Source: an optimization exercise on an open RTL-to-GDS flow (aim: small area). Production flows keep margins and buffers that such runs may drop. At most, simulation tests tie the RTL to the original design; equivalence was not proved. Some runs may be left out. An edit can pass the tests and still lose a function that they never use. Function not checked in runs 6 and 7: the RTL went through the layout flow alone. Power and IR drop assume default switching activity.

**flow/config.mk**
```make
export PLATFORM = sky130hd
export DESIGN_NAME = MIPS_ALU_top
export DESIGN_NICKNAME = MIPS_ALU_top
export VERILOG_FILES = /design/flow/design.v
export SDC_FILE = /design/flow/constraint.sdc
export NUM_CORES = 4
export LEC_CHECK = 0
export ABC_AREA = 1
export CAP_MARGIN = 20
export CORE_MARGIN = 2
export CORE_UTILIZATION = 40
export GPL_TIMING_DRIVEN = 0
export SETUP_SLACK_MARGIN = 0.2
export SLEW_MARGIN = 20
```
**flow/constraint.sdc**
```tcl
create_clock -name core_clock -period 11.0 [get_ports {clk}]
set_input_delay 2.2000 -clock core_clock [delete_from_list [all_inputs] [get_ports {clk}]]
set_output_delay 2.2000 -clock core_clock [all_outputs]
set_load 0.01 [all_outputs]
```
**flow/design.v**
```verilog
module ALU (
    input  [31:0] dataA,
    input  [31:0] dataB,
    input  [3:0]  control,
    input  [4:0]  shmt,
    output [32:0] R,
    output        negative
);
    wire op0 = (control == 4'd0);
    wire op1 = (control == 4'd1);
    wire op2 = (control == 4'd2);
    wire op3 = (control == 4'd3);
    wire op4 = (control == 4'd4);
    wire op5 = (control == 4'd5);
    wire op6 = (control == 4'd6);
    wire op7 = (control == 4'd7);
    wire op8 = (control == 4'd8);
    wire op9 = (control == 4'd9);
    wire op10 = (control == 4'd10);
    wire op11 = (control == 4'd11);
    wire op12 = (control == 4'd12);
    wire opL = op5 | op6 | op7;
    wire cg0 = dataB[0] & ~dataA[0];
    wire cp0 = dataB[0] | ~dataA[0];
    wire cg1 = dataB[1] & ~dataA[1];
    wire cp1 = dataB[1] | ~dataA[1];
    wire cg2 = dataB[2] & ~dataA[2];
    wire cp2 = dataB[2] | ~dataA[2];
    wire cg3 = dataB[3] & ~dataA[3];
    wire cp3 = dataB[3] | ~dataA[3];
    wire cg4 = dataB[4] & ~dataA[4];
    wire cp4 = dataB[4] | ~dataA[4];
    wire cg5 = dataB[5] & ~dataA[5];
    wire cp5 = dataB[5] | ~dataA[5];
    wire cg6 = dataB[6] & ~dataA[6];
    wire cp6 = dataB[6] | ~dataA[6];
    wire cg7 = dataB[7] & ~dataA[7];
    wire cp7 = dataB[7] | ~dataA[7];
    wire cg8 = dataB[8] & ~dataA[8];
    wire cp8 = dataB[8] | ~dataA[8];
    wire cg9 = dataB[9] & ~dataA[9];
    wire cp9 = dataB[9] | ~dataA[9];
    wire cg10 = dataB[10] & ~dataA[10];
    wire cp10 = dataB[10] | ~dataA[10];
    wire cg11 = dataB[11] & ~dataA[11];
    wire cp11 = dataB[11] | ~dataA[11];
    wire cg12 = dataB[12] & ~dataA[12];
    wire cp12 = dataB[12] | ~dataA[12];
    wire cg13 = dataB[13] & ~dataA[13];
    wire cp13 = dataB[13] | ~dataA[13];
    wire cg14 = dataB[14] & ~dataA[14];
    wire cp14 = dataB[14] | ~dataA[14];
    wire cg15 = dataB[15] & ~dataA[15];
    wire cp15 = dataB[15] | ~dataA[15];
    wire cg16 = dataB[16] & ~dataA[16];
    wire cp16 = dataB[16] | ~dataA[16];
    wire cg17 = dataB[17] & ~dataA[17];
    wire cp17 = dataB[17] | ~dataA[17];
    wire cg18 = dataB[18] & ~dataA[18];
    wire cp18 = dataB[18] | ~dataA[18];
    wire cg19 = dataB[19] & ~dataA[19];
    wire cp19 = dataB[19] | ~dataA[19];
    wire cg20 = dataB[20] & ~dataA[20];
    wire cp20 = dataB[20] | ~dataA[20];
    wire cg21 = dataB[21] & ~dataA[21];
    wire cp21 = dataB[21] | ~dataA[21];
    wire cg22 = dataB[22] & ~dataA[22];
    wire cp22 = dataB[22] | ~dataA[22];
    wire cg23 = dataB[23] & ~dataA[23];
    wire cp23 = dataB[23] | ~dataA[23];
    wire cg24 = dataB[24] & ~dataA[24];
    wire cp24 = dataB[24] | ~dataA[24];
    wire cg25 = dataB[25] & ~dataA[25];
    wire cp25 = dataB[25] | ~dataA[25];
    wire cg26 = dataB[26] & ~dataA[26];
    wire cp26 = dataB[26] | ~dataA[26];
    wire cg27 = dataB[27] & ~dataA[27];
    wire cp27 = dataB[27] | ~dataA[27];
    wire cg28 = dataB[28] & ~dataA[28];
    wire cp28 = dataB[28] | ~dataA[28];
    wire cg29 = dataB[29] & ~dataA[29];
    wire cp29 = dataB[29] | ~dataA[29];
    wire cg30 = dataB[30] & ~dataA[30];
    wire cp30 = dataB[30] | ~dataA[30];
    wire cg31 = dataB[31] & ~dataA[31];
    wire cp31 = dataB[31] | ~dataA[31];
    wire cG1 = cg1 | (cp1 & cg0);
    wire cP1 = cp1 & cp0;
    wire cG2 = cg3 | (cp3 & cg2);
    wire cP2 = cp3 & cp2;
    wire cG3 = cg5 | (cp5 & cg4);
    wire cP3 = cp5 & cp4;
    wire cG4 = cg7 | (cp7 & cg6);
    wire cP4 = cp7 & cp6;
    wire cG5 = cg9 | (cp9 & cg8);
    wire cP5 = cp9 & cp8;
    wire cG6 = cg11 | (cp11 & cg10);
    wire cP6 = cp11 & cp10;
    wire cG7 = cg13 | (cp13 & cg12);
    wire cP7 = cp13 & cp12;
    wire cG8 = cg15 | (cp15 & cg14);
    wire cP8 = cp15 & cp14;
    wire cG9 = cg17 | (cp17 & cg16);
    wire cP9 = cp17 & cp16;
    wire cG10 = cg19 | (cp19 & cg18);
    wire cP10 = cp19 & cp18;
    wire cG11 = cg21 | (cp21 & cg20);
    wire cP11 = cp21 & cp20;
    wire cG12 = cg23 | (cp23 & cg22);
    wire cP12 = cp23 & cp22;
    wire cG13 = cg25 | (cp25 & cg24);
    wire cP13 = cp25 & cp24;
    wire cG14 = cg27 | (cp27 & cg26);
    wire cP14 = cp27 & cp26;
    wire cG15 = cg29 | (cp29 & cg28);
    wire cP15 = cp29 & cp28;
    wire cG16 = cg31 | (cp31 & cg30);
    wire cP16 = cp31 & cp30;
    wire cG17 = cG2 | (cP2 & cG1);
    wire cP17 = cP2 & cP1;
    wire cG18 = cG4 | (cP4 & cG3);
    wire cP18 = cP4 & cP3;
    wire cG19 = cG6 | (cP6 & cG5);
    wire cP19 = cP6 & cP5;
    wire cG20 = cG8 | (cP8 & cG7);
    wire cP20 = cP8 & cP7;
    wire cG21 = cG10 | (cP10 & cG9);
    wire cP21 = cP10 & cP9;
    wire cG22 = cG12 | (cP12 & cG11);
    wire cP22 = cP12 & cP11;
    wire cG23 = cG14 | (cP14 & cG13);
    wire cP23 = cP14 & cP13;
    wire cG24 = cG16 | (cP16 & cG15);
    wire cP24 = cP16 & cP15;
    wire cG25 = cG18 | (cP18 & cG17);
    wire cP25 = cP18 & cP17;
    wire cG26 = cG20 | (cP20 & cG19);
    wire cP26 = cP20 & cP19;
    wire cG27 = cG22 | (cP22 & cG21);
    wire cP27 = cP22 & cP21;
    wire cG28 = cG24 | (cP24 & cG23);
    wire cP28 = cP24 & cP23;
    wire cG29 = cG26 | (cP26 & cG25);
    wire cP29 = cP26 & cP25;
    wire cG30 = cG28 | (cP28 & cG27);
    wire cP30 = cP28 & cP27;
    wire cG31 = cG30 | (cP30 & cG29);
    wire lt = cG31;
    wire [31:0] Brev;
    genvar gi;
    generate for (gi = 0; gi < 32; gi = gi + 1) begin : g_rev
        assign Brev[gi] = dataB[31-gi];
    end endgenerate
    wire [31:0] X = op9 ? Brev : dataB;
    wire a_hi_zero = ~|dataA[31:5];
    wire [4:0] amt = op10 ? dataA[4:0] : (op8 | op9) ? shmt : op11 ? 5'd16 : 5'd0;
    wire oh_en = op1 | op2 | opL | op8 | op9 | op11 | (op10 & a_hi_zero);
    wire zinv = op3 | op4 | (op1 & lt);
    wire zen = op1 | op2 | op3 | op4 | opL;
    wire [32:0] Z = {zinv, {32{zen}} & (dataA ^ {32{zinv}})};
    wire negfix = op1 & ~lt;
    wire cin = 1'b0;
    wire inv = 1'b0;
    wire t32 = op10 & ~|dataA[31:6] & dataA[5] & ~|dataA[4:0] & dataB[0];
    wire bo0 = dataA[0] ^ 1'b0;
    wire bt0 = (dataA[1] & ~dataA[0] & ~1'b0) | (~dataA[1] & dataA[0] & 1'b0);
    wire bn0 = dataA[1] & ~(dataA[0] & 1'b0);
    wire one0 = (op0 & bo0) | (oh_en & (amt == 5'd0));
    wire two0 = (op0 & bt0) | (oh_en & (amt == 5'd1));
    wire neg0 = (op0 & bn0) | negfix;
    wire bo1 = dataA[2] ^ dataA[1];
    wire bt1 = (dataA[3] & ~dataA[2] & ~dataA[1]) | (~dataA[3] & dataA[2] & dataA[1]);
    wire bn1 = dataA[3] & ~(dataA[2] & dataA[1]);
    wire one1 = (op0 & bo1) | (oh_en & (amt == 5'd2));
    wire two1 = (op0 & bt1) | (oh_en & (amt == 5'd3));
    wire neg1 = (op0 & bn1);
    wire bo2 = dataA[4] ^ dataA[3];
    wire bt2 = (dataA[5] & ~dataA[4] & ~dataA[3]) | (~dataA[5] & dataA[4] & dataA[3]);
    wire bn2 = dataA[5] & ~(dataA[4] & dataA[3]);
    wire one2 = (op0 & bo2) | (oh_en & (amt == 5'd4));
    wire two2 = (op0 & bt2) | (oh_en & (amt == 5'd5));
    wire neg2 = (op0 & bn2);
    wire bo3 = dataA[6] ^ dataA[5];
    wire bt3 = (dataA[7] & ~dataA[6] & ~dataA[5]) | (~dataA[7] & dataA[6] & dataA[5]);
    wire bn3 = dataA[7] & ~(dataA[6] & dataA[5]);
    wire one3 = (op0 & bo3) | (oh_en & (amt == 5'd6));
    wire two3 = (op0 & bt3) | (oh_en & (amt == 5'd7));
    wire neg3 = (op0 & bn3);
    wire bo4 = dataA[8] ^ dataA[7];
    wire bt4 = (dataA[9] & ~dataA[8] & ~dataA[7]) | (~dataA[9] & dataA[8] & dataA[7]);
    wire bn4 = dataA[9] & ~(dataA[8] & dataA[7]);
    wire one4 = (op0 & bo4) | (oh_en & (amt == 5'd8));
    wire two4 = (op0 & bt4) | (oh_en & (amt == 5'd9));
    wire neg4 = (op0 & bn4);
    wire bo5 = dataA[10] ^ dataA[9];
    wire bt5 = (dataA[11] & ~dataA[10] & ~dataA[9]) | (~dataA[11] & dataA[10] & dataA[9]);
    wire bn5 = dataA[11] & ~(dataA[10] & dataA[9]);
    wire one5 = (op0 & bo5) | (oh_en & (amt == 5'd10));
    wire two5 = (op0 & bt5) | (oh_en & (amt == 5'd11));
    wire neg5 = (op0 & bn5);
    wire bo6 = dataA[12] ^ dataA[11];
    wire bt6 = (dataA[13] & ~dataA[12] & ~dataA[11]) | (~dataA[13] & dataA[12] & dataA[11]);
    wire bn6 = dataA[13] & ~(dataA[12] & dataA[11]);
    wire one6 = (op0 & bo6) | (oh_en & (amt == 5'd12));
    wire two6 = (op0 & bt6) | (oh_en & (amt == 5'd13));
    wire neg6 = (op0 & bn6);
    wire bo7 = dataA[14] ^ dataA[13];
    wire bt7 = (dataA[15] & ~dataA[14] & ~dataA[13]) | (~dataA[15] & dataA[14] & dataA[13]);
    wire bn7 = dataA[15] & ~(dataA[14] & dataA[13]);
    wire one7 = (op0 & bo7) | (oh_en & (amt == 5'd14));
    wire two7 = (op0 & bt7) | (oh_en & (amt == 5'd15));
    wire neg7 = (op0 & bn7);
    wire bo8 = dataA[16] ^ dataA[15];
    wire bt8 = (dataA[17] & ~dataA[16] & ~dataA[15]) | (~dataA[17] & dataA[16] & dataA[15]);
    wire bn8 = dataA[17] & ~(dataA[16] & dataA[15]);
    wire one8 = (op0 & bo8) | (oh_en & (amt == 5'd16));
    wire two8 = (op0 & bt8) | (oh_en & (amt == 5'd17));
    wire neg8 = (op0 & bn8);
    wire bo9 = dataA[18] ^ dataA[17];
    wire bt9 = (dataA[19] & ~dataA[18] & ~dataA[17]) | (~dataA[19] & dataA[18] & dataA[17]);
    wire bn9 = dataA[19] & ~(dataA[18] & dataA[17]);
    wire one9 = (op0 & bo9) | (oh_en & (amt == 5'd18));
    wire two9 = (op0 & bt9) | (oh_en & (amt == 5'd19));
    wire neg9 = (op0 & bn9);
    wire bo10 = dataA[20] ^ dataA[19];
    wire bt10 = (dataA[21] & ~dataA[20] & ~dataA[19]) | (~dataA[21] & dataA[20] & dataA[19]);
    wire bn10 = dataA[21] & ~(dataA[20] & dataA[19]);
    wire one10 = (op0 & bo10) | (oh_en & (amt == 5'd20));
    wire two10 = (op0 & bt10) | (oh_en & (amt == 5'd21));
    wire neg10 = (op0 & bn10);
    wire bo11 = dataA[22] ^ dataA[21];
    wire bt11 = (dataA[23] & ~dataA[22] & ~dataA[21]) | (~dataA[23] & dataA[22] & dataA[21]);
    wire bn11 = dataA[23] & ~(dataA[22] & dataA[21]);
    wire one11 = (op0 & bo11) | (oh_en & (amt == 5'd22));
    wire two11 = (op0 & bt11) | (oh_en & (amt == 5'd23));
    wire neg11 = (op0 & bn11);
    wire bo12 = dataA[24] ^ dataA[23];
    wire bt12 = (dataA[25] & ~dataA[24] & ~dataA[23]) | (~dataA[25] & dataA[24] & dataA[23]);
    wire bn12 = dataA[25] & ~(dataA[24] & dataA[23]);
    wire one12 = (op0 & bo12) | (oh_en & (amt == 5'd24));
    wire two12 = (op0 & bt12) | (oh_en & (amt == 5'd25));
    wire neg12 = (op0 & bn12);
    wire bo13 = dataA[26] ^ dataA[25];
    wire bt13 = (dataA[27] & ~dataA[26] & ~dataA[25]) | (~dataA[27] & dataA[26] & dataA[25]);
    wire bn13 = dataA[27] & ~(dataA[26] & dataA[25]);
    wire one13 = (op0 & bo13) | (oh_en & (amt == 5'd26));
    wire two13 = (op0 & bt13) | (oh_en & (amt == 5'd27));
    wire neg13 = (op0 & bn13);
    wire bo14 = dataA[28] ^ dataA[27];
    wire bt14 = (dataA[29] & ~dataA[28] & ~dataA[27]) | (~dataA[29] & dataA[28] & dataA[27]);
    wire bn14 = dataA[29] & ~(dataA[28] & dataA[27]);
    wire one14 = (op0 & bo14) | (oh_en & (amt == 5'd28));
    wire two14 = (op0 & bt14) | (oh_en & (amt == 5'd29));
    wire neg14 = (op0 & bn14);
    wire bo15 = dataA[30] ^ dataA[29];
    wire bt15 = (dataA[31] & ~dataA[30] & ~dataA[29]) | (~dataA[31] & dataA[30] & dataA[29]);
    wire bn15 = dataA[31] & ~(dataA[30] & dataA[29]);
    wire one15 = (op0 & bo15) | (oh_en & (amt == 5'd30));
    wire two15 = (op0 & bt15) | (oh_en & (amt == 5'd31));
    wire neg15 = (op0 & bn15);
    wire one16 = op0 & dataA[31];
    wire c0 = (op0 & dataA[1]) | op4 | op1;
    wire pp0_0 = ((X[0] & one0)) ^ neg0;
    wire pp0_1 = ((X[1] & one0) | (X[0] & two0)) ^ neg0;
    wire pp0_2 = ((X[2] & one0) | (X[1] & two0)) ^ neg0;
    wire pp0_3 = ((X[3] & one0) | (X[2] & two0)) ^ neg0;
    wire pp0_4 = ((X[4] & one0) | (X[3] & two0)) ^ neg0;
    wire pp0_5 = ((X[5] & one0) | (X[4] & two0)) ^ neg0;
    wire pp0_6 = ((X[6] & one0) | (X[5] & two0)) ^ neg0;
    wire pp0_7 = ((X[7] & one0) | (X[6] & two0)) ^ neg0;
    wire pp0_8 = ((X[8] & one0) | (X[7] & two0)) ^ neg0;
    wire pp0_9 = ((X[9] & one0) | (X[8] & two0)) ^ neg0;
    wire pp0_10 = ((X[10] & one0) | (X[9] & two0)) ^ neg0;
    wire pp0_11 = ((X[11] & one0) | (X[10] & two0)) ^ neg0;
    wire pp0_12 = ((X[12] & one0) | (X[11] & two0)) ^ neg0;
    wire pp0_13 = ((X[13] & one0) | (X[12] & two0)) ^ neg0;
    wire pp0_14 = ((X[14] & one0) | (X[13] & two0)) ^ neg0;
    wire pp0_15 = ((X[15] & one0) | (X[14] & two0)) ^ neg0;
    wire pp0_16 = ((X[16] & one0) | (X[15] & two0)) ^ neg0;
    wire pp0_17 = ((X[17] & one0) | (X[16] & two0)) ^ neg0;
    wire pp0_18 = ((X[18] & one0) | (X[17] & two0)) ^ neg0;
    wire pp0_19 = ((X[19] & one0) | (X[18] & two0)) ^ neg0;
    wire pp0_20 = ((X[20] & one0) | (X[19] & two0)) ^ neg0;
    wire pp0_21 = ((X[21] & one0) | (X[20] & two0)) ^ neg0;
    wire pp0_22 = ((X[22] & one0) | (X[21] & two0)) ^ neg0;
    wire pp0_23 = ((X[23] & one0) | (X[22] & two0)) ^ neg0;
    wire pp0_24 = ((X[24] & one0) | (X[23] & two0)) ^ neg0;
    wire pp0_25 = ((X[25] & one0) | (X[24] & two0)) ^ neg0;
    wire pp0_26 = ((X[26] & one0) | (X[25] & two0)) ^ neg0;
    wire pp0_27 = ((X[27] & one0) | (X[26] & two0)) ^ neg0;
    wire pp0_28 = ((X[28] & one0) | (X[27] & two0)) ^ neg0;
    wire pp0_29 = ((X[29] & one0) | (X[28] & two0)) ^ neg0;
    wire pp0_30 = ((X[30] & one0) | (X[29] & two0)) ^ neg0;
    wire pp0_31 = ((X[31] & one0) | (X[30] & two0)) ^ neg0;
    wire pp0_32 = ((X[31] & two0)) ^ neg0;
    wire pp1_0 = ((X[0] & one1)) ^ neg1;
    wire pp1_1 = ((X[1] & one1) | (X[0] & two1)) ^ neg1;
    wire pp1_2 = ((X[2] & one1) | (X[1] & two1)) ^ neg1;
    wire pp1_3 = ((X[3] & one1) | (X[2] & two1)) ^ neg1;
    wire pp1_4 = ((X[4] & one1) | (X[3] & two1)) ^ neg1;
    wire pp1_5 = ((X[5] & one1) | (X[4] & two1)) ^ neg1;
    wire pp1_6 = ((X[6] & one1) | (X[5] & two1)) ^ neg1;
    wire pp1_7 = ((X[7] & one1) | (X[6] & two1)) ^ neg1;
    wire pp1_8 = ((X[8] & one1) | (X[7] & two1)) ^ neg1;
    wire pp1_9 = ((X[9] & one1) | (X[8] & two1)) ^ neg1;
    wire pp1_10 = ((X[10] & one1) | (X[9] & two1)) ^ neg1;
    wire pp1_11 = ((X[11] & one1) | (X[10] & two1)) ^ neg1;
    wire pp1_12 = ((X[12] & one1) | (X[11] & two1)) ^ neg1;
    wire pp1_13 = ((X[13] & one1) | (X[12] & two1)) ^ neg1;
    wire pp1_14 = ((X[14] & one1) | (X[13] & two1)) ^ neg1;
    wire pp1_15 = ((X[15] & one1) | (X[14] & two1)) ^ neg1;
    wire pp1_16 = ((X[16] & one1) | (X[15] & two1)) ^ neg1;
    wire pp1_17 = ((X[17] & one1) | (X[16] & two1)) ^ neg1;
    wire pp1_18 = ((X[18] & one1) | (X[17] & two1)) ^ neg1;
    wire pp1_19 = ((X[19] & one1) | (X[18] & two1)) ^ neg1;
    wire pp1_20 = ((X[20] & one1) | (X[19] & two1)) ^ neg1;
    wire pp1_21 = ((X[21] & one1) | (X[20] & two1)) ^ neg1;
    wire pp1_22 = ((X[22] & one1) | (X[21] & two1)) ^ neg1;
    wire pp1_23 = ((X[23] & one1) | (X[22] & two1)) ^ neg1;
    wire pp1_24 = ((X[24] & one1) | (X[23] & two1)) ^ neg1;
    wire pp1_25 = ((X[25] & one1) | (X[24] & two1)) ^ neg1;
    wire pp1_26 = ((X[26] & one1) | (X[25] & two1)) ^ neg1;
    wire pp1_27 = ((X[27] & one1) | (X[26] & two1)) ^ neg1;
    wire pp1_28 = ((X[28] & one1) | (X[27] & two1)) ^ neg1;
    wire pp1_29 = ((X[29] & one1) | (X[28] & two1)) ^ neg1;
    wire pp1_30 = ((X[30] & one1) | (X[29] & two1)) ^ neg1;
    wire pp2_0 = ((X[0] & one2)) ^ neg2;
    wire pp2_1 = ((X[1] & one2) | (X[0] & two2)) ^ neg2;
    wire pp2_2 = ((X[2] & one2) | (X[1] & two2)) ^ neg2;
    wire pp2_3 = ((X[3] & one2) | (X[2] & two2)) ^ neg2;
    wire pp2_4 = ((X[4] & one2) | (X[3] & two2)) ^ neg2;
    wire pp2_5 = ((X[5] & one2) | (X[4] & two2)) ^ neg2;
    wire pp2_6 = ((X[6] & one2) | (X[5] & two2)) ^ neg2;
    wire pp2_7 = ((X[7] & one2) | (X[6] & two2)) ^ neg2;
    wire pp2_8 = ((X[8] & one2) | (X[7] & two2)) ^ neg2;
    wire pp2_9 = ((X[9] & one2) | (X[8] & two2)) ^ neg2;
    wire pp2_10 = ((X[10] & one2) | (X[9] & two2)) ^ neg2;
    wire pp2_11 = ((X[11] & one2) | (X[10] & two2)) ^ neg2;
    wire pp2_12 = ((X[12] & one2) | (X[11] & two2)) ^ neg2;
    wire pp2_13 = ((X[13] & one2) | (X[12] & two2)) ^ neg2;
    wire pp2_14 = ((X[14] & one2) | (X[13] & two2)) ^ neg2;
    wire pp2_15 = ((X[15] & one2) | (X[14] & two2)) ^ neg2;
    wire pp2_16 = ((X[16] & one2) | (X[15] & two2)) ^ neg2;
    wire pp2_17 = ((X[17] & one2) | (X[16] & two2)) ^ neg2;
    wire pp2_18 = ((X[18] & one2) | (X[17] & two2)) ^ neg2;
    wire pp2_19 = ((X[19] & one2) | (X[18] & two2)) ^ neg2;
    wire pp2_20 = ((X[20] & one2) | (X[19] & two2)) ^ neg2;
    wire pp2_21 = ((X[21] & one2) | (X[20] & two2)) ^ neg2;
    wire pp2_22 = ((X[22] & one2) | (X[21] & two2)) ^ neg2;
    wire pp2_23 = ((X[23] & one2) | (X[22] & two2)) ^ neg2;
    wire pp2_24 = ((X[24] & one2) | (X[23] & two2)) ^ neg2;
    wire pp2_25 = ((X[25] & one2) | (X[24] & two2)) ^ neg2;
    wire pp2_26 = ((X[26] & one2) | (X[25] & two2)) ^ neg2;
    wire pp2_27 = ((X[27] & one2) | (X[26] & two2)) ^ neg2;
    wire pp2_28 = ((X[28] & one2) | (X[27] & two2)) ^ neg2;
    wire pp3_0 = ((X[0] & one3)) ^ neg3;
    wire pp3_1 = ((X[1] & one3) | (X[0] & two3)) ^ neg3;
    wire pp3_2 = ((X[2] & one3) | (X[1] & two3)) ^ neg3;
    wire pp3_3 = ((X[3] & one3) | (X[2] & two3)) ^ neg3;
    wire pp3_4 = ((X[4] & one3) | (X[3] & two3)) ^ neg3;
    wire pp3_5 = ((X[5] & one3) | (X[4] & two3)) ^ neg3;
    wire pp3_6 = ((X[6] & one3) | (X[5] & two3)) ^ neg3;
    wire pp3_7 = ((X[7] & one3) | (X[6] & two3)) ^ neg3;
    wire pp3_8 = ((X[8] & one3) | (X[7] & two3)) ^ neg3;
    wire pp3_9 = ((X[9] & one3) | (X[8] & two3)) ^ neg3;
    wire pp3_10 = ((X[10] & one3) | (X[9] & two3)) ^ neg3;
    wire pp3_11 = ((X[11] & one3) | (X[10] & two3)) ^ neg3;
    wire pp3_12 = ((X[12] & one3) | (X[11] & two3)) ^ neg3;
    wire pp3_13 = ((X[13] & one3) | (X[12] & two3)) ^ neg3;
    wire pp3_14 = ((X[14] & one3) | (X[13] & two3)) ^ neg3;
    wire pp3_15 = ((X[15] & one3) | (X[14] & two3)) ^ neg3;
    wire pp3_16 = ((X[16] & one3) | (X[15] & two3)) ^ neg3;
    wire pp3_17 = ((X[17] & one3) | (X[16] & two3)) ^ neg3;
    wire pp3_18 = ((X[18] & one3) | (X[17] & two3)) ^ neg3;
    wire pp3_19 = ((X[19] & one3) | (X[18] & two3)) ^ neg3;
    wire pp3_20 = ((X[20] & one3) | (X[19] & two3)) ^ neg3;
    wire pp3_21 = ((X[21] & one3) | (X[20] & two3)) ^ neg3;
    wire pp3_22 = ((X[22] & one3) | (X[21] & two3)) ^ neg3;
    wire pp3_23 = ((X[23] & one3) | (X[22] & two3)) ^ neg3;
    wire pp3_24 = ((X[24] & one3) | (X[23] & two3)) ^ neg3;
    wire pp3_25 = ((X[25] & one3) | (X[24] & two3)) ^ neg3;
    wire pp3_26 = ((X[26] & one3) | (X[25] & two3)) ^ neg3;
    wire pp4_0 = ((X[0] & one4)) ^ neg4;
    wire pp4_1 = ((X[1] & one4) | (X[0] & two4)) ^ neg4;
    wire pp4_2 = ((X[2] & one4) | (X[1] & two4)) ^ neg4;
    wire pp4_3 = ((X[3] & one4) | (X[2] & two4)) ^ neg4;
    wire pp4_4 = ((X[4] & one4) | (X[3] & two4)) ^ neg4;
    wire pp4_5 = ((X[5] & one4) | (X[4] & two4)) ^ neg4;
    wire pp4_6 = ((X[6] & one4) | (X[5] & two4)) ^ neg4;
    wire pp4_7 = ((X[7] & one4) | (X[6] & two4)) ^ neg4;
    wire pp4_8 = ((X[8] & one4) | (X[7] & two4)) ^ neg4;
    wire pp4_9 = ((X[9] & one4) | (X[8] & two4)) ^ neg4;
    wire pp4_10 = ((X[10] & one4) | (X[9] & two4)) ^ neg4;
    wire pp4_11 = ((X[11] & one4) | (X[10] & two4)) ^ neg4;
    wire pp4_12 = ((X[12] & one4) | (X[11] & two4)) ^ neg4;
    wire pp4_13 = ((X[13] & one4) | (X[12] & two4)) ^ neg4;
    wire pp4_14 = ((X[14] & one4) | (X[13] & two4)) ^ neg4;
    wire pp4_15 = ((X[15] & one4) | (X[14] & two4)) ^ neg4;
    wire pp4_16 = ((X[16] & one4) | (X[15] & two4)) ^ neg4;
    wire pp4_17 = ((X[17] & one4) | (X[16] & two4)) ^ neg4;
    wire pp4_18 = ((X[18] & one4) | (X[17] & two4)) ^ neg4;
    wire pp4_19 = ((X[19] & one4) | (X[18] & two4)) ^ neg4;
    wire pp4_20 = ((X[20] & one4) | (X[19] & two4)) ^ neg4;
    wire pp4_21 = ((X[21] & one4) | (X[20] & two4)) ^ neg4;
    wire pp4_22 = ((X[22] & one4) | (X[21] & two4)) ^ neg4;
    wire pp4_23 = ((X[23] & one4) | (X[22] & two4)) ^ neg4;
    wire pp4_24 = ((X[24] & one4) | (X[23] & two4)) ^ neg4;
    wire pp5_0 = ((X[0] & one5)) ^ neg5;
    wire pp5_1 = ((X[1] & one5) | (X[0] & two5)) ^ neg5;
    wire pp5_2 = ((X[2] & one5) | (X[1] & two5)) ^ neg5;
    wire pp5_3 = ((X[3] & one5) | (X[2] & two5)) ^ neg5;
    wire pp5_4 = ((X[4] & one5) | (X[3] & two5)) ^ neg5;
    wire pp5_5 = ((X[5] & one5) | (X[4] & two5)) ^ neg5;
    wire pp5_6 = ((X[6] & one5) | (X[5] & two5)) ^ neg5;
    wire pp5_7 = ((X[7] & one5) | (X[6] & two5)) ^ neg5;
    wire pp5_8 = ((X[8] & one5) | (X[7] & two5)) ^ neg5;
    wire pp5_9 = ((X[9] & one5) | (X[8] & two5)) ^ neg5;
    wire pp5_10 = ((X[10] & one5) | (X[9] & two5)) ^ neg5;
    wire pp5_11 = ((X[11] & one5) | (X[10] & two5)) ^ neg5;
    wire pp5_12 = ((X[12] & one5) | (X[11] & two5)) ^ neg5;
    wire pp5_13 = ((X[13] & one5) | (X[12] & two5)) ^ neg5;
    wire pp5_14 = ((X[14] & one5) | (X[13] & two5)) ^ neg5;
    wire pp5_15 = ((X[15] & one5) | (X[14] & two5)) ^ neg5;
    wire pp5_16 = ((X[16] & one5) | (X[15] & two5)) ^ neg5;
    wire pp5_17 = ((X[17] & one5) | (X[16] & two5)) ^ neg5;
    wire pp5_18 = ((X[18] & one5) | (X[17] & two5)) ^ neg5;
    wire pp5_19 = ((X[19] & one5) | (X[18] & two5)) ^ neg5;
    wire pp5_20 = ((X[20] & one5) | (X[19] & two5)) ^ neg5;
    wire pp5_21 = ((X[21] & one5) | (X[20] & two5)) ^ neg5;
    wire pp5_22 = ((X[22] & one5) | (X[21] & two5)) ^ neg5;
    wire pp6_0 = ((X[0] & one6)) ^ neg6;
    wire pp6_1 = ((X[1] & one6) | (X[0] & two6)) ^ neg6;
    wire pp6_2 = ((X[2] & one6) | (X[1] & two6)) ^ neg6;
    wire pp6_3 = ((X[3] & one6) | (X[2] & two6)) ^ neg6;
    wire pp6_4 = ((X[4] & one6) | (X[3] & two6)) ^ neg6;
    wire pp6_5 = ((X[5] & one6) | (X[4] & two6)) ^ neg6;
    wire pp6_6 = ((X[6] & one6) | (X[5] & two6)) ^ neg6;
    wire pp6_7 = ((X[7] & one6) | (X[6] & two6)) ^ neg6;
    wire pp6_8 = ((X[8] & one6) | (X[7] & two6)) ^ neg6;
    wire pp6_9 = ((X[9] & one6) | (X[8] & two6)) ^ neg6;
    wire pp6_10 = ((X[10] & one6) | (X[9] & two6)) ^ neg6;
    wire pp6_11 = ((X[11] & one6) | (X[10] & two6)) ^ neg6;
    wire pp6_12 = ((X[12] & one6) | (X[11] & two6)) ^ neg6;
    wire pp6_13 = ((X[13] & one6) | (X[12] & two6)) ^ neg6;
    wire pp6_14 = ((X[14] & one6) | (X[13] & two6)) ^ neg6;
    wire pp6_15 = ((X[15] & one6) | (X[14] & two6)) ^ neg6;
    wire pp6_16 = ((X[16] & one6) | (X[15] & two6)) ^ neg6;
    wire pp6_17 = ((X[17] & one6) | (X[16] & two6)) ^ neg6;
    wire pp6_18 = ((X[18] & one6) | (X[17] & two6)) ^ neg6;
    wire pp6_19 = ((X[19] & one6) | (X[18] & two6)) ^ neg6;
    wire pp6_20 = ((X[20] & one6) | (X[19] & two6)) ^ neg6;
    wire pp7_0 = ((X[0] & one7)) ^ neg7;
    wire pp7_1 = ((X[1] & one7) | (X[0] & two7)) ^ neg7;
    wire pp7_2 = ((X[2] & one7) | (X[1] & two7)) ^ neg7;
    wire pp7_3 = ((X[3] & one7) | (X[2] & two7)) ^ neg7;
    wire pp7_4 = ((X[4] & one7) | (X[3] & two7)) ^ neg7;
    wire pp7_5 = ((X[5] & one7) | (X[4] & two7)) ^ neg7;
    wire pp7_6 = ((X[6] & one7) | (X[5] & two7)) ^ neg7;
    wire pp7_7 = ((X[7] & one7) | (X[6] & two7)) ^ neg7;
    wire pp7_8 = ((X[8] & one7) | (X[7] & two7)) ^ neg7;
    wire pp7_9 = ((X[9] & one7) | (X[8] & two7)) ^ neg7;
    wire pp7_10 = ((X[10] & one7) | (X[9] & two7)) ^ neg7;
    wire pp7_11 = ((X[11] & one7) | (X[10] & two7)) ^ neg7;
    wire pp7_12 = ((X[12] & one7) | (X[11] & two7)) ^ neg7;
    wire pp7_13 = ((X[13] & one7) | (X[12] & two7)) ^ neg7;
    wire pp7_14 = ((X[14] & one7) | (X[13] & two7)) ^ neg7;
    wire pp7_15 = ((X[15] & one7) | (X[14] & two7)) ^ neg7;
    wire pp7_16 = ((X[16] & one7) | (X[15] & two7)) ^ neg7;
    wire pp7_17 = ((X[17] & one7) | (X[16] & two7)) ^ neg7;
    wire pp7_18 = ((X[18] & one7) | (X[17] & two7)) ^ neg7;
    wire pp8_0 = ((X[0] & one8)) ^ neg8;
    wire pp8_1 = ((X[1] & one8) | (X[0] & two8)) ^ neg8;
    wire pp8_2 = ((X[2] & one8) | (X[1] & two8)) ^ neg8;
    wire pp8_3 = ((X[3] & one8) | (X[2] & two8)) ^ neg8;
    wire pp8_4 = ((X[4] & one8) | (X[3] & two8)) ^ neg8;
    wire pp8_5 = ((X[5] & one8) | (X[4] & two8)) ^ neg8;
    wire pp8_6 = ((X[6] & one8) | (X[5] & two8)) ^ neg8;
    wire pp8_7 = ((X[7] & one8) | (X[6] & two8)) ^ neg8;
    wire pp8_8 = ((X[8] & one8) | (X[7] & two8)) ^ neg8;
    wire pp8_9 = ((X[9] & one8) | (X[8] & two8)) ^ neg8;
    wire pp8_10 = ((X[10] & one8) | (X[9] & two8)) ^ neg8;
    wire pp8_11 = ((X[11] & one8) | (X[10] & two8)) ^ neg8;
    wire pp8_12 = ((X[12] & one8) | (X[11] & two8)) ^ neg8;
    wire pp8_13 = ((X[13] & one8) | (X[12] & two8)) ^ neg8;
    wire pp8_14 = ((X[14] & one8) | (X[13] & two8)) ^ neg8;
    wire pp8_15 = ((X[15] & one8) | (X[14] & two8)) ^ neg8;
    wire pp8_16 = ((X[16] & one8) | (X[15] & two8)) ^ neg8;
    wire pp9_0 = ((X[0] & one9)) ^ neg9;
    wire pp9_1 = ((X[1] & one9) | (X[0] & two9)) ^ neg9;
    wire pp9_2 = ((X[2] & one9) | (X[1] & two9)) ^ neg9;
    wire pp9_3 = ((X[3] & one9) | (X[2] & two9)) ^ neg9;
    wire pp9_4 = ((X[4] & one9) | (X[3] & two9)) ^ neg9;
    wire pp9_5 = ((X[5] & one9) | (X[4] & two9)) ^ neg9;
    wire pp9_6 = ((X[6] & one9) | (X[5] & two9)) ^ neg9;
    wire pp9_7 = ((X[7] & one9) | (X[6] & two9)) ^ neg9;
    wire pp9_8 = ((X[8] & one9) | (X[7] & two9)) ^ neg9;
    wire pp9_9 = ((X[9] & one9) | (X[8] & two9)) ^ neg9;
    wire pp9_10 = ((X[10] & one9) | (X[9] & two9)) ^ neg9;
    wire pp9_11 = ((X[11] & one9) | (X[10] & two9)) ^ neg9;
    wire pp9_12 = ((X[12] & one9) | (X[11] & two9)) ^ neg9;
    wire pp9_13 = ((X[13] & one9) | (X[12] & two9)) ^ neg9;
    wire pp9_14 = ((X[14] & one9) | (X[13] & two9)) ^ neg9;
    wire pp10_0 = ((X[0] & one10)) ^ neg10;
    wire pp10_1 = ((X[1] & one10) | (X[0] & two10)) ^ neg10;
    wire pp10_2 = ((X[2] & one10) | (X[1] & two10)) ^ neg10;
    wire pp10_3 = ((X[3] & one10) | (X[2] & two10)) ^ neg10;
    wire pp10_4 = ((X[4] & one10) | (X[3] & two10)) ^ neg10;
    wire pp10_5 = ((X[5] & one10) | (X[4] & two10)) ^ neg10;
    wire pp10_6 = ((X[6] & one10) | (X[5] & two10)) ^ neg10;
    wire pp10_7 = ((X[7] & one10) | (X[6] & two10)) ^ neg10;
    wire pp10_8 = ((X[8] & one10) | (X[7] & two10)) ^ neg10;
    wire pp10_9 = ((X[9] & one10) | (X[8] & two10)) ^ neg10;
    wire pp10_10 = ((X[10] & one10) | (X[9] & two10)) ^ neg10;
    wire pp10_11 = ((X[11] & one10) | (X[10] & two10)) ^ neg10;
    wire pp10_12 = ((X[12] & one10) | (X[11] & two10)) ^ neg10;
    wire pp11_0 = ((X[0] & one11)) ^ neg11;
    wire pp11_1 = ((X[1] & one11) | (X[0] & two11)) ^ neg11;
    wire pp11_2 = ((X[2] & one11) | (X[1] & two11)) ^ neg11;
    wire pp11_3 = ((X[3] & one11) | (X[2] & two11)) ^ neg11;
    wire pp11_4 = ((X[4] & one11) | (X[3] & two11)) ^ neg11;
    wire pp11_5 = ((X[5] & one11) | (X[4] & two11)) ^ neg11;
    wire pp11_6 = ((X[6] & one11) | (X[5] & two11)) ^ neg11;
    wire pp11_7 = ((X[7] & one11) | (X[6] & two11)) ^ neg11;
    wire pp11_8 = ((X[8] & one11) | (X[7] & two11)) ^ neg11;
    wire pp11_9 = ((X[9] & one11) | (X[8] & two11)) ^ neg11;
    wire pp11_10 = ((X[10] & one11) | (X[9] & two11)) ^ neg11;
    wire pp12_0 = ((X[0] & one12)) ^ neg12;
    wire pp12_1 = ((X[1] & one12) | (X[0] & two12)) ^ neg12;
    wire pp12_2 = ((X[2] & one12) | (X[1] & two12)) ^ neg12;
    wire pp12_3 = ((X[3] & one12) | (X[2] & two12)) ^ neg12;
    wire pp12_4 = ((X[4] & one12) | (X[3] & two12)) ^ neg12;
    wire pp12_5 = ((X[5] & one12) | (X[4] & two12)) ^ neg12;
    wire pp12_6 = ((X[6] & one12) | (X[5] & two12)) ^ neg12;
    wire pp12_7 = ((X[7] & one12) | (X[6] & two12)) ^ neg12;
    wire pp12_8 = ((X[8] & one12) | (X[7] & two12)) ^ neg12;
    wire pp13_0 = ((X[0] & one13)) ^ neg13;
    wire pp13_1 = ((X[1] & one13) | (X[0] & two13)) ^ neg13;
    wire pp13_2 = ((X[2] & one13) | (X[1] & two13)) ^ neg13;
    wire pp13_3 = ((X[3] & one13) | (X[2] & two13)) ^ neg13;
    wire pp13_4 = ((X[4] & one13) | (X[3] & two13)) ^ neg13;
    wire pp13_5 = ((X[5] & one13) | (X[4] & two13)) ^ neg13;
    wire pp13_6 = ((X[6] & one13) | (X[5] & two13)) ^ neg13;
    wire pp14_0 = ((X[0] & one14)) ^ neg14;
    wire pp14_1 = ((X[1] & one14) | (X[0] & two14)) ^ neg14;
    wire pp14_2 = ((X[2] & one14) | (X[1] & two14)) ^ neg14;
    wire pp14_3 = ((X[3] & one14) | (X[2] & two14)) ^ neg14;
    wire pp14_4 = ((X[4] & one14) | (X[3] & two14)) ^ neg14;
    wire pp15_0 = ((X[0] & one15)) ^ neg15;
    wire pp15_1 = ((X[1] & one15) | (X[0] & two15)) ^ neg15;
    wire pp15_2 = ((X[2] & one15) | (X[1] & two15)) ^ neg15;
    wire pp16_0 = X[0] & one16;
    wire s0;
    wire c1;
    wire t2;
    assign t2 = Z[0] ^ pp0_0;
    assign s0 = t2 ^ c0;
    assign c1 = (Z[0] & pp0_0) | (t2 & c0);
    wire s3;
    wire c4;
    assign s3 = Z[1] ^ pp0_1;
    assign c4 = Z[1] & pp0_1;
    wire s5;
    wire c6;
    wire t7;
    assign t7 = Z[2] ^ pp0_2;
    assign s5 = t7 ^ pp1_0;
    assign c6 = (Z[2] & pp0_2) | (t7 & pp1_0);
    wire s8;
    wire c9;
    assign s8 = neg1 ^ c4;
    assign c9 = neg1 & c4;
    wire s10;
    wire c11;
    wire t12;
    assign t12 = Z[3] ^ pp0_3;
    assign s10 = t12 ^ pp1_1;
    assign c11 = (Z[3] & pp0_3) | (t12 & pp1_1);
    wire s13;
    wire c14;
    assign s13 = c6 ^ s10;
    assign c14 = c6 & s10;
    wire s15;
    wire c16;
    wire t17;
    assign t17 = neg2 ^ pp1_2;
    assign s15 = t17 ^ pp2_0;
    assign c16 = (neg2 & pp1_2) | (t17 & pp2_0);
    wire s18;
    wire c19;
    wire t20;
    assign t20 = Z[4] ^ pp0_4;
    assign s18 = t20 ^ s15;
    assign c19 = (Z[4] & pp0_4) | (t20 & s15);
    wire s21;
    wire c22;
    assign s21 = c11 ^ s18;
    assign c22 = c11 & s18;
    wire s23;
    wire c24;
    wire t25;
    assign t25 = pp1_3 ^ pp2_1;
    assign s23 = t25 ^ c16;
    assign c24 = (pp1_3 & pp2_1) | (t25 & c16);
    wire s26;
    wire c27;
    wire t28;
    assign t28 = Z[5] ^ pp0_5;
    assign s26 = t28 ^ s23;
    assign c27 = (Z[5] & pp0_5) | (t28 & s23);
    wire s29;
    wire c30;
    assign s29 = c19 ^ s26;
    assign c30 = c19 & s26;
    wire s31;
    wire c32;
    wire t33;
    assign t33 = neg3 ^ pp1_4;
    assign s31 = t33 ^ pp2_2;
    assign c32 = (neg3 & pp1_4) | (t33 & pp2_2);
    wire s34;
    wire c35;
    wire t36;
    assign t36 = pp3_0 ^ s31;
    assign s34 = t36 ^ c24;
    assign c35 = (pp3_0 & s31) | (t36 & c24);
    wire s37;
    wire c38;
    wire t39;
    assign t39 = Z[6] ^ pp0_6;
    assign s37 = t39 ^ s34;
    assign c38 = (Z[6] & pp0_6) | (t39 & s34);
    wire s40;
    wire c41;
    assign s40 = c27 ^ c30;
    assign c41 = c27 & c30;
    wire s42;
    wire c43;
    wire t44;
    assign t44 = pp1_5 ^ pp2_3;
    assign s42 = t44 ^ pp3_1;
    assign c43 = (pp1_5 & pp2_3) | (t44 & pp3_1);
    wire s45;
    wire c46;
    wire t47;
    assign t47 = Z[7] ^ pp0_7;
    assign s45 = t47 ^ s42;
    assign c46 = (Z[7] & pp0_7) | (t47 & s42);
    wire s48;
    wire c49;
    wire t50;
    assign t50 = c32 ^ c35;
    assign s48 = t50 ^ s45;
    assign c49 = (c32 & c35) | (t50 & s45);
    wire s51;
    wire c52;
    assign s51 = c38 ^ s48;
    assign c52 = c38 & s48;
    wire s53;
    wire c54;
    wire t55;
    assign t55 = neg4 ^ pp1_6;
    assign s53 = t55 ^ pp2_4;
    assign c54 = (neg4 & pp1_6) | (t55 & pp2_4);
    wire s56;
    wire c57;
    wire t58;
    assign t58 = pp3_2 ^ pp4_0;
    assign s56 = t58 ^ c43;
    assign c57 = (pp3_2 & pp4_0) | (t58 & c43);
    wire s59;
    wire c60;
    wire t61;
    assign t61 = Z[8] ^ pp0_8;
    assign s59 = t61 ^ s56;
    assign c60 = (Z[8] & pp0_8) | (t61 & s56);
    wire s62;
    wire c63;
    wire t64;
    assign t64 = s53 ^ c46;
    assign s62 = t64 ^ s59;
    assign c63 = (s53 & c46) | (t64 & s59);
    wire s65;
    wire c66;
    assign s65 = c49 ^ s62;
    assign c66 = c49 & s62;
    wire s67;
    wire c68;
    wire t69;
    assign t69 = pp1_7 ^ pp2_5;
    assign s67 = t69 ^ pp3_3;
    assign c68 = (pp1_7 & pp2_5) | (t69 & pp3_3);
    wire s70;
    wire c71;
    wire t72;
    assign t72 = pp4_1 ^ c54;
    assign s70 = t72 ^ s67;
    assign c71 = (pp4_1 & c54) | (t72 & s67);
    wire s73;
    wire c74;
    wire t75;
    assign t75 = Z[9] ^ pp0_9;
    assign s73 = t75 ^ s70;
    assign c74 = (Z[9] & pp0_9) | (t75 & s70);
    wire s76;
    wire c77;
    wire t78;
    assign t78 = c57 ^ c60;
    assign s76 = t78 ^ s73;
    assign c77 = (c57 & c60) | (t78 & s73);
    wire s79;
    wire c80;
    assign s79 = c63 ^ s76;
    assign c80 = c63 & s76;
    wire s81;
    wire c82;
    wire t83;
    assign t83 = neg5 ^ pp1_8;
    assign s81 = t83 ^ pp2_6;
    assign c82 = (neg5 & pp1_8) | (t83 & pp2_6);
    wire s84;
    wire c85;
    wire t86;
    assign t86 = pp3_4 ^ pp4_2;
    assign s84 = t86 ^ pp5_0;
    assign c85 = (pp3_4 & pp4_2) | (t86 & pp5_0);
    wire s87;
    wire c88;
    wire t89;
    assign t89 = c68 ^ s81;
    assign s87 = t89 ^ s84;
    assign c88 = (c68 & s81) | (t89 & s84);
    wire s90;
    wire c91;
    wire t92;
    assign t92 = Z[10] ^ pp0_10;
    assign s90 = t92 ^ s87;
    assign c91 = (Z[10] & pp0_10) | (t92 & s87);
    wire s93;
    wire c94;
    wire t95;
    assign t95 = c71 ^ c74;
    assign s93 = t95 ^ s90;
    assign c94 = (c71 & c74) | (t95 & s90);
    wire s96;
    wire c97;
    assign s96 = c77 ^ s93;
    assign c97 = c77 & s93;
    wire s98;
    wire c99;
    wire t100;
    assign t100 = pp1_9 ^ pp2_7;
    assign s98 = t100 ^ pp3_5;
    assign c99 = (pp1_9 & pp2_7) | (t100 & pp3_5);
    wire s101;
    wire c102;
    wire t103;
    assign t103 = pp4_3 ^ pp5_1;
    assign s101 = t103 ^ c82;
    assign c102 = (pp4_3 & pp5_1) | (t103 & c82);
    wire s104;
    wire c105;
    wire t106;
    assign t106 = c85 ^ s98;
    assign s104 = t106 ^ c88;
    assign c105 = (c85 & s98) | (t106 & c88);
    wire s107;
    wire c108;
    wire t109;
    assign t109 = Z[11] ^ pp0_11;
    assign s107 = t109 ^ s101;
    assign c108 = (Z[11] & pp0_11) | (t109 & s101);
    wire s110;
    wire c111;
    wire t112;
    assign t112 = c91 ^ s104;
    assign s110 = t112 ^ s107;
    assign c111 = (c91 & s104) | (t112 & s107);
    wire s113;
    wire c114;
    assign s113 = c94 ^ s110;
    assign c114 = c94 & s110;
    wire s115;
    wire c116;
    wire t117;
    assign t117 = neg6 ^ pp1_10;
    assign s115 = t117 ^ pp2_8;
    assign c116 = (neg6 & pp1_10) | (t117 & pp2_8);
    wire s118;
    wire c119;
    wire t120;
    assign t120 = pp3_6 ^ pp4_4;
    assign s118 = t120 ^ pp5_2;
    assign c119 = (pp3_6 & pp4_4) | (t120 & pp5_2);
    wire s121;
    wire c122;
    wire t123;
    assign t123 = pp6_0 ^ c99;
    assign s121 = t123 ^ s115;
    assign c122 = (pp6_0 & c99) | (t123 & s115);
    wire s124;
    wire c125;
    wire t126;
    assign t126 = Z[12] ^ pp0_12;
    assign s124 = t126 ^ s121;
    assign c125 = (Z[12] & pp0_12) | (t126 & s121);
    wire s127;
    wire c128;
    wire t129;
    assign t129 = s118 ^ c102;
    assign s127 = t129 ^ c105;
    assign c128 = (s118 & c102) | (t129 & c105);
    wire s130;
    wire c131;
    wire t132;
    assign t132 = c108 ^ s124;
    assign s130 = t132 ^ s127;
    assign c131 = (c108 & s124) | (t132 & s127);
    wire s133;
    wire c134;
    assign s133 = c111 ^ c114;
    assign c134 = c111 & c114;
    wire s135;
    wire c136;
    wire t137;
    assign t137 = pp1_11 ^ pp2_9;
    assign s135 = t137 ^ pp3_7;
    assign c136 = (pp1_11 & pp2_9) | (t137 & pp3_7);
    wire s138;
    wire c139;
    wire t140;
    assign t140 = pp4_5 ^ pp5_3;
    assign s138 = t140 ^ pp6_1;
    assign c139 = (pp4_5 & pp5_3) | (t140 & pp6_1);
    wire s141;
    wire c142;
    wire t143;
    assign t143 = c116 ^ c119;
    assign s141 = t143 ^ s135;
    assign c142 = (c116 & c119) | (t143 & s135);
    wire s144;
    wire c145;
    wire t146;
    assign t146 = Z[13] ^ pp0_13;
    assign s144 = t146 ^ s141;
    assign c145 = (Z[13] & pp0_13) | (t146 & s141);
    wire s147;
    wire c148;
    wire t149;
    assign t149 = s138 ^ c122;
    assign s147 = t149 ^ c125;
    assign c148 = (s138 & c122) | (t149 & c125);
    wire s150;
    wire c151;
    wire t152;
    assign t152 = s144 ^ c128;
    assign s150 = t152 ^ s147;
    assign c151 = (s144 & c128) | (t152 & s147);
    wire s153;
    wire c154;
    assign s153 = c131 ^ s150;
    assign c154 = c131 & s150;
    wire s155;
    wire c156;
    wire t157;
    assign t157 = neg7 ^ pp1_12;
    assign s155 = t157 ^ pp2_10;
    assign c156 = (neg7 & pp1_12) | (t157 & pp2_10);
    wire s158;
    wire c159;
    wire t160;
    assign t160 = pp3_8 ^ pp4_6;
    assign s158 = t160 ^ pp5_4;
    assign c159 = (pp3_8 & pp4_6) | (t160 & pp5_4);
    wire s161;
    wire c162;
    wire t163;
    assign t163 = pp6_2 ^ pp7_0;
    assign s161 = t163 ^ c136;
    assign c162 = (pp6_2 & pp7_0) | (t163 & c136);
    wire s164;
    wire c165;
    wire t166;
    assign t166 = c139 ^ s155;
    assign s164 = t166 ^ s158;
    assign c165 = (c139 & s155) | (t166 & s158);
    wire s167;
    wire c168;
    wire t169;
    assign t169 = Z[14] ^ pp0_14;
    assign s167 = t169 ^ s164;
    assign c168 = (Z[14] & pp0_14) | (t169 & s164);
    wire s170;
    wire c171;
    wire t172;
    assign t172 = c142 ^ s161;
    assign s170 = t172 ^ c145;
    assign c171 = (c142 & s161) | (t172 & c145);
    wire s173;
    wire c174;
    wire t175;
    assign t175 = s167 ^ c148;
    assign s173 = t175 ^ s170;
    assign c174 = (s167 & c148) | (t175 & s170);
    wire s176;
    wire c177;
    assign s176 = c151 ^ s173;
    assign c177 = c151 & s173;
    wire s178;
    wire c179;
    wire t180;
    assign t180 = pp1_13 ^ pp2_11;
    assign s178 = t180 ^ pp3_9;
    assign c179 = (pp1_13 & pp2_11) | (t180 & pp3_9);
    wire s181;
    wire c182;
    wire t183;
    assign t183 = pp4_7 ^ pp5_5;
    assign s181 = t183 ^ pp6_3;
    assign c182 = (pp4_7 & pp5_5) | (t183 & pp6_3);
    wire s184;
    wire c185;
    wire t186;
    assign t186 = pp7_1 ^ c156;
    assign s184 = t186 ^ c159;
    assign c185 = (pp7_1 & c156) | (t186 & c159);
    wire s187;
    wire c188;
    wire t189;
    assign t189 = s178 ^ s181;
    assign s187 = t189 ^ c162;
    assign c188 = (s178 & s181) | (t189 & c162);
    wire s190;
    wire c191;
    wire t192;
    assign t192 = Z[15] ^ pp0_15;
    assign s190 = t192 ^ s184;
    assign c191 = (Z[15] & pp0_15) | (t192 & s184);
    wire s193;
    wire c194;
    wire t195;
    assign t195 = c165 ^ s187;
    assign s193 = t195 ^ c168;
    assign c194 = (c165 & s187) | (t195 & c168);
    wire s196;
    wire c197;
    wire t198;
    assign t198 = s190 ^ c171;
    assign s196 = t198 ^ s193;
    assign c197 = (s190 & c171) | (t198 & s193);
    wire s199;
    wire c200;
    assign s199 = c174 ^ s196;
    assign c200 = c174 & s196;
    wire s201;
    wire c202;
    wire t203;
    assign t203 = neg8 ^ pp1_14;
    assign s201 = t203 ^ pp2_12;
    assign c202 = (neg8 & pp1_14) | (t203 & pp2_12);
    wire s204;
    wire c205;
    wire t206;
    assign t206 = pp3_10 ^ pp4_8;
    assign s204 = t206 ^ pp5_6;
    assign c205 = (pp3_10 & pp4_8) | (t206 & pp5_6);
    wire s207;
    wire c208;
    wire t209;
    assign t209 = pp6_4 ^ pp7_2;
    assign s207 = t209 ^ pp8_0;
    assign c208 = (pp6_4 & pp7_2) | (t209 & pp8_0);
    wire s210;
    wire c211;
    wire t212;
    assign t212 = c179 ^ c182;
    assign s210 = t212 ^ s201;
    assign c211 = (c179 & c182) | (t212 & s201);
    wire s213;
    wire c214;
    wire t215;
    assign t215 = s204 ^ s207;
    assign s213 = t215 ^ c185;
    assign c214 = (s204 & s207) | (t215 & c185);
    wire s216;
    wire c217;
    wire t218;
    assign t218 = Z[16] ^ pp0_16;
    assign s216 = t218 ^ s210;
    assign c217 = (Z[16] & pp0_16) | (t218 & s210);
    wire s219;
    wire c220;
    wire t221;
    assign t221 = c188 ^ s213;
    assign s219 = t221 ^ c191;
    assign c220 = (c188 & s213) | (t221 & c191);
    wire s222;
    wire c223;
    wire t224;
    assign t224 = s216 ^ c194;
    assign s222 = t224 ^ s219;
    assign c223 = (s216 & c194) | (t224 & s219);
    wire s225;
    wire c226;
    assign s225 = c197 ^ s222;
    assign c226 = c197 & s222;
    wire s227;
    wire c228;
    wire t229;
    assign t229 = pp1_15 ^ pp2_13;
    assign s227 = t229 ^ pp3_11;
    assign c228 = (pp1_15 & pp2_13) | (t229 & pp3_11);
    wire s230;
    wire c231;
    wire t232;
    assign t232 = pp4_9 ^ pp5_7;
    assign s230 = t232 ^ pp6_5;
    assign c231 = (pp4_9 & pp5_7) | (t232 & pp6_5);
    wire s233;
    wire c234;
    wire t235;
    assign t235 = pp7_3 ^ pp8_1;
    assign s233 = t235 ^ c202;
    assign c234 = (pp7_3 & pp8_1) | (t235 & c202);
    wire s236;
    wire c237;
    wire t238;
    assign t238 = c205 ^ c208;
    assign s236 = t238 ^ s227;
    assign c237 = (c205 & c208) | (t238 & s227);
    wire s239;
    wire c240;
    wire t241;
    assign t241 = s230 ^ c211;
    assign s239 = t241 ^ s233;
    assign c240 = (s230 & c211) | (t241 & s233);
    wire s242;
    wire c243;
    wire t244;
    assign t244 = Z[17] ^ pp0_17;
    assign s242 = t244 ^ s236;
    assign c243 = (Z[17] & pp0_17) | (t244 & s236);
    wire s245;
    wire c246;
    wire t247;
    assign t247 = c214 ^ c217;
    assign s245 = t247 ^ s239;
    assign c246 = (c214 & c217) | (t247 & s239);
    wire s248;
    wire c249;
    wire t250;
    assign t250 = s242 ^ c220;
    assign s248 = t250 ^ s245;
    assign c249 = (s242 & c220) | (t250 & s245);
    wire s251;
    wire c252;
    assign s251 = c223 ^ s248;
    assign c252 = c223 & s248;
    wire s253;
    wire c254;
    wire t255;
    assign t255 = neg9 ^ pp1_16;
    assign s253 = t255 ^ pp2_14;
    assign c254 = (neg9 & pp1_16) | (t255 & pp2_14);
    wire s256;
    wire c257;
    wire t258;
    assign t258 = pp3_12 ^ pp4_10;
    assign s256 = t258 ^ pp5_8;
    assign c257 = (pp3_12 & pp4_10) | (t258 & pp5_8);
    wire s259;
    wire c260;
    wire t261;
    assign t261 = pp6_6 ^ pp7_4;
    assign s259 = t261 ^ pp8_2;
    assign c260 = (pp6_6 & pp7_4) | (t261 & pp8_2);
    wire s262;
    wire c263;
    wire t264;
    assign t264 = pp9_0 ^ c228;
    assign s262 = t264 ^ c231;
    assign c263 = (pp9_0 & c228) | (t264 & c231);
    wire s265;
    wire c266;
    wire t267;
    assign t267 = s253 ^ s256;
    assign s265 = t267 ^ s259;
    assign c266 = (s253 & s256) | (t267 & s259);
    wire s268;
    wire c269;
    wire t270;
    assign t270 = c234 ^ c237;
    assign s268 = t270 ^ s262;
    assign c269 = (c234 & c237) | (t270 & s262);
    wire s271;
    wire c272;
    wire t273;
    assign t273 = Z[18] ^ pp0_18;
    assign s271 = t273 ^ s265;
    assign c272 = (Z[18] & pp0_18) | (t273 & s265);
    wire s274;
    wire c275;
    wire t276;
    assign t276 = c240 ^ c243;
    assign s274 = t276 ^ s268;
    assign c275 = (c240 & c243) | (t276 & s268);
    wire s277;
    wire c278;
    wire t279;
    assign t279 = s271 ^ c246;
    assign s277 = t279 ^ s274;
    assign c278 = (s271 & c246) | (t279 & s274);
    wire s280;
    wire c281;
    assign s280 = c249 ^ s277;
    assign c281 = c249 & s277;
    wire s282;
    wire c283;
    wire t284;
    assign t284 = pp1_17 ^ pp2_15;
    assign s282 = t284 ^ pp3_13;
    assign c283 = (pp1_17 & pp2_15) | (t284 & pp3_13);
    wire s285;
    wire c286;
    wire t287;
    assign t287 = pp4_11 ^ pp5_9;
    assign s285 = t287 ^ pp6_7;
    assign c286 = (pp4_11 & pp5_9) | (t287 & pp6_7);
    wire s288;
    wire c289;
    wire t290;
    assign t290 = pp7_5 ^ pp8_3;
    assign s288 = t290 ^ pp9_1;
    assign c289 = (pp7_5 & pp8_3) | (t290 & pp9_1);
    wire s291;
    wire c292;
    wire t293;
    assign t293 = c254 ^ c257;
    assign s291 = t293 ^ c260;
    assign c292 = (c254 & c257) | (t293 & c260);
    wire s294;
    wire c295;
    wire t296;
    assign t296 = s282 ^ s285;
    assign s294 = t296 ^ s288;
    assign c295 = (s282 & s285) | (t296 & s288);
    wire s297;
    wire c298;
    wire t299;
    assign t299 = c263 ^ c266;
    assign s297 = t299 ^ s291;
    assign c298 = (c263 & c266) | (t299 & s291);
    wire s300;
    wire c301;
    wire t302;
    assign t302 = Z[19] ^ pp0_19;
    assign s300 = t302 ^ s294;
    assign c301 = (Z[19] & pp0_19) | (t302 & s294);
    wire s303;
    wire c304;
    wire t305;
    assign t305 = c269 ^ c272;
    assign s303 = t305 ^ s297;
    assign c304 = (c269 & c272) | (t305 & s297);
    wire s306;
    wire c307;
    wire t308;
    assign t308 = s300 ^ c275;
    assign s306 = t308 ^ s303;
    assign c307 = (s300 & c275) | (t308 & s303);
    wire s309;
    wire c310;
    assign s309 = c278 ^ s306;
    assign c310 = c278 & s306;
    wire s311;
    wire c312;
    wire t313;
    assign t313 = neg10 ^ pp10_0;
    assign s311 = t313 ^ pp1_18;
    assign c312 = (neg10 & pp10_0) | (t313 & pp1_18);
    wire s314;
    wire c315;
    wire t316;
    assign t316 = pp2_16 ^ pp3_14;
    assign s314 = t316 ^ pp4_12;
    assign c315 = (pp2_16 & pp3_14) | (t316 & pp4_12);
    wire s317;
    wire c318;
    wire t319;
    assign t319 = pp5_10 ^ pp6_8;
    assign s317 = t319 ^ pp7_6;
    assign c318 = (pp5_10 & pp6_8) | (t319 & pp7_6);
    wire s320;
    wire c321;
    wire t322;
    assign t322 = pp8_4 ^ pp9_2;
    assign s320 = t322 ^ c283;
    assign c321 = (pp8_4 & pp9_2) | (t322 & c283);
    wire s323;
    wire c324;
    wire t325;
    assign t325 = c286 ^ c289;
    assign s323 = t325 ^ s311;
    assign c324 = (c286 & c289) | (t325 & s311);
    wire s326;
    wire c327;
    wire t328;
    assign t328 = s314 ^ s317;
    assign s326 = t328 ^ c292;
    assign c327 = (s314 & s317) | (t328 & c292);
    wire s329;
    wire c330;
    wire t331;
    assign t331 = Z[20] ^ pp0_20;
    assign s329 = t331 ^ s323;
    assign c330 = (Z[20] & pp0_20) | (t331 & s323);
    wire s332;
    wire c333;
    wire t334;
    assign t334 = c295 ^ s320;
    assign s332 = t334 ^ c298;
    assign c333 = (c295 & s320) | (t334 & c298);
    wire s335;
    wire c336;
    wire t337;
    assign t337 = s326 ^ c301;
    assign s335 = t337 ^ s329;
    assign c336 = (s326 & c301) | (t337 & s329);
    wire s338;
    wire c339;
    wire t340;
    assign t340 = c304 ^ s332;
    assign s338 = t340 ^ s335;
    assign c339 = (c304 & s332) | (t340 & s335);
    wire s341;
    wire c342;
    assign s341 = c307 ^ s338;
    assign c342 = c307 & s338;
    wire s343;
    wire c344;
    wire t345;
    assign t345 = pp10_1 ^ pp1_19;
    assign s343 = t345 ^ pp2_17;
    assign c344 = (pp10_1 & pp1_19) | (t345 & pp2_17);
    wire s346;
    wire c347;
    wire t348;
    assign t348 = pp3_15 ^ pp4_13;
    assign s346 = t348 ^ pp5_11;
    assign c347 = (pp3_15 & pp4_13) | (t348 & pp5_11);
    wire s349;
    wire c350;
    wire t351;
    assign t351 = pp6_9 ^ pp7_7;
    assign s349 = t351 ^ pp8_5;
    assign c350 = (pp6_9 & pp7_7) | (t351 & pp8_5);
    wire s352;
    wire c353;
    wire t354;
    assign t354 = pp9_3 ^ c312;
    assign s352 = t354 ^ c315;
    assign c353 = (pp9_3 & c312) | (t354 & c315);
    wire s355;
    wire c356;
    wire t357;
    assign t357 = c318 ^ s343;
    assign s355 = t357 ^ s346;
    assign c356 = (c318 & s343) | (t357 & s346);
    wire s358;
    wire c359;
    wire t360;
    assign t360 = s349 ^ c321;
    assign s358 = t360 ^ c324;
    assign c359 = (s349 & c321) | (t360 & c324);
    wire s361;
    wire c362;
    wire t363;
    assign t363 = Z[21] ^ pp0_21;
    assign s361 = t363 ^ s355;
    assign c362 = (Z[21] & pp0_21) | (t363 & s355);
    wire s364;
    wire c365;
    wire t366;
    assign t366 = s352 ^ c327;
    assign s364 = t366 ^ c330;
    assign c365 = (s352 & c327) | (t366 & c330);
    wire s367;
    wire c368;
    wire t369;
    assign t369 = s358 ^ s361;
    assign s367 = t369 ^ c333;
    assign c368 = (s358 & s361) | (t369 & c333);
    wire s370;
    wire c371;
    wire t372;
    assign t372 = c336 ^ s364;
    assign s370 = t372 ^ s367;
    assign c371 = (c336 & s364) | (t372 & s367);
    wire s373;
    wire c374;
    assign s373 = c339 ^ c342;
    assign c374 = c339 & c342;
    wire s375;
    wire c376;
    wire t377;
    assign t377 = neg11 ^ pp10_2;
    assign s375 = t377 ^ pp11_0;
    assign c376 = (neg11 & pp10_2) | (t377 & pp11_0);
    wire s378;
    wire c379;
    wire t380;
    assign t380 = pp1_20 ^ pp2_18;
    assign s378 = t380 ^ pp3_16;
    assign c379 = (pp1_20 & pp2_18) | (t380 & pp3_16);
    wire s381;
    wire c382;
    wire t383;
    assign t383 = pp4_14 ^ pp5_12;
    assign s381 = t383 ^ pp6_10;
    assign c382 = (pp4_14 & pp5_12) | (t383 & pp6_10);
    wire s384;
    wire c385;
    wire t386;
    assign t386 = pp7_8 ^ pp8_6;
    assign s384 = t386 ^ pp9_4;
    assign c385 = (pp7_8 & pp8_6) | (t386 & pp9_4);
    wire s387;
    wire c388;
    wire t389;
    assign t389 = c344 ^ c347;
    assign s387 = t389 ^ c350;
    assign c388 = (c344 & c347) | (t389 & c350);
    wire s390;
    wire c391;
    wire t392;
    assign t392 = s375 ^ s378;
    assign s390 = t392 ^ s381;
    assign c391 = (s375 & s378) | (t392 & s381);
    wire s393;
    wire c394;
    wire t395;
    assign t395 = s384 ^ c353;
    assign s393 = t395 ^ c356;
    assign c394 = (s384 & c353) | (t395 & c356);
    wire s396;
    wire c397;
    wire t398;
    assign t398 = Z[22] ^ pp0_22;
    assign s396 = t398 ^ s390;
    assign c397 = (Z[22] & pp0_22) | (t398 & s390);
    wire s399;
    wire c400;
    wire t401;
    assign t401 = s387 ^ c359;
    assign s399 = t401 ^ c362;
    assign c400 = (s387 & c359) | (t401 & c362);
    wire s402;
    wire c403;
    wire t404;
    assign t404 = s393 ^ s396;
    assign s402 = t404 ^ c365;
    assign c403 = (s393 & s396) | (t404 & c365);
    wire s405;
    wire c406;
    wire t407;
    assign t407 = s399 ^ c368;
    assign s405 = t407 ^ s402;
    assign c406 = (s399 & c368) | (t407 & s402);
    wire s408;
    wire c409;
    assign s408 = c371 ^ s405;
    assign c409 = c371 & s405;
    wire s410;
    wire c411;
    wire t412;
    assign t412 = pp10_3 ^ pp11_1;
    assign s410 = t412 ^ pp1_21;
    assign c411 = (pp10_3 & pp11_1) | (t412 & pp1_21);
    wire s413;
    wire c414;
    wire t415;
    assign t415 = pp2_19 ^ pp3_17;
    assign s413 = t415 ^ pp4_15;
    assign c414 = (pp2_19 & pp3_17) | (t415 & pp4_15);
    wire s416;
    wire c417;
    wire t418;
    assign t418 = pp5_13 ^ pp6_11;
    assign s416 = t418 ^ pp7_9;
    assign c417 = (pp5_13 & pp6_11) | (t418 & pp7_9);
    wire s419;
    wire c420;
    wire t421;
    assign t421 = pp8_7 ^ pp9_5;
    assign s419 = t421 ^ c376;
    assign c420 = (pp8_7 & pp9_5) | (t421 & c376);
    wire s422;
    wire c423;
    wire t424;
    assign t424 = c379 ^ c382;
    assign s422 = t424 ^ c385;
    assign c423 = (c379 & c382) | (t424 & c385);
    wire s425;
    wire c426;
    wire t427;
    assign t427 = s410 ^ s413;
    assign s425 = t427 ^ s416;
    assign c426 = (s410 & s413) | (t427 & s416);
    wire s428;
    wire c429;
    wire t430;
    assign t430 = c388 ^ c391;
    assign s428 = t430 ^ s419;
    assign c429 = (c388 & c391) | (t430 & s419);
    wire s431;
    wire c432;
    wire t433;
    assign t433 = Z[23] ^ pp0_23;
    assign s431 = t433 ^ s425;
    assign c432 = (Z[23] & pp0_23) | (t433 & s425);
    wire s434;
    wire c435;
    wire t436;
    assign t436 = s422 ^ c394;
    assign s434 = t436 ^ c397;
    assign c435 = (s422 & c394) | (t436 & c397);
    wire s437;
    wire c438;
    wire t439;
    assign t439 = s428 ^ s431;
    assign s437 = t439 ^ c400;
    assign c438 = (s428 & s431) | (t439 & c400);
    wire s440;
    wire c441;
    wire t442;
    assign t442 = s434 ^ c403;
    assign s440 = t442 ^ s437;
    assign c441 = (s434 & c403) | (t442 & s437);
    wire s443;
    wire c444;
    assign s443 = c406 ^ s440;
    assign c444 = c406 & s440;
    wire s445;
    wire c446;
    wire t447;
    assign t447 = neg12 ^ pp10_4;
    assign s445 = t447 ^ pp11_2;
    assign c446 = (neg12 & pp10_4) | (t447 & pp11_2);
    wire s448;
    wire c449;
    wire t450;
    assign t450 = pp12_0 ^ pp1_22;
    assign s448 = t450 ^ pp2_20;
    assign c449 = (pp12_0 & pp1_22) | (t450 & pp2_20);
    wire s451;
    wire c452;
    wire t453;
    assign t453 = pp3_18 ^ pp4_16;
    assign s451 = t453 ^ pp5_14;
    assign c452 = (pp3_18 & pp4_16) | (t453 & pp5_14);
    wire s454;
    wire c455;
    wire t456;
    assign t456 = pp6_12 ^ pp7_10;
    assign s454 = t456 ^ pp8_8;
    assign c455 = (pp6_12 & pp7_10) | (t456 & pp8_8);
    wire s457;
    wire c458;
    wire t459;
    assign t459 = pp9_6 ^ c411;
    assign s457 = t459 ^ c414;
    assign c458 = (pp9_6 & c411) | (t459 & c414);
    wire s460;
    wire c461;
    wire t462;
    assign t462 = c417 ^ s445;
    assign s460 = t462 ^ s448;
    assign c461 = (c417 & s445) | (t462 & s448);
    wire s463;
    wire c464;
    wire t465;
    assign t465 = s451 ^ s454;
    assign s463 = t465 ^ c420;
    assign c464 = (s451 & s454) | (t465 & c420);
    wire s466;
    wire c467;
    wire t468;
    assign t468 = c423 ^ c426;
    assign s466 = t468 ^ s457;
    assign c467 = (c423 & c426) | (t468 & s457);
    wire s469;
    wire c470;
    wire t471;
    assign t471 = Z[24] ^ pp0_24;
    assign s469 = t471 ^ s460;
    assign c470 = (Z[24] & pp0_24) | (t471 & s460);
    wire s472;
    wire c473;
    wire t474;
    assign t474 = c429 ^ s463;
    assign s472 = t474 ^ c432;
    assign c473 = (c429 & s463) | (t474 & c432);
    wire s475;
    wire c476;
    wire t477;
    assign t477 = s466 ^ s469;
    assign s475 = t477 ^ c435;
    assign c476 = (s466 & s469) | (t477 & c435);
    wire s478;
    wire c479;
    wire t480;
    assign t480 = s472 ^ c438;
    assign s478 = t480 ^ s475;
    assign c479 = (s472 & c438) | (t480 & s475);
    wire s481;
    wire c482;
    assign s481 = c441 ^ s478;
    assign c482 = c441 & s478;
    wire s483;
    wire c484;
    wire t485;
    assign t485 = pp10_5 ^ pp11_3;
    assign s483 = t485 ^ pp12_1;
    assign c484 = (pp10_5 & pp11_3) | (t485 & pp12_1);
    wire s486;
    wire c487;
    wire t488;
    assign t488 = pp1_23 ^ pp2_21;
    assign s486 = t488 ^ pp3_19;
    assign c487 = (pp1_23 & pp2_21) | (t488 & pp3_19);
    wire s489;
    wire c490;
    wire t491;
    assign t491 = pp4_17 ^ pp5_15;
    assign s489 = t491 ^ pp6_13;
    assign c490 = (pp4_17 & pp5_15) | (t491 & pp6_13);
    wire s492;
    wire c493;
    wire t494;
    assign t494 = pp7_11 ^ pp8_9;
    assign s492 = t494 ^ pp9_7;
    assign c493 = (pp7_11 & pp8_9) | (t494 & pp9_7);
    wire s495;
    wire c496;
    wire t497;
    assign t497 = c446 ^ c449;
    assign s495 = t497 ^ c452;
    assign c496 = (c446 & c449) | (t497 & c452);
    wire s498;
    wire c499;
    wire t500;
    assign t500 = c455 ^ s483;
    assign s498 = t500 ^ s486;
    assign c499 = (c455 & s483) | (t500 & s486);
    wire s501;
    wire c502;
    wire t503;
    assign t503 = s489 ^ s492;
    assign s501 = t503 ^ c458;
    assign c502 = (s489 & s492) | (t503 & c458);
    wire s504;
    wire c505;
    wire t506;
    assign t506 = Z[25] ^ pp0_25;
    assign s504 = t506 ^ s498;
    assign c505 = (Z[25] & pp0_25) | (t506 & s498);
    wire s507;
    wire c508;
    wire t509;
    assign t509 = c461 ^ s495;
    assign s507 = t509 ^ c464;
    assign c508 = (c461 & s495) | (t509 & c464);
    wire s510;
    wire c511;
    wire t512;
    assign t512 = c467 ^ s501;
    assign s510 = t512 ^ c470;
    assign c511 = (c467 & s501) | (t512 & c470);
    wire s513;
    wire c514;
    wire t515;
    assign t515 = s504 ^ s507;
    assign s513 = t515 ^ c473;
    assign c514 = (s504 & s507) | (t515 & c473);
    wire s516;
    wire c517;
    wire t518;
    assign t518 = s510 ^ c476;
    assign s516 = t518 ^ s513;
    assign c517 = (s510 & c476) | (t518 & s513);
    wire s519;
    wire c520;
    assign s519 = c479 ^ s516;
    assign c520 = c479 & s516;
    wire s521;
    wire c522;
    wire t523;
    assign t523 = neg13 ^ pp10_6;
    assign s521 = t523 ^ pp11_4;
    assign c522 = (neg13 & pp10_6) | (t523 & pp11_4);
    wire s524;
    wire c525;
    wire t526;
    assign t526 = pp12_2 ^ pp13_0;
    assign s524 = t526 ^ pp1_24;
    assign c525 = (pp12_2 & pp13_0) | (t526 & pp1_24);
    wire s527;
    wire c528;
    wire t529;
    assign t529 = pp2_22 ^ pp3_20;
    assign s527 = t529 ^ pp4_18;
    assign c528 = (pp2_22 & pp3_20) | (t529 & pp4_18);
    wire s530;
    wire c531;
    wire t532;
    assign t532 = pp5_16 ^ pp6_14;
    assign s530 = t532 ^ pp7_12;
    assign c531 = (pp5_16 & pp6_14) | (t532 & pp7_12);
    wire s533;
    wire c534;
    wire t535;
    assign t535 = pp8_10 ^ pp9_8;
    assign s533 = t535 ^ c484;
    assign c534 = (pp8_10 & pp9_8) | (t535 & c484);
    wire s536;
    wire c537;
    wire t538;
    assign t538 = c487 ^ c490;
    assign s536 = t538 ^ c493;
    assign c537 = (c487 & c490) | (t538 & c493);
    wire s539;
    wire c540;
    wire t541;
    assign t541 = s521 ^ s524;
    assign s539 = t541 ^ s527;
    assign c540 = (s521 & s524) | (t541 & s527);
    wire s542;
    wire c543;
    wire t544;
    assign t544 = s530 ^ c496;
    assign s542 = t544 ^ c499;
    assign c543 = (s530 & c496) | (t544 & c499);
    wire s545;
    wire c546;
    wire t547;
    assign t547 = Z[26] ^ pp0_26;
    assign s545 = t547 ^ s539;
    assign c546 = (Z[26] & pp0_26) | (t547 & s539);
    wire s548;
    wire c549;
    wire t550;
    assign t550 = s533 ^ s536;
    assign s548 = t550 ^ c502;
    assign c549 = (s533 & s536) | (t550 & c502);
    wire s551;
    wire c552;
    wire t553;
    assign t553 = c505 ^ s542;
    assign s551 = t553 ^ s545;
    assign c552 = (c505 & s542) | (t553 & s545);
    wire s554;
    wire c555;
    wire t556;
    assign t556 = c508 ^ s548;
    assign s554 = t556 ^ c511;
    assign c555 = (c508 & s548) | (t556 & c511);
    wire s557;
    wire c558;
    wire t559;
    assign t559 = s551 ^ c514;
    assign s557 = t559 ^ s554;
    assign c558 = (s551 & c514) | (t559 & s554);
    wire s560;
    wire c561;
    assign s560 = c517 ^ s557;
    assign c561 = c517 & s557;
    wire s562;
    wire c563;
    wire t564;
    assign t564 = pp10_7 ^ pp11_5;
    assign s562 = t564 ^ pp12_3;
    assign c563 = (pp10_7 & pp11_5) | (t564 & pp12_3);
    wire s565;
    wire c566;
    wire t567;
    assign t567 = pp13_1 ^ pp1_25;
    assign s565 = t567 ^ pp2_23;
    assign c566 = (pp13_1 & pp1_25) | (t567 & pp2_23);
    wire s568;
    wire c569;
    wire t570;
    assign t570 = pp3_21 ^ pp4_19;
    assign s568 = t570 ^ pp5_17;
    assign c569 = (pp3_21 & pp4_19) | (t570 & pp5_17);
    wire s571;
    wire c572;
    wire t573;
    assign t573 = pp6_15 ^ pp7_13;
    assign s571 = t573 ^ pp8_11;
    assign c572 = (pp6_15 & pp7_13) | (t573 & pp8_11);
    wire s574;
    wire c575;
    wire t576;
    assign t576 = pp9_9 ^ c522;
    assign s574 = t576 ^ c525;
    assign c575 = (pp9_9 & c522) | (t576 & c525);
    wire s577;
    wire c578;
    wire t579;
    assign t579 = c528 ^ c531;
    assign s577 = t579 ^ s562;
    assign c578 = (c528 & c531) | (t579 & s562);
    wire s580;
    wire c581;
    wire t582;
    assign t582 = s565 ^ s568;
    assign s580 = t582 ^ s571;
    assign c581 = (s565 & s568) | (t582 & s571);
    wire s583;
    wire c584;
    wire t585;
    assign t585 = c534 ^ c537;
    assign s583 = t585 ^ c540;
    assign c584 = (c534 & c537) | (t585 & c540);
    wire s586;
    wire c587;
    wire t588;
    assign t588 = Z[27] ^ pp0_27;
    assign s586 = t588 ^ s580;
    assign c587 = (Z[27] & pp0_27) | (t588 & s580);
    wire s589;
    wire c590;
    wire t591;
    assign t591 = s574 ^ s577;
    assign s589 = t591 ^ c543;
    assign c590 = (s574 & s577) | (t591 & c543);
    wire s592;
    wire c593;
    wire t594;
    assign t594 = c546 ^ s583;
    assign s592 = t594 ^ s586;
    assign c593 = (c546 & s583) | (t594 & s586);
    wire s595;
    wire c596;
    wire t597;
    assign t597 = c549 ^ s589;
    assign s595 = t597 ^ c552;
    assign c596 = (c549 & s589) | (t597 & c552);
    wire s598;
    wire c599;
    wire t600;
    assign t600 = s592 ^ c555;
    assign s598 = t600 ^ s595;
    assign c599 = (s592 & c555) | (t600 & s595);
    wire s601;
    wire c602;
    assign s601 = c558 ^ s598;
    assign c602 = c558 & s598;
    wire s603;
    wire c604;
    wire t605;
    assign t605 = neg14 ^ pp10_8;
    assign s603 = t605 ^ pp11_6;
    assign c604 = (neg14 & pp10_8) | (t605 & pp11_6);
    wire s606;
    wire c607;
    wire t608;
    assign t608 = pp12_4 ^ pp13_2;
    assign s606 = t608 ^ pp14_0;
    assign c607 = (pp12_4 & pp13_2) | (t608 & pp14_0);
    wire s609;
    wire c610;
    wire t611;
    assign t611 = pp1_26 ^ pp2_24;
    assign s609 = t611 ^ pp3_22;
    assign c610 = (pp1_26 & pp2_24) | (t611 & pp3_22);
    wire s612;
    wire c613;
    wire t614;
    assign t614 = pp4_20 ^ pp5_18;
    assign s612 = t614 ^ pp6_16;
    assign c613 = (pp4_20 & pp5_18) | (t614 & pp6_16);
    wire s615;
    wire c616;
    wire t617;
    assign t617 = pp7_14 ^ pp8_12;
    assign s615 = t617 ^ pp9_10;
    assign c616 = (pp7_14 & pp8_12) | (t617 & pp9_10);
    wire s618;
    wire c619;
    wire t620;
    assign t620 = c563 ^ c566;
    assign s618 = t620 ^ c569;
    assign c619 = (c563 & c566) | (t620 & c569);
    wire s621;
    wire c622;
    wire t623;
    assign t623 = c572 ^ s603;
    assign s621 = t623 ^ s606;
    assign c622 = (c572 & s603) | (t623 & s606);
    wire s624;
    wire c625;
    wire t626;
    assign t626 = s609 ^ s612;
    assign s624 = t626 ^ s615;
    assign c625 = (s609 & s612) | (t626 & s615);
    wire s627;
    wire c628;
    wire t629;
    assign t629 = c575 ^ c578;
    assign s627 = t629 ^ c581;
    assign c628 = (c575 & c578) | (t629 & c581);
    wire s630;
    wire c631;
    wire t632;
    assign t632 = Z[28] ^ pp0_28;
    assign s630 = t632 ^ s624;
    assign c631 = (Z[28] & pp0_28) | (t632 & s624);
    wire s633;
    wire c634;
    wire t635;
    assign t635 = s618 ^ s621;
    assign s633 = t635 ^ c584;
    assign c634 = (s618 & s621) | (t635 & c584);
    wire s636;
    wire c637;
    wire t638;
    assign t638 = c587 ^ s627;
    assign s636 = t638 ^ s630;
    assign c637 = (c587 & s627) | (t638 & s630);
    wire s639;
    wire c640;
    wire t641;
    assign t641 = c590 ^ s633;
    assign s639 = t641 ^ c593;
    assign c640 = (c590 & s633) | (t641 & c593);
    wire s642;
    wire c643;
    wire t644;
    assign t644 = s636 ^ c596;
    assign s642 = t644 ^ s639;
    assign c643 = (s636 & c596) | (t644 & s639);
    wire s645;
    wire c646;
    assign s645 = c599 ^ s642;
    assign c646 = c599 & s642;
    wire s647;
    wire c648;
    wire t649;
    assign t649 = pp10_9 ^ pp11_7;
    assign s647 = t649 ^ pp12_5;
    assign c648 = (pp10_9 & pp11_7) | (t649 & pp12_5);
    wire s650;
    wire c651;
    wire t652;
    assign t652 = pp13_3 ^ pp14_1;
    assign s650 = t652 ^ pp1_27;
    assign c651 = (pp13_3 & pp14_1) | (t652 & pp1_27);
    wire s653;
    wire c654;
    wire t655;
    assign t655 = pp2_25 ^ pp3_23;
    assign s653 = t655 ^ pp4_21;
    assign c654 = (pp2_25 & pp3_23) | (t655 & pp4_21);
    wire s656;
    wire c657;
    wire t658;
    assign t658 = pp5_19 ^ pp6_17;
    assign s656 = t658 ^ pp7_15;
    assign c657 = (pp5_19 & pp6_17) | (t658 & pp7_15);
    wire s659;
    wire c660;
    wire t661;
    assign t661 = pp8_13 ^ pp9_11;
    assign s659 = t661 ^ c604;
    assign c660 = (pp8_13 & pp9_11) | (t661 & c604);
    wire s662;
    wire c663;
    wire t664;
    assign t664 = c607 ^ c610;
    assign s662 = t664 ^ c613;
    assign c663 = (c607 & c610) | (t664 & c613);
    wire s665;
    wire c666;
    wire t667;
    assign t667 = c616 ^ s647;
    assign s665 = t667 ^ s650;
    assign c666 = (c616 & s647) | (t667 & s650);
    wire s668;
    wire c669;
    wire t670;
    assign t670 = s653 ^ s656;
    assign s668 = t670 ^ c619;
    assign c669 = (s653 & s656) | (t670 & c619);
    wire s671;
    wire c672;
    wire t673;
    assign t673 = c622 ^ c625;
    assign s671 = t673 ^ s659;
    assign c672 = (c622 & c625) | (t673 & s659);
    wire s674;
    wire c675;
    wire t676;
    assign t676 = Z[29] ^ pp0_29;
    assign s674 = t676 ^ s665;
    assign c675 = (Z[29] & pp0_29) | (t676 & s665);
    wire s677;
    wire c678;
    wire t679;
    assign t679 = s662 ^ c628;
    assign s677 = t679 ^ s668;
    assign c678 = (s662 & c628) | (t679 & s668);
    wire s680;
    wire c681;
    wire t682;
    assign t682 = c631 ^ s671;
    assign s680 = t682 ^ s674;
    assign c681 = (c631 & s671) | (t682 & s674);
    wire s683;
    wire c684;
    wire t685;
    assign t685 = c634 ^ s677;
    assign s683 = t685 ^ c637;
    assign c684 = (c634 & s677) | (t685 & c637);
    wire s686;
    wire c687;
    wire t688;
    assign t688 = s680 ^ c640;
    assign s686 = t688 ^ s683;
    assign c687 = (s680 & c640) | (t688 & s683);
    wire s689;
    wire c690;
    assign s689 = c643 ^ s686;
    assign c690 = c643 & s686;
    wire s691;
    wire c692;
    wire t693;
    assign t693 = neg15 ^ pp10_10;
    assign s691 = t693 ^ pp11_8;
    assign c692 = (neg15 & pp10_10) | (t693 & pp11_8);
    wire s694;
    wire c695;
    wire t696;
    assign t696 = pp12_6 ^ pp13_4;
    assign s694 = t696 ^ pp14_2;
    assign c695 = (pp12_6 & pp13_4) | (t696 & pp14_2);
    wire s697;
    wire c698;
    wire t699;
    assign t699 = pp15_0 ^ pp1_28;
    assign s697 = t699 ^ pp2_26;
    assign c698 = (pp15_0 & pp1_28) | (t699 & pp2_26);
    wire s700;
    wire c701;
    wire t702;
    assign t702 = pp3_24 ^ pp4_22;
    assign s700 = t702 ^ pp5_20;
    assign c701 = (pp3_24 & pp4_22) | (t702 & pp5_20);
    wire s703;
    wire c704;
    wire t705;
    assign t705 = pp6_18 ^ pp7_16;
    assign s703 = t705 ^ pp8_14;
    assign c704 = (pp6_18 & pp7_16) | (t705 & pp8_14);
    wire s706;
    wire c707;
    wire t708;
    assign t708 = pp9_12 ^ c648;
    assign s706 = t708 ^ c651;
    assign c707 = (pp9_12 & c648) | (t708 & c651);
    wire s709;
    wire c710;
    wire t711;
    assign t711 = c654 ^ c657;
    assign s709 = t711 ^ s691;
    assign c710 = (c654 & c657) | (t711 & s691);
    wire s712;
    wire c713;
    wire t714;
    assign t714 = s694 ^ s697;
    assign s712 = t714 ^ s700;
    assign c713 = (s694 & s697) | (t714 & s700);
    wire s715;
    wire c716;
    wire t717;
    assign t717 = s703 ^ c660;
    assign s715 = t717 ^ c663;
    assign c716 = (s703 & c660) | (t717 & c663);
    wire s718;
    wire c719;
    wire t720;
    assign t720 = Z[30] ^ pp0_30;
    assign s718 = t720 ^ s712;
    assign c719 = (Z[30] & pp0_30) | (t720 & s712);
    wire s721;
    wire c722;
    wire t723;
    assign t723 = c666 ^ s706;
    assign s721 = t723 ^ s709;
    assign c722 = (c666 & s706) | (t723 & s709);
    wire s724;
    wire c725;
    wire t726;
    assign t726 = c669 ^ c672;
    assign s724 = t726 ^ s715;
    assign c725 = (c669 & c672) | (t726 & s715);
    wire s727;
    wire c728;
    wire t729;
    assign t729 = c675 ^ s718;
    assign s727 = t729 ^ s721;
    assign c728 = (c675 & s718) | (t729 & s721);
    wire s730;
    wire c731;
    wire t732;
    assign t732 = c678 ^ s724;
    assign s730 = t732 ^ c681;
    assign c731 = (c678 & s724) | (t732 & c681);
    wire s733;
    wire c734;
    wire t735;
    assign t735 = s727 ^ c684;
    assign s733 = t735 ^ s730;
    assign c734 = (s727 & c684) | (t735 & s730);
    wire s736;
    wire c737;
    assign s736 = c687 ^ s733;
    assign c737 = c687 & s733;
    wire s738;
    wire c739;
    wire t740;
    assign t740 = pp10_11 ^ pp11_9;
    assign s738 = t740 ^ pp12_7;
    assign c739 = (pp10_11 & pp11_9) | (t740 & pp12_7);
    wire s741;
    wire c742;
    wire t743;
    assign t743 = pp13_5 ^ pp14_3;
    assign s741 = t743 ^ pp15_1;
    assign c742 = (pp13_5 & pp14_3) | (t743 & pp15_1);
    wire s744;
    wire c745;
    wire t746;
    assign t746 = pp1_29 ^ pp2_27;
    assign s744 = t746 ^ pp3_25;
    assign c745 = (pp1_29 & pp2_27) | (t746 & pp3_25);
    wire s747;
    wire c748;
    wire t749;
    assign t749 = pp4_23 ^ pp5_21;
    assign s747 = t749 ^ pp6_19;
    assign c748 = (pp4_23 & pp5_21) | (t749 & pp6_19);
    wire s750;
    wire c751;
    wire t752;
    assign t752 = pp7_17 ^ pp8_15;
    assign s750 = t752 ^ pp9_13;
    assign c751 = (pp7_17 & pp8_15) | (t752 & pp9_13);
    wire s753;
    wire c754;
    wire t755;
    assign t755 = c692 ^ c695;
    assign s753 = t755 ^ c698;
    assign c754 = (c692 & c695) | (t755 & c698);
    wire s756;
    wire c757;
    wire t758;
    assign t758 = c701 ^ c704;
    assign s756 = t758 ^ s738;
    assign c757 = (c701 & c704) | (t758 & s738);
    wire s759;
    wire c760;
    wire t761;
    assign t761 = s741 ^ s744;
    assign s759 = t761 ^ s747;
    assign c760 = (s741 & s744) | (t761 & s747);
    wire s762;
    wire c763;
    wire t764;
    assign t764 = s750 ^ c707;
    assign s762 = t764 ^ c710;
    assign c763 = (s750 & c707) | (t764 & c710);
    wire s765;
    wire c766;
    wire t767;
    assign t767 = Z[31] ^ pp0_31;
    assign s765 = t767 ^ s759;
    assign c766 = (Z[31] & pp0_31) | (t767 & s759);
    wire s768;
    wire c769;
    wire t770;
    assign t770 = c713 ^ s753;
    assign s768 = t770 ^ s756;
    assign c769 = (c713 & s753) | (t770 & s756);
    wire s771;
    wire c772;
    wire t773;
    assign t773 = c716 ^ c719;
    assign s771 = t773 ^ c722;
    assign c772 = (c716 & c719) | (t773 & c722);
    wire s774;
    wire c775;
    wire t776;
    assign t776 = s762 ^ s765;
    assign s774 = t776 ^ s768;
    assign c775 = (s762 & s765) | (t776 & s768);
    wire s777;
    wire c778;
    wire t779;
    assign t779 = c725 ^ c728;
    assign s777 = t779 ^ s771;
    assign c778 = (c725 & c728) | (t779 & s771);
    wire s780;
    wire c781;
    wire t782;
    assign t782 = s774 ^ c731;
    assign s780 = t782 ^ s777;
    assign c781 = (s774 & c731) | (t782 & s777);
    wire s783;
    wire c784;
    assign s783 = c734 ^ s780;
    assign c784 = c734 & s780;
    wire x785;
    assign x785 = t32 ^ Z[32];
    wire x786;
    assign x786 = pp10_12 ^ pp11_10;
    wire x787;
    assign x787 = pp12_8 ^ pp13_6;
    wire x788;
    assign x788 = pp14_4 ^ pp15_2;
    wire x789;
    assign x789 = pp16_0 ^ pp1_30;
    wire x790;
    assign x790 = pp2_28 ^ pp3_26;
    wire x791;
    assign x791 = pp4_24 ^ pp5_22;
    wire x792;
    assign x792 = pp6_20 ^ pp7_18;
    wire x793;
    assign x793 = pp8_16 ^ pp9_14;
    wire x794;
    assign x794 = pp0_32 ^ x785;
    wire x795;
    assign x795 = x786 ^ x787;
    wire x796;
    assign x796 = x788 ^ x789;
    wire x797;
    assign x797 = x790 ^ x791;
    wire x798;
    assign x798 = x792 ^ x793;
    wire x799;
    assign x799 = c739 ^ c742;
    wire x800;
    assign x800 = c745 ^ c748;
    wire x801;
    assign x801 = c751 ^ x794;
    wire x802;
    assign x802 = x795 ^ x796;
    wire x803;
    assign x803 = x797 ^ x798;
    wire x804;
    assign x804 = x799 ^ x800;
    wire x805;
    assign x805 = x801 ^ x802;
    wire x806;
    assign x806 = x803 ^ c754;
    wire x807;
    assign x807 = c757 ^ c760;
    wire x808;
    assign x808 = x804 ^ x805;
    wire x809;
    assign x809 = x806 ^ x807;
    wire x810;
    assign x810 = x808 ^ c763;
    wire x811;
    assign x811 = c766 ^ c769;
    wire x812;
    assign x812 = x809 ^ x810;
    wire x813;
    assign x813 = x811 ^ c772;
    wire x814;
    assign x814 = x812 ^ c775;
    wire x815;
    assign x815 = x813 ^ x814;
    wire x816;
    assign x816 = c778 ^ x815;
    wire x817;
    assign x817 = x816 ^ c781;
    wire x818;
    assign x818 = x817 ^ c784;
    wire g0 = 1'b0;
    wire p0 = s0;
    wire g1 = s3 & c1;
    wire p1 = s3 ^ c1;
    wire g2 = s5 & s8;
    wire p2 = s5 ^ s8;
    wire g3 = c9 & s13;
    wire p3 = c9 ^ s13;
    wire g4 = c14 & s21;
    wire p4 = c14 ^ s21;
    wire g5 = c22 & s29;
    wire p5 = c22 ^ s29;
    wire g6 = s37 & s40;
    wire p6 = s37 ^ s40;
    wire g7 = c41 & s51;
    wire p7 = c41 ^ s51;
    wire g8 = c52 & s65;
    wire p8 = c52 ^ s65;
    wire g9 = c66 & s79;
    wire p9 = c66 ^ s79;
    wire g10 = c80 & s96;
    wire p10 = c80 ^ s96;
    wire g11 = c97 & s113;
    wire p11 = c97 ^ s113;
    wire g12 = s130 & s133;
    wire p12 = s130 ^ s133;
    wire g13 = c134 & s153;
    wire p13 = c134 ^ s153;
    wire g14 = c154 & s176;
    wire p14 = c154 ^ s176;
    wire g15 = c177 & s199;
    wire p15 = c177 ^ s199;
    wire g16 = c200 & s225;
    wire p16 = c200 ^ s225;
    wire g17 = c226 & s251;
    wire p17 = c226 ^ s251;
    wire g18 = c252 & s280;
    wire p18 = c252 ^ s280;
    wire g19 = c281 & s309;
    wire p19 = c281 ^ s309;
    wire g20 = c310 & s341;
    wire p20 = c310 ^ s341;
    wire g21 = s370 & s373;
    wire p21 = s370 ^ s373;
    wire g22 = c374 & s408;
    wire p22 = c374 ^ s408;
    wire g23 = c409 & s443;
    wire p23 = c409 ^ s443;
    wire g24 = c444 & s481;
    wire p24 = c444 ^ s481;
    wire g25 = c482 & s519;
    wire p25 = c482 ^ s519;
    wire g26 = c520 & s560;
    wire p26 = c520 ^ s560;
    wire g27 = c561 & s601;
    wire p27 = c561 ^ s601;
    wire g28 = c602 & s645;
    wire p28 = c602 ^ s645;
    wire g29 = c646 & s689;
    wire p29 = c646 ^ s689;
    wire g30 = c690 & s736;
    wire p30 = c690 ^ s736;
    wire g31 = c737 & s783;
    wire p31 = c737 ^ s783;
    wire [32:0] cy;
    assign cy[0] = cin;
    wire g0c = g0 | (p0 & cin);
    wire G_u1_1 = g1 | (p1 & g0c);
    wire P_u1_1 = p1 & p0;
    wire G_u3_1 = g3 | (p3 & g2);
    wire P_u3_1 = p3 & p2;
    wire G_u5_1 = g5 | (p5 & g4);
    wire P_u5_1 = p5 & p4;
    wire G_u7_1 = g7 | (p7 & g6);
    wire P_u7_1 = p7 & p6;
    wire G_u9_1 = g9 | (p9 & g8);
    wire P_u9_1 = p9 & p8;
    wire G_u11_1 = g11 | (p11 & g10);
    wire P_u11_1 = p11 & p10;
    wire G_u13_1 = g13 | (p13 & g12);
    wire P_u13_1 = p13 & p12;
    wire G_u15_1 = g15 | (p15 & g14);
    wire P_u15_1 = p15 & p14;
    wire G_u17_1 = g17 | (p17 & g16);
    wire P_u17_1 = p17 & p16;
    wire G_u19_1 = g19 | (p19 & g18);
    wire P_u19_1 = p19 & p18;
    wire G_u21_1 = g21 | (p21 & g20);
    wire P_u21_1 = p21 & p20;
    wire G_u23_1 = g23 | (p23 & g22);
    wire P_u23_1 = p23 & p22;
    wire G_u25_1 = g25 | (p25 & g24);
    wire P_u25_1 = p25 & p24;
    wire G_u27_1 = g27 | (p27 & g26);
    wire P_u27_1 = p27 & p26;
    wire G_u29_1 = g29 | (p29 & g28);
    wire P_u29_1 = p29 & p28;
    wire G_u31_1 = g31 | (p31 & g30);
    wire P_u31_1 = p31 & p30;
    wire G_u3_2 = G_u3_1 | (P_u3_1 & G_u1_1);
    wire P_u3_2 = P_u3_1 & P_u1_1;
    wire G_u7_2 = G_u7_1 | (P_u7_1 & G_u5_1);
    wire P_u7_2 = P_u7_1 & P_u5_1;
    wire G_u11_2 = G_u11_1 | (P_u11_1 & G_u9_1);
    wire P_u11_2 = P_u11_1 & P_u9_1;
    wire G_u15_2 = G_u15_1 | (P_u15_1 & G_u13_1);
    wire P_u15_2 = P_u15_1 & P_u13_1;
    wire G_u19_2 = G_u19_1 | (P_u19_1 & G_u17_1);
    wire P_u19_2 = P_u19_1 & P_u17_1;
    wire G_u23_2 = G_u23_1 | (P_u23_1 & G_u21_1);
    wire P_u23_2 = P_u23_1 & P_u21_1;
    wire G_u27_2 = G_u27_1 | (P_u27_1 & G_u25_1);
    wire P_u27_2 = P_u27_1 & P_u25_1;
    wire G_u31_2 = G_u31_1 | (P_u31_1 & G_u29_1);
    wire P_u31_2 = P_u31_1 & P_u29_1;
    wire G_u7_4 = G_u7_2 | (P_u7_2 & G_u3_2);
    wire P_u7_4 = P_u7_2 & P_u3_2;
    wire G_u15_4 = G_u15_2 | (P_u15_2 & G_u11_2);
    wire P_u15_4 = P_u15_2 & P_u11_2;
    wire G_u23_4 = G_u23_2 | (P_u23_2 & G_u19_2);
    wire P_u23_4 = P_u23_2 & P_u19_2;
    wire G_u31_4 = G_u31_2 | (P_u31_2 & G_u27_2);
    wire P_u31_4 = P_u31_2 & P_u27_2;
    wire G_u15_8 = G_u15_4 | (P_u15_4 & G_u7_4);
    wire P_u15_8 = P_u15_4 & P_u7_4;
    wire G_u31_8 = G_u31_4 | (P_u31_4 & G_u23_4);
    wire P_u31_8 = P_u31_4 & P_u23_4;
    wire G_u31_16 = G_u31_8 | (P_u31_8 & G_u15_8);
    wire P_u31_16 = P_u31_8 & P_u15_8;
    wire G_d23_8 = G_u23_4 | (P_u23_4 & G_u15_8);
    wire P_d23_8 = P_u23_4 & P_u15_8;
    wire G_d11_4 = G_u11_2 | (P_u11_2 & G_u7_4);
    wire P_d11_4 = P_u11_2 & P_u7_4;
    wire G_d19_4 = G_u19_2 | (P_u19_2 & G_u15_8);
    wire P_d19_4 = P_u19_2 & P_u15_8;
    wire G_d27_4 = G_u27_2 | (P_u27_2 & G_d23_8);
    wire P_d27_4 = P_u27_2 & P_d23_8;
    wire G_d5_2 = G_u5_1 | (P_u5_1 & G_u3_2);
    wire P_d5_2 = P_u5_1 & P_u3_2;
    wire G_d9_2 = G_u9_1 | (P_u9_1 & G_u7_4);
    wire P_d9_2 = P_u9_1 & P_u7_4;
    wire G_d13_2 = G_u13_1 | (P_u13_1 & G_d11_4);
    wire P_d13_2 = P_u13_1 & P_d11_4;
    wire G_d17_2 = G_u17_1 | (P_u17_1 & G_u15_8);
    wire P_d17_2 = P_u17_1 & P_u15_8;
    wire G_d21_2 = G_u21_1 | (P_u21_1 & G_d19_4);
    wire P_d21_2 = P_u21_1 & P_d19_4;
    wire G_d25_2 = G_u25_1 | (P_u25_1 & G_d23_8);
    wire P_d25_2 = P_u25_1 & P_d23_8;
    wire G_d29_2 = G_u29_1 | (P_u29_1 & G_d27_4);
    wire P_d29_2 = P_u29_1 & P_d27_4;
    wire G_d2_1 = g2 | (p2 & G_u1_1);
    wire P_d2_1 = p2 & P_u1_1;
    wire G_d4_1 = g4 | (p4 & G_u3_2);
    wire P_d4_1 = p4 & P_u3_2;
    wire G_d6_1 = g6 | (p6 & G_d5_2);
    wire P_d6_1 = p6 & P_d5_2;
    wire G_d8_1 = g8 | (p8 & G_u7_4);
    wire P_d8_1 = p8 & P_u7_4;
    wire G_d10_1 = g10 | (p10 & G_d9_2);
    wire P_d10_1 = p10 & P_d9_2;
    wire G_d12_1 = g12 | (p12 & G_d11_4);
    wire P_d12_1 = p12 & P_d11_4;
    wire G_d14_1 = g14 | (p14 & G_d13_2);
    wire P_d14_1 = p14 & P_d13_2;
    wire G_d16_1 = g16 | (p16 & G_u15_8);
    wire P_d16_1 = p16 & P_u15_8;
    wire G_d18_1 = g18 | (p18 & G_d17_2);
    wire P_d18_1 = p18 & P_d17_2;
    wire G_d20_1 = g20 | (p20 & G_d19_4);
    wire P_d20_1 = p20 & P_d19_4;
    wire G_d22_1 = g22 | (p22 & G_d21_2);
    wire P_d22_1 = p22 & P_d21_2;
    wire G_d24_1 = g24 | (p24 & G_d23_8);
    wire P_d24_1 = p24 & P_d23_8;
    wire G_d26_1 = g26 | (p26 & G_d25_2);
    wire P_d26_1 = p26 & P_d25_2;
    wire G_d28_1 = g28 | (p28 & G_d27_4);
    wire P_d28_1 = p28 & P_d27_4;
    wire G_d30_1 = g30 | (p30 & G_d29_2);
    wire P_d30_1 = p30 & P_d29_2;
    assign cy[1] = g0c;
    assign cy[2] = G_u1_1;
    assign cy[3] = G_d2_1;
    assign cy[4] = G_u3_2;
    assign cy[5] = G_d4_1;
    assign cy[6] = G_d5_2;
    assign cy[7] = G_d6_1;
    assign cy[8] = G_u7_4;
    assign cy[9] = G_d8_1;
    assign cy[10] = G_d9_2;
    assign cy[11] = G_d10_1;
    assign cy[12] = G_d11_4;
    assign cy[13] = G_d12_1;
    assign cy[14] = G_d13_2;
    assign cy[15] = G_d14_1;
    assign cy[16] = G_u15_8;
    assign cy[17] = G_d16_1;
    assign cy[18] = G_d17_2;
    assign cy[19] = G_d18_1;
    assign cy[20] = G_d19_4;
    assign cy[21] = G_d20_1;
    assign cy[22] = G_d21_2;
    assign cy[23] = G_d22_1;
    assign cy[24] = G_d23_8;
    assign cy[25] = G_d24_1;
    assign cy[26] = G_d25_2;
    assign cy[27] = G_d26_1;
    assign cy[28] = G_d27_4;
    assign cy[29] = G_d28_1;
    assign cy[30] = G_d29_2;
    assign cy[31] = G_d30_1;
    assign cy[32] = G_u31_16;
    wire [32:0] P;
    assign P[0] = p0 ^ cy[0];
    assign P[1] = p1 ^ cy[1];
    assign P[2] = p2 ^ cy[2];
    assign P[3] = p3 ^ cy[3];
    assign P[4] = p4 ^ cy[4];
    assign P[5] = p5 ^ cy[5];
    assign P[6] = p6 ^ cy[6];
    assign P[7] = p7 ^ cy[7];
    assign P[8] = p8 ^ cy[8];
    assign P[9] = p9 ^ cy[9];
    assign P[10] = p10 ^ cy[10];
    assign P[11] = p11 ^ cy[11];
    assign P[12] = p12 ^ cy[12];
    assign P[13] = p13 ^ cy[13];
    assign P[14] = p14 ^ cy[14];
    assign P[15] = p15 ^ cy[15];
    assign P[16] = p16 ^ cy[16];
    assign P[17] = p17 ^ cy[17];
    assign P[18] = p18 ^ cy[18];
    assign P[19] = p19 ^ cy[19];
    assign P[20] = p20 ^ cy[20];
    assign P[21] = p21 ^ cy[21];
    assign P[22] = p22 ^ cy[22];
    assign P[23] = p23 ^ cy[23];
    assign P[24] = p24 ^ cy[24];
    assign P[25] = p25 ^ cy[25];
    assign P[26] = p26 ^ cy[26];
    assign P[27] = p27 ^ cy[27];
    assign P[28] = p28 ^ cy[28];
    assign P[29] = p29 ^ cy[29];
    assign P[30] = p30 ^ cy[30];
    assign P[31] = p31 ^ cy[31];
    assign P[32] = x818 ^ cy[32];
    wire kx = op6 | op7;
    wire ka = op5 | op6;
    wire [31:0] Lg;
    assign Lg[0] = (s0 & kx) | (c1 & ka);
    assign Lg[1] = (s3 & kx) | (c4 & ka);
    assign Lg[2] = (s5 & kx) | (c6 & ka);
    assign Lg[3] = (s10 & kx) | (c11 & ka);
    assign Lg[4] = (s18 & kx) | (c19 & ka);
    assign Lg[5] = (s26 & kx) | (c27 & ka);
    assign Lg[6] = (s37 & kx) | (c38 & ka);
    assign Lg[7] = (s45 & kx) | (c46 & ka);
    assign Lg[8] = (s59 & kx) | (c60 & ka);
    assign Lg[9] = (s73 & kx) | (c74 & ka);
    assign Lg[10] = (s90 & kx) | (c91 & ka);
    assign Lg[11] = (s107 & kx) | (c108 & ka);
    assign Lg[12] = (s124 & kx) | (c125 & ka);
    assign Lg[13] = (s144 & kx) | (c145 & ka);
    assign Lg[14] = (s167 & kx) | (c168 & ka);
    assign Lg[15] = (s190 & kx) | (c191 & ka);
    assign Lg[16] = (s216 & kx) | (c217 & ka);
    assign Lg[17] = (s242 & kx) | (c243 & ka);
    assign Lg[18] = (s271 & kx) | (c272 & ka);
    assign Lg[19] = (s300 & kx) | (c301 & ka);
    assign Lg[20] = (s329 & kx) | (c330 & ka);
    assign Lg[21] = (s361 & kx) | (c362 & ka);
    assign Lg[22] = (s396 & kx) | (c397 & ka);
    assign Lg[23] = (s431 & kx) | (c432 & ka);
    assign Lg[24] = (s469 & kx) | (c470 & ka);
    assign Lg[25] = (s504 & kx) | (c505 & ka);
    assign Lg[26] = (s545 & kx) | (c546 & ka);
    assign Lg[27] = (s586 & kx) | (c587 & ka);
    assign Lg[28] = (s630 & kx) | (c631 & ka);
    assign Lg[29] = (s674 & kx) | (c675 & ka);
    assign Lg[30] = (s718 & kx) | (c719 & ka);
    assign Lg[31] = (s765 & kx) | (c766 & ka);
    wire kP = ~op9 & ~opL;
    wire [32:0] Pi = P ^ {33{inv}};
    wire [31:0] Prev;
    generate for (gi = 0; gi < 32; gi = gi + 1) begin : g_prev
        assign Prev[gi] = P[31-gi];
    end endgenerate
    assign R = {Pi[32] & kP, ({32{kP}} & Pi[31:0]) | ({32{op9}} & Prev) | Lg | {31'd0, op12 & lt}};
    assign negative = lt & (op1 | op12);
endmodule
module MIPS_ALU_top (
    input             clk,
    input      [31:0] dataA,
    input      [31:0] dataB,
    input      [3:0]  control,
    input      [4:0]  shmt,
    output reg [31:0] dataC,
    output reg        carry,
    output reg        zero,
    output reg        negative
);
wire [32:0] r_w;
wire        negative_w;
reg  [32:0] r_q;
reg         negative_q;
ALU alu_unit (
    .dataA(dataA),
    .dataB(dataB),
    .control(control),
    .shmt(shmt),
    .R(r_w),
    .negative(negative_w)
);
always @(posedge clk) begin
    r_q        <= r_w;
    negative_q <= negative_w;
    dataC      <= r_q[31:0];
    carry      <= r_q[32];
    zero       <= (r_q == 33'd0);
    negative   <= negative_q;
end
endmodule
```
**flow/run.sh**
```bash
#!/bin/bash
# synth_recipe.tcl (not shown) runs the flow's synth.tcl, then flattens the netlist and writes it again
# the make line also repeats each setting of config.mk as NAME=value (left out here)
make -C /OpenROAD-flow-scripts/flow DESIGN_CONFIG=/design/flow/config.mk WORK_HOME=/design/flow/orfs CLKGATE_MAP_FILE= SYNTH_SCRIPT=/design/flow/synth_recipe.tcl finish
```
### Cell density map, run 1

Scale bar: 50 um. The die is cut into 21 by 21 equal tiles; white is low, dark blue is high, 0 to 100% covered.
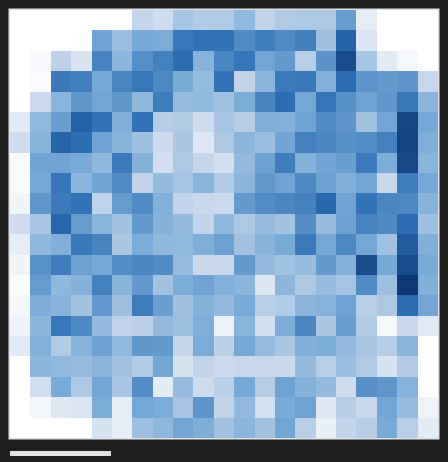
The mean over all tiles is 42%. The densest ninth of the die: east. The fullest tile reaches 97%. 4.1% of the tiles are over 75% full.

### Gate families picked out, run 1

Scale bar: 50 um.
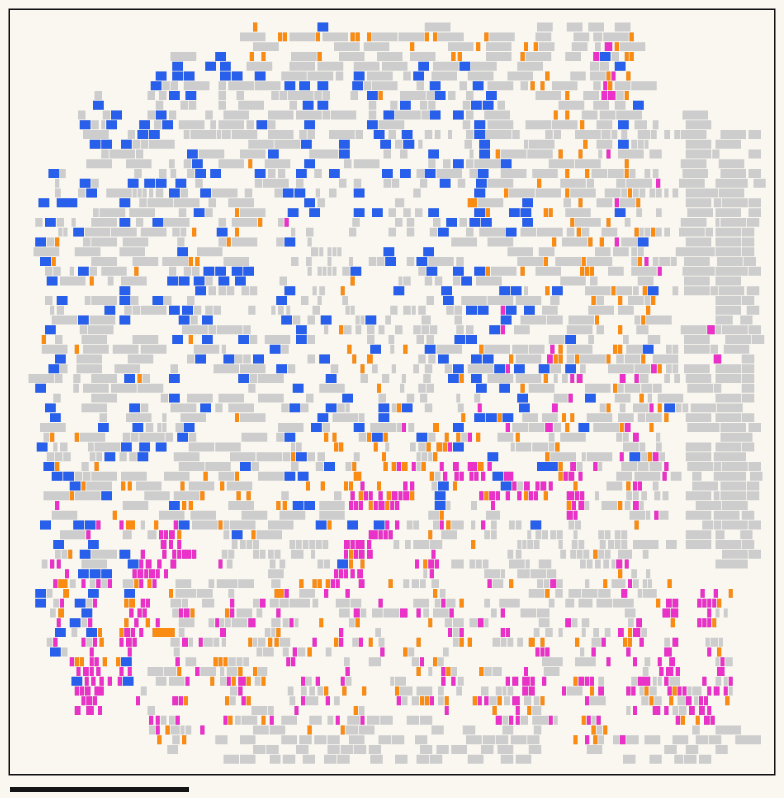
xor and xnor cells: in blue, cells 305, most used xor2_1. nand cells: in magenta, cells 372, most used nand2_1. inv cells: in orange, cells 329, most used inv_1, where all over the die.

==> qor.yml, run 1 <==
synth_common_cells: "291 x inv_1, 280 x o22ai_1, 277 x nand2_1, 253 x fa_1, 253 x xor2_1"
fmax_mhz: 94.4
clock_latency_ns: 0.32
nonClkBufAreaFrac: 0.0884
wl_met1_um: 34000
antenna_found_initial: 1
drt_iter0_markers: 2180
wire_per_inst_um: 28.9
hold_buffers: 0
cts_made_buffers: 9
slew_headroom: 0.252
cts-root-buf: "clkbuf_16"
status: "finished clean"
multi_input_area_share: 0.726
worst_slack_ns: 0.405
diodes: 0
worstSetupPathType: "input pin to register"
cpMostUsedCell: "fa_1"
final-setup-viol-count: 0
startpoint_type: "input pin"
critPathCaptureType: "register"
crit_end: "r_q[31]"
clk_share: 0.0152
cts_tree: "yes"
seq_share: 0.0696
max_stage_delay_ns: 0.61
cp_slowest_cell: "clkdlybuf4s50_1"
clock-skew-final_ns: 0.00349
r2r-start: "r_q[1]"
synth_cell_types: 47
wirelength_um: 84400
hold_ws_ns: 0.324
num-nonclk-buffers: 242
ir_drop_mv: 0.149
dieArea_um2: 45300
htreeDepth: 3
post_cts_resized: 35
synth_edf_count: 0
rr_endpoint: "zero"
rows: 76
critPathRequiredTime_ns: 11.20
syn_inst: 2204
min_period_ns: 10.60
top_layer: "met5"
num-clock-buffers: 11
final_common_cell: "o22ai_1"
syn_avg_cell_area_um2: 7.92
detail-route-antenna-nets: 0
place_congestion: 1.07
crit_buf_inv: 7
leakage_nw: 7.72
final_max_slew_viol_count: 0
### Signal wires by layer, run 1

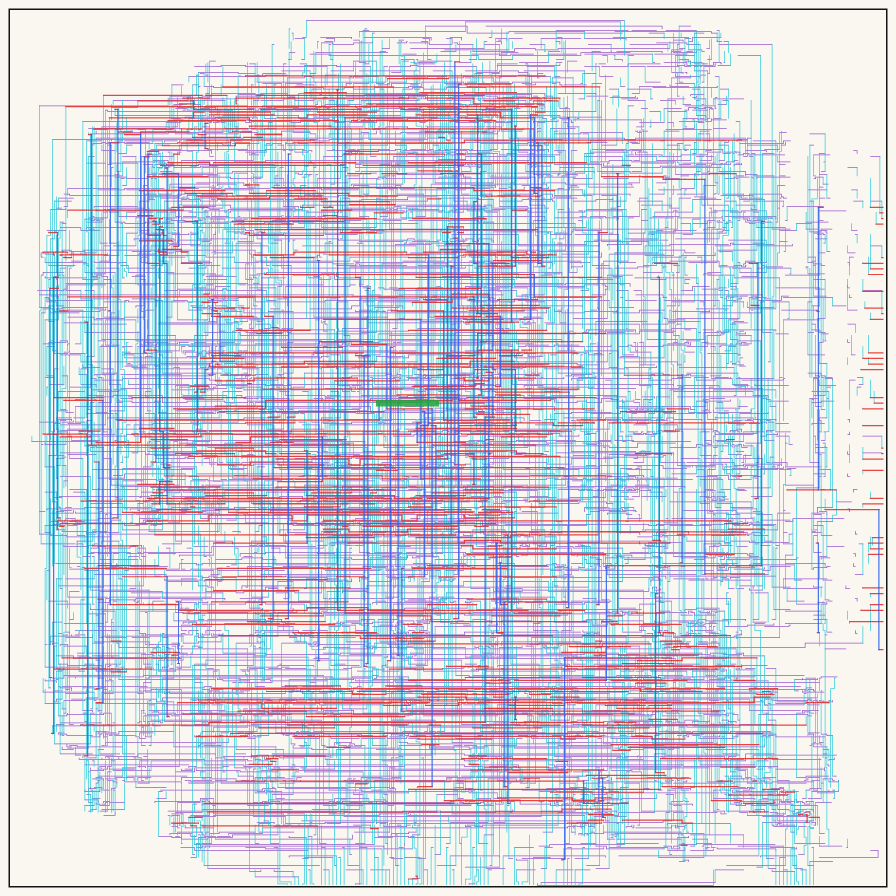
metal 4: in blue, wire length 4730 um. metal 5: in green, wire length 13.8 um. metal 2: in cyan, wire length 35.3 mm. metal 1: in purple, wire length 34.0 mm. metal 3: in red, wire length 10400 um.

-- run 1: stage by stage --
step	TNS, ns	instance area [um2]
after floorplan	0	17400
after global placement	-11.56	19200
after detailed placement	-11.39	19200
after CTS	0	19600
after global routing	0	19800
final	0	19800
-- run 1: worst reg2reg max path, delay by kind of cell (launching register included) --
family,cells,cell delay [ns]
simple gates,3,0.81
flops,1,0.30
-- run 1: power breakdown --
part / switching (mW) / internal (mW) / total (mW) / leakage, nW
clock network: 0.0978 / 0.182 / 0.279 / 0.142
registers: 0.0420 / 0.387 / 0.429 / 0.580
logic: 1.29 / 0.854 / 2.15 / 7.00
total: 1.43 / 1.42 / 2.85 / 7.72
-- run 1: logic make-up (layout without fill, tap and decap cells) --
kind of cell,count (synthesis),after routing,share of synthesized area
buffers and inverters,454,587,0.100
and+or+nand+nor,462,462,0.119
AOI/OAI and AO/OA,571,571,0.194
DFF,69,69,0.0792
adders and majority gates,343,343,0.355
xor gates and xnor gates,305,305,0.153
-- run 1: sequential cells by signal (all words and copies together) (netlist names) --
register	flops
r_q	33
dataC	32
carry	1
negative	1
negative_q	1
zero	1
==> run 1 -> run 2 <==
--- a/flow/config.mk
+++ b/flow/config.mk
@@ -9,6 +9,7 @@
 export CAP_MARGIN = 20
 export CORE_MARGIN = 2
 export CORE_UTILIZATION = 40
+export CTS_BUF_LIST = sky130_fd_sc_hd__clkbuf_4 sky130_fd_sc_hd__clkbuf_8
 export GPL_TIMING_DRIVEN = 0
 export SETUP_SLACK_MARGIN = 0.2
 export SLEW_MARGIN = 20
### Gate families picked out, run 2

Scale bar: 50 um.
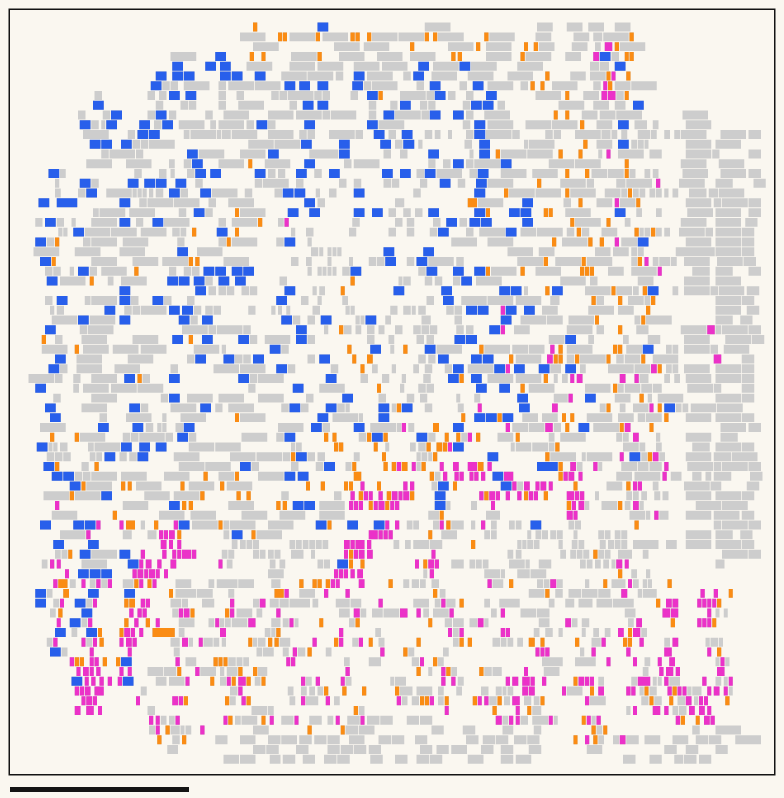
nand cells: in magenta, cells 372, most used nand2_1. xor and xnor cells: in blue, cells 305, most used xor2_1. inv cells: in orange, cells 329, most used inv_1, where all over the die.

### Cell density map, run 2

Scale bar: 50 um. The die is cut into 21 by 21 equal tiles; white is low, dark blue is high, 0 to 100% covered.
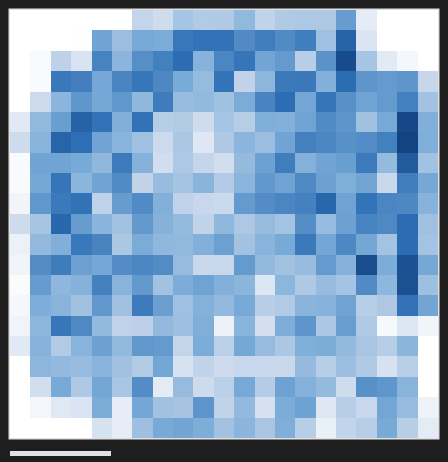
3.9% of the tiles are over 75% full. The densest ninth of the die: east. 6.8% of the tiles are nearly empty. The fullest tile reaches 92%.

### Signal wires by layer, run 2

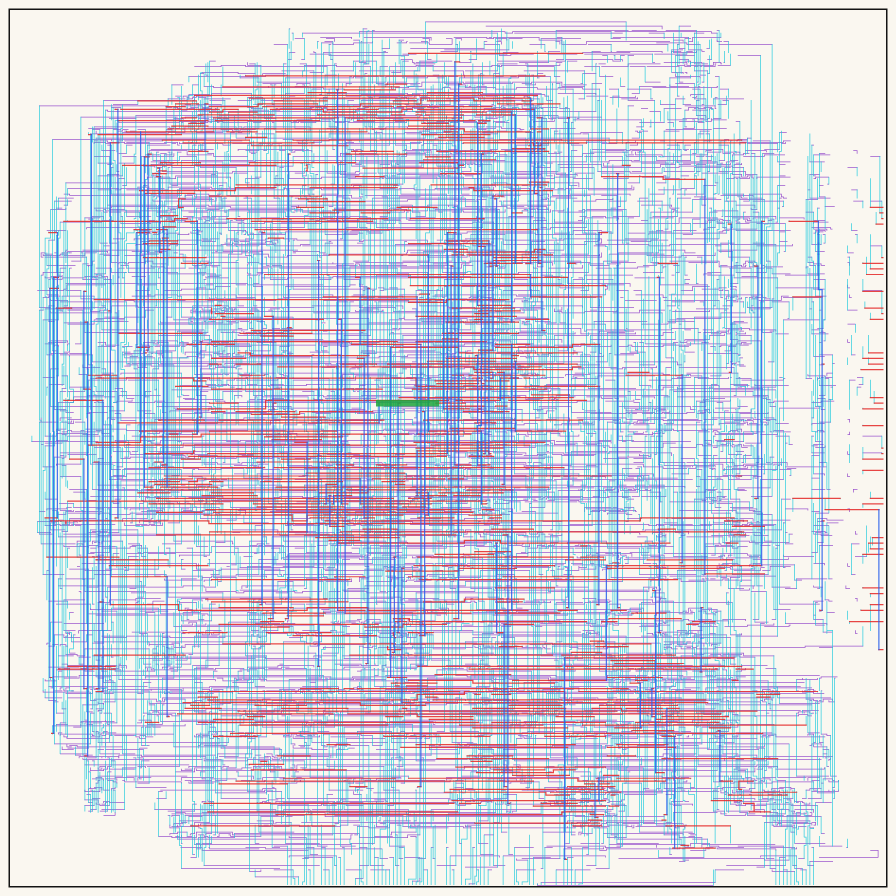
metal 5: in green, wire length 13.8 um. metal 4: in blue, wire length 4900 um. metal 1: in purple, wire length 33.7 mm. metal 2: in cyan, wire length 35.3 mm. metal 3: in red, wire length 10400 um.

==> run 2 against run 1 <==
  * Synthesized cell count unchanged
  * Clock power down 28%
  * Global-route usage about the same
  * Largest cell class unchanged
==> qor.yml, run 2 <==
synth_common_cells: "291 x inv_1, 280 x o22ai_1, 277 x nand2_1, 253 x fa_1, 253 x xor2_1"
arrival_ns: 10.92
worst_slack_ns: 0.283
swShare: 0.512
detail-route-antenna-nets: 0
cp_slowest_cell: "fa_1"
hold_ws_ns: 0.329
place_congestion: 1.07
diodes: 0
final_max_slew_viol_count: 0
crit_buf_inv: 8
syn_inst: 2204
hold_buffers: 0
critPathRequiredTime_ns: 11.20
slew_headroom: 0.241
cts-root-buf: "clkbuf_8"
place_area_um2: 19200
critPathCaptureType: "register"
final_cell_area_um2: 19700
netSwitchingPower_mw: 1.42
largestRegisters: "r_q x33, dataC x32"
startpoint_type: "input pin"
muxShareOfSynthArea: 0
leakage_nw: 7.62
cpMostUsedCell: "fa_1"
htreeDepth: 3
final-setup-viol-count: 0
synthAdderAreaFrac: 0.355
largest_register_ffs: 33
synth_cell_types: 47
rows: 76
p_comb_frac: 0.773
cts_tree: "yes"
cts_made_buffers: 9
synth_edf_count: 0
p_clk_frac: 0.072
regMostFlops: "r_q"
worstSetupPathType: "input pin to register"
ir_drop_mv: 0.115
dieArea_um2: 45300
synth_xor_area_frac: 0.153
post_cts_resized: 33
syn_avg_cell_area_um2: 7.92
synthSimpleGateAreaFrac: 0.119
rr_endpoint: "zero"
seq_power_share: 0.155
tns_ns: 0
clock_latency_ns: 0.33
top_layer: "met5"
synth_compound_gate_area_share: 0.194
clock-skew-final_ns: 0.00376
hpwl_um: 69500
cts.path.max_buffers: 2
drt_iter0_markers: 2142
antenna_found_initial: 1
wire_per_inst_um: 28.9
min_period_ns: 10.72
synth_top_family_by_area: "adder cells"
wl_met1_um: 33700
status: "finished clean"
## run 2: cell counts after synthesis
No cell type changed its count.
## run 2: area by class of cell
| cell class | count | area share |
|---|---|---|
| plain buffers | 125 | 0.0281 |
| clock buffers | 11 | 0.00736 |
| clock inverters | 5 | 0.00298 |
| inverters | 329 | 0.0647 |
| multi-input cells | 1681 | 0.730 |
| flip-flops and latches | 69 | 0.0700 |
| well taps | 585 | 0.0371 |
| repair buffers | 116 | 0.0596 |
## run 2: power by group through the flow
| stage | logic, mW | clock network, mW | registers [mW] |
|---|---|---|---|
| floorplan | 1.24 | 0 | 0.461 |
| global placement | 2.03 | 0 | 0.435 |
| detailed placement | 2.06 | 0 | 0.436 |
| CTS | 2.08 | 0.205 | 0.431 |
| global route | 2.34 | 0.213 | 0.438 |
| finish | 2.15 | 0.201 | 0.429 |
## run 2: worst max path at each step
stage	startpoint	slack (ns)	to	cells past startpoint
CTS	dataA[23]	0.20	r_q[0]	35
finish	control[1]	0.28	r_q[31]	30
global route	control[1]	0.18	r_q[31]	31
global placement	dataA[15]	-0.91	r_q[31]	32
floorplan	dataA[29]	1.98	r_q[29]	31
detailed placement	dataA[15]	-0.90	r_q[31]	32
==> run 2 -> run 3 <==
--- a/flow/config.mk
+++ b/flow/config.mk
@@ -8,7 +8,7 @@
 export ABC_AREA = 1
 export CAP_MARGIN = 20
 export CORE_MARGIN = 2
-export CORE_UTILIZATION = 40
+export CORE_UTILIZATION = 50
 export CTS_BUF_LIST = sky130_fd_sc_hd__clkbuf_4 sky130_fd_sc_hd__clkbuf_8
 export GPL_TIMING_DRIVEN = 0
 export SETUP_SLACK_MARGIN = 0.2
### Signal wires by layer, run 3

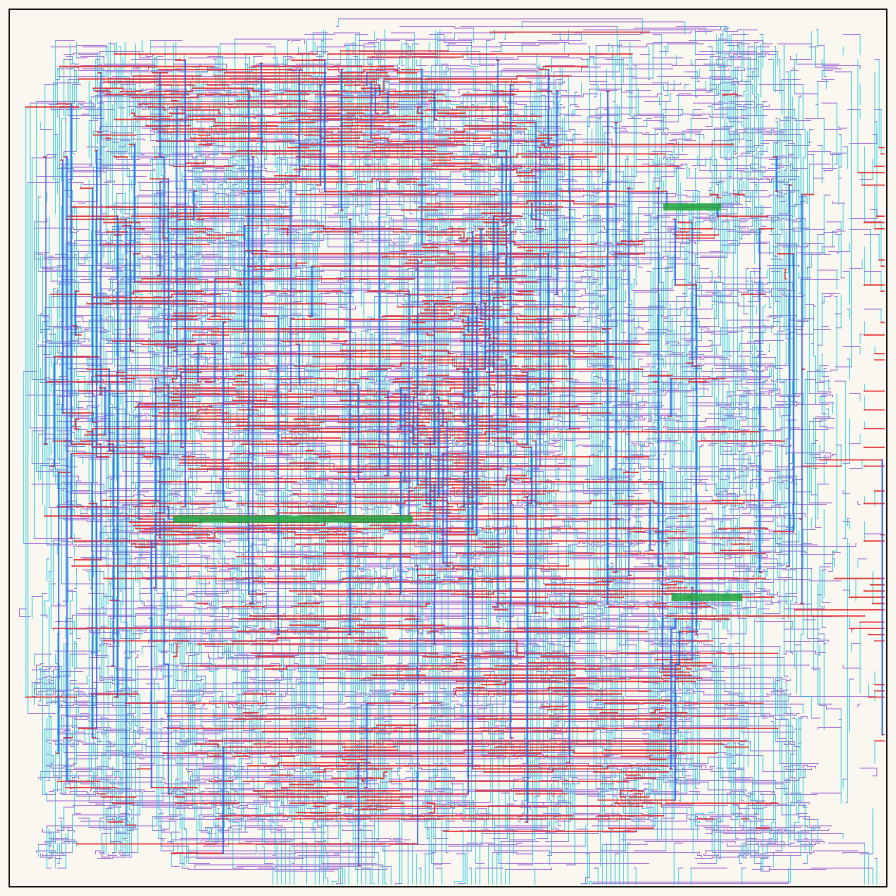
metal 5: in green, wire length 75.4 um. metal 1: in purple, wire length 30.9 mm. metal 4: in blue, wire length 5130 um. metal 3: in red, wire length 11400 um. metal 2: in cyan, wire length 34.0 mm.

### Cell density map, run 3

Scale bar: 50 um. The die is cut into 19 by 19 equal tiles; white is low, dark blue is high, 0 to 100% covered.
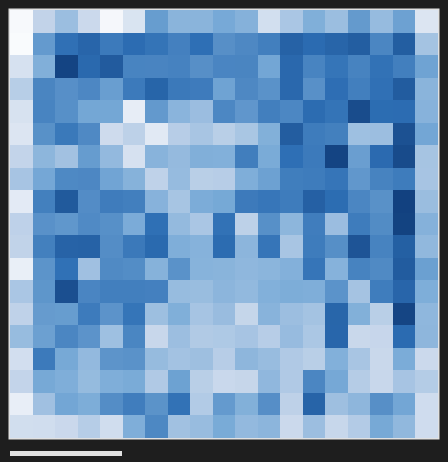
12% of the tiles are over 75% full. The fullest tile reaches 93%. The mean over all tiles is 52%.

==> run 3 against run 2 <==
  * Clock-buffer cell count decreased by 1
  * Clock skew barely moved
  * Worst hold slack lost 0.00079 ns
  * Clock power down 7%
  * Final cell count shrank 4.6%
  * Sequential share of layout area is 0.095 points higher
  * Critical path depth unchanged
  * Setup slack lost 0.042 ns
  * Largest power group unchanged
  * Highest routed layer unchanged
==> qor.yml, run 3 <==
status: "finished clean"
synth_common_cells: "291 x inv_1, 280 x o22ai_1, 277 x nand2_1, 253 x fa_1, 253 x xor2_1"
wirelength_um: 81500
cp_slowest_cell: "clkbuf_1"
hpwl_um: 66900
critPathCaptureType: "register"
detail-route-antenna-nets: 0
hold_buffers: 0
hold_ws_ns: 0.328
synth_edf_count: 0
nMultiInputCombCells: 1681
worstSetupPathType: "input pin to register"
fmax_mhz: 92.9
num-nonclk-inverters: 329
max_stage_delay_ns: 0.68
min_period_ns: 10.76
cts_made_buffers: 9
place_congestion: 1.08
drt_iter0_markers: 2753
largest_register_ffs: 33
synth_cell_types: 47
worst_slack_ns: 0.241
final_common_cell: "inv_1"
final_cell_area_um2: 19500
slew_headroom: 0.245
crit_end: "r_q[2]"
startpoint_type: "input pin"
clock-skew-final_ns: 0.00355
tapCellCount: 455
clock_latency_ns: 0.33
dieArea_um2: 36400
syn_inst: 2204
place_area_um2: 19100
rows: 68
cts-root-buf: "clkbuf_8"
r2r-start: "r_q[1]"
leakage_nw: 7.57
seq_share: 0.0710
htreeDepth: 3
rr_endpoint: "zero"
largestRegisters: "r_q x33, dataC x32"
### Nets reached from selected ports, run 3

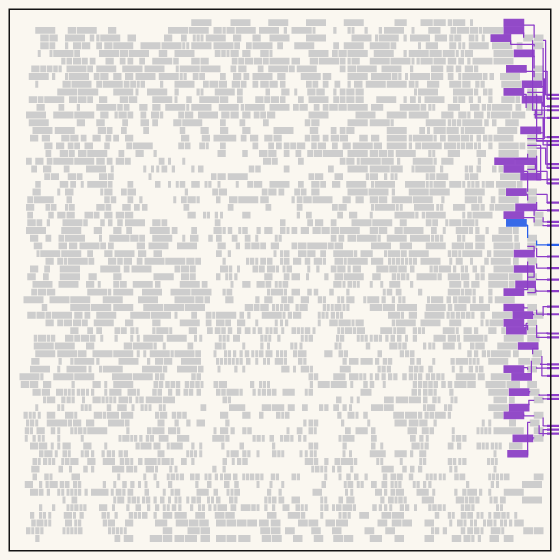
`dataC`: in purple, bits 32, direction output, edge east, end cells 32, buffers 32, wire 472 um. `zero`: in blue, bits 1, direction output, edge east, end cells 1, buffers 1, wire 10.7 um.

run 3: worst max-delay path: cells and delay by family:
family                   cells  cell delay, ns
buffers and inverters        9            2.74
XOR/XNOR                     2            0.55
AND/OR/NAND/NOR              4            0.53
adder cells (fa/ha/maj)      9            3.89
AO/OA/AOI/OAI                6            1.07
run 3: routing by layer:
| layer | GRT usage | up-vias | share of wire |
|---|---|---|---|
| met1 | 0.575 | 8687 | 0.38 |
| met2 | 0.669 | 1396 | 0.42 |
| met3 | 0.152 | 284 | 0.14 |
| met5 | 0 | - | 0.00092 |
| li1 | - | 7612 | - |
| met4 | 0.220 | 6 | 0.063 |
run 3: kinds of logic after synthesis:
kind of cell / count (synthesis) / synth area share
fa+ha+maj: 343 / 0.355
simple gates: 462 / 0.119
flops: 69 / 0.0792
compound gates: 571 / 0.194
buf+inv: 454 / 0.100
xor+xnor: 305 / 0.153
run 3: timing repair:
item | 4_1_cts | 5_1_grt
setup endpoints to repair | 17 | 22
resized for setup | 21 | 83
pin swaps | 1 | 0
buffers inserted | 2 | 3
run 3: power breakdown:
group,internal (mW),total [mW],switching (mW)
Combinational,0.840,2.12,1.28
Clock,0.105,0.187,0.0823
Sequential,0.387,0.433,0.0454
### Clock routing, run 3

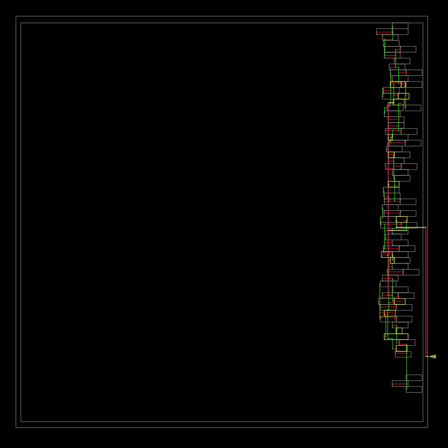

==> run 3 -> run 4 <==
--- a/flow/config.mk
+++ b/flow/config.mk
@@ -8,8 +8,5 @@
 export ABC_AREA = 1
 export CAP_MARGIN = 20
 export CORE_MARGIN = 2
-export CORE_UTILIZATION = 50
-export CTS_BUF_LIST = sky130_fd_sc_hd__clkbuf_4 sky130_fd_sc_hd__clkbuf_8
-export GPL_TIMING_DRIVEN = 0
-export SETUP_SLACK_MARGIN = 0.2
+export CORE_UTILIZATION = 40
 export SLEW_MARGIN = 20
### Clock routing, run 4

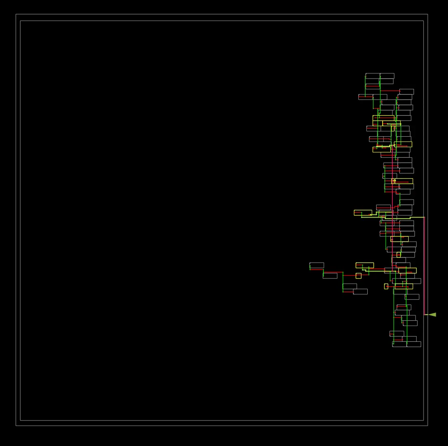
Clock Skews: 0.00359 ns
worst skew pair latency: 0.32 ns

### Nets reached from selected ports, run 4

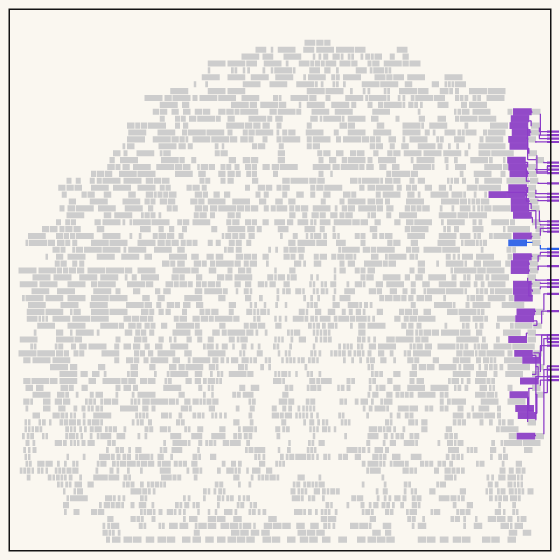
`dataC`: in purple, bits 32, direction output, edge east, end cells 32, buffers 32, wire 384 um. `zero`: in blue, bits 1, direction output, edge east, end cells 1, buffers 1, wire 7.50 um.

### Signal wires by layer, run 4

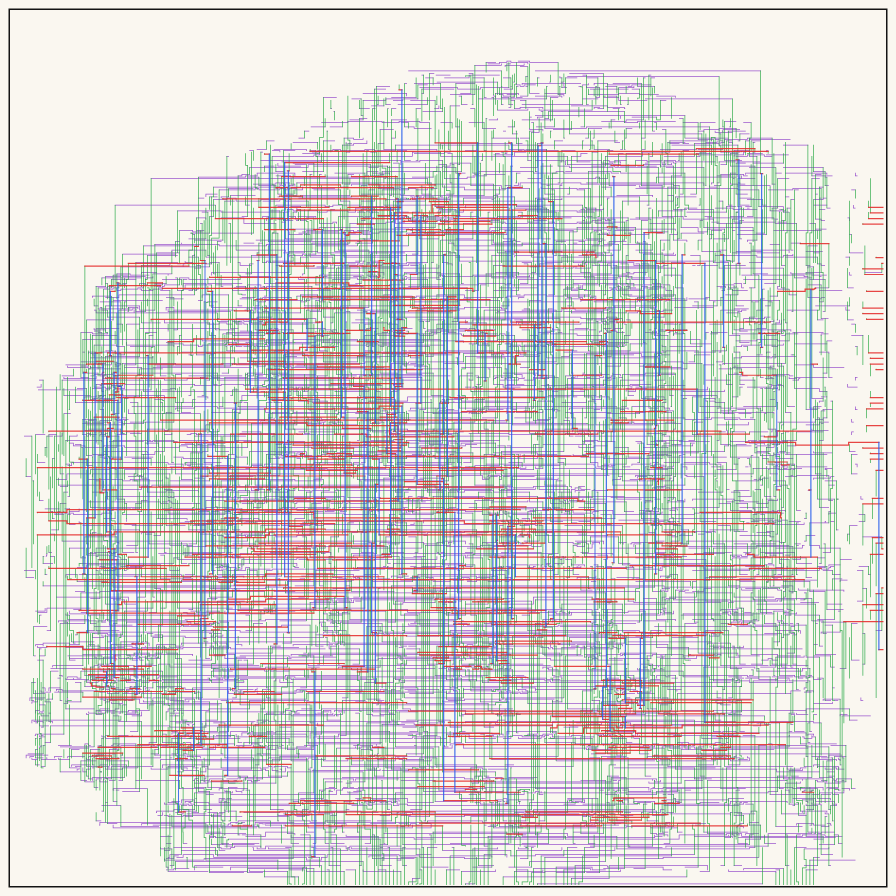
metal 4: in blue, wire length 4400 um. metal 1: in purple, wire length 30.5 mm. metal 3: in red, wire length 7640 um. metal 2: in green, wire length 32.6 mm.

==> run 4 against run 3 <==
  * Largest cell class unchanged
  * Critical path type unchanged
  * Wire length down 7.9%
  * Final cell count up 5.4%
  * Non-clock buffer count up 19
  * Die area up 24%
  * Clock skew about the same
  * Via count down 4.0%
  * Synthesized area unchanged
  * Critical endpoint is now r_q[30]
  * Combinational power up 3%
  * Synthesized cell count unchanged
  * Sequential power about the same
==> qor.yml, run 4 <==
syn_avg_cell_area_um2: 7.92
maxPowerGroup: "combinational logic"
hpwl_um: 62400
antenna_found_initial: 0
cts_made_buffers: 9
top_layer: "met4"
dieArea_um2: 45300
largest_class: "multi-input combinational cells"
wl_met2_um: 32600
seq_power_share: 0.150
netSwitchingPower_mw: 1.46
largest_register_ffs: 33
max_stage_delay_ns: 0.77
crit_start: "control[3]"
cts-root-buf: "clkbuf_16"
regMostFlops: "r_q"
place_congestion: 1.05
cts.path.max_buffers: 2
cpMostUsedCell: "fa_1"
p_seq_mw: 0.436
final_max_slew_viol_count: 0
p_clk_frac: 0.096
clk_share: 0.0146
pg_clk_mw: 0.280
wire_per_inst_um: 25.6
htreeDepth: 3
rows: 76
cpLargestDelayFamily: "adder cells"
num-clock-buffers: 12
p_comb_frac: 0.754
leakage_nw: 7.88
rr_endpoint: "zero"
nMultiInputCombCells: 1681
nFlopsAndLatches: 69
seq_share: 0.0684
wl_met3_um: 7640
status: "finished clean"
syn_inst: 2204
tapCellCount: 585
worstSetupPathType: "input pin to register"
arrival_ns: 10.86
slew_headroom: 0.221
synth_common_cells: "291 x inv_1, 280 x o22ai_1, 277 x nand2_1, 253 x fa_1, 253 x xor2_1"
synth_cell_types: 47
swShare: 0.502
p_comb_mw: 2.19
nonClkBufAreaFrac: 0.110
hold_buffers: 0
crit_buf_inv: 5
min_period_ns: 10.61
largestRegisters: "r_q x33, dataC x32"
cp_slowest_cell: "o21ai_0"
fmax_mhz: 94.2
critPathCaptureType: "register"
ir_drop_mv: 0.181
final_common_cell: "inv_1"
final-setup-viol-count: 0
drt_iter0_markers: 1994
r2r-start: "r_q[0]"
## run 4: logic make-up after synthesis
family | count (synthesis) | synth area share
AOI/OAI and AO/OA | 571 | 0.194
and+or+nand+nor | 462 | 0.119
buffers and inverters | 454 | 0.100
adders and majority gates | 343 | 0.355
xor gates and xnor gates | 305 | 0.153
DFF | 69 | 0.0792
## run 4: per-layer routing
| metal | up-vias | track usage |
|---|---|---|
| met5 | - | 0 |
| met4 | 0 | 0.167 |
| met3 | 201 | 0.0699 |
| met2 | 1025 | 0.521 |
| met1 | 8402 | 0.451 |
| li1 | 7640 | - |
## run 4: what timing repair did
item / in CTS / in global routing
resized for setup: 0 / 1
setup endpoints to repair: 0 / 2
setup buffers: 0 / 0
## run 4: stage by stage
step	instance area [um2]	utilization	hold WS (ns)	setup WS [ns]	power [mW]
after floorplan	17400	-	0.310	1.98	1.70
after global placement	19900	0.462	0.315	0.240	2.56
after detailed placement	19900	0.462	0.312	0.0677	2.59
after CTS	20200	0.469	0.324	0.376	2.89
after global routing	20200	0.469	0.343	0.0936	3.14
final	20200	0.469	0.324	0.387	2.91
==> run 4 -> run 5 <==
==> flow/flow/run.sh (new file) <==
#!/bin/bash
set -uo pipefail
W=$(pwd)
{ cat <<'EOT'
# synth_recipe.tcl with ABC's -script argument pointed at flow/abc.script
proc abc {args} {
  set i [lsearch -exact $args -script]
  if {$i >= 0} { lset args [expr {$i + 1}] @ABC@ }
  yosys abc {*}$args
}
EOT
cat synth_recipe.tcl; } | sed "s#@ABC@#$W/flow/abc.script#" > synth_abc.tcl
bash standard.sh SYNTH_SCRIPT=$W/synth_abc.tcl synth > synth.log 2>&1 || exit 1
bash standard.sh > layout.log 2>&1
==> flow/flow/abc.script (new file) <==
strash
&get -n
&st
&dch
&nf -R 1000
&put
topo
stime -c
buffer -c
upsize -c
dnsize -c
==> flow/standard.sh (new file) <==
#!/bin/bash
# synth_recipe.tcl (not shown) runs the flow's synth.tcl, then flattens the netlist and writes it again
# the make line also repeats each setting of config.mk as NAME=value (left out here)
make -C /OpenROAD-flow-scripts/flow DESIGN_CONFIG=/design/flow/config.mk WORK_HOME=/design/flow/orfs CLKGATE_MAP_FILE= SYNTH_SCRIPT=/design/flow/synth_recipe.tcl "${@:-finish}"
--- a/flow/config.mk
+++ b/flow/config.mk
@@ -9,4 +9,7 @@
 export CAP_MARGIN = 20
 export CORE_MARGIN = 2
 export CORE_UTILIZATION = 40
+export CTS_BUF_LIST = sky130_fd_sc_hd__clkbuf_4 sky130_fd_sc_hd__clkbuf_8
+export GPL_TIMING_DRIVEN = 0
+export SETUP_SLACK_MARGIN = 0.2
 export SLEW_MARGIN = 20
removed: flow/run.sh
### Gate families picked out, run 5

Scale bar: 50 um.
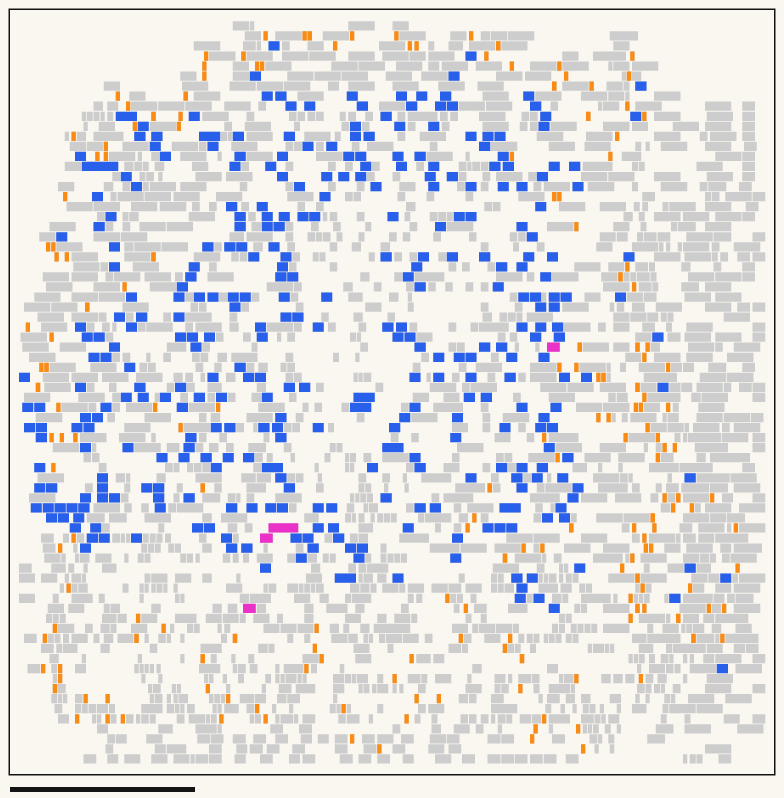
xor and xnor cells: in blue, cells 344, most used xnor2_1. inv cells: in orange, cells 177, most used inv_1, where all over the die. mux cells: in magenta, cells 4, most used mux2i_1.

### Nets reached from selected ports, run 5

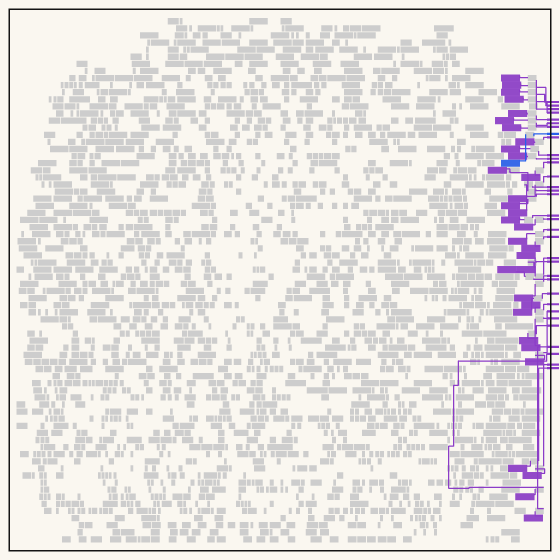
`dataC`: in purple, bits 32, direction output, edge east, end cells 32, buffers 32, wire 615 um. `zero`: in blue, bits 1, direction output, edge east, end cells 1, buffers 1, wire 19.1 um.

### Cell density map, run 5

Scale bar: 50 um. The die is cut into 21 by 21 equal tiles; white is low, dark blue is high, 0 to 100% covered.
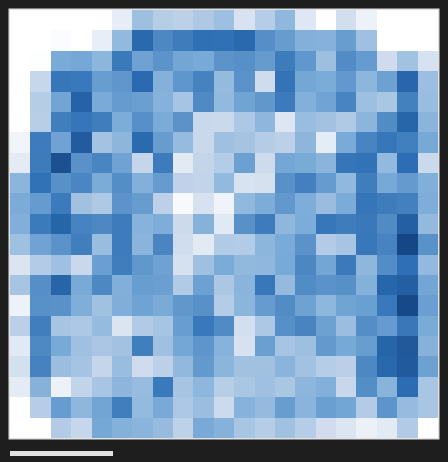
The densest ninth of the die: east. 5.0% of the tiles are over 75% full. 5.7% of the tiles are nearly empty. The mean over all tiles is 45%.

==> run 5 against run 4 <==
  * Still clean on timing, DRC and antenna
  * Clock-buffer cell count shrank 3
  * Worst hold slack improved by 0.0062 ns
  * Fmax fell by 0.98%
  * Flip-flop and latch count stayed put
  * Critical path depth up 12
  * Wire length is 11% higher
  * Combinational power up about 20%
  * Non-clock buffer count increased by 46
  * Critical endpoint is now r_q[0]
==> qor.yml, run 5 <==
status: "finished clean"
syn_inst: 1909
nMultiInputCombCells: 1506
top_layer: "met5"
leakage_nw: 6.95
multi_input_area_share: 0.736
cts.path.max_buffers: 2
arrival_ns: 10.95
seq_share: 0.0692
wirelength_um: 83400
postCtsSetupRepairBufs: 20
nonClkBufAreaFrac: 0.118
final_util: 0.490
p_seq_mw: 0.440
rr_endpoint: "zero"
p_clk_frac: 0.062
cp_slowest_cell: "fa_1"
wire_per_inst_um: 32.0
seq_power_share: 0.134
synth_common_cells: "295 x o22ai_1, 269 x xnor2_1, 253 x fa_1, 175 x inv_1, 138 x clkbuf_1"
hold_ws_ns: 0.330
swShare: 0.525
cts_made_buffers: 9
power_mw: 3.27
num-nonclk-buffers: 302
==> run 5: worst max-delay path by stage <==
| stage | slack [ns] | end | cells past startpoint |
|---|---|---|---|
| final | 0.28 | r_q[0] | 36 |
| after global routing | 0.17 | r_q[0] | 41 |
| after CTS | 0.20 | r_q[0] | 35 |
| after detailed placement | -3.16 | r_q[0] | 35 |
| after global placement | -3.12 | r_q[0] | 39 |
| after floorplan | 0.88 | r_q[0] | 33 |
==> run 5: logic make-up after synthesis <==
kind of cell / after synthesis / share of synthesized area
AO/OA/AOI/OAI: 554 / 0.208
XOR/XNOR: 344 / 0.183
adder cells (fa/ha/maj): 345 / 0.377
buffers and inverters: 334 / 0.0764
flip-flops: 69 / 0.0838
multiplexers: 4 / 0.00243
AND/OR/NAND/NOR: 259 / 0.0692
==> run 5: critical path: cells and delay by family <==
kind / cells / cell delay, ns
adders and majority gates: 9 / 3.88
xor gates and xnor gates: 2 / 0.35
and+or+nand+nor: 8 / 1.08
AOI/OAI and AO/OA: 9 / 1.57
buffers and inverters: 8 / 1.81
==> run 5: per-layer routing <==
layer  up-vias  GRT usage
met3       312     0.0796
met5         -          0
met2      1234      0.606
li1       6905          -
met4         2      0.220
met1      8274      0.510
==> run 6: too many edits to list; what changed since run 5 <==
flow/design.v: 2512 -> 2516 lines; modules unchanged: 0
  ALU: edited, 2480 -> 2480 lines
  MIPS_ALU_top: edited, 32 -> 36 lines
==> module MIPS_ALU_top as of run 6 <==
module MIPS_ALU_top (
    input             clk,
    input      [31:0] dataA,
    input      [31:0] dataB,
    input      [3:0]  control,
    input      [4:0]  shmt,
    output reg [31:0] dataC,
    output reg        carry,
    output reg        zero,
    output reg        negative
);
reg [31:0] dataA_q;
reg [31:0] dataB_q;
reg [3:0]  control_q;
reg [4:0]  shmt_q;
wire [32:0] r_w;
wire        negative_w;
always @(posedge clk) begin
    dataA_q   <= dataA;
    dataB_q   <= dataB;
    control_q <= control;
    shmt_q    <= shmt;
    dataC     <= r_w[31:0];
    carry     <= r_w[32];
    zero      <= (r_w == 33'd0);
    negative  <= negative_w;
end
ALU alu_unit (
    .dataA(dataA_q),
    .dataB(dataB_q),
    .control(control_q),
    .shmt(shmt_q),
    .R(r_w),
    .negative(negative_w)
);
endmodule
==> flow/flow/abc.script (replaced) <==
strash
&get -n
&st
&dch
&nf -R 1000 -p
&st
&dch
&nf -R 1000 -p
&put
### Cell density map, run 6

Scale bar: 50 um. The die is cut into 21 by 21 equal tiles; white is low, dark blue is high, 0 to 100% covered.
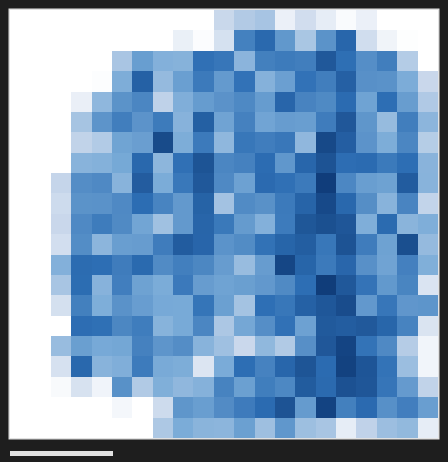
17% of the tiles are over 75% full. 19% of the tiles are nearly empty. The emptiest ninth of the die: north-west.

### Signal wires by layer, run 6

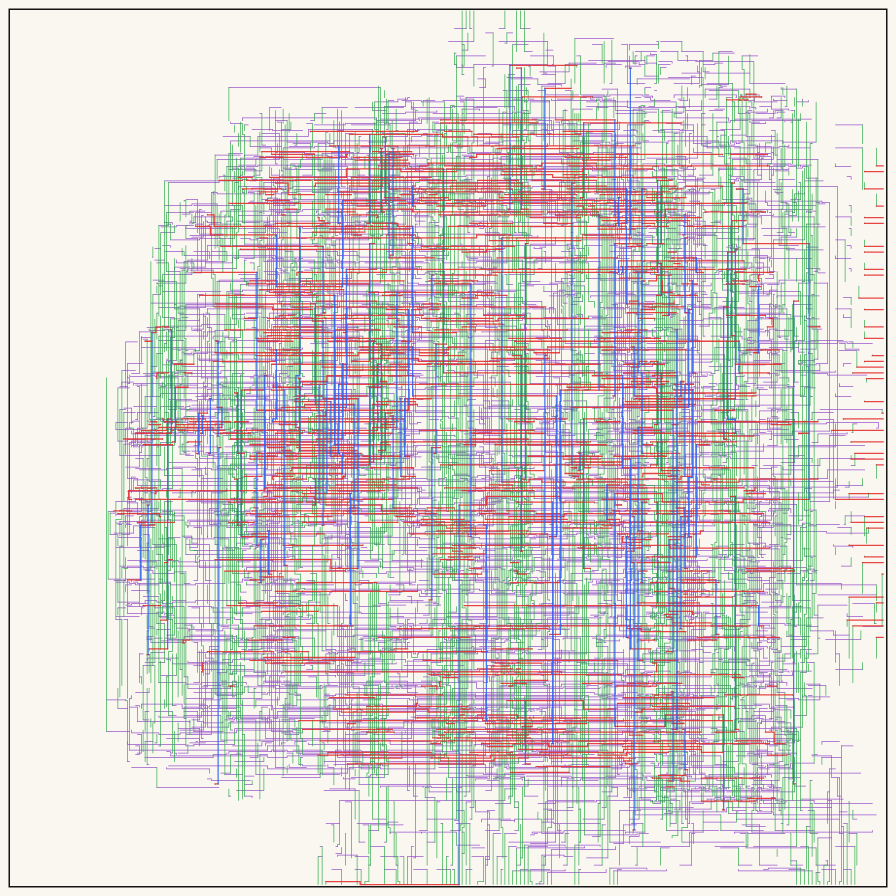
metal 1: in purple, wire length 26.3 mm. metal 2: in green, wire length 31.7 mm. metal 3: in red, wire length 9040 um. metal 4: in blue, wire length 3820 um.

### Nets reached from selected ports, run 6

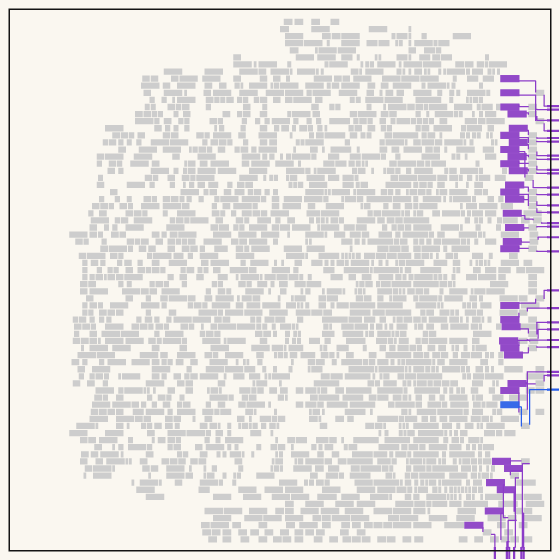
`dataC`: in purple, bits 32, direction output, edge 26 east, 6 south, end cells 32, buffers 32, wire 445 um. `zero`: in blue, bits 1, direction output, edge east, end cells 1, buffers 1, wire 29.0 um.

==> run 6 against run 5 <==
  * Clock-buffer cell count did not move
  * Via count fell by 1.3%
  * Final cell count fell by 5.2%
  * Wire length fell by 15%
  * Sequential power rose by 21%
  * Critical path depth fell by 1
  * Highest routed layer is now met4
  * Die area rose by 0.26%
  * Final area rose by 4.1%
  * Clock skew rose by 0.022 ns
  * Fmax rose by 2.2%
  * Sequential share of layout area rose by 3.5 points
  * Non-clock buffer count fell by 93
==> qor.yml, run 6 <==
rows: 74
synth_edf_count: 0
clock_latency_ns: 0.44
drt_iter0_markers: 2206
tns_ns: 0
nMultiInputCombCells: 1436
nFlopsAndLatches: 108
largest_class: "multi-input combinational cells"
ir_drop_mv: 0.129
detail-route-antenna-nets: 0
ys_ff_latch: 108
synth_cell_types: 46
clk_share: 0.0104
place_area_um2: 20300
wirelength_um: 70900
multi_input_area_share: 0.697
final_max_slew_viol_count: 0
syn_inst: 1711
cts_tree: "yes"
startpoint_type: "register"
antenna_found_initial: 1
final_util: 0.509
crit_end: "zero"
final_common_cell: "o22ai_1"
min_period_ns: 10.49
arrival_ns: 10.84
hold_ws_ns: 0.710
tapCellCount: 532
cts.path.max_buffers: 2
cpMostUsedCell: "fa_1"
seq_share: 0.104
power_mw: 3.09
r2r-start: "dataA_q[19]"
rr_endpoint: "zero"
fmax_mhz: 95.3
cts-root-buf: "clkbuf_8"
critPathRequiredTime_ns: 11.35
worstSetupPathType: "register to register"
final_cell_area_um2: 20800
synth_common_cells: "295 x o22ai_1, 283 x xnor2_1, 253 x fa_1, 167 x clkinv_1, 108 x dfxtp_1"
cp_slowest_cell: "nor2_2"
num-nonclk-inverters: 167
leakage_nw: 6.46
hold_buffers: 0
crit_buf_inv: 4
htreeDepth: 3
hpwl_um: 54600
diodes: 0
crit_start: "dataA_q[19]"
nonClkBufAreaFrac: 0.126
clock-skew-final_ns: 0.0253
critPathCaptureType: "register"
status: "finished clean"
num-nonclk-buffers: 209
cts_made_buffers: 9
num-clock-buffers: 9
run 6: worst min path at each step:
stage                       from        to  slack, ns
finish              control_q[3]  negative       0.71
floorplan           control_q[3]  negative       0.55
detailed placement  control_q[3]  negative       0.67
CTS                 control_q[3]  negative       0.69
global placement    control_q[3]  negative       0.63
global route        control_q[3]  negative       0.74
run 6: routing by layer:
layer	track usage	part of all wire	vias to the layer above
met5	0	0	-
met4	0.163	0.054	0
met3	0.0871	0.13	328
met2	0.506	0.45	1362
met1	0.420	0.37	8152
li1	-	-	6667
run 6: cell families after synthesis:
logic type,after synthesis,share of synthesized area
xor+xnor,333,0.177
flops,108,0.131
fa+ha+maj,343,0.375
simple gates,171,0.0482
mux,33,0.0201
buf+inv,167,0.0379
compound gates,556,0.212
run 6: timing repair:
action / 4_1_cts / 5_1_grt
cloned: 0 / 0
endpoints found under the setup margin: 2 / 1
gates resized for setup: 10 / 12
pin swaps: 6 / 3
setup buffers: 23 / 4
run 6: report_power, final:
| part | total [mW] | internal, mW | switching [mW] |
|---|---|---|---|
| clock | 0.257 | 0.0923 | 0.165 |
| sequential | 0.532 | 0.481 | 0.0509 |
| combinational | 2.30 | 0.935 | 1.36 |
==> run 7: too many edits to list; what changed since run 6 <==
flow/design.v: 2516 -> 2514 lines; modules unchanged: 1
  ALU: edited, 2480 -> 2478 lines
==> flow/run.sh (new file) <==
#!/bin/bash
# synth_recipe.tcl (not shown) runs the flow's synth.tcl, then flattens the netlist and writes it again
# the make line also repeats each setting of config.mk as NAME=value (left out here)
make -C /OpenROAD-flow-scripts/flow DESIGN_CONFIG=/design/flow/config.mk WORK_HOME=/design/flow/orfs CLKGATE_MAP_FILE= SYNTH_SCRIPT=/design/flow/synth_recipe.tcl finish
--- a/flow/config.mk
+++ b/flow/config.mk
@@ -10,5 +10,4 @@
 export CORE_MARGIN = 2
 export CORE_UTILIZATION = 40
-export CTS_BUF_LIST = sky130_fd_sc_hd__clkbuf_4 sky130_fd_sc_hd__clkbuf_8
 export GPL_TIMING_DRIVEN = 0
 export SETUP_SLACK_MARGIN = 0.2
removed: flow/flow/run.sh
removed: flow/flow/abc.script
removed: flow/standard.sh
### Clock routing, run 7

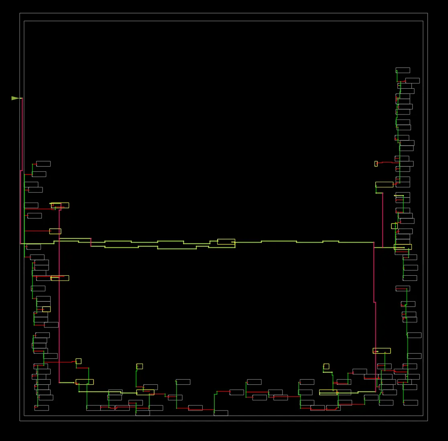
CLK BUF: 10
clk pwr: 0.327 mW
clock sinks: 108
worst skew pair latency: 0.41 ns
Clock Skews: 0.00954 ns

### Gate families picked out, run 7

Scale bar: 50 um.
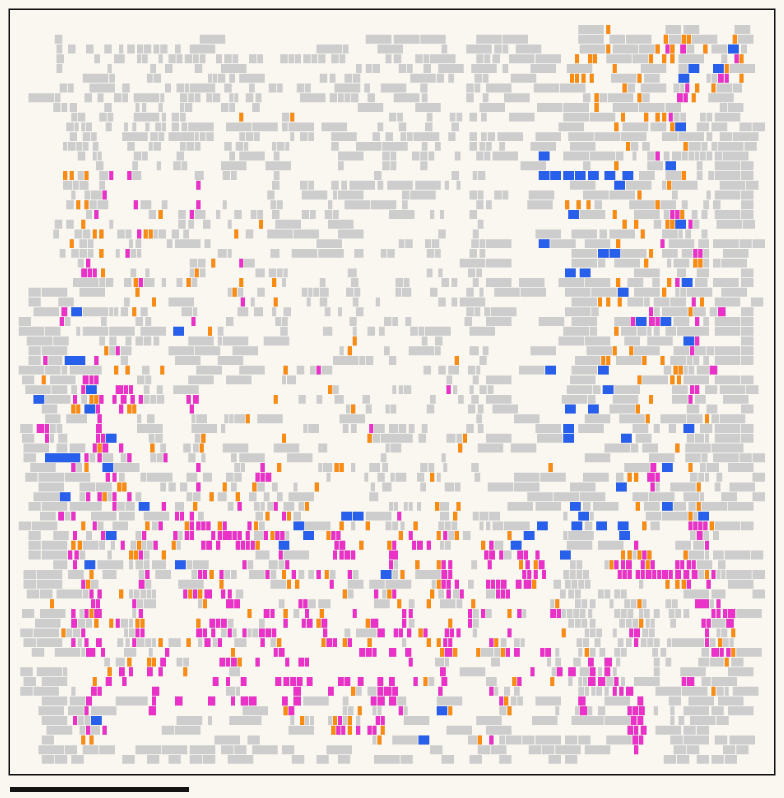
xor and xnor cells: in blue, cells 73, most used xor2_1. inv cells: in orange, cells 298, most used inv_1, where all over the die. nand cells: in magenta, cells 456, most used nand2_1.

==> run 7 against run 6 <==
  * Flip-flop and latch count did not move
  * Final area decreased by 5.0%
  * Non-clock buffer count grew 43
  * Global-route usage is 11 points higher
  * Core utilization shrank 5.1 points
  * Critical endpoint unchanged
  * Highest routed layer is now met5
==> qor.yml, run 7 <==
clk_share: 0.0146
synth_common_cells: "323 x nand2_1, 294 x a21oi_1, 264 x inv_1, 258 x fa_1, 244 x o22ai_1"
nFlopsAndLatches: 108
multi_input_area_share: 0.698
slew_headroom: 0.189
seq_share: 0.109
synth_top_family_by_area: "adder cells"
synthAdderAreaFrac: 0.347
synthSimpleGateAreaFrac: 0.145
final-setup-viol-count: 0
wirelength_um: 98000
antenna_found_initial: 2
crit_end: "zero"
cts_tree: "yes"
num-nonclk-buffers: 252
min_period_ns: 10.36
grtUsageMet1: 0.560
wire_per_inst_um: 32.5
r2r-start: "dataB_q[4]"
startpoint_type: "register"
htreeDepth: 3
hpwl_um: 82000
critPathRequiredTime_ns: 11.35
nonClkBufAreaFrac: 0.0836
busiest_layer: "met2"
detail-route-antenna-nets: 0
use_met3: 0.170
worst_slack_ns: 0.642
largest_class: "multi-input combinational cells"
cts_made_buffers: 9
postCtsSetupRepairBufs: 0
nMultiInputCombCells: 1753
max_stage_delay_ns: 0.61
synth_edf_count: 0
muxShareOfSynthArea: 0
ir_drop_mv: 0.108
status: "finished clean"
rr_endpoint: "zero"
drt_iter0_markers: 3030
num-nonclk-inverters: 298
path_depth: 41
synth_compound_gate_area_share: 0.252
ys_ff_latch: 108
cts-root-buf: "clkbuf_16"
worstSetupPathType: "register to register"
crit_buf_inv: 2
synth_cell_types: 46
rows: 76
cp_slowest_cell: "fa_1"
top_layer: "met5"
place_ws_ns: -0.220
diodes: 1
cpLargestDelayFamily: "adder cells"
place_area_um2: 19400
tapCellCount: 585
### Cell density map, run 7

Scale bar: 50 um. The die is cut into 21 by 21 equal tiles; white is low, dark blue is high, 0 to 100% covered.
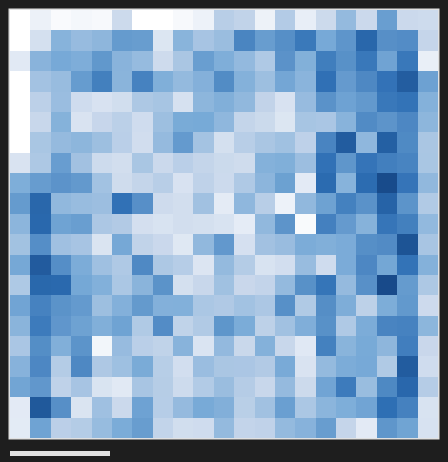
1.8% of the tiles are nearly empty. 4.1% of the tiles are over 75% full. The fullest tile reaches 89%. The mean over all tiles is 42%.

[run 7: changes by cell type after synthesis, sizes merged, moves of 115 or more]
cell,delta
nand2,+293
inv,+281
xnor2,-265
a21oi,+224
clkinv,-150
clkbuf,+115
[run 7: worst register-to-register path, delay by kind of cell, from the launching register on]
family	cells	cell delay (ns)
AO/OA/AOI/OAI	10	2.22
adder cells (fa/ha/maj)	10	4.66
AND/OR/NAND/NOR	18	2.50
flip-flops	1	0.50
buffers and inverters	2	0.14
XOR/XNOR	1	0.26
[run 7: stage by stage]
step	instances	hold WS [ns]	setup TNS (ns)	total power, mW	util
2_1_floorplan	2303	0.630	0	1.34	-
3_3_place_gp	2996	0.694	-0.0810	1.85	0.449
3_5_place_dp	2996	0.703	-0.220	1.87	0.449
4_1_cts	3012	0.715	0	2.21	0.456
5_1_grt	3012	0.761	0	2.39	0.457
6_report	3013	0.718	0	2.24	0.457
[run 7: what timing repair did]
| action | in CTS | in global routing |
|---|---|---|
| resized for setup | 6 | 14 |
| endpoints found under the setup margin | 1 | 1 |
| gates cloned | 0 | 0 |
[run 7: power by group]
part	internal, mW	switching (mW)
combinational	0.526	0.882
sequential	0.465	0.0441
clock	0.158	0.169
total	1.15	1.10
### Signal wires by layer, run 7

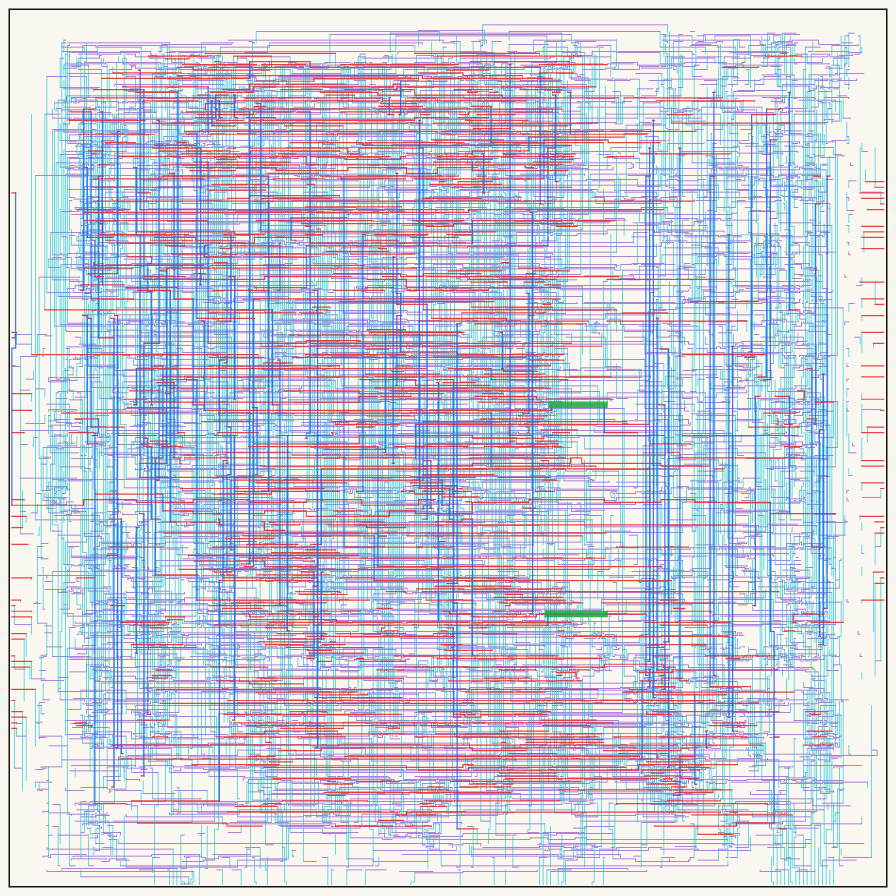

==> run 7 -> run 8 <==
--- a/flow/design.v
+++ b/flow/design.v
@@ -2487,28 +2487,24 @@
     output reg        zero,
     output reg        negative
 );
-reg [31:0] dataA_q;
-reg [31:0] dataB_q;
-reg [3:0]  control_q;
-reg [4:0]  shmt_q;
 wire [32:0] r_w;
 wire        negative_w;
-always @(posedge clk) begin
-    dataA_q   <= dataA;
-    dataB_q   <= dataB;
-    control_q <= control;
-    shmt_q    <= shmt;
-    dataC     <= r_w[31:0];
-    carry     <= r_w[32];
-    zero      <= (r_w == 33'd0);
-    negative  <= negative_w;
-end
+reg  [32:0] r_q;
+reg         negative_q;
 ALU alu_unit (
-    .dataA(dataA_q),
-    .dataB(dataB_q),
-    .control(control_q),
-    .shmt(shmt_q),
+    .dataA(dataA),
+    .dataB(dataB),
+    .control(control),
+    .shmt(shmt),
     .R(r_w),
     .negative(negative_w)
 );
+always @(posedge clk) begin
+    r_q        <= r_w;
+    negative_q <= negative_w;
+    dataC      <= r_q[31:0];
+    carry      <= r_q[32];
+    zero       <= (r_q == 33'd0);
+    negative   <= negative_q;
+end
 endmodule
--- a/flow/config.mk
+++ b/flow/config.mk
@@ -9,6 +9,7 @@
 export CAP_MARGIN = 20
 export CORE_MARGIN = 2
 export CORE_UTILIZATION = 40
+export CTS_BUF_LIST = sky130_fd_sc_hd__clkbuf_4 sky130_fd_sc_hd__clkbuf_8
 export GPL_TIMING_DRIVEN = 0
 export SETUP_SLACK_MARGIN = 0.2
 export SLEW_MARGIN = 20
### Signal wires by layer, run 8

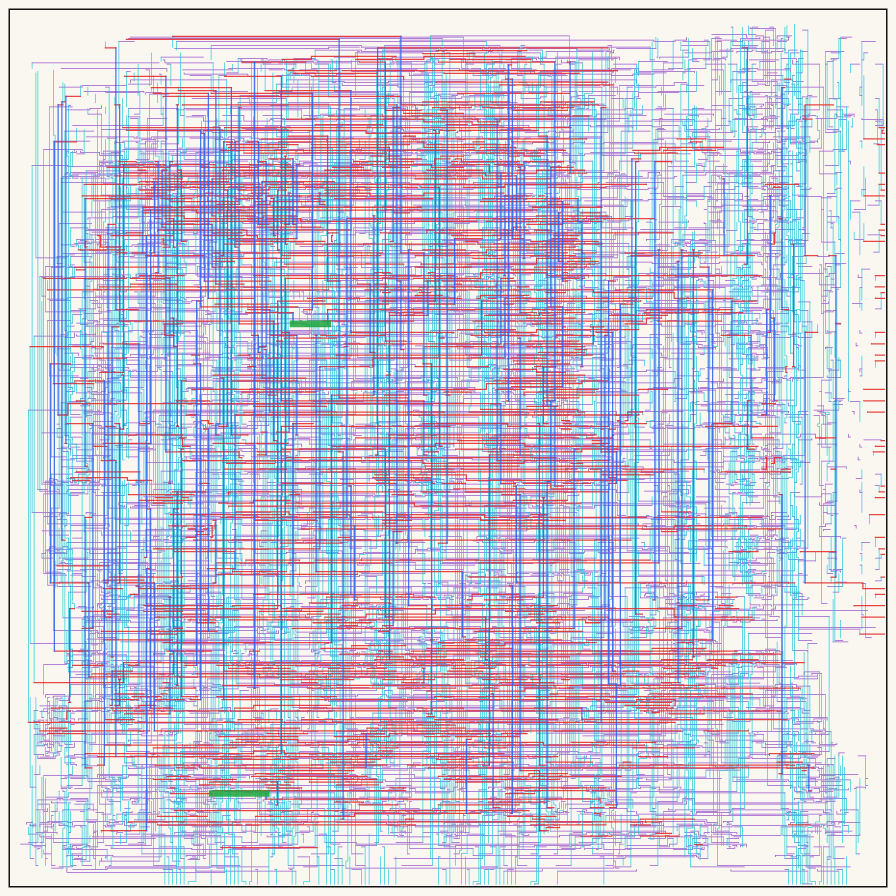
metal 5: in green, wire length 21.2 um. metal 3: in red, wire length 15000 um. metal 1: in purple, wire length 36.4 mm. metal 4: in blue, wire length 8510 um. metal 2: in cyan, wire length 41.4 mm.

### Cell density map, run 8

Scale bar: 50 um. The die is cut into 21 by 21 equal tiles; white is low, dark blue is high, 0 to 100% covered.
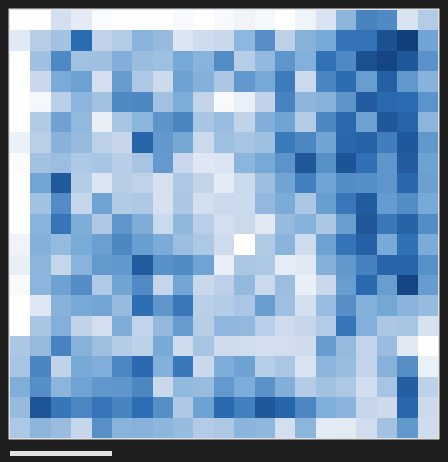
The mean over all tiles is 43%. 4.3% of the tiles are nearly empty. 9.3% of the tiles are over 75% full.

==> run 8 against run 7 <==
  * Critical endpoint is now r_q[30]
  * Wire length up 3.4%
  * Sequential share of layout area down 3.9 points
  * Final cell count down 2.3%
  * Critical path depth fell by 14
  * Register-to-register slack improved by 9.2 ns
  * First-iteration DRC count is 2.3% lower
  * Final area shrank 1.2%
  * Clock-buffer cell count up 2
  * Largest power group unchanged
==> qor.yml, run 8 <==
worst_slack_ns: 0.202
p_seq_mw: 0.407
worstSetupPathType: "input pin to register"
cts_tree: "yes"
grtUsageMet1: 0.560
htreeDepth: 3
num-nonclk-buffers: 253
syn_avg_cell_area_um2: 7.45
swShare: 0.516
globalRouteMet2Util: 0.670
nonClkBufAreaFrac: 0.0905
critPathRequiredTime_ns: 11.22
nFlopsAndLatches: 69
ir_drop_mv: 0.0916
rows: 75
seq_share: 0.0708
startpoint_type: "input pin"
status: "finished clean"
cpMostUsedCell: "fa_1"
p_comb_frac: 0.728
largestRegisters: "r_q x33, dataC x32"
largest_register_ffs: 33
crit_buf_inv: 6
multi_input_area_share: 0.736
postCtsSetupRepairBufs: 3
drt_iter0_markers: 2961
hpwl_um: 83600
hold_ws_ns: 0.327
max_stage_delay_ns: 1.00
cts-root-buf: "clkbuf_8"
p_comb_mw: 1.60
### Nets reached from selected ports, run 8

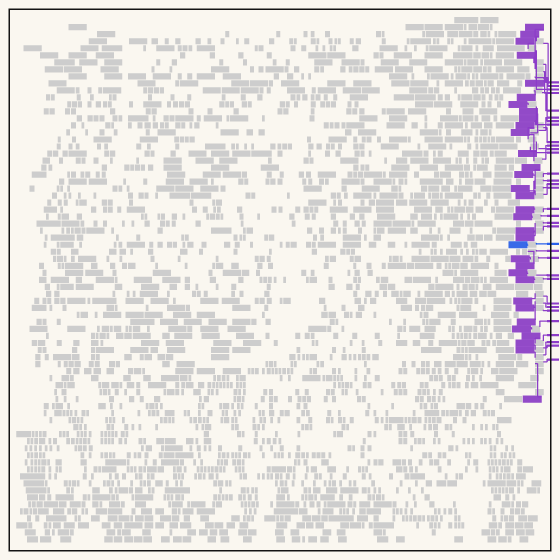
`zero`: in blue, bits 1, direction output, edge east, end cells 1, buffers 1, wire 6.20 um. `dataC`: in purple, bits 32, direction output, edge east, end cells 32, buffers 32, wire 366 um.

==> run 8: changes by cell type in the layout (fill, tap and decap cells not counted), sizes merged, moves of 11 or more <==
cell | before | now
clkbuf | 125 | 107
nand2 | 332 | 346
buf | 29 | 53
dfxtp | 108 | 69
nand3 | 94 | 105
nor2 | 90 | 106
==> run 8: cells by family (layout without fill, tap and decap cells) <==
kind of cell	count (synthesis)	after routing	share of synthesized area
AOI/OAI and AO/OA	757	757	0.265
and+or+nand+nor	611	611	0.158
buffers and inverters	422	562	0.0971
adders and majority gates	333	333	0.362
xor gates and xnor gates	70	70	0.0364
DFF	69	69	0.0819
other	0	2	0
==> run 8: worst paths after layout <==
check | start | end | cells after the start
hold reg to reg | negative_q | negative | 0
setup / recovery | control[2] | r_q[30] | 27
setup reg to reg | r_q[29] | zero | 3
hold / removal | negative_q | negative | 0
==> run 8: per-layer routing <==
metal  up-vias  routed length [um]
li1       8126                   -
met1      9654               36400
met2      1663               41400
met3       424               15000
met4         4                8510
met5         -                  21
==> run 8: through the flow <==
step | util | std cells
floorplan | - | 2262
global placement | 0.445 | 2906
detailed placement | 0.446 | 2908
CTS | 0.457 | 2925
global route | 0.467 | 2941
finish | 0.467 | 2943
==> run 8 -> run 9 <==
--- a/flow/design.v
+++ b/flow/design.v
@@ -224,144 +224,190 @@
     wire tp30 = dataB[30] ^ dataB[29];
     wire tg31 = dataB[31] & dataB[30];
     wire tp31 = dataB[31] ^ dataB[30];
-    wire Gt_u1_1 = tg2 | (tp2 & tg1);
-    wire Pt_u1_1 = tp2 & tp1;
-    wire Gt_u3_1 = tg4 | (tp4 & tg3);
-    wire Pt_u3_1 = tp4 & tp3;
-    wire Gt_u5_1 = tg6 | (tp6 & tg5);
-    wire Pt_u5_1 = tp6 & tp5;
-    wire Gt_u7_1 = tg8 | (tp8 & tg7);
-    wire Pt_u7_1 = tp8 & tp7;
-    wire Gt_u9_1 = tg10 | (tp10 & tg9);
-    wire Pt_u9_1 = tp10 & tp9;
-    wire Gt_u11_1 = tg12 | (tp12 & tg11);
-    wire Pt_u11_1 = tp12 & tp11;
-    wire Gt_u13_1 = tg14 | (tp14 & tg13);
-    wire Pt_u13_1 = tp14 & tp13;
-    wire Gt_u15_1 = tg16 | (tp16 & tg15);
-    wire Pt_u15_1 = tp16 & tp15;
-    wire Gt_u17_1 = tg18 | (tp18 & tg17);
-    wire Pt_u17_1 = tp18 & tp17;
-    wire Gt_u19_1 = tg20 | (tp20 & tg19);
-    wire Pt_u19_1 = tp20 & tp19;
-    wire Gt_u21_1 = tg22 | (tp22 & tg21);
-    wire Pt_u21_1 = tp22 & tp21;
-    wire Gt_u23_1 = tg24 | (tp24 & tg23);
-    wire Pt_u23_1 = tp24 & tp23;
-    wire Gt_u25_1 = tg26 | (tp26 & tg25);
-    wire Pt_u25_1 = tp26 & tp25;
-    wire Gt_u27_1 = tg28 | (tp28 & tg27);
-    wire Pt_u27_1 = tp28 & tp27;
-    wire Gt_u29_1 = tg30 | (tp30 & tg29);
-    wire Pt_u29_1 = tp30 & tp29;
-    wire Gt_u3_2 = Gt_u3_1 | (Pt_u3_1 & Gt_u1_1);
-    wire Pt_u3_2 = Pt_u3_1 & Pt_u1_1;
-    wire Gt_u7_2 = Gt_u7_1 | (Pt_u7_1 & Gt_u5_1);
-    wire Pt_u7_2 = Pt_u7_1 & Pt_u5_1;
-    wire Gt_u11_2 = Gt_u11_1 | (Pt_u11_1 & Gt_u9_1);
-    wire Pt_u11_2 = Pt_u11_1 & Pt_u9_1;
-    wire Gt_u15_2 = Gt_u15_1 | (Pt_u15_1 & Gt_u13_1);
-    wire Pt_u15_2 = Pt_u15_1 & Pt_u13_1;
-    wire Gt_u19_2 = Gt_u19_1 | (Pt_u19_1 & Gt_u17_1);
-    wire Pt_u19_2 = Pt_u19_1 & Pt_u17_1;
-    wire Gt_u23_2 = Gt_u23_1 | (Pt_u23_1 & Gt_u21_1);
-    wire Pt_u23_2 = Pt_u23_1 & Pt_u21_1;
-    wire Gt_u27_2 = Gt_u27_1 | (Pt_u27_1 & Gt_u25_1);
-    wire Pt_u27_2 = Pt_u27_1 & Pt_u25_1;
-    wire Gt_u7_4 = Gt_u7_2 | (Pt_u7_2 & Gt_u3_2);
-    wire Pt_u7_4 = Pt_u7_2 & Pt_u3_2;
-    wire Gt_u15_4 = Gt_u15_2 | (Pt_u15_2 & Gt_u11_2);
-    wire Pt_u15_4 = Pt_u15_2 & Pt_u11_2;
-    wire Gt_u23_4 = Gt_u23_2 | (Pt_u23_2 & Gt_u19_2);
-    wire Pt_u23_4 = Pt_u23_2 & Pt_u19_2;
-    wire Gt_u15_8 = Gt_u15_4 | (Pt_u15_4 & Gt_u7_4);
-    wire Pt_u15_8 = Pt_u15_4 & Pt_u7_4;
-    wire Gt_d2 = tg3 | (tp3 & Gt_u1_1);
-    wire Pt_d2 = tp3 & Pt_u1_1;
-    wire Gt_d4 = tg5 | (tp5 & Gt_u3_2);
-    wire Pt_d4 = tp5 & Pt_u3_2;
-    wire Gt_d5 = Gt_u5_1 | (Pt_u5_1 & Gt_u3_2);
-    wire Pt_d5 = Pt_u5_1 & Pt_u3_2;
-    wire Gt_d6 = tg7 | (tp7 & Gt_d5);
-    wire Pt_d6 = tp7 & Pt_d5;
-    wire Gt_d8 = tg9 | (tp9 & Gt_u7_4);
-    wire Pt_d8 = tp9 & Pt_u7_4;
-    wire Gt_d9 = Gt_u9_1 | (Pt_u9_1 & Gt_u7_4);
-    wire Pt_d9 = Pt_u9_1 & Pt_u7_4;
-    wire Gt_d10 = tg11 | (tp11 & Gt_d9);
-    wire Pt_d10 = tp11 & Pt_d9;
-    wire Gt_d11 = Gt_u11_2 | (Pt_u11_2 & Gt_u7_4);
-    wire Pt_d11 = Pt_u11_2 & Pt_u7_4;
-    wire Gt_d12 = tg13 | (tp13 & Gt_d11);
-    wire Pt_d12 = tp13 & Pt_d11;
-    wire Gt_d13 = Gt_u13_1 | (Pt_u13_1 & Gt_d11);
-    wire Pt_d13 = Pt_u13_1 & Pt_d11;
-    wire Gt_d14 = tg15 | (tp15 & Gt_d13);
-    wire Pt_d14 = tp15 & Pt_d13;
-    wire Gt_d16 = tg17 | (tp17 & Gt_u15_8);
-    wire Pt_d16 = tp17 & Pt_u15_8;
-    wire Gt_d17 = Gt_u17_1 | (Pt_u17_1 & Gt_u15_8);
-    wire Pt_d17 = Pt_u17_1 & Pt_u15_8;
-    wire Gt_d18 = tg19 | (tp19 & Gt_d17);
-    wire Pt_d18 = tp19 & Pt_d17;
-    wire Gt_d19 = Gt_u19_2 | (Pt_u19_2 & Gt_u15_8);
-    wire Pt_d19 = Pt_u19_2 & Pt_u15_8;
-    wire Gt_d20 = tg21 | (tp21 & Gt_d19);
-    wire Pt_d20 = tp21 & Pt_d19;
-    wire Gt_d21 = Gt_u21_1 | (Pt_u21_1 & Gt_d19);
-    wire Pt_d21 = Pt_u21_1 & Pt_d19;
-    wire Gt_d22 = tg23 | (tp23 & Gt_d21);
-    wire Pt_d22 = tp23 & Pt_d21;
-    wire Gt_d23 = Gt_u23_4 | (Pt_u23_4 & Gt_u15_8);
-    wire Pt_d23 = Pt_u23_4 & Pt_u15_8;
-    wire Gt_d24 = tg25 | (tp25 & Gt_d23);
-    wire Pt_d24 = tp25 & Pt_d23;
-    wire Gt_d25 = Gt_u25_1 | (Pt_u25_1 & Gt_d23);
-    wire Pt_d25 = Pt_u25_1 & Pt_d23;
-    wire Gt_d26 = tg27 | (tp27 & Gt_d25);
-    wire Pt_d26 = tp27 & Pt_d25;
-    wire Gt_d27 = Gt_u27_2 | (Pt_u27_2 & Gt_d23);
-    wire Pt_d27 = Pt_u27_2 & Pt_d23;
-    wire Gt_d28 = tg29 | (tp29 & Gt_d27);
-    wire Pt_d28 = tp29 & Pt_d27;
-    wire Gt_d29 = Gt_u29_1 | (Pt_u29_1 & Gt_d27);
-    wire Pt_d29 = Pt_u29_1 & Pt_d27;
-    wire Gt_d30 = tg31 | (tp31 & Gt_d29);
-    wire Pt_d30 = tp31 & Pt_d29;
+    wire Gt_s1_1 = tg2 | (tp2 & tg1);
+    wire Pt_s1_1 = tp2 & tp1;
+    wire Gt_s3_1 = tg4 | (tp4 & tg3);
+    wire Pt_s3_1 = tp4 & tp3;
+    wire Gt_s5_1 = tg6 | (tp6 & tg5);
+    wire Pt_s5_1 = tp6 & tp5;
+    wire Gt_s7_1 = tg8 | (tp8 & tg7);
+    wire Pt_s7_1 = tp8 & tp7;
+    wire Gt_s9_1 = tg10 | (tp10 & tg9);
+    wire Pt_s9_1 = tp10 & tp9;
+    wire Gt_s11_1 = tg12 | (tp12 & tg11);
+    wire Pt_s11_1 = tp12 & tp11;
+    wire Gt_s13_1 = tg14 | (tp14 & tg13);
+    wire Pt_s13_1 = tp14 & tp13;
+    wire Gt_s15_1 = tg16 | (tp16 & tg15);
+    wire Pt_s15_1 = tp16 & tp15;
+    wire Gt_s17_1 = tg18 | (tp18 & tg17);
+    wire Pt_s17_1 = tp18 & tp17;
+    wire Gt_s19_1 = tg20 | (tp20 & tg19);
+    wire Pt_s19_1 = tp20 & tp19;
+    wire Gt_s21_1 = tg22 | (tp22 & tg21);
+    wire Pt_s21_1 = tp22 & tp21;
+    wire Gt_s23_1 = tg24 | (tp24 & tg23);
+    wire Pt_s23_1 = tp24 & tp23;
+    wire Gt_s25_1 = tg26 | (tp26 & tg25);
+    wire Pt_s25_1 = tp26 & tp25;
+    wire Gt_s27_1 = tg28 | (tp28 & tg27);
+    wire Pt_s27_1 = tp28 & tp27;
+    wire Gt_s29_1 = tg30 | (tp30 & tg29);
+    wire Pt_s29_1 = tp30 & tp29;
+    wire Gt_s2_2 = tg3 | (tp3 & Gt_s1_1);
+    wire Pt_s2_2 = tp3 & Pt_s1_1;
+    wire Gt_s3_2 = Gt_s3_1 | (Pt_s3_1 & Gt_s1_1);
+    wire Pt_s3_2 = Pt_s3_1 & Pt_s1_1;
+    wire Gt_s6_2 = tg7 | (tp7 & Gt_s5_1);
+    wire Pt_s6_2 = tp7 & Pt_s5_1;
+    wire Gt_s7_2 = Gt_s7_1 | (Pt_s7_1 & Gt_s5_1);
+    wire Pt_s7_2 = Pt_s7_1 & Pt_s5_1;
+    wire Gt_s10_2 = tg11 | (tp11 & Gt_s9_1);
+    wire Pt_s10_2 = tp11 & Pt_s9_1;
+    wire Gt_s11_2 = Gt_s11_1 | (Pt_s11_1 & Gt_s9_1);
+    wire Pt_s11_2 = Pt_s11_1 & Pt_s9_1;
+    wire Gt_s14_2 = tg15 | (tp15 & Gt_s13_1);
+    wire Pt_s14_2 = tp15 & Pt_s13_1;
+    wire Gt_s15_2 = Gt_s15_1 | (Pt_s15_1 & Gt_s13_1);
+    wire Pt_s15_2 = Pt_s15_1 & Pt_s13_1;
+    wire Gt_s18_2 = tg19 | (tp19 & Gt_s17_1);
+    wire Pt_s18_2 = tp19 & Pt_s17_1;
+    wire Gt_s19_2 = Gt_s19_1 | (Pt_s19_1 & Gt_s17_1);
+    wire Pt_s19_2 = Pt_s19_1 & Pt_s17_1;
+    wire Gt_s22_2 = tg23 | (tp23 & Gt_s21_1);
+    wire Pt_s22_2 = tp23 & Pt_s21_1;
+    wire Gt_s23_2 = Gt_s23_1 | (Pt_s23_1 & Gt_s21_1);
+    wire Pt_s23_2 = Pt_s23_1 & Pt_s21_1;
+    wire Gt_s26_2 = tg27 | (tp27 & Gt_s25_1);
+    wire Pt_s26_2 = tp27 & Pt_s25_1;
+    wire Gt_s27_2 = Gt_s27_1 | (Pt_s27_1 & Gt_s25_1);
+    wire Pt_s27_2 = Pt_s27_1 & Pt_s25_1;
+    wire Gt_s30_2 = tg31 | (tp31 & Gt_s29_1);
+    wire Pt_s30_2 = tp31 & Pt_s29_1;
+    wire Gt_s4_4 = tg5 | (tp5 & Gt_s3_2);
+    wire Pt_s4_4 = tp5 & Pt_s3_2;
+    wire Gt_s5_4 = Gt_s5_1 | (Pt_s5_1 & Gt_s3_2);
+    wire Pt_s5_4 = Pt_s5_1 & Pt_s3_2;
+    wire Gt_s6_4 = Gt_s6_2 | (Pt_s6_2 & Gt_s3_2);
+    wire Pt_s6_4 = Pt_s6_2 & Pt_s3_2;
+    wire Gt_s7_4 = Gt_s7_2 | (Pt_s7_2 & Gt_s3_2);
+    wire Pt_s7_4 = Pt_s7_2 & Pt_s3_2;
+    wire Gt_s12_4 = tg13 | (tp13 & Gt_s11_2);
+    wire Pt_s12_4 = tp13 & Pt_s11_2;
+    wire Gt_s13_4 = Gt_s13_1 | (Pt_s13_1 & Gt_s11_2);
+    wire Pt_s13_4 = Pt_s13_1 & Pt_s11_2;
+    wire Gt_s14_4 = Gt_s14_2 | (Pt_s14_2 & Gt_s11_2);
+    wire Pt_s14_4 = Pt_s14_2 & Pt_s11_2;
+    wire Gt_s15_4 = Gt_s15_2 | (Pt_s15_2 & Gt_s11_2);
+    wire Pt_s15_4 = Pt_s15_2 & Pt_s11_2;
+    wire Gt_s20_4 = tg21 | (tp21 & Gt_s19_2);
+    wire Pt_s20_4 = tp21 & Pt_s19_2;
+    wire Gt_s21_4 = Gt_s21_1 | (Pt_s21_1 & Gt_s19_2);
+    wire Pt_s21_4 = Pt_s21_1 & Pt_s19_2;
+    wire Gt_s22_4 = Gt_s22_2 | (Pt_s22_2 & Gt_s19_2);
+    wire Pt_s22_4 = Pt_s22_2 & Pt_s19_2;
+    wire Gt_s23_4 = Gt_s23_2 | (Pt_s23_2 & Gt_s19_2);
+    wire Pt_s23_4 = Pt_s23_2 & Pt_s19_2;
+    wire Gt_s28_4 = tg29 | (tp29 & Gt_s27_2);
+    wire Pt_s28_4 = tp29 & Pt_s27_2;
+    wire Gt_s29_4 = Gt_s29_1 | (Pt_s29_1 & Gt_s27_2);
+    wire Pt_s29_4 = Pt_s29_1 & Pt_s27_2;
+    wire Gt_s30_4 = Gt_s30_2 | (Pt_s30_2 & Gt_s27_2);
+    wire Pt_s30_4 = Pt_s30_2 & Pt_s27_2;
+    wire Gt_s8_8 = tg9 | (tp9 & Gt_s7_4);
+    wire Pt_s8_8 = tp9 & Pt_s7_4;
+    wire Gt_s9_8 = Gt_s9_1 | (Pt_s9_1 & Gt_s7_4);
+    wire Pt_s9_8 = Pt_s9_1 & Pt_s7_4;
+    wire Gt_s10_8 = Gt_s10_2 | (Pt_s10_2 & Gt_s7_4);
+    wire Pt_s10_8 = Pt_s10_2 & Pt_s7_4;
+    wire Gt_s11_8 = Gt_s11_2 | (Pt_s11_2 & Gt_s7_4);
+    wire Pt_s11_8 = Pt_s11_2 & Pt_s7_4;
+    wire Gt_s12_8 = Gt_s12_4 | (Pt_s12_4 & Gt_s7_4);
+    wire Pt_s12_8 = Pt_s12_4 & Pt_s7_4;
+    wire Gt_s13_8 = Gt_s13_4 | (Pt_s13_4 & Gt_s7_4);
+    wire Pt_s13_8 = Pt_s13_4 & Pt_s7_4;
+    wire Gt_s14_8 = Gt_s14_4 | (Pt_s14_4 & Gt_s7_4);
+    wire Pt_s14_8 = Pt_s14_4 & Pt_s7_4;
+    wire Gt_s15_8 = Gt_s15_4 | (Pt_s15_4 & Gt_s7_4);
+    wire Pt_s15_8 = Pt_s15_4 & Pt_s7_4;
+    wire Gt_s24_8 = tg25 | (tp25 & Gt_s23_4);
+    wire Pt_s24_8 = tp25 & Pt_s23_4;
+    wire Gt_s25_8 = Gt_s25_1 | (Pt_s25_1 & Gt_s23_4);
+    wire Pt_s25_8 = Pt_s25_1 & Pt_s23_4;
+    wire Gt_s26_8 = Gt_s26_2 | (Pt_s26_2 & Gt_s23_4);
+    wire Pt_s26_8 = Pt_s26_2 & Pt_s23_4;
+    wire Gt_s27_8 = Gt_s27_2 | (Pt_s27_2 & Gt_s23_4);
+    wire Pt_s27_8 = Pt_s27_2 & Pt_s23_4;
+    wire Gt_s28_8 = Gt_s28_4 | (Pt_s28_4 & Gt_s23_4);
+    wire Pt_s28_8 = Pt_s28_4 & Pt_s23_4;
+    wire Gt_s29_8 = Gt_s29_4 | (Pt_s29_4 & Gt_s23_4);
+    wire Pt_s29_8 = Pt_s29_4 & Pt_s23_4;
+    wire Gt_s30_8 = Gt_s30_4 | (Pt_s30_4 & Gt_s23_4);
+    wire Pt_s30_8 = Pt_s30_4 & Pt_s23_4;
+    wire Gt_s16_16 = tg17 | (tp17 & Gt_s15_8);
+    wire Pt_s16_16 = tp17 & Pt_s15_8;
+    wire Gt_s17_16 = Gt_s17_1 | (Pt_s17_1 & Gt_s15_8);
+    wire Pt_s17_16 = Pt_s17_1 & Pt_s15_8;
+    wire Gt_s18_16 = Gt_s18_2 | (Pt_s18_2 & Gt_s15_8);
+    wire Pt_s18_16 = Pt_s18_2 & Pt_s15_8;
+    wire Gt_s19_16 = Gt_s19_2 | (Pt_s19_2 & Gt_s15_8);
+    wire Pt_s19_16 = Pt_s19_2 & Pt_s15_8;
+    wire Gt_s20_16 = Gt_s20_4 | (Pt_s20_4 & Gt_s15_8);
+    wire Pt_s20_16 = Pt_s20_4 & Pt_s15_8;
+    wire Gt_s21_16 = Gt_s21_4 | (Pt_s21_4 & Gt_s15_8);
+    wire Pt_s21_16 = Pt_s21_4 & Pt_s15_8;
+    wire Gt_s22_16 = Gt_s22_4 | (Pt_s22_4 & Gt_s15_8);
+    wire Pt_s22_16 = Pt_s22_4 & Pt_s15_8;
+    wire Gt_s23_16 = Gt_s23_4 | (Pt_s23_4 & Gt_s15_8);
+    wire Pt_s23_16 = Pt_s23_4 & Pt_s15_8;
+    wire Gt_s24_16 = Gt_s24_8 | (Pt_s24_8 & Gt_s15_8);
+    wire Pt_s24_16 = Pt_s24_8 & Pt_s15_8;
+    wire Gt_s25_16 = Gt_s25_8 | (Pt_s25_8 & Gt_s15_8);
+    wire Pt_s25_16 = Pt_s25_8 & Pt_s15_8;
+    wire Gt_s26_16 = Gt_s26_8 | (Pt_s26_8 & Gt_s15_8);
+    wire Pt_s26_16 = Pt_s26_8 & Pt_s15_8;
+    wire Gt_s27_16 = Gt_s27_8 | (Pt_s27_8 & Gt_s15_8);
+    wire Pt_s27_16 = Pt_s27_8 & Pt_s15_8;
+    wire Gt_s28_16 = Gt_s28_8 | (Pt_s28_8 & Gt_s15_8);
+    wire Pt_s28_16 = Pt_s28_8 & Pt_s15_8;
+    wire Gt_s29_16 = Gt_s29_8 | (Pt_s29_8 & Gt_s15_8);
+    wire Pt_s29_16 = Pt_s29_8 & Pt_s15_8;
+    wire Gt_s30_16 = Gt_s30_8 | (Pt_s30_8 & Gt_s15_8);
+    wire Pt_s30_16 = Pt_s30_8 & Pt_s15_8;
     wire [32:0] T;
     assign T[0] = dataB[0];
     assign T[1] = tp1;
     assign T[2] = tp2 ^ tg1;
-    assign T[3] = tp3 ^ Gt_u1_1;
-    assign T[4] = tp4 ^ Gt_d2;
-    assign T[5] = tp5 ^ Gt_u3_2;
-    assign T[6] = tp6 ^ Gt_d4;
-    assign T[7] = tp7 ^ Gt_d5;
-    assign T[8] = tp8 ^ Gt_d6;
-    assign T[9] = tp9 ^ Gt_u7_4;
-    assign T[10] = tp10 ^ Gt_d8;
-    assign T[11] = tp11 ^ Gt_d9;
-    assign T[12] = tp12 ^ Gt_d10;
-    assign T[13] = tp13 ^ Gt_d11;
-    assign T[14] = tp14 ^ Gt_d12;
-    assign T[15] = tp15 ^ Gt_d13;
-    assign T[16] = tp16 ^ Gt_d14;
-    assign T[17] = tp17 ^ Gt_u15_8;
-    assign T[18] = tp18 ^ Gt_d16;
-    assign T[19] = tp19 ^ Gt_d17;
-    assign T[20] = tp20 ^ Gt_d18;
-    assign T[21] = tp21 ^ Gt_d19;
-    assign T[22] = tp22 ^ Gt_d20;
-    assign T[23] = tp23 ^ Gt_d21;
-    assign T[24] = tp24 ^ Gt_d22;
-    assign T[25] = tp25 ^ Gt_d23;
-    assign T[26] = tp26 ^ Gt_d24;
-    assign T[27] = tp27 ^ Gt_d25;
-    assign T[28] = tp28 ^ Gt_d26;
-    assign T[29] = tp29 ^ Gt_d27;
-    assign T[30] = tp30 ^ Gt_d28;
-    assign T[31] = tp31 ^ Gt_d29;
-    assign T[32] = dataB[31] ^ Gt_d30;
+    assign T[3] = tp3 ^ Gt_s1_1;
+    assign T[4] = tp4 ^ Gt_s2_2;
+    assign T[5] = tp5 ^ Gt_s3_2;
+    assign T[6] = tp6 ^ Gt_s4_4;
+    assign T[7] = tp7 ^ Gt_s5_4;
+    assign T[8] = tp8 ^ Gt_s6_4;
+    assign T[9] = tp9 ^ Gt_s7_4;
+    assign T[10] = tp10 ^ Gt_s8_8;
+    assign T[11] = tp11 ^ Gt_s9_8;
+    assign T[12] = tp12 ^ Gt_s10_8;
+    assign T[13] = tp13 ^ Gt_s11_8;
+    assign T[14] = tp14 ^ Gt_s12_8;
+    assign T[15] = tp15 ^ Gt_s13_8;
+    assign T[16] = tp16 ^ Gt_s14_8;
+    assign T[17] = tp17 ^ Gt_s15_8;
+    assign T[18] = tp18 ^ Gt_s16_16;
+    assign T[19] = tp19 ^ Gt_s17_16;
+    assign T[20] = tp20 ^ Gt_s18_16;
+    assign T[21] = tp21 ^ Gt_s19_16;
+    assign T[22] = tp22 ^ Gt_s20_16;
+    assign T[23] = tp23 ^ Gt_s21_16;
+    assign T[24] = tp24 ^ Gt_s22_16;
+    assign T[25] = tp25 ^ Gt_s23_16;
+    assign T[26] = tp26 ^ Gt_s24_16;
+    assign T[27] = tp27 ^ Gt_s25_16;
+    assign T[28] = tp28 ^ Gt_s26_16;
+    assign T[29] = tp29 ^ Gt_s27_16;
+    assign T[30] = tp30 ^ Gt_s28_16;
+    assign T[31] = tp31 ^ Gt_s29_16;
+    assign T[32] = dataB[31] ^ Gt_s30_16;
     wire one0 = (op0 & ~dataA[1] & dataA[0]) | (oh_en & (amt == 5'd0));
     wire two0 = (op0 & dataA[1] & ~dataA[0]) | (oh_en & (amt == 5'd1));
     wire thr0 = op0 & dataA[1] & dataA[0];
==> run 9 against run 8 <==
  * Still clean on timing, DRC and antenna
  * Die area is 2.5% higher
  * Clock-buffer cell count is 1 higher
  * Sequential share of layout area hardly changed
  * Core utilization is 1.3 points lower
  * Final cell count is 6.2% higher
  * Setup slack better by 0.098 ns
  * Wire length is 0.73% lower
  * Critical path depth is 2 higher
  * Critical endpoint unchanged
  * Largest power group unchanged
  * Highest routed layer is now met4
==> qor.yml, run 9 <==
p_clk_frac: 0.087
cts_tree: "yes"
swShare: 0.519
final_cell_area_um2: 19500
pg_clk_mw: 0.183
htreeDepth: 3
ir_drop_mv: 0.104
top_layer: "met4"
maxPowerGroup: "combinational logic"
final-setup-viol-count: 0
worstSetupPathType: "input pin to register"
worst_slack_ns: 0.300
final_common_cell: "nand2_1"
syn_inst: 2413
grtUsageMet1: 0.565
hp-start: "negative_q"
wl_met2_um: 41700
hold_buffers: 0
hold_ws_ns: 0.330
cts_made_buffers: 9
internal-power_mw: 1.01
drt_iter0_markers: 3197
cts.path.max_buffers: 2
leakage_nw: 7.44
fin_cells: 3126
arrival_ns: 10.92
cts-root-buf: "clkbuf_8"
place_ws_ns: -0.618
syn_avg_cell_area_um2: 7.17
holdPathEnd: "negative"
regMostFlops: "r_q"
r2r_cells: 3
place_congestion: 1.07
rows: 76
wirelength_um: 101000
fmax_mhz: 93.5
p_comb_frac: 0.719
wl_met3_um: 13400
cpMostUsedCell: "fa_1"
largest_register_ffs: 33
crit_end: "r_q[30]"
ys_ff_latch: 69
cts_sinks: 69
p_comb_mw: 1.50
status: "finished clean"
critPathRequiredTime_ns: 11.22
min_period_ns: 10.70
final_max_slew_viol_count: 0
globalRouteMet2Util: 0.660
busiest_layer: "met2"
clock-skew-final_ns: 0.00452
wl_met1_um: 38300
synth_cell_types: 50
whs_path_depth: 0
antenna_found_initial: 1
wire_per_inst_um: 32.2
run 9: what timing repair did:
item / CTS / global route
resized for setup: 12 / 69
endpoints found under the setup margin: 15 / 20
buffers inserted: 0 / 2
pin swaps: 0 / 0
run 9: logic make-up (layout without fill, tap and decap cells):
family          after synthesis  count (layout)  synth area share
simple gates                748             748             0.188
other cells                   0               3                 0
xor+xnor                     70              70            0.0354
compound gates              741             741             0.254
fa+ha+maj                   323             323             0.341
buf+inv                     462             587             0.102
flops                        69              69            0.0799
run 9: worst max-delay path, delay by kind of cell:
family,cells,cell delay (ns)
buf+inv,9,2.21
compound gates,4,1.33
fa+ha+maj,8,3.95
simple gates,8,1.20
run 9: layout make-up:
class | count | area (um2) | area share
Multi-Input combinational cell | 1882 | 14300 | 0.732
Sequential cell | 69 | 1380 | 0.0709
Inverter | 332 | 1260 | 0.0646
Timing Repair Buffer | 109 | 1090 | 0.0558
Tap cell | 585 | 732 | 0.0376
Buffer | 130 | 567 | 0.0291
Clock buffer | 13 | 166 | 0.00854
Clock inverter | 3 | 20.0 | 0.00103
Antenna cell | 3 | 7.51 | 0.000385
### Cell density map, run 9

Scale bar: 50 um. The die is cut into 21 by 21 equal tiles; white is low, dark blue is high, 0 to 100% covered.
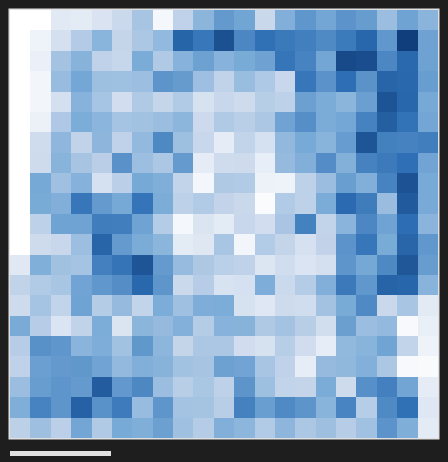
The densest ninth of the die: north-east. 5.9% of the tiles are over 75% full. 2.9% of the tiles are nearly empty.

### Gate families picked out, run 9

Scale bar: 50 um.
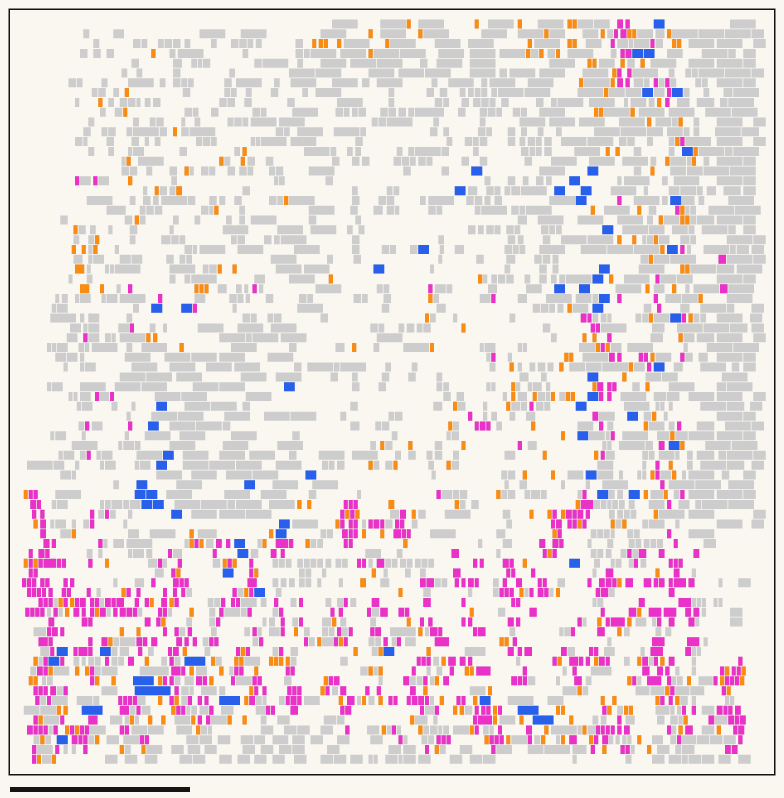
inv cells: in orange, cells 332, most used inv_1, where all over the die. nand cells: in magenta, cells 573, most used nand2_1. xor and xnor cells: in blue, cells 70, most used xor2_1, where all over the die.

### Signal wires by layer, run 9

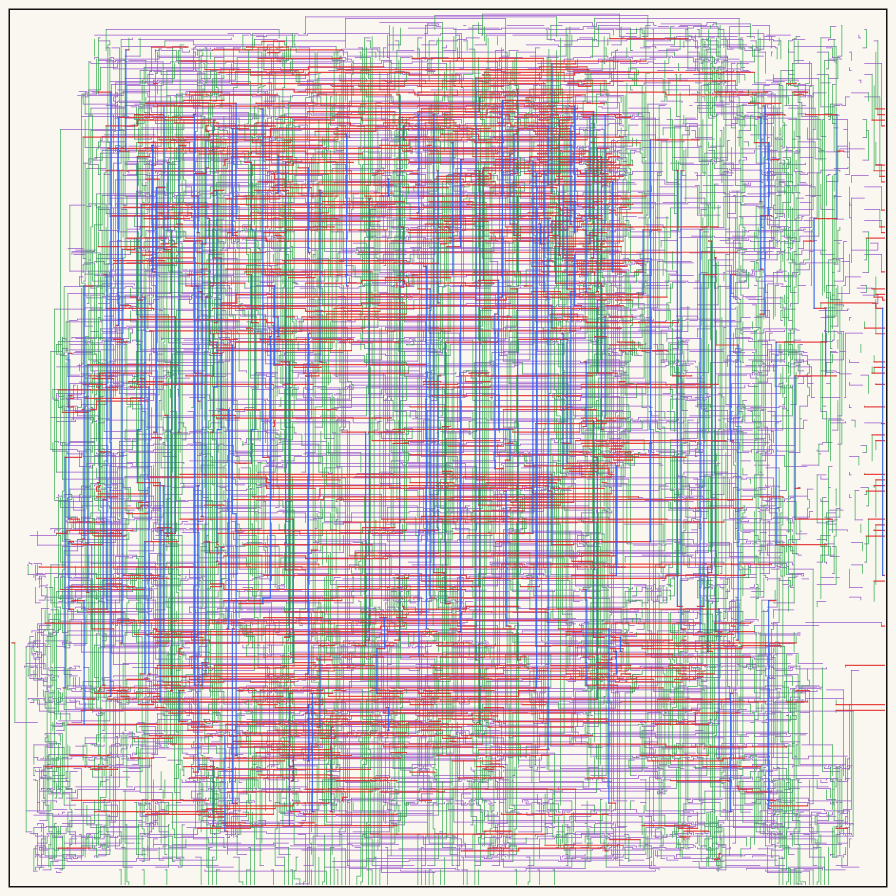
metal 3: in red, wire length 13400 um. metal 4: in blue, wire length 7240 um. metal 1: in purple, wire length 38.3 mm. metal 2: in green, wire length 41.7 mm.

==> run 9 -> run 10 <==
==> flow/flow/run.sh (new file) <==
#!/bin/bash
set -uo pipefail
W=$(pwd)
{ cat <<'EOT'
# synth_recipe.tcl with ABC's -script argument pointed at flow/abc.script
proc abc {args} {
  set i [lsearch -exact $args -script]
  if {$i >= 0} { lset args [expr {$i + 1}] @ABC@ }
  yosys abc {*}$args
}
EOT
cat synth_recipe.tcl; } | sed "s#@ABC@#$W/flow/abc.script#" > synth_abc.tcl
bash standard.sh SYNTH_SCRIPT=$W/synth_abc.tcl synth > synth.log 2>&1 || exit 1
bash standard.sh > layout.log 2>&1
==> flow/flow/abc.script (new file) <==
strash
&get -n
&st
&dch
&nf -R 1000
&put
topo
stime -c
buffer -c
upsize -c
dnsize -c
==> flow/standard.sh (new file) <==
#!/bin/bash
# synth_recipe.tcl (not shown) runs the flow's synth.tcl, then flattens the netlist and writes it again
# the make line also repeats each setting of config.mk as NAME=value (left out here)
make -C /OpenROAD-flow-scripts/flow DESIGN_CONFIG=/design/flow/config.mk WORK_HOME=/design/flow/orfs CLKGATE_MAP_FILE= SYNTH_SCRIPT=/design/flow/synth_recipe.tcl "${@:-finish}"
--- a/flow/config.mk
+++ b/flow/config.mk
@@ -7,6 +7,8 @@
 export LEC_CHECK = 0
 export ABC_AREA = 1
 export CAP_MARGIN = 20
+export CELL_PAD_IN_SITES_DETAIL_PLACEMENT = 1
+export CELL_PAD_IN_SITES_GLOBAL_PLACEMENT = 1
 export CORE_MARGIN = 2
 export CORE_UTILIZATION = 40
 export CTS_BUF_LIST = sky130_fd_sc_hd__clkbuf_4 sky130_fd_sc_hd__clkbuf_8
removed: flow/run.sh
### Gate families picked out, run 10

Scale bar: 50 um.
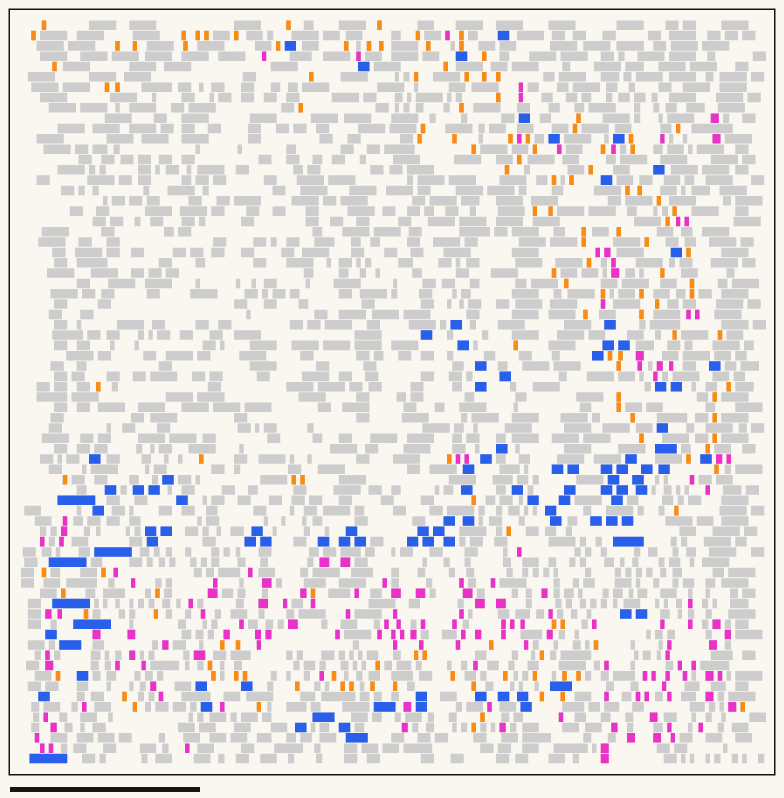
nand cells: in magenta, cells 152, most used nand2_1. xor and xnor cells: in blue, cells 104, most used xnor2_1. inv cells: in orange, cells 141, most used inv_1, where all over the die.

### Cell density map, run 10

Scale bar: 50 um. The die is cut into 20 by 20 equal tiles; white is low, dark blue is high, 0 to 100% covered.
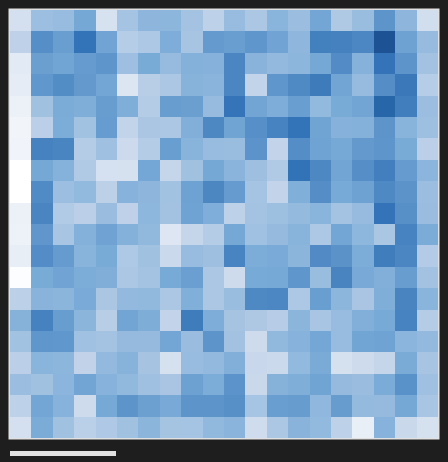
0.70% of the tiles are nearly empty. 0.50% of the tiles are over 75% full. The fullest tile reaches 86%. The mean over all tiles is 44%.

### Clock routing, run 10

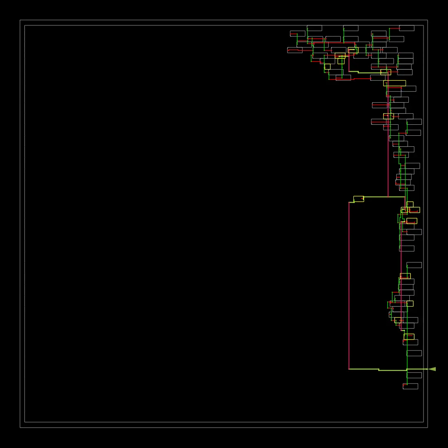
Clock Skews: 0.00987 ns
worst skew pair latency: 0.37 ns
layout sequential cell count: 69
clk pwr: 0.215 mW
clock sinks: 69

==> run 10 against run 9 <==
  * Sequential power rose by 3%
  * Clock-buffer cell count is 4 lower
  * Final cell count is 24% lower
  * Register-to-register slack got worse by 0.05 ns
  * Clock skew increased by 0.0054 ns
  * Sequential share of layout area grew 0.35 points
  * Still clean
  * Wire length down 9.8%
  * Core utilization up 2.7 points
==> qor.yml, run 10 <==
cts_made_buffers: 9
slew_headroom: 0.106
startpoint_type: "input pin"
wire_per_inst_um: 38.2
syn_inst: 1702
wl_met1_um: 34500
largest_class: "multi-input combinational cells"
nMultiInputCombCells: 1315
worstSetupPathType: "input pin to register"
critPathCaptureType: "register"
final_cell_area_um2: 18600
crit_end: "r_q[0]"
min_period_ns: 10.63
max_stage_delay_ns: 0.81
holdPathEnd: "negative"
use_met3: 0.136
cts-root-buf: "clkbuf_8"
dieArea_um2: 40500
ys_ff_latch: 69
status: "finished clean"
crit_buf_inv: 5
rr_endpoint: "zero"
htreeDepth: 3
cp_slowest_cell: "o22ai_1"
path_depth: 29
dp_cells: 2317
hpwl_um: 73100
crit_start: "dataA[26]"
critPathRequiredTime_ns: 11.24
wl_met3_um: 12800
regMostFlops: "r_q"
==> run 10: changes by cell type after synthesis, moves of 19 or more <==
| cell | previous run | this run |
|---|---|---|
| nor2_1 | 132 | 87 |
| o22ai_1 | 219 | 32 |
| o21ai_0 | 105 | 53 |
| a222oi_1 | 0 | 270 |
| xnor2_1 | 31 | 68 |
| nand2_1 | 427 | 103 |
| inv_1 | 300 | 139 |
| clkbuf_1 | 105 | 154 |
| nand3_1 | 99 | 21 |
| a21oi_1 | 280 | 106 |
| clkinv_1 | 19 | 0 |
| a221oi_1 | 39 | 5 |
==> run 10: cell families after synthesis <==
kind of cell / Yosys count / share of synthesized area
AO/OA/AOI/OAI: 589 / 0.305
adder cells (fa/ha/maj): 323 / 0.379
buffers and inverters: 318 / 0.0777
AND/OR/NAND/NOR: 299 / 0.0894
flip-flops: 69 / 0.0888
XOR/XNOR: 104 / 0.0599
==> run 10: power breakdown <==
group          total, mW  switching (mW)  internal (mW)
Sequential         0.417          0.0431          0.374
Clock              0.215           0.108          0.107
Combinational       1.64            1.01          0.637
==> run 10 -> run 11 <==
==> flow/flow/abc.script (replaced) <==
strash
dch
map -a -B 0.9
topo
stime -c
buffer -c
upsize -c
dnsize -c
--- a/flow/config.mk
+++ b/flow/config.mk
@@ -7,8 +7,6 @@
 export LEC_CHECK = 0
 export ABC_AREA = 1
 export CAP_MARGIN = 20
-export CELL_PAD_IN_SITES_DETAIL_PLACEMENT = 1
-export CELL_PAD_IN_SITES_GLOBAL_PLACEMENT = 1
 export CORE_MARGIN = 2
 export CORE_UTILIZATION = 40
 export CTS_BUF_LIST = sky130_fd_sc_hd__clkbuf_4 sky130_fd_sc_hd__clkbuf_8
==> run 11 against run 10 <==
  * Combinational power is about 10% lower
  * Global-route usage is 2.0 points higher
  * Still clean
  * Critical path depth is 2 higher
  * Fmax is 1.2% lower
  * Synthesized cell count is 24% higher
  * Clock power is 19% lower
  * Core utilization is 1.3 points lower
  * Clock-buffer cell count is 1 higher
  * Non-clock buffer count is 68 lower
  * Setup slack worse by 0.13 ns
==> qor.yml, run 11 <==
status: "finished clean"
min_period_ns: 10.76
antenna_found_initial: 2
globalRouteMet2Util: 0.689
hold_ws_ns: 0.333
power_mw: 2.07
cts-root-buf: "clkbuf_8"
place_ws_ns: -1.67
worstSetupPathType: "input pin to register"
syn_inst: 2115
startpoint_type: "input pin"
clock_latency_ns: 0.33
arrival_ns: 10.97
max_stage_delay_ns: 0.75
wl_met3_um: 13700
place_area_um2: 18100
wl_met1_um: 36100
critPathRequiredTime_ns: 11.22
crit_buf_inv: 8
diodes: 0
tns_ns: 0
regMostFlops: "r_q"
cts_sinks: 69
critPathCaptureType: "register"
postCtsSetupRepairBufs: 4
final_common_cell: "inv_1"
busiest_layer: "met2"
final_max_slew_viol_count: 0
place_congestion: 1.10
final_cell_area_um2: 19000
fmax_mhz: 93.0
cpLargestDelayFamily: "adder cells"
final_util: 0.468
wirelength_um: 97100
worst_slack_ns: 0.243
clock-skew-final_ns: 0.00707
hpwl_um: 79300
[run 11: final timing paths]
path	startpoint	end	slack, ns	depth (start not counted)
setup / recovery	dataA[4]	r_q[30]	0.24	31
hold / removal	negative_q	negative	0.33	0
setup reg to reg	r_q[29]	zero	9.58	3
hold reg to reg	negative_q	negative	0.33	0
[run 11: area by class of cell]
| class | count | area, um2 |
|---|---|---|
| timing repair buffer | 124 | 1250 |
| tap | 532 | 666 |
| fill | 4136 | 21600 |
| clock inverter | 6 | 38.8 |
| clock buffer | 10 | 131 |
| inverter | 299 | 1150 |
| multi-input combinational | 1624 | 13800 |
| sequential | 69 | 1380 |
| buffer | 123 | 576 |
[run 11: cell families after synthesis]
family | count (synthesis) | synth area share
DFF | 69 | 0.0845
and+or+nand+nor | 457 | 0.116
buffers and inverters | 422 | 0.0975
adders and majority gates | 323 | 0.360
AOI/OAI and AO/OA | 745 | 0.288
xor gates and xnor gates | 99 | 0.0535
[run 11: where the power goes]
group | internal [mW] | total [mW] | switching, mW
clock | 0.0838 | 0.175 | 0.0908
sequential | 0.368 | 0.430 | 0.0619
combinational | 0.551 | 1.47 | 0.916
total | 1.00 | 2.07 | 1.07
### Signal wires by layer, run 11

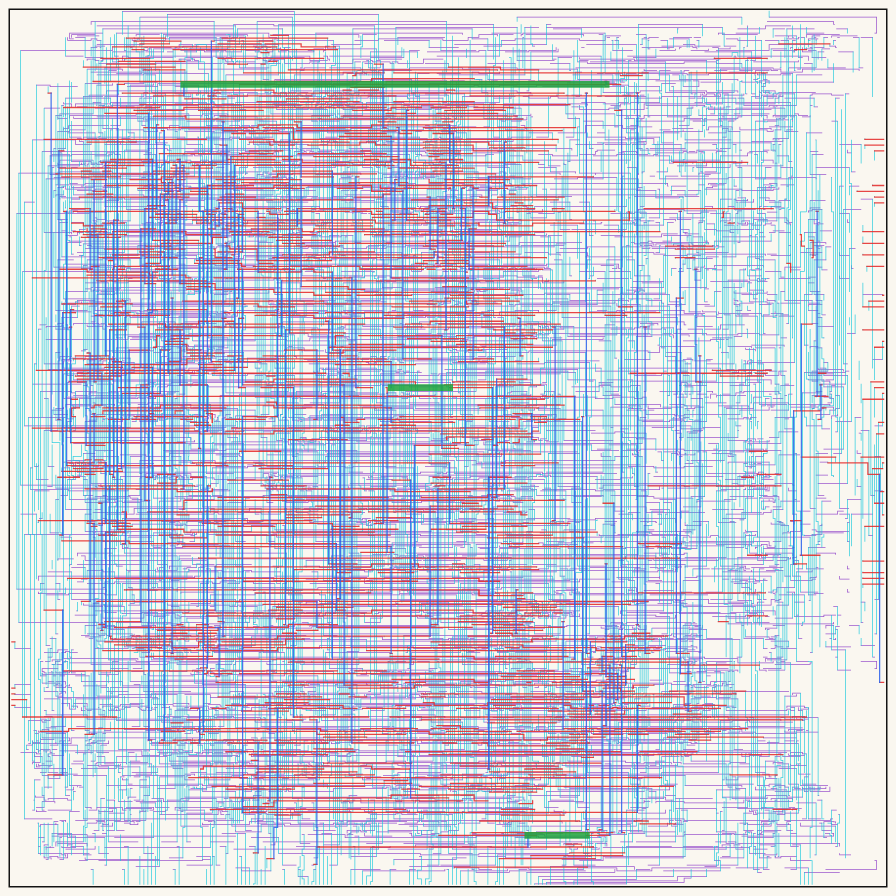
metal 4: in blue, wire length 5930 um. metal 3: in red, wire length 13700 um. metal 1: in purple, wire length 36.1 mm. metal 2: in cyan, wire length 41.2 mm. metal 5: in green, wire length 127 um.

### Gate families picked out, run 11

Scale bar: 50 um.
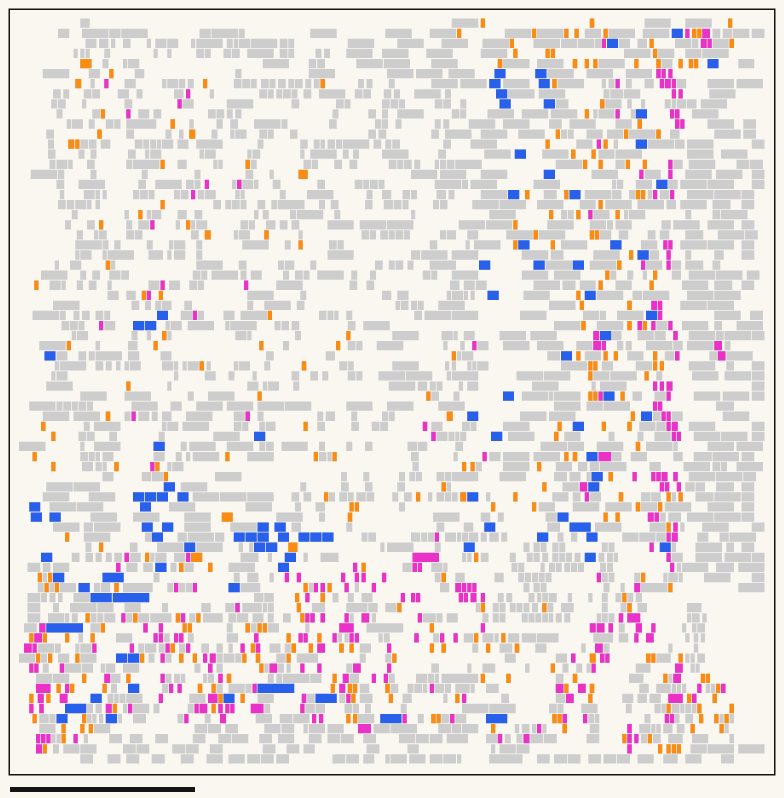
inv cells: in orange, cells 299, most used inv_1, where all over the die. xor and xnor cells: in blue, cells 99, most used xor2_1, where all over the die. nand cells: in magenta, cells 257, most used nand2_1, where all over the die.

### Nets reached from selected ports, run 11

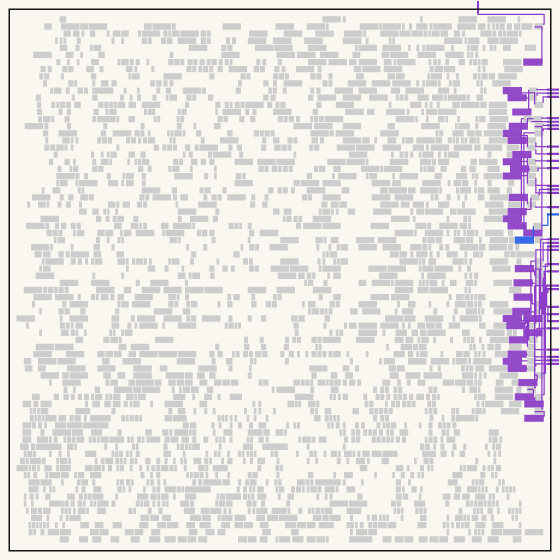
`dataC`: in purple, bits 32, direction output, edge 31 east, 1 north, end cells 32, buffers 32, wire 752 um. `zero`: in blue, bits 1, direction output, edge east, end cells 1, buffers 1, wire 11.2 um.

==> run 11 -> run 12 <==
==> flow/flow/abc.script (replaced) <==
strash
&get -n
&st
&dch
&nf -R 1000
&put
topo
stime -c
buffer -c
upsize -c
dnsize -c
--- a/flow/config.mk
+++ b/flow/config.mk
@@ -8,7 +8,7 @@
 export ABC_AREA = 1
 export CAP_MARGIN = 20
 export CORE_MARGIN = 2
-export CORE_UTILIZATION = 40
+export CORE_UTILIZATION = 33
 export CTS_BUF_LIST = sky130_fd_sc_hd__clkbuf_4 sky130_fd_sc_hd__clkbuf_8
 export GPL_TIMING_DRIVEN = 0
 export SETUP_SLACK_MARGIN = 0.2
==> run 12 against run 11 <==
  * Combinational power rose by 11%
  * Clock skew decreased by 0.0012 ns
  * Critical endpoint is now r_q[0]
  * Wire length shrank 3.8%
  * Synthesized cell count fell by 20%
  * Worst hold slack gained 0.0014 ns
==> qor.yml, run 12 <==
power_mw: 2.26
max_stage_delay_ns: 0.63
nMultiInputCombCells: 1315
antenna_found_initial: 2
critPathCaptureType: "register"
crit_buf_inv: 4
place_area_um2: 17400
holdPathEnd: "negative"
place_ws_ns: -1.76
cpMostUsedCell: "fa_1"
cts_tree: "yes"
crit_start: "dataA[25]"
hp-start: "negative_q"
cts-root-buf: "clkbuf_8"
p_clk_frac: 0.094
final_max_slew_viol_count: 0
final_cell_area_um2: 18700
status: "finished clean"
synth_common_cells: "270 x a222oi_1, 247 x fa_1, 154 x clkbuf_1, 139 x inv_1, 106 x a21oi_1"
internal-power_mw: 1.15
synth_cell_types: 65
ir_drop_mv: 0.178
largestRegisters: "r_q x33, dataC x32"
whs_path_depth: 0
multi_input_area_share: 0.729
syn_avg_cell_area_um2: 9.14
r2r_cells: 3
dieArea_um2: 48900
multi_input_area_um2: 13600
place_congestion: 1.03
min_period_ns: 10.54
leakage_nw: 6.27
nFlopsAndLatches: 69
startpoint_type: "input pin"
cpLargestDelayFamily: "adder cells"
cts_sinks: 69
swShare: 0.490
seq_power_share: 0.185
cp_slowest_cell: "clkdlybuf4s50_1"
fmax_mhz: 94.9
post_cts_resized: 142
crit_end: "r_q[0]"
fillers: 4659
drt_iter0_markers: 3787
r2r-start: "r_q[1]"
worstSetupPathType: "input pin to register"
seqCellArea_um2: 1380
r2r_slack_ns: 9.78
num-nonclk-inverters: 141
final_util: 0.402
hpwl_um: 75200
postCtsSetupRepairBufs: 17
rr_endpoint: "zero"
wire_per_inst_um: 37.9
wirelength_um: 93300
diodes: 1
cts.path.max_buffers: 2
tapCellCount: 607
detail-route-antenna-nets: 0
nonClkBufAreaFrac: 0.117
run 12: cell count changes after synthesis, moves of 56 or more:
cell | before | now
a21oi_1 | 248 | 106
a221oi_1 | 61 | 5
o22ai_1 | 175 | 32
nand2_1 | 214 | 103
inv_1 | 258 | 139
a222oi_1 | 0 | 270
nor2_1 | 151 | 87
run 12: power groups by stage:
| stage | sequential (mW) | combinational, mW | clock [mW] |
|---|---|---|---|
| floorplan | 0.445 | 0.872 | 0 |
| global placement | 0.419 | 1.46 | 0 |
| detailed placement | 0.425 | 1.48 | 0 |
| CTS | 0.420 | 1.52 | 0.217 |
| global route | 0.432 | 1.75 | 0.226 |
| finish | 0.418 | 1.63 | 0.213 |
run 12: kinds of logic (layout without fill, tap and decap cells):
logic type                 Yosys count  in the layout  synth area share
and+or+nand+nor                    299            299            0.0894
xor gates and xnor gates           104            104            0.0599
AOI/OAI and AO/OA                  589            589             0.305
adders and majority gates          323            323             0.379
buffers and inverters              318            469            0.0777
DFF                                 69             69            0.0888
other                                0              1                 0
run 12: per-layer routing:
layer	up-vias	wire, um	track usage
li1	6892	-	-
met1	8843	36000	0.481
met2	1464	39400	0.559
met3	289	12600	0.115
met4	2	5220	0.163
met5	-	63	0.00880
### Clock routing, run 12

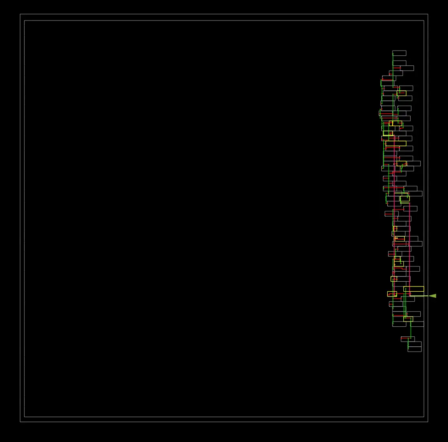
Clock Skews: 0.00589 ns
CTS buffer count: 9
CLK BUF: 9
worst skew pair latency: 0.33 ns
clk pwr: 0.213 mW

### Cell density map, run 12

Scale bar: 50 um. The die is cut into 22 by 22 equal tiles; white is low, dark blue is high, 0 to 100% covered.
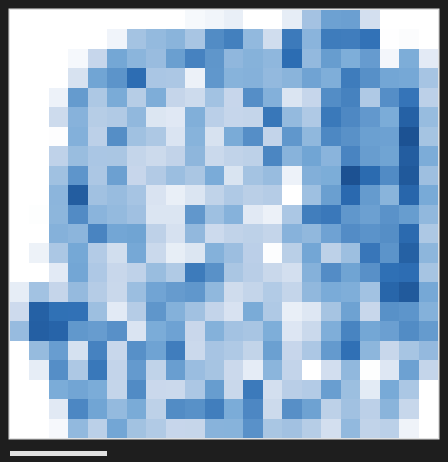
3.9% of the tiles are over 75% full. The emptiest ninth of the die: north-west. The densest ninth of the die: east. The mean over all tiles is 37%. 13% of the tiles are nearly empty.

### Gate families picked out, run 12

Scale bar: 50 um.
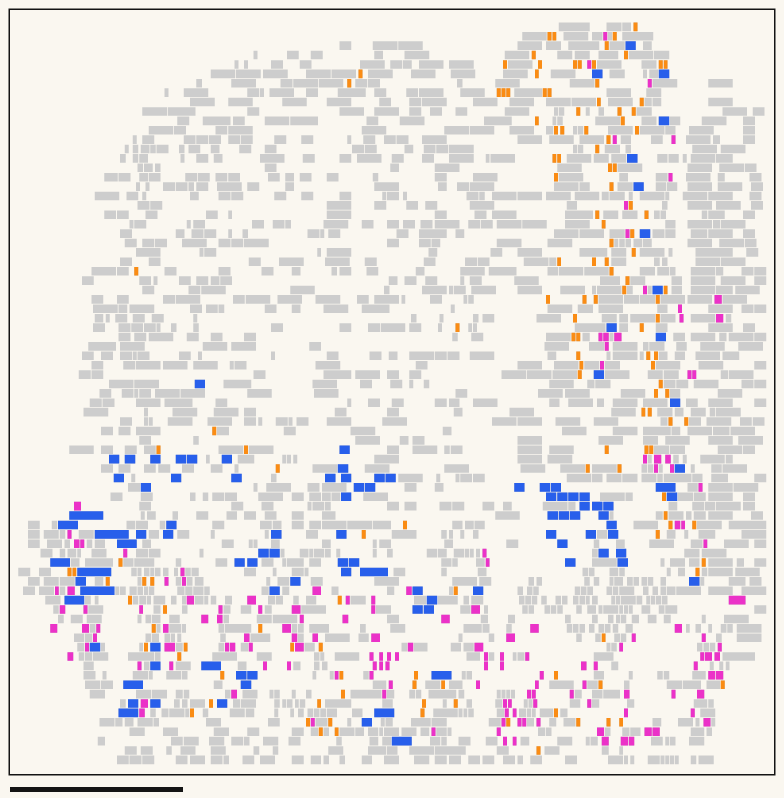
xor and xnor cells: in blue, cells 104, most used xnor2_1. nand cells: in magenta, cells 152, most used nand2_1. inv cells: in orange, cells 141, most used inv_1, where all over the die.

==> run 12 -> run 13 <==
--- a/flow/design.v
+++ b/flow/design.v
@@ -2298,152 +2298,198 @@
     wire [32:0] cy;
     assign cy[0] = cin;
     wire g0c = g0 | (p0 & cin);
-    wire G_u1_1 = g1 | (p1 & g0c);
-    wire P_u1_1 = p1 & p0;
-    wire G_u3_1 = g3 | (p3 & g2);
-    wire P_u3_1 = p3 & p2;
-    wire G_u5_1 = g5 | (p5 & g4);
-    wire P_u5_1 = p5 & p4;
-    wire G_u7_1 = g7 | (p7 & g6);
-    wire P_u7_1 = p7 & p6;
-    wire G_u9_1 = g9 | (p9 & g8);
-    wire P_u9_1 = p9 & p8;
-    wire G_u11_1 = g11 | (p11 & g10);
-    wire P_u11_1 = p11 & p10;
-    wire G_u13_1 = g13 | (p13 & g12);
-    wire P_u13_1 = p13 & p12;
-    wire G_u15_1 = g15 | (p15 & g14);
-    wire P_u15_1 = p15 & p14;
-    wire G_u17_1 = g17 | (p17 & g16);
-    wire P_u17_1 = p17 & p16;
-    wire G_u19_1 = g19 | (p19 & g18);
-    wire P_u19_1 = p19 & p18;
-    wire G_u21_1 = g21 | (p21 & g20);
-    wire P_u21_1 = p21 & p20;
-    wire G_u23_1 = g23 | (p23 & g22);
-    wire P_u23_1 = p23 & p22;
-    wire G_u25_1 = g25 | (p25 & g24);
-    wire P_u25_1 = p25 & p24;
-    wire G_u27_1 = g27 | (p27 & g26);
-    wire P_u27_1 = p27 & p26;
-    wire G_u29_1 = g29 | (p29 & g28);
-    wire P_u29_1 = p29 & p28;
-    wire G_u31_1 = g31 | (p31 & g30);
-    wire P_u31_1 = p31 & p30;
-    wire G_u3_2 = G_u3_1 | (P_u3_1 & G_u1_1);
-    wire P_u3_2 = P_u3_1 & P_u1_1;
-    wire G_u7_2 = G_u7_1 | (P_u7_1 & G_u5_1);
-    wire P_u7_2 = P_u7_1 & P_u5_1;
-    wire G_u11_2 = G_u11_1 | (P_u11_1 & G_u9_1);
-    wire P_u11_2 = P_u11_1 & P_u9_1;
-    wire G_u15_2 = G_u15_1 | (P_u15_1 & G_u13_1);
-    wire P_u15_2 = P_u15_1 & P_u13_1;
-    wire G_u19_2 = G_u19_1 | (P_u19_1 & G_u17_1);
-    wire P_u19_2 = P_u19_1 & P_u17_1;
-    wire G_u23_2 = G_u23_1 | (P_u23_1 & G_u21_1);
-    wire P_u23_2 = P_u23_1 & P_u21_1;
-    wire G_u27_2 = G_u27_1 | (P_u27_1 & G_u25_1);
-    wire P_u27_2 = P_u27_1 & P_u25_1;
-    wire G_u31_2 = G_u31_1 | (P_u31_1 & G_u29_1);
-    wire P_u31_2 = P_u31_1 & P_u29_1;
-    wire G_u7_4 = G_u7_2 | (P_u7_2 & G_u3_2);
-    wire P_u7_4 = P_u7_2 & P_u3_2;
-    wire G_u15_4 = G_u15_2 | (P_u15_2 & G_u11_2);
-    wire P_u15_4 = P_u15_2 & P_u11_2;
-    wire G_u23_4 = G_u23_2 | (P_u23_2 & G_u19_2);
-    wire P_u23_4 = P_u23_2 & P_u19_2;
-    wire G_u31_4 = G_u31_2 | (P_u31_2 & G_u27_2);
-    wire P_u31_4 = P_u31_2 & P_u27_2;
-    wire G_u15_8 = G_u15_4 | (P_u15_4 & G_u7_4);
-    wire P_u15_8 = P_u15_4 & P_u7_4;
-    wire G_u31_8 = G_u31_4 | (P_u31_4 & G_u23_4);
-    wire P_u31_8 = P_u31_4 & P_u23_4;
-    wire G_u31_16 = G_u31_8 | (P_u31_8 & G_u15_8);
-    wire P_u31_16 = P_u31_8 & P_u15_8;
-    wire G_d23_8 = G_u23_4 | (P_u23_4 & G_u15_8);
-    wire P_d23_8 = P_u23_4 & P_u15_8;
-    wire G_d11_4 = G_u11_2 | (P_u11_2 & G_u7_4);
-    wire P_d11_4 = P_u11_2 & P_u7_4;
-    wire G_d19_4 = G_u19_2 | (P_u19_2 & G_u15_8);
-    wire P_d19_4 = P_u19_2 & P_u15_8;
-    wire G_d27_4 = G_u27_2 | (P_u27_2 & G_d23_8);
-    wire P_d27_4 = P_u27_2 & P_d23_8;
-    wire G_d5_2 = G_u5_1 | (P_u5_1 & G_u3_2);
-    wire P_d5_2 = P_u5_1 & P_u3_2;
-    wire G_d9_2 = G_u9_1 | (P_u9_1 & G_u7_4);
-    wire P_d9_2 = P_u9_1 & P_u7_4;
-    wire G_d13_2 = G_u13_1 | (P_u13_1 & G_d11_4);
-    wire P_d13_2 = P_u13_1 & P_d11_4;
-    wire G_d17_2 = G_u17_1 | (P_u17_1 & G_u15_8);
-    wire P_d17_2 = P_u17_1 & P_u15_8;
-    wire G_d21_2 = G_u21_1 | (P_u21_1 & G_d19_4);
-    wire P_d21_2 = P_u21_1 & P_d19_4;
-    wire G_d25_2 = G_u25_1 | (P_u25_1 & G_d23_8);
-    wire P_d25_2 = P_u25_1 & P_d23_8;
-    wire G_d29_2 = G_u29_1 | (P_u29_1 & G_d27_4);
-    wire P_d29_2 = P_u29_1 & P_d27_4;
-    wire G_d2_1 = g2 | (p2 & G_u1_1);
-    wire P_d2_1 = p2 & P_u1_1;
-    wire G_d4_1 = g4 | (p4 & G_u3_2);
-    wire P_d4_1 = p4 & P_u3_2;
-    wire G_d6_1 = g6 | (p6 & G_d5_2);
-    wire P_d6_1 = p6 & P_d5_2;
-    wire G_d8_1 = g8 | (p8 & G_u7_4);
-    wire P_d8_1 = p8 & P_u7_4;
-    wire G_d10_1 = g10 | (p10 & G_d9_2);
-    wire P_d10_1 = p10 & P_d9_2;
-    wire G_d12_1 = g12 | (p12 & G_d11_4);
-    wire P_d12_1 = p12 & P_d11_4;
-    wire G_d14_1 = g14 | (p14 & G_d13_2);
-    wire P_d14_1 = p14 & P_d13_2;
-    wire G_d16_1 = g16 | (p16 & G_u15_8);
-    wire P_d16_1 = p16 & P_u15_8;
-    wire G_d18_1 = g18 | (p18 & G_d17_2);
-    wire P_d18_1 = p18 & P_d17_2;
-    wire G_d20_1 = g20 | (p20 & G_d19_4);
-    wire P_d20_1 = p20 & P_d19_4;
-    wire G_d22_1 = g22 | (p22 & G_d21_2);
-    wire P_d22_1 = p22 & P_d21_2;
-    wire G_d24_1 = g24 | (p24 & G_d23_8);
-    wire P_d24_1 = p24 & P_d23_8;
-    wire G_d26_1 = g26 | (p26 & G_d25_2);
-    wire P_d26_1 = p26 & P_d25_2;
-    wire G_d28_1 = g28 | (p28 & G_d27_4);
-    wire P_d28_1 = p28 & P_d27_4;
-    wire G_d30_1 = g30 | (p30 & G_d29_2);
-    wire P_d30_1 = p30 & P_d29_2;
+    wire G_1_1 = g1 | (p1 & g0c);
+    wire P_1_1 = p1 & p0;
+    wire G_3_1 = g3 | (p3 & g2);
+    wire P_3_1 = p3 & p2;
+    wire G_5_1 = g5 | (p5 & g4);
+    wire P_5_1 = p5 & p4;
+    wire G_7_1 = g7 | (p7 & g6);
+    wire P_7_1 = p7 & p6;
+    wire G_9_1 = g9 | (p9 & g8);
+    wire P_9_1 = p9 & p8;
+    wire G_11_1 = g11 | (p11 & g10);
+    wire P_11_1 = p11 & p10;
+    wire G_13_1 = g13 | (p13 & g12);
+    wire P_13_1 = p13 & p12;
+    wire G_15_1 = g15 | (p15 & g14);
+    wire P_15_1 = p15 & p14;
+    wire G_17_1 = g17 | (p17 & g16);
+    wire P_17_1 = p17 & p16;
+    wire G_19_1 = g19 | (p19 & g18);
+    wire P_19_1 = p19 & p18;
+    wire G_21_1 = g21 | (p21 & g20);
+    wire P_21_1 = p21 & p20;
+    wire G_23_1 = g23 | (p23 & g22);
+    wire P_23_1 = p23 & p22;
+    wire G_25_1 = g25 | (p25 & g24);
+    wire P_25_1 = p25 & p24;
+    wire G_27_1 = g27 | (p27 & g26);
+    wire P_27_1 = p27 & p26;
+    wire G_29_1 = g29 | (p29 & g28);
+    wire P_29_1 = p29 & p28;
+    wire G_31_1 = g31 | (p31 & g30);
+    wire P_31_1 = p31 & p30;
+    wire G_2_2 = g2 | (p2 & G_1_1);
+    wire P_2_2 = p2 & P_1_1;
+    wire G_3_2 = G_3_1 | (P_3_1 & G_1_1);
+    wire P_3_2 = P_3_1 & P_1_1;
+    wire G_6_2 = g6 | (p6 & G_5_1);
+    wire P_6_2 = p6 & P_5_1;
+    wire G_7_2 = G_7_1 | (P_7_1 & G_5_1);
+    wire P_7_2 = P_7_1 & P_5_1;
+    wire G_10_2 = g10 | (p10 & G_9_1);
+    wire P_10_2 = p10 & P_9_1;
+    wire G_11_2 = G_11_1 | (P_11_1 & G_9_1);
+    wire P_11_2 = P_11_1 & P_9_1;
+    wire G_14_2 = g14 | (p14 & G_13_1);
+    wire P_14_2 = p14 & P_13_1;
+    wire G_15_2 = G_15_1 | (P_15_1 & G_13_1);
+    wire P_15_2 = P_15_1 & P_13_1;
+    wire G_18_2 = g18 | (p18 & G_17_1);
+    wire P_18_2 = p18 & P_17_1;
+    wire G_19_2 = G_19_1 | (P_19_1 & G_17_1);
+    wire P_19_2 = P_19_1 & P_17_1;
+    wire G_22_2 = g22 | (p22 & G_21_1);
+    wire P_22_2 = p22 & P_21_1;
+    wire G_23_2 = G_23_1 | (P_23_1 & G_21_1);
+    wire P_23_2 = P_23_1 & P_21_1;
+    wire G_26_2 = g26 | (p26 & G_25_1);
+    wire P_26_2 = p26 & P_25_1;
+    wire G_27_2 = G_27_1 | (P_27_1 & G_25_1);
+    wire P_27_2 = P_27_1 & P_25_1;
+    wire G_30_2 = g30 | (p30 & G_29_1);
+    wire P_30_2 = p30 & P_29_1;
+    wire G_31_2 = G_31_1 | (P_31_1 & G_29_1);
+    wire P_31_2 = P_31_1 & P_29_1;
+    wire G_4_4 = g4 | (p4 & G_3_2);
+    wire P_4_4 = p4 & P_3_2;
+    wire G_5_4 = G_5_1 | (P_5_1 & G_3_2);
+    wire P_5_4 = P_5_1 & P_3_2;
+    wire G_6_4 = G_6_2 | (P_6_2 & G_3_2);
+    wire P_6_4 = P_6_2 & P_3_2;
+    wire G_7_4 = G_7_2 | (P_7_2 & G_3_2);
+    wire P_7_4 = P_7_2 & P_3_2;
+    wire G_12_4 = g12 | (p12 & G_11_2);
+    wire P_12_4 = p12 & P_11_2;
+    wire G_13_4 = G_13_1 | (P_13_1 & G_11_2);
+    wire P_13_4 = P_13_1 & P_11_2;
+    wire G_14_4 = G_14_2 | (P_14_2 & G_11_2);
+    wire P_14_4 = P_14_2 & P_11_2;
+    wire G_15_4 = G_15_2 | (P_15_2 & G_11_2);
+    wire P_15_4 = P_15_2 & P_11_2;
+    wire G_20_4 = g20 | (p20 & G_19_2);
+    wire P_20_4 = p20 & P_19_2;
+    wire G_21_4 = G_21_1 | (P_21_1 & G_19_2);
+    wire P_21_4 = P_21_1 & P_19_2;
+    wire G_22_4 = G_22_2 | (P_22_2 & G_19_2);
+    wire P_22_4 = P_22_2 & P_19_2;
+    wire G_23_4 = G_23_2 | (P_23_2 & G_19_2);
+    wire P_23_4 = P_23_2 & P_19_2;
+    wire G_28_4 = g28 | (p28 & G_27_2);
+    wire P_28_4 = p28 & P_27_2;
+    wire G_29_4 = G_29_1 | (P_29_1 & G_27_2);
+    wire P_29_4 = P_29_1 & P_27_2;
+    wire G_30_4 = G_30_2 | (P_30_2 & G_27_2);
+    wire P_30_4 = P_30_2 & P_27_2;
+    wire G_31_4 = G_31_2 | (P_31_2 & G_27_2);
+    wire P_31_4 = P_31_2 & P_27_2;
+    wire G_8_8 = g8 | (p8 & G_7_4);
+    wire P_8_8 = p8 & P_7_4;
+    wire G_9_8 = G_9_1 | (P_9_1 & G_7_4);
+    wire P_9_8 = P_9_1 & P_7_4;
+    wire G_10_8 = G_10_2 | (P_10_2 & G_7_4);
+    wire P_10_8 = P_10_2 & P_7_4;
+    wire G_11_8 = G_11_2 | (P_11_2 & G_7_4);
+    wire P_11_8 = P_11_2 & P_7_4;
+    wire G_12_8 = G_12_4 | (P_12_4 & G_7_4);
+    wire P_12_8 = P_12_4 & P_7_4;
+    wire G_13_8 = G_13_4 | (P_13_4 & G_7_4);
+    wire P_13_8 = P_13_4 & P_7_4;
+    wire G_14_8 = G_14_4 | (P_14_4 & G_7_4);
+    wire P_14_8 = P_14_4 & P_7_4;
+    wire G_15_8 = G_15_4 | (P_15_4 & G_7_4);
+    wire P_15_8 = P_15_4 & P_7_4;
+    wire G_24_8 = g24 | (p24 & G_23_4);
+    wire P_24_8 = p24 & P_23_4;
+    wire G_25_8 = G_25_1 | (P_25_1 & G_23_4);
+    wire P_25_8 = P_25_1 & P_23_4;
+    wire G_26_8 = G_26_2 | (P_26_2 & G_23_4);
+    wire P_26_8 = P_26_2 & P_23_4;
+    wire G_27_8 = G_27_2 | (P_27_2 & G_23_4);
+    wire P_27_8 = P_27_2 & P_23_4;
+    wire G_28_8 = G_28_4 | (P_28_4 & G_23_4);
+    wire P_28_8 = P_28_4 & P_23_4;
+    wire G_29_8 = G_29_4 | (P_29_4 & G_23_4);
+    wire P_29_8 = P_29_4 & P_23_4;
+    wire G_30_8 = G_30_4 | (P_30_4 & G_23_4);
+    wire P_30_8 = P_30_4 & P_23_4;
+    wire G_31_8 = G_31_4 | (P_31_4 & G_23_4);
+    wire P_31_8 = P_31_4 & P_23_4;
+    wire G_16_16 = g16 | (p16 & G_15_8);
+    wire P_16_16 = p16 & P_15_8;
+    wire G_17_16 = G_17_1 | (P_17_1 & G_15_8);
+    wire P_17_16 = P_17_1 & P_15_8;
+    wire G_18_16 = G_18_2 | (P_18_2 & G_15_8);
+    wire P_18_16 = P_18_2 & P_15_8;
+    wire G_19_16 = G_19_2 | (P_19_2 & G_15_8);
+    wire P_19_16 = P_19_2 & P_15_8;
+    wire G_20_16 = G_20_4 | (P_20_4 & G_15_8);
+    wire P_20_16 = P_20_4 & P_15_8;
+    wire G_21_16 = G_21_4 | (P_21_4 & G_15_8);
+    wire P_21_16 = P_21_4 & P_15_8;
+    wire G_22_16 = G_22_4 | (P_22_4 & G_15_8);
+    wire P_22_16 = P_22_4 & P_15_8;
+    wire G_23_16 = G_23_4 | (P_23_4 & G_15_8);
+    wire P_23_16 = P_23_4 & P_15_8;
+    wire G_24_16 = G_24_8 | (P_24_8 & G_15_8);
+    wire P_24_16 = P_24_8 & P_15_8;
+    wire G_25_16 = G_25_8 | (P_25_8 & G_15_8);
+    wire P_25_16 = P_25_8 & P_15_8;
+    wire G_26_16 = G_26_8 | (P_26_8 & G_15_8);
+    wire P_26_16 = P_26_8 & P_15_8;
+    wire G_27_16 = G_27_8 | (P_27_8 & G_15_8);
+    wire P_27_16 = P_27_8 & P_15_8;
+    wire G_28_16 = G_28_8 | (P_28_8 & G_15_8);
+    wire P_28_16 = P_28_8 & P_15_8;
+    wire G_29_16 = G_29_8 | (P_29_8 & G_15_8);
+    wire P_29_16 = P_29_8 & P_15_8;
+    wire G_30_16 = G_30_8 | (P_30_8 & G_15_8);
+    wire P_30_16 = P_30_8 & P_15_8;
+    wire G_31_16 = G_31_8 | (P_31_8 & G_15_8);
+    wire P_31_16 = P_31_8 & P_15_8;
     assign cy[1] = g0c;
-    assign cy[2] = G_u1_1;
-    assign cy[3] = G_d2_1;
-    assign cy[4] = G_u3_2;
-    assign cy[5] = G_d4_1;
-    assign cy[6] = G_d5_2;
-    assign cy[7] = G_d6_1;
-    assign cy[8] = G_u7_4;
-    assign cy[9] = G_d8_1;
-    assign cy[10] = G_d9_2;
-    assign cy[11] = G_d10_1;
-    assign cy[12] = G_d11_4;
-    assign cy[13] = G_d12_1;
-    assign cy[14] = G_d13_2;
-    assign cy[15] = G_d14_1;
-    assign cy[16] = G_u15_8;
-    assign cy[17] = G_d16_1;
-    assign cy[18] = G_d17_2;
-    assign cy[19] = G_d18_1;
-    assign cy[20] = G_d19_4;
-    assign cy[21] = G_d20_1;
-    assign cy[22] = G_d21_2;
-    assign cy[23] = G_d22_1;
-    assign cy[24] = G_d23_8;
-    assign cy[25] = G_d24_1;
-    assign cy[26] = G_d25_2;
-    assign cy[27] = G_d26_1;
-    assign cy[28] = G_d27_4;
-    assign cy[29] = G_d28_1;
-    assign cy[30] = G_d29_2;
-    assign cy[31] = G_d30_1;
-    assign cy[32] = G_u31_16;
+    assign cy[2] = G_1_1;
+    assign cy[3] = G_2_2;
+    assign cy[4] = G_3_2;
+    assign cy[5] = G_4_4;
+    assign cy[6] = G_5_4;
+    assign cy[7] = G_6_4;
+    assign cy[8] = G_7_4;
+    assign cy[9] = G_8_8;
+    assign cy[10] = G_9_8;
+    assign cy[11] = G_10_8;
+    assign cy[12] = G_11_8;
+    assign cy[13] = G_12_8;
+    assign cy[14] = G_13_8;
+    assign cy[15] = G_14_8;
+    assign cy[16] = G_15_8;
+    assign cy[17] = G_16_16;
+    assign cy[18] = G_17_16;
+    assign cy[19] = G_18_16;
+    assign cy[20] = G_19_16;
+    assign cy[21] = G_20_16;
+    assign cy[22] = G_21_16;
+    assign cy[23] = G_22_16;
+    assign cy[24] = G_23_16;
+    assign cy[25] = G_24_16;
+    assign cy[26] = G_25_16;
+    assign cy[27] = G_26_16;
+    assign cy[28] = G_27_16;
+    assign cy[29] = G_28_16;
+    assign cy[30] = G_29_16;
+    assign cy[31] = G_30_16;
+    assign cy[32] = G_31_16;
     wire [32:0] P;
     assign P[0] = p0 ^ cy[0];
     assign P[1] = p1 ^ cy[1];
### Signal wires by layer, run 13

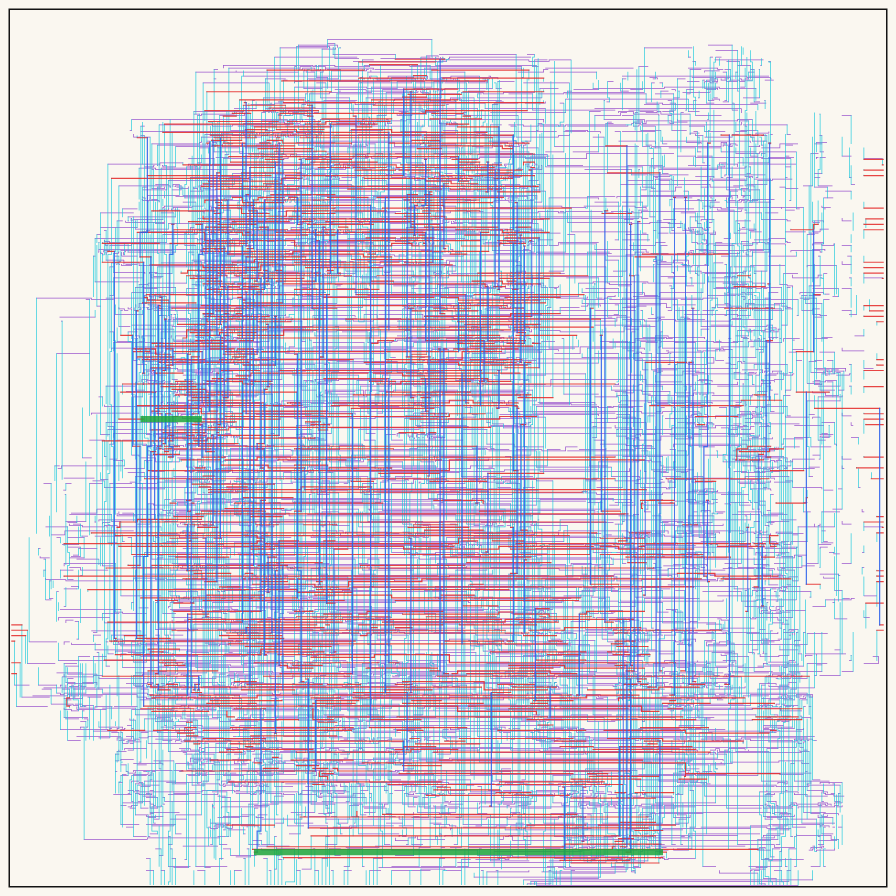
metal 4: in blue, wire length 6980 um. metal 5: in green, wire length 115 um. metal 3: in red, wire length 14200 um. metal 2: in cyan, wire length 37.9 mm. metal 1: in purple, wire length 34.9 mm.

### Cell density map, run 13

Scale bar: 50 um. The die is cut into 22 by 22 equal tiles; white is low, dark blue is high, 0 to 100% covered.
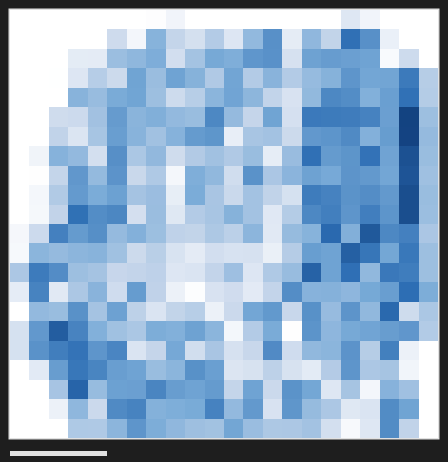
The emptiest ninth of the die: north-west. 13% of the tiles are nearly empty. The densest ninth of the die: east. The fullest tile reaches 92%.

==> run 13 against run 12 <==
  * Still clean
  * Clock power increased by 2%
  * Largest power group unchanged
  * Synthesized cell count increased by 1.7%
  * Wire length increased by 0.88%
  * Clock-buffer cell count increased by 3
==> qor.yml, run 13 <==
status: "finished clean"
p_seq_mw: 0.415
busiest_layer: "met2"
cts_sinks: 69
nFlopsAndLatches: 69
largest_register_ffs: 33
maxPowerGroup: "combinational logic"
diodes: 2
globalRouteMet2Util: 0.561
multi_input_area_um2: 13500
drt_iter0_markers: 4610
top_layer: "met5"
multi_input_area_share: 0.731
tapCellCount: 607
max_stage_delay_ns: 0.75
ys_ff_latch: 69
place_ws_ns: -1.62
synth_common_cells: "247 x a222oi_1, 236 x fa_1, 156 x clkbuf_1, 130 x inv_1, 117 x nand2_1"
clock-skew-final_ns: 0.00666
largestRegisters: "r_q x33, dataC x32"
final_max_slew_viol_count: 0
htreeDepth: 3
seq_share: 0.0749
r2r_slack_ns: 9.80
slew_headroom: 0.216
num-clock-buffers: 12
synth_edf_count: 0
worstSetupPathType: "input pin to register"
largest_class: "multi-input combinational cells"
syn_inst: 1731
seqCellArea_um2: 1380
synth_cell_types: 66
hp-start: "negative_q"
min_period_ns: 10.78
wl_met3_um: 14200
place_congestion: 1.07
leakage_nw: 6.02
hpwl_um: 74800
wirelength_um: 94200
rows: 79
swShare: 0.496
final-setup-viol-count: 0
cts_tree: "yes"
r2r_cells: 3
p_clk_frac: 0.095
worst_slack_ns: 0.225
wire_per_inst_um: 37.8
syn_avg_cell_area_um2: 8.90
power_mw: 2.27
holdPathEnd: "negative"
fmax_mhz: 92.8
wl_met1_um: 34900
use_met3: 0.147
detail-route-antenna-nets: 0
seq_power_share: 0.182
fillers: 4747
startpoint_type: "input pin"
### Nets reached from selected ports, run 13

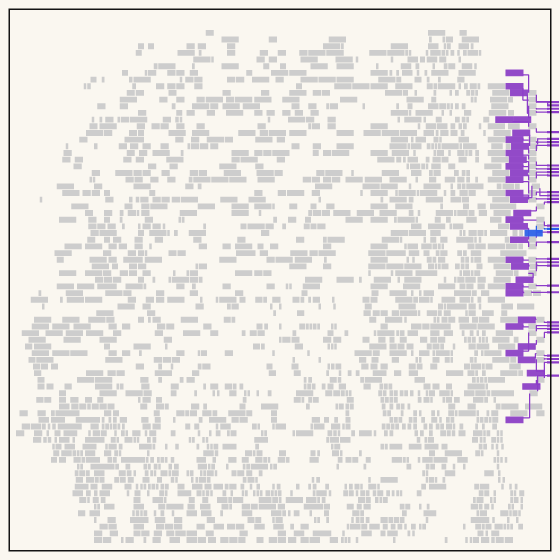
`zero`: in blue, bits 1, direction output, edge east, end cells 1, buffers 1, wire 6.10 um. `dataC`: in purple, bits 32, direction output, edge east, end cells 32, buffers 32, wire 331 um.

## run 13: kinds of logic after synthesis
| family | Yosys count | share of synthesized area |
|---|---|---|
| flip-flops | 69 | 0.0896 |
| XOR/XNOR | 112 | 0.0636 |
| AND/OR/NAND/NOR | 313 | 0.0914 |
| adder cells (fa/ha/maj) | 312 | 0.368 |
| buffers and inverters | 311 | 0.0769 |
| AO/OA/AOI/OAI | 614 | 0.310 |
## run 13: through the flow
step	hold slack (ns)	instance area (um2)	utilization	std cells
2_1_floorplan	0.310	15400	-	1731
3_3_place_gp	0.312	17100	0.368	2428
3_5_place_dp	0.314	17200	0.372	2433
4_1_cts	0.330	18000	0.389	2469
5_1_grt	0.345	18400	0.398	2488
6_report	0.328	18400	0.398	2489
## run 13: worst max-delay path by stage
stage	end	slack, ns	cells past startpoint
floorplan	r_q[0]	1.00	32
global route	r_q[2]	0.11	45
global placement	r_q[2]	-1.52	37
detailed placement	r_q[2]	-1.62	37
finish	r_q[0]	0.22	26
CTS	r_q[0]	0.21	32
## run 13: what timing repair did
item                                   CTS  global route
endpoints found under the hold margin    0             0
resized for setup                      119           107
hold buffers                             0             0
pin swaps                               18            34
setup endpoints to repair               33            19
setup buffers                           20            17
==> run 13 -> run 14 <==
==> flow/run.sh (new file) <==
#!/bin/bash
# synth_recipe.tcl (not shown) runs the flow's synth.tcl, then flattens the netlist and writes it again
# the make line also repeats each setting of config.mk as NAME=value (left out here)
make -C /OpenROAD-flow-scripts/flow DESIGN_CONFIG=/design/flow/config.mk WORK_HOME=/design/flow/orfs CLKGATE_MAP_FILE= SYNTH_SCRIPT=/design/flow/synth_recipe.tcl finish
--- a/flow/config.mk
+++ b/flow/config.mk
@@ -8,7 +8,7 @@
 export ABC_AREA = 1
 export CAP_MARGIN = 20
 export CORE_MARGIN = 2
-export CORE_UTILIZATION = 33
+export CORE_UTILIZATION = 40
 export CTS_BUF_LIST = sky130_fd_sc_hd__clkbuf_4 sky130_fd_sc_hd__clkbuf_8
 export GPL_TIMING_DRIVEN = 0
 export SETUP_SLACK_MARGIN = 0.2
removed: flow/flow/run.sh
removed: flow/flow/abc.script
removed: flow/standard.sh
### Clock routing, run 14

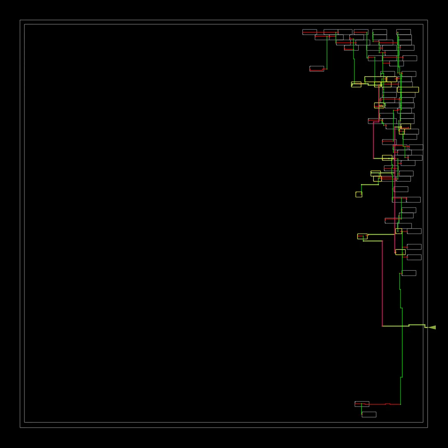
clk pwr: 0.243 mW
worst skew pair latency: 0.36 ns
Clock Skews: 0.00955 ns

### Cell density map, run 14

Scale bar: 50 um. The die is cut into 21 by 21 equal tiles; white is low, dark blue is high, 0 to 100% covered.
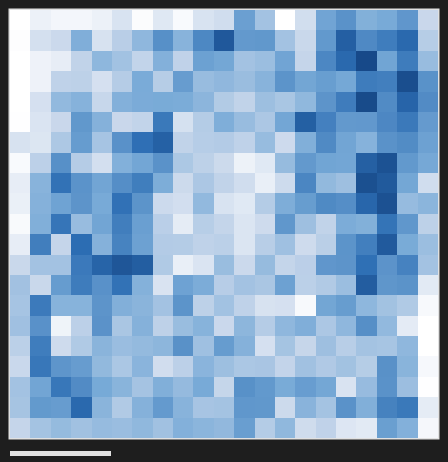
The densest ninth of the die: north-east. The fullest tile reaches 90%. The emptiest ninth of the die: north-west. The mean over all tiles is 42%. 5.2% of the tiles are over 75% full. 2.5% of the tiles are nearly empty.

==> run 14 against run 13 <==
  * Still clean
  * Synthesized cell count grew 40%
  * Global-route usage increased by 7.1 points
  * Die area fell by 7.6%
  * Clock-buffer cell count decreased by 3
  * Setup slack better by 0.041 ns
  * Via count is 16% higher
  * Critical path depth is 8 higher
  * Register-to-register slack worse by 0.15 ns
  * Final cell count grew 25%
  * Core utilization up 5.7 points
  * Final area up 5.6%
  * Synthesized area rose by 12%
  * Largest cell class unchanged
==> qor.yml, run 14 <==
status: "finished clean"
internal-power_mw: 1.07
power_mw: 2.35
wire_per_inst_um: 33.3
crit_start: "dataA[29]"
whs_path_depth: 0
drt_iter0_markers: 3197
final_util: 0.455
rows: 76
num-nonclk-inverters: 349
leakage_nw: 7.61
synth_common_cells: "431 x nand2_1, 314 x inv_1, 277 x a21oi_1, 236 x fa_1, 198 x o22ai_1"
synth_cell_types: 55
diodes: 4
hold_ws_ns: 0.337
place_congestion: 1.11
p_seq_mw: 0.416
ir_drop_mv: 0.116
hp-start: "negative_q"
num-clock-buffers: 9
r2r_slack_ns: 9.65
cp_slowest_cell: "clkdlybuf4s50_1"
nonClkBufAreaFrac: 0.0843
cts_tree: "yes"
startpoint_type: "input pin"
fin_cells: 3102
wirelength_um: 103000
place_area_um2: 19000
final-setup-viol-count: 0
p_clk_frac: 0.104
multi_input_area_share: 0.730
dp_cells: 3081
ys_ff_latch: 69
synth_edf_count: 0
fillers: 4442
nFlopsAndLatches: 69
htreeDepth: 3
### Signal wires by layer, run 14

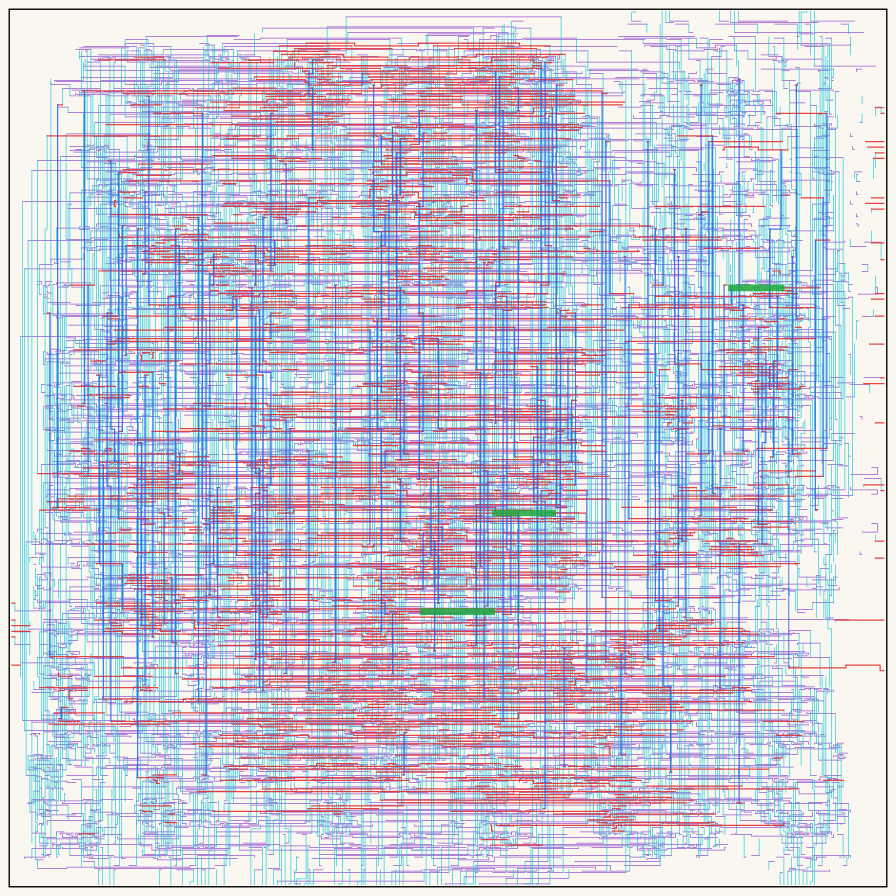
metal 1: in purple, wire length 38.5 mm. metal 4: in blue, wire length 6880 um. metal 5: in green, wire length 42.3 um. metal 3: in red, wire length 15500 um. metal 2: in cyan, wire length 42.4 mm.

-- run 14: worst max-delay path, delay by kind of cell --
| kind | cells | cell delay [ns] |
|---|---|---|
| xor+xnor | 1 | 0.26 |
| buf+inv | 11 | 2.39 |
| simple gates | 3 | 0.49 |
| compound gates | 11 | 2.05 |
| fa+ha+maj | 8 | 3.48 |
-- run 14: cell families after synthesis --
family                     count (synthesis)  synth area share
adders and majority gates                312             0.329
xor gates and xnor gates                  80            0.0411
AOI/OAI and AO/OA                        726             0.251
buffers and inverters                    471             0.106
DFF                                       69            0.0801
and+or+nand+nor                          769             0.193
-- run 14: timing repair --
| action | CTS | global route |
|---|---|---|
| hold buffers | 0 | 0 |
| setup buffers | 0 | 1 |
| setup endpoints to repair | 28 | 14 |
| hold endpoints to repair | 0 | 0 |
| pin swaps | 1 | 3 |
| gates resized for setup | 21 | 48 |
-- run 14: metal layers --
layer,share of wire,vias up,global-route usage
met5,0.00041,-,0
met4,0.067,6,0.246
met3,0.15,343,0.170
met2,0.41,1773,0.673
met1,0.37,9806,0.582
li1,-,8494,-

static timing again, ports no longer ideal:
No port has a modelled driver above. Below, the same layouts with a new extraction and two added sets of constraints.
Step 1 assumes that a clkbuf_16 drives the clock port and a buf_2 every other input.
Step 2, shift: input delay + t, output delay - t, t = (earliest + latest rising clock arrival at the registers) / 2. This alone moves slack from input paths to output paths.
Three values: ideal ports, drivers, drivers and shift; two values: the first two.
run	t (ns)	slack for setup (ns)	worst setup path after step 2
run 1	0.349	0.405 / 0.410 / 0.061	input to register
run 2	0.356	0.283 / 0.286 / -0.070	input to register
run 3	0.352	0.241 / 0.237 / -0.116	input to register
run 4	0.357	0.387 / 0.395 / 0.038	input to register
run 5	0.373	0.282 / 0.293 / -0.081	input to register
run 6	0.471	0.512 / 0.512 / 0.512	register to register
run 7	0.457	0.642 / 0.642 / 0.642	register to register
run 8	0.364	0.202 / 0.209 / -0.155	input to register
run 9	0.359	0.300 / 0.304 / -0.056	input to register
run 10	0.403	0.372 / 0.390 / -0.014	input to register
run 11	0.352	0.243 / 0.244 / -0.109	input to register
run 12	0.359	0.459 / 0.461 / 0.102	input to register
run 13	0.350	0.225 / 0.226 / -0.124	input to register
run 14	0.389	0.266 / 0.264 / -0.125	input to register
With both steps, setup timing fails in 9 of these runs, where it was met with ideal ports. For run 14, which loses most, drivers alone change the setup slack by -0.002 ns; drivers and shift together by -0.391 ns.
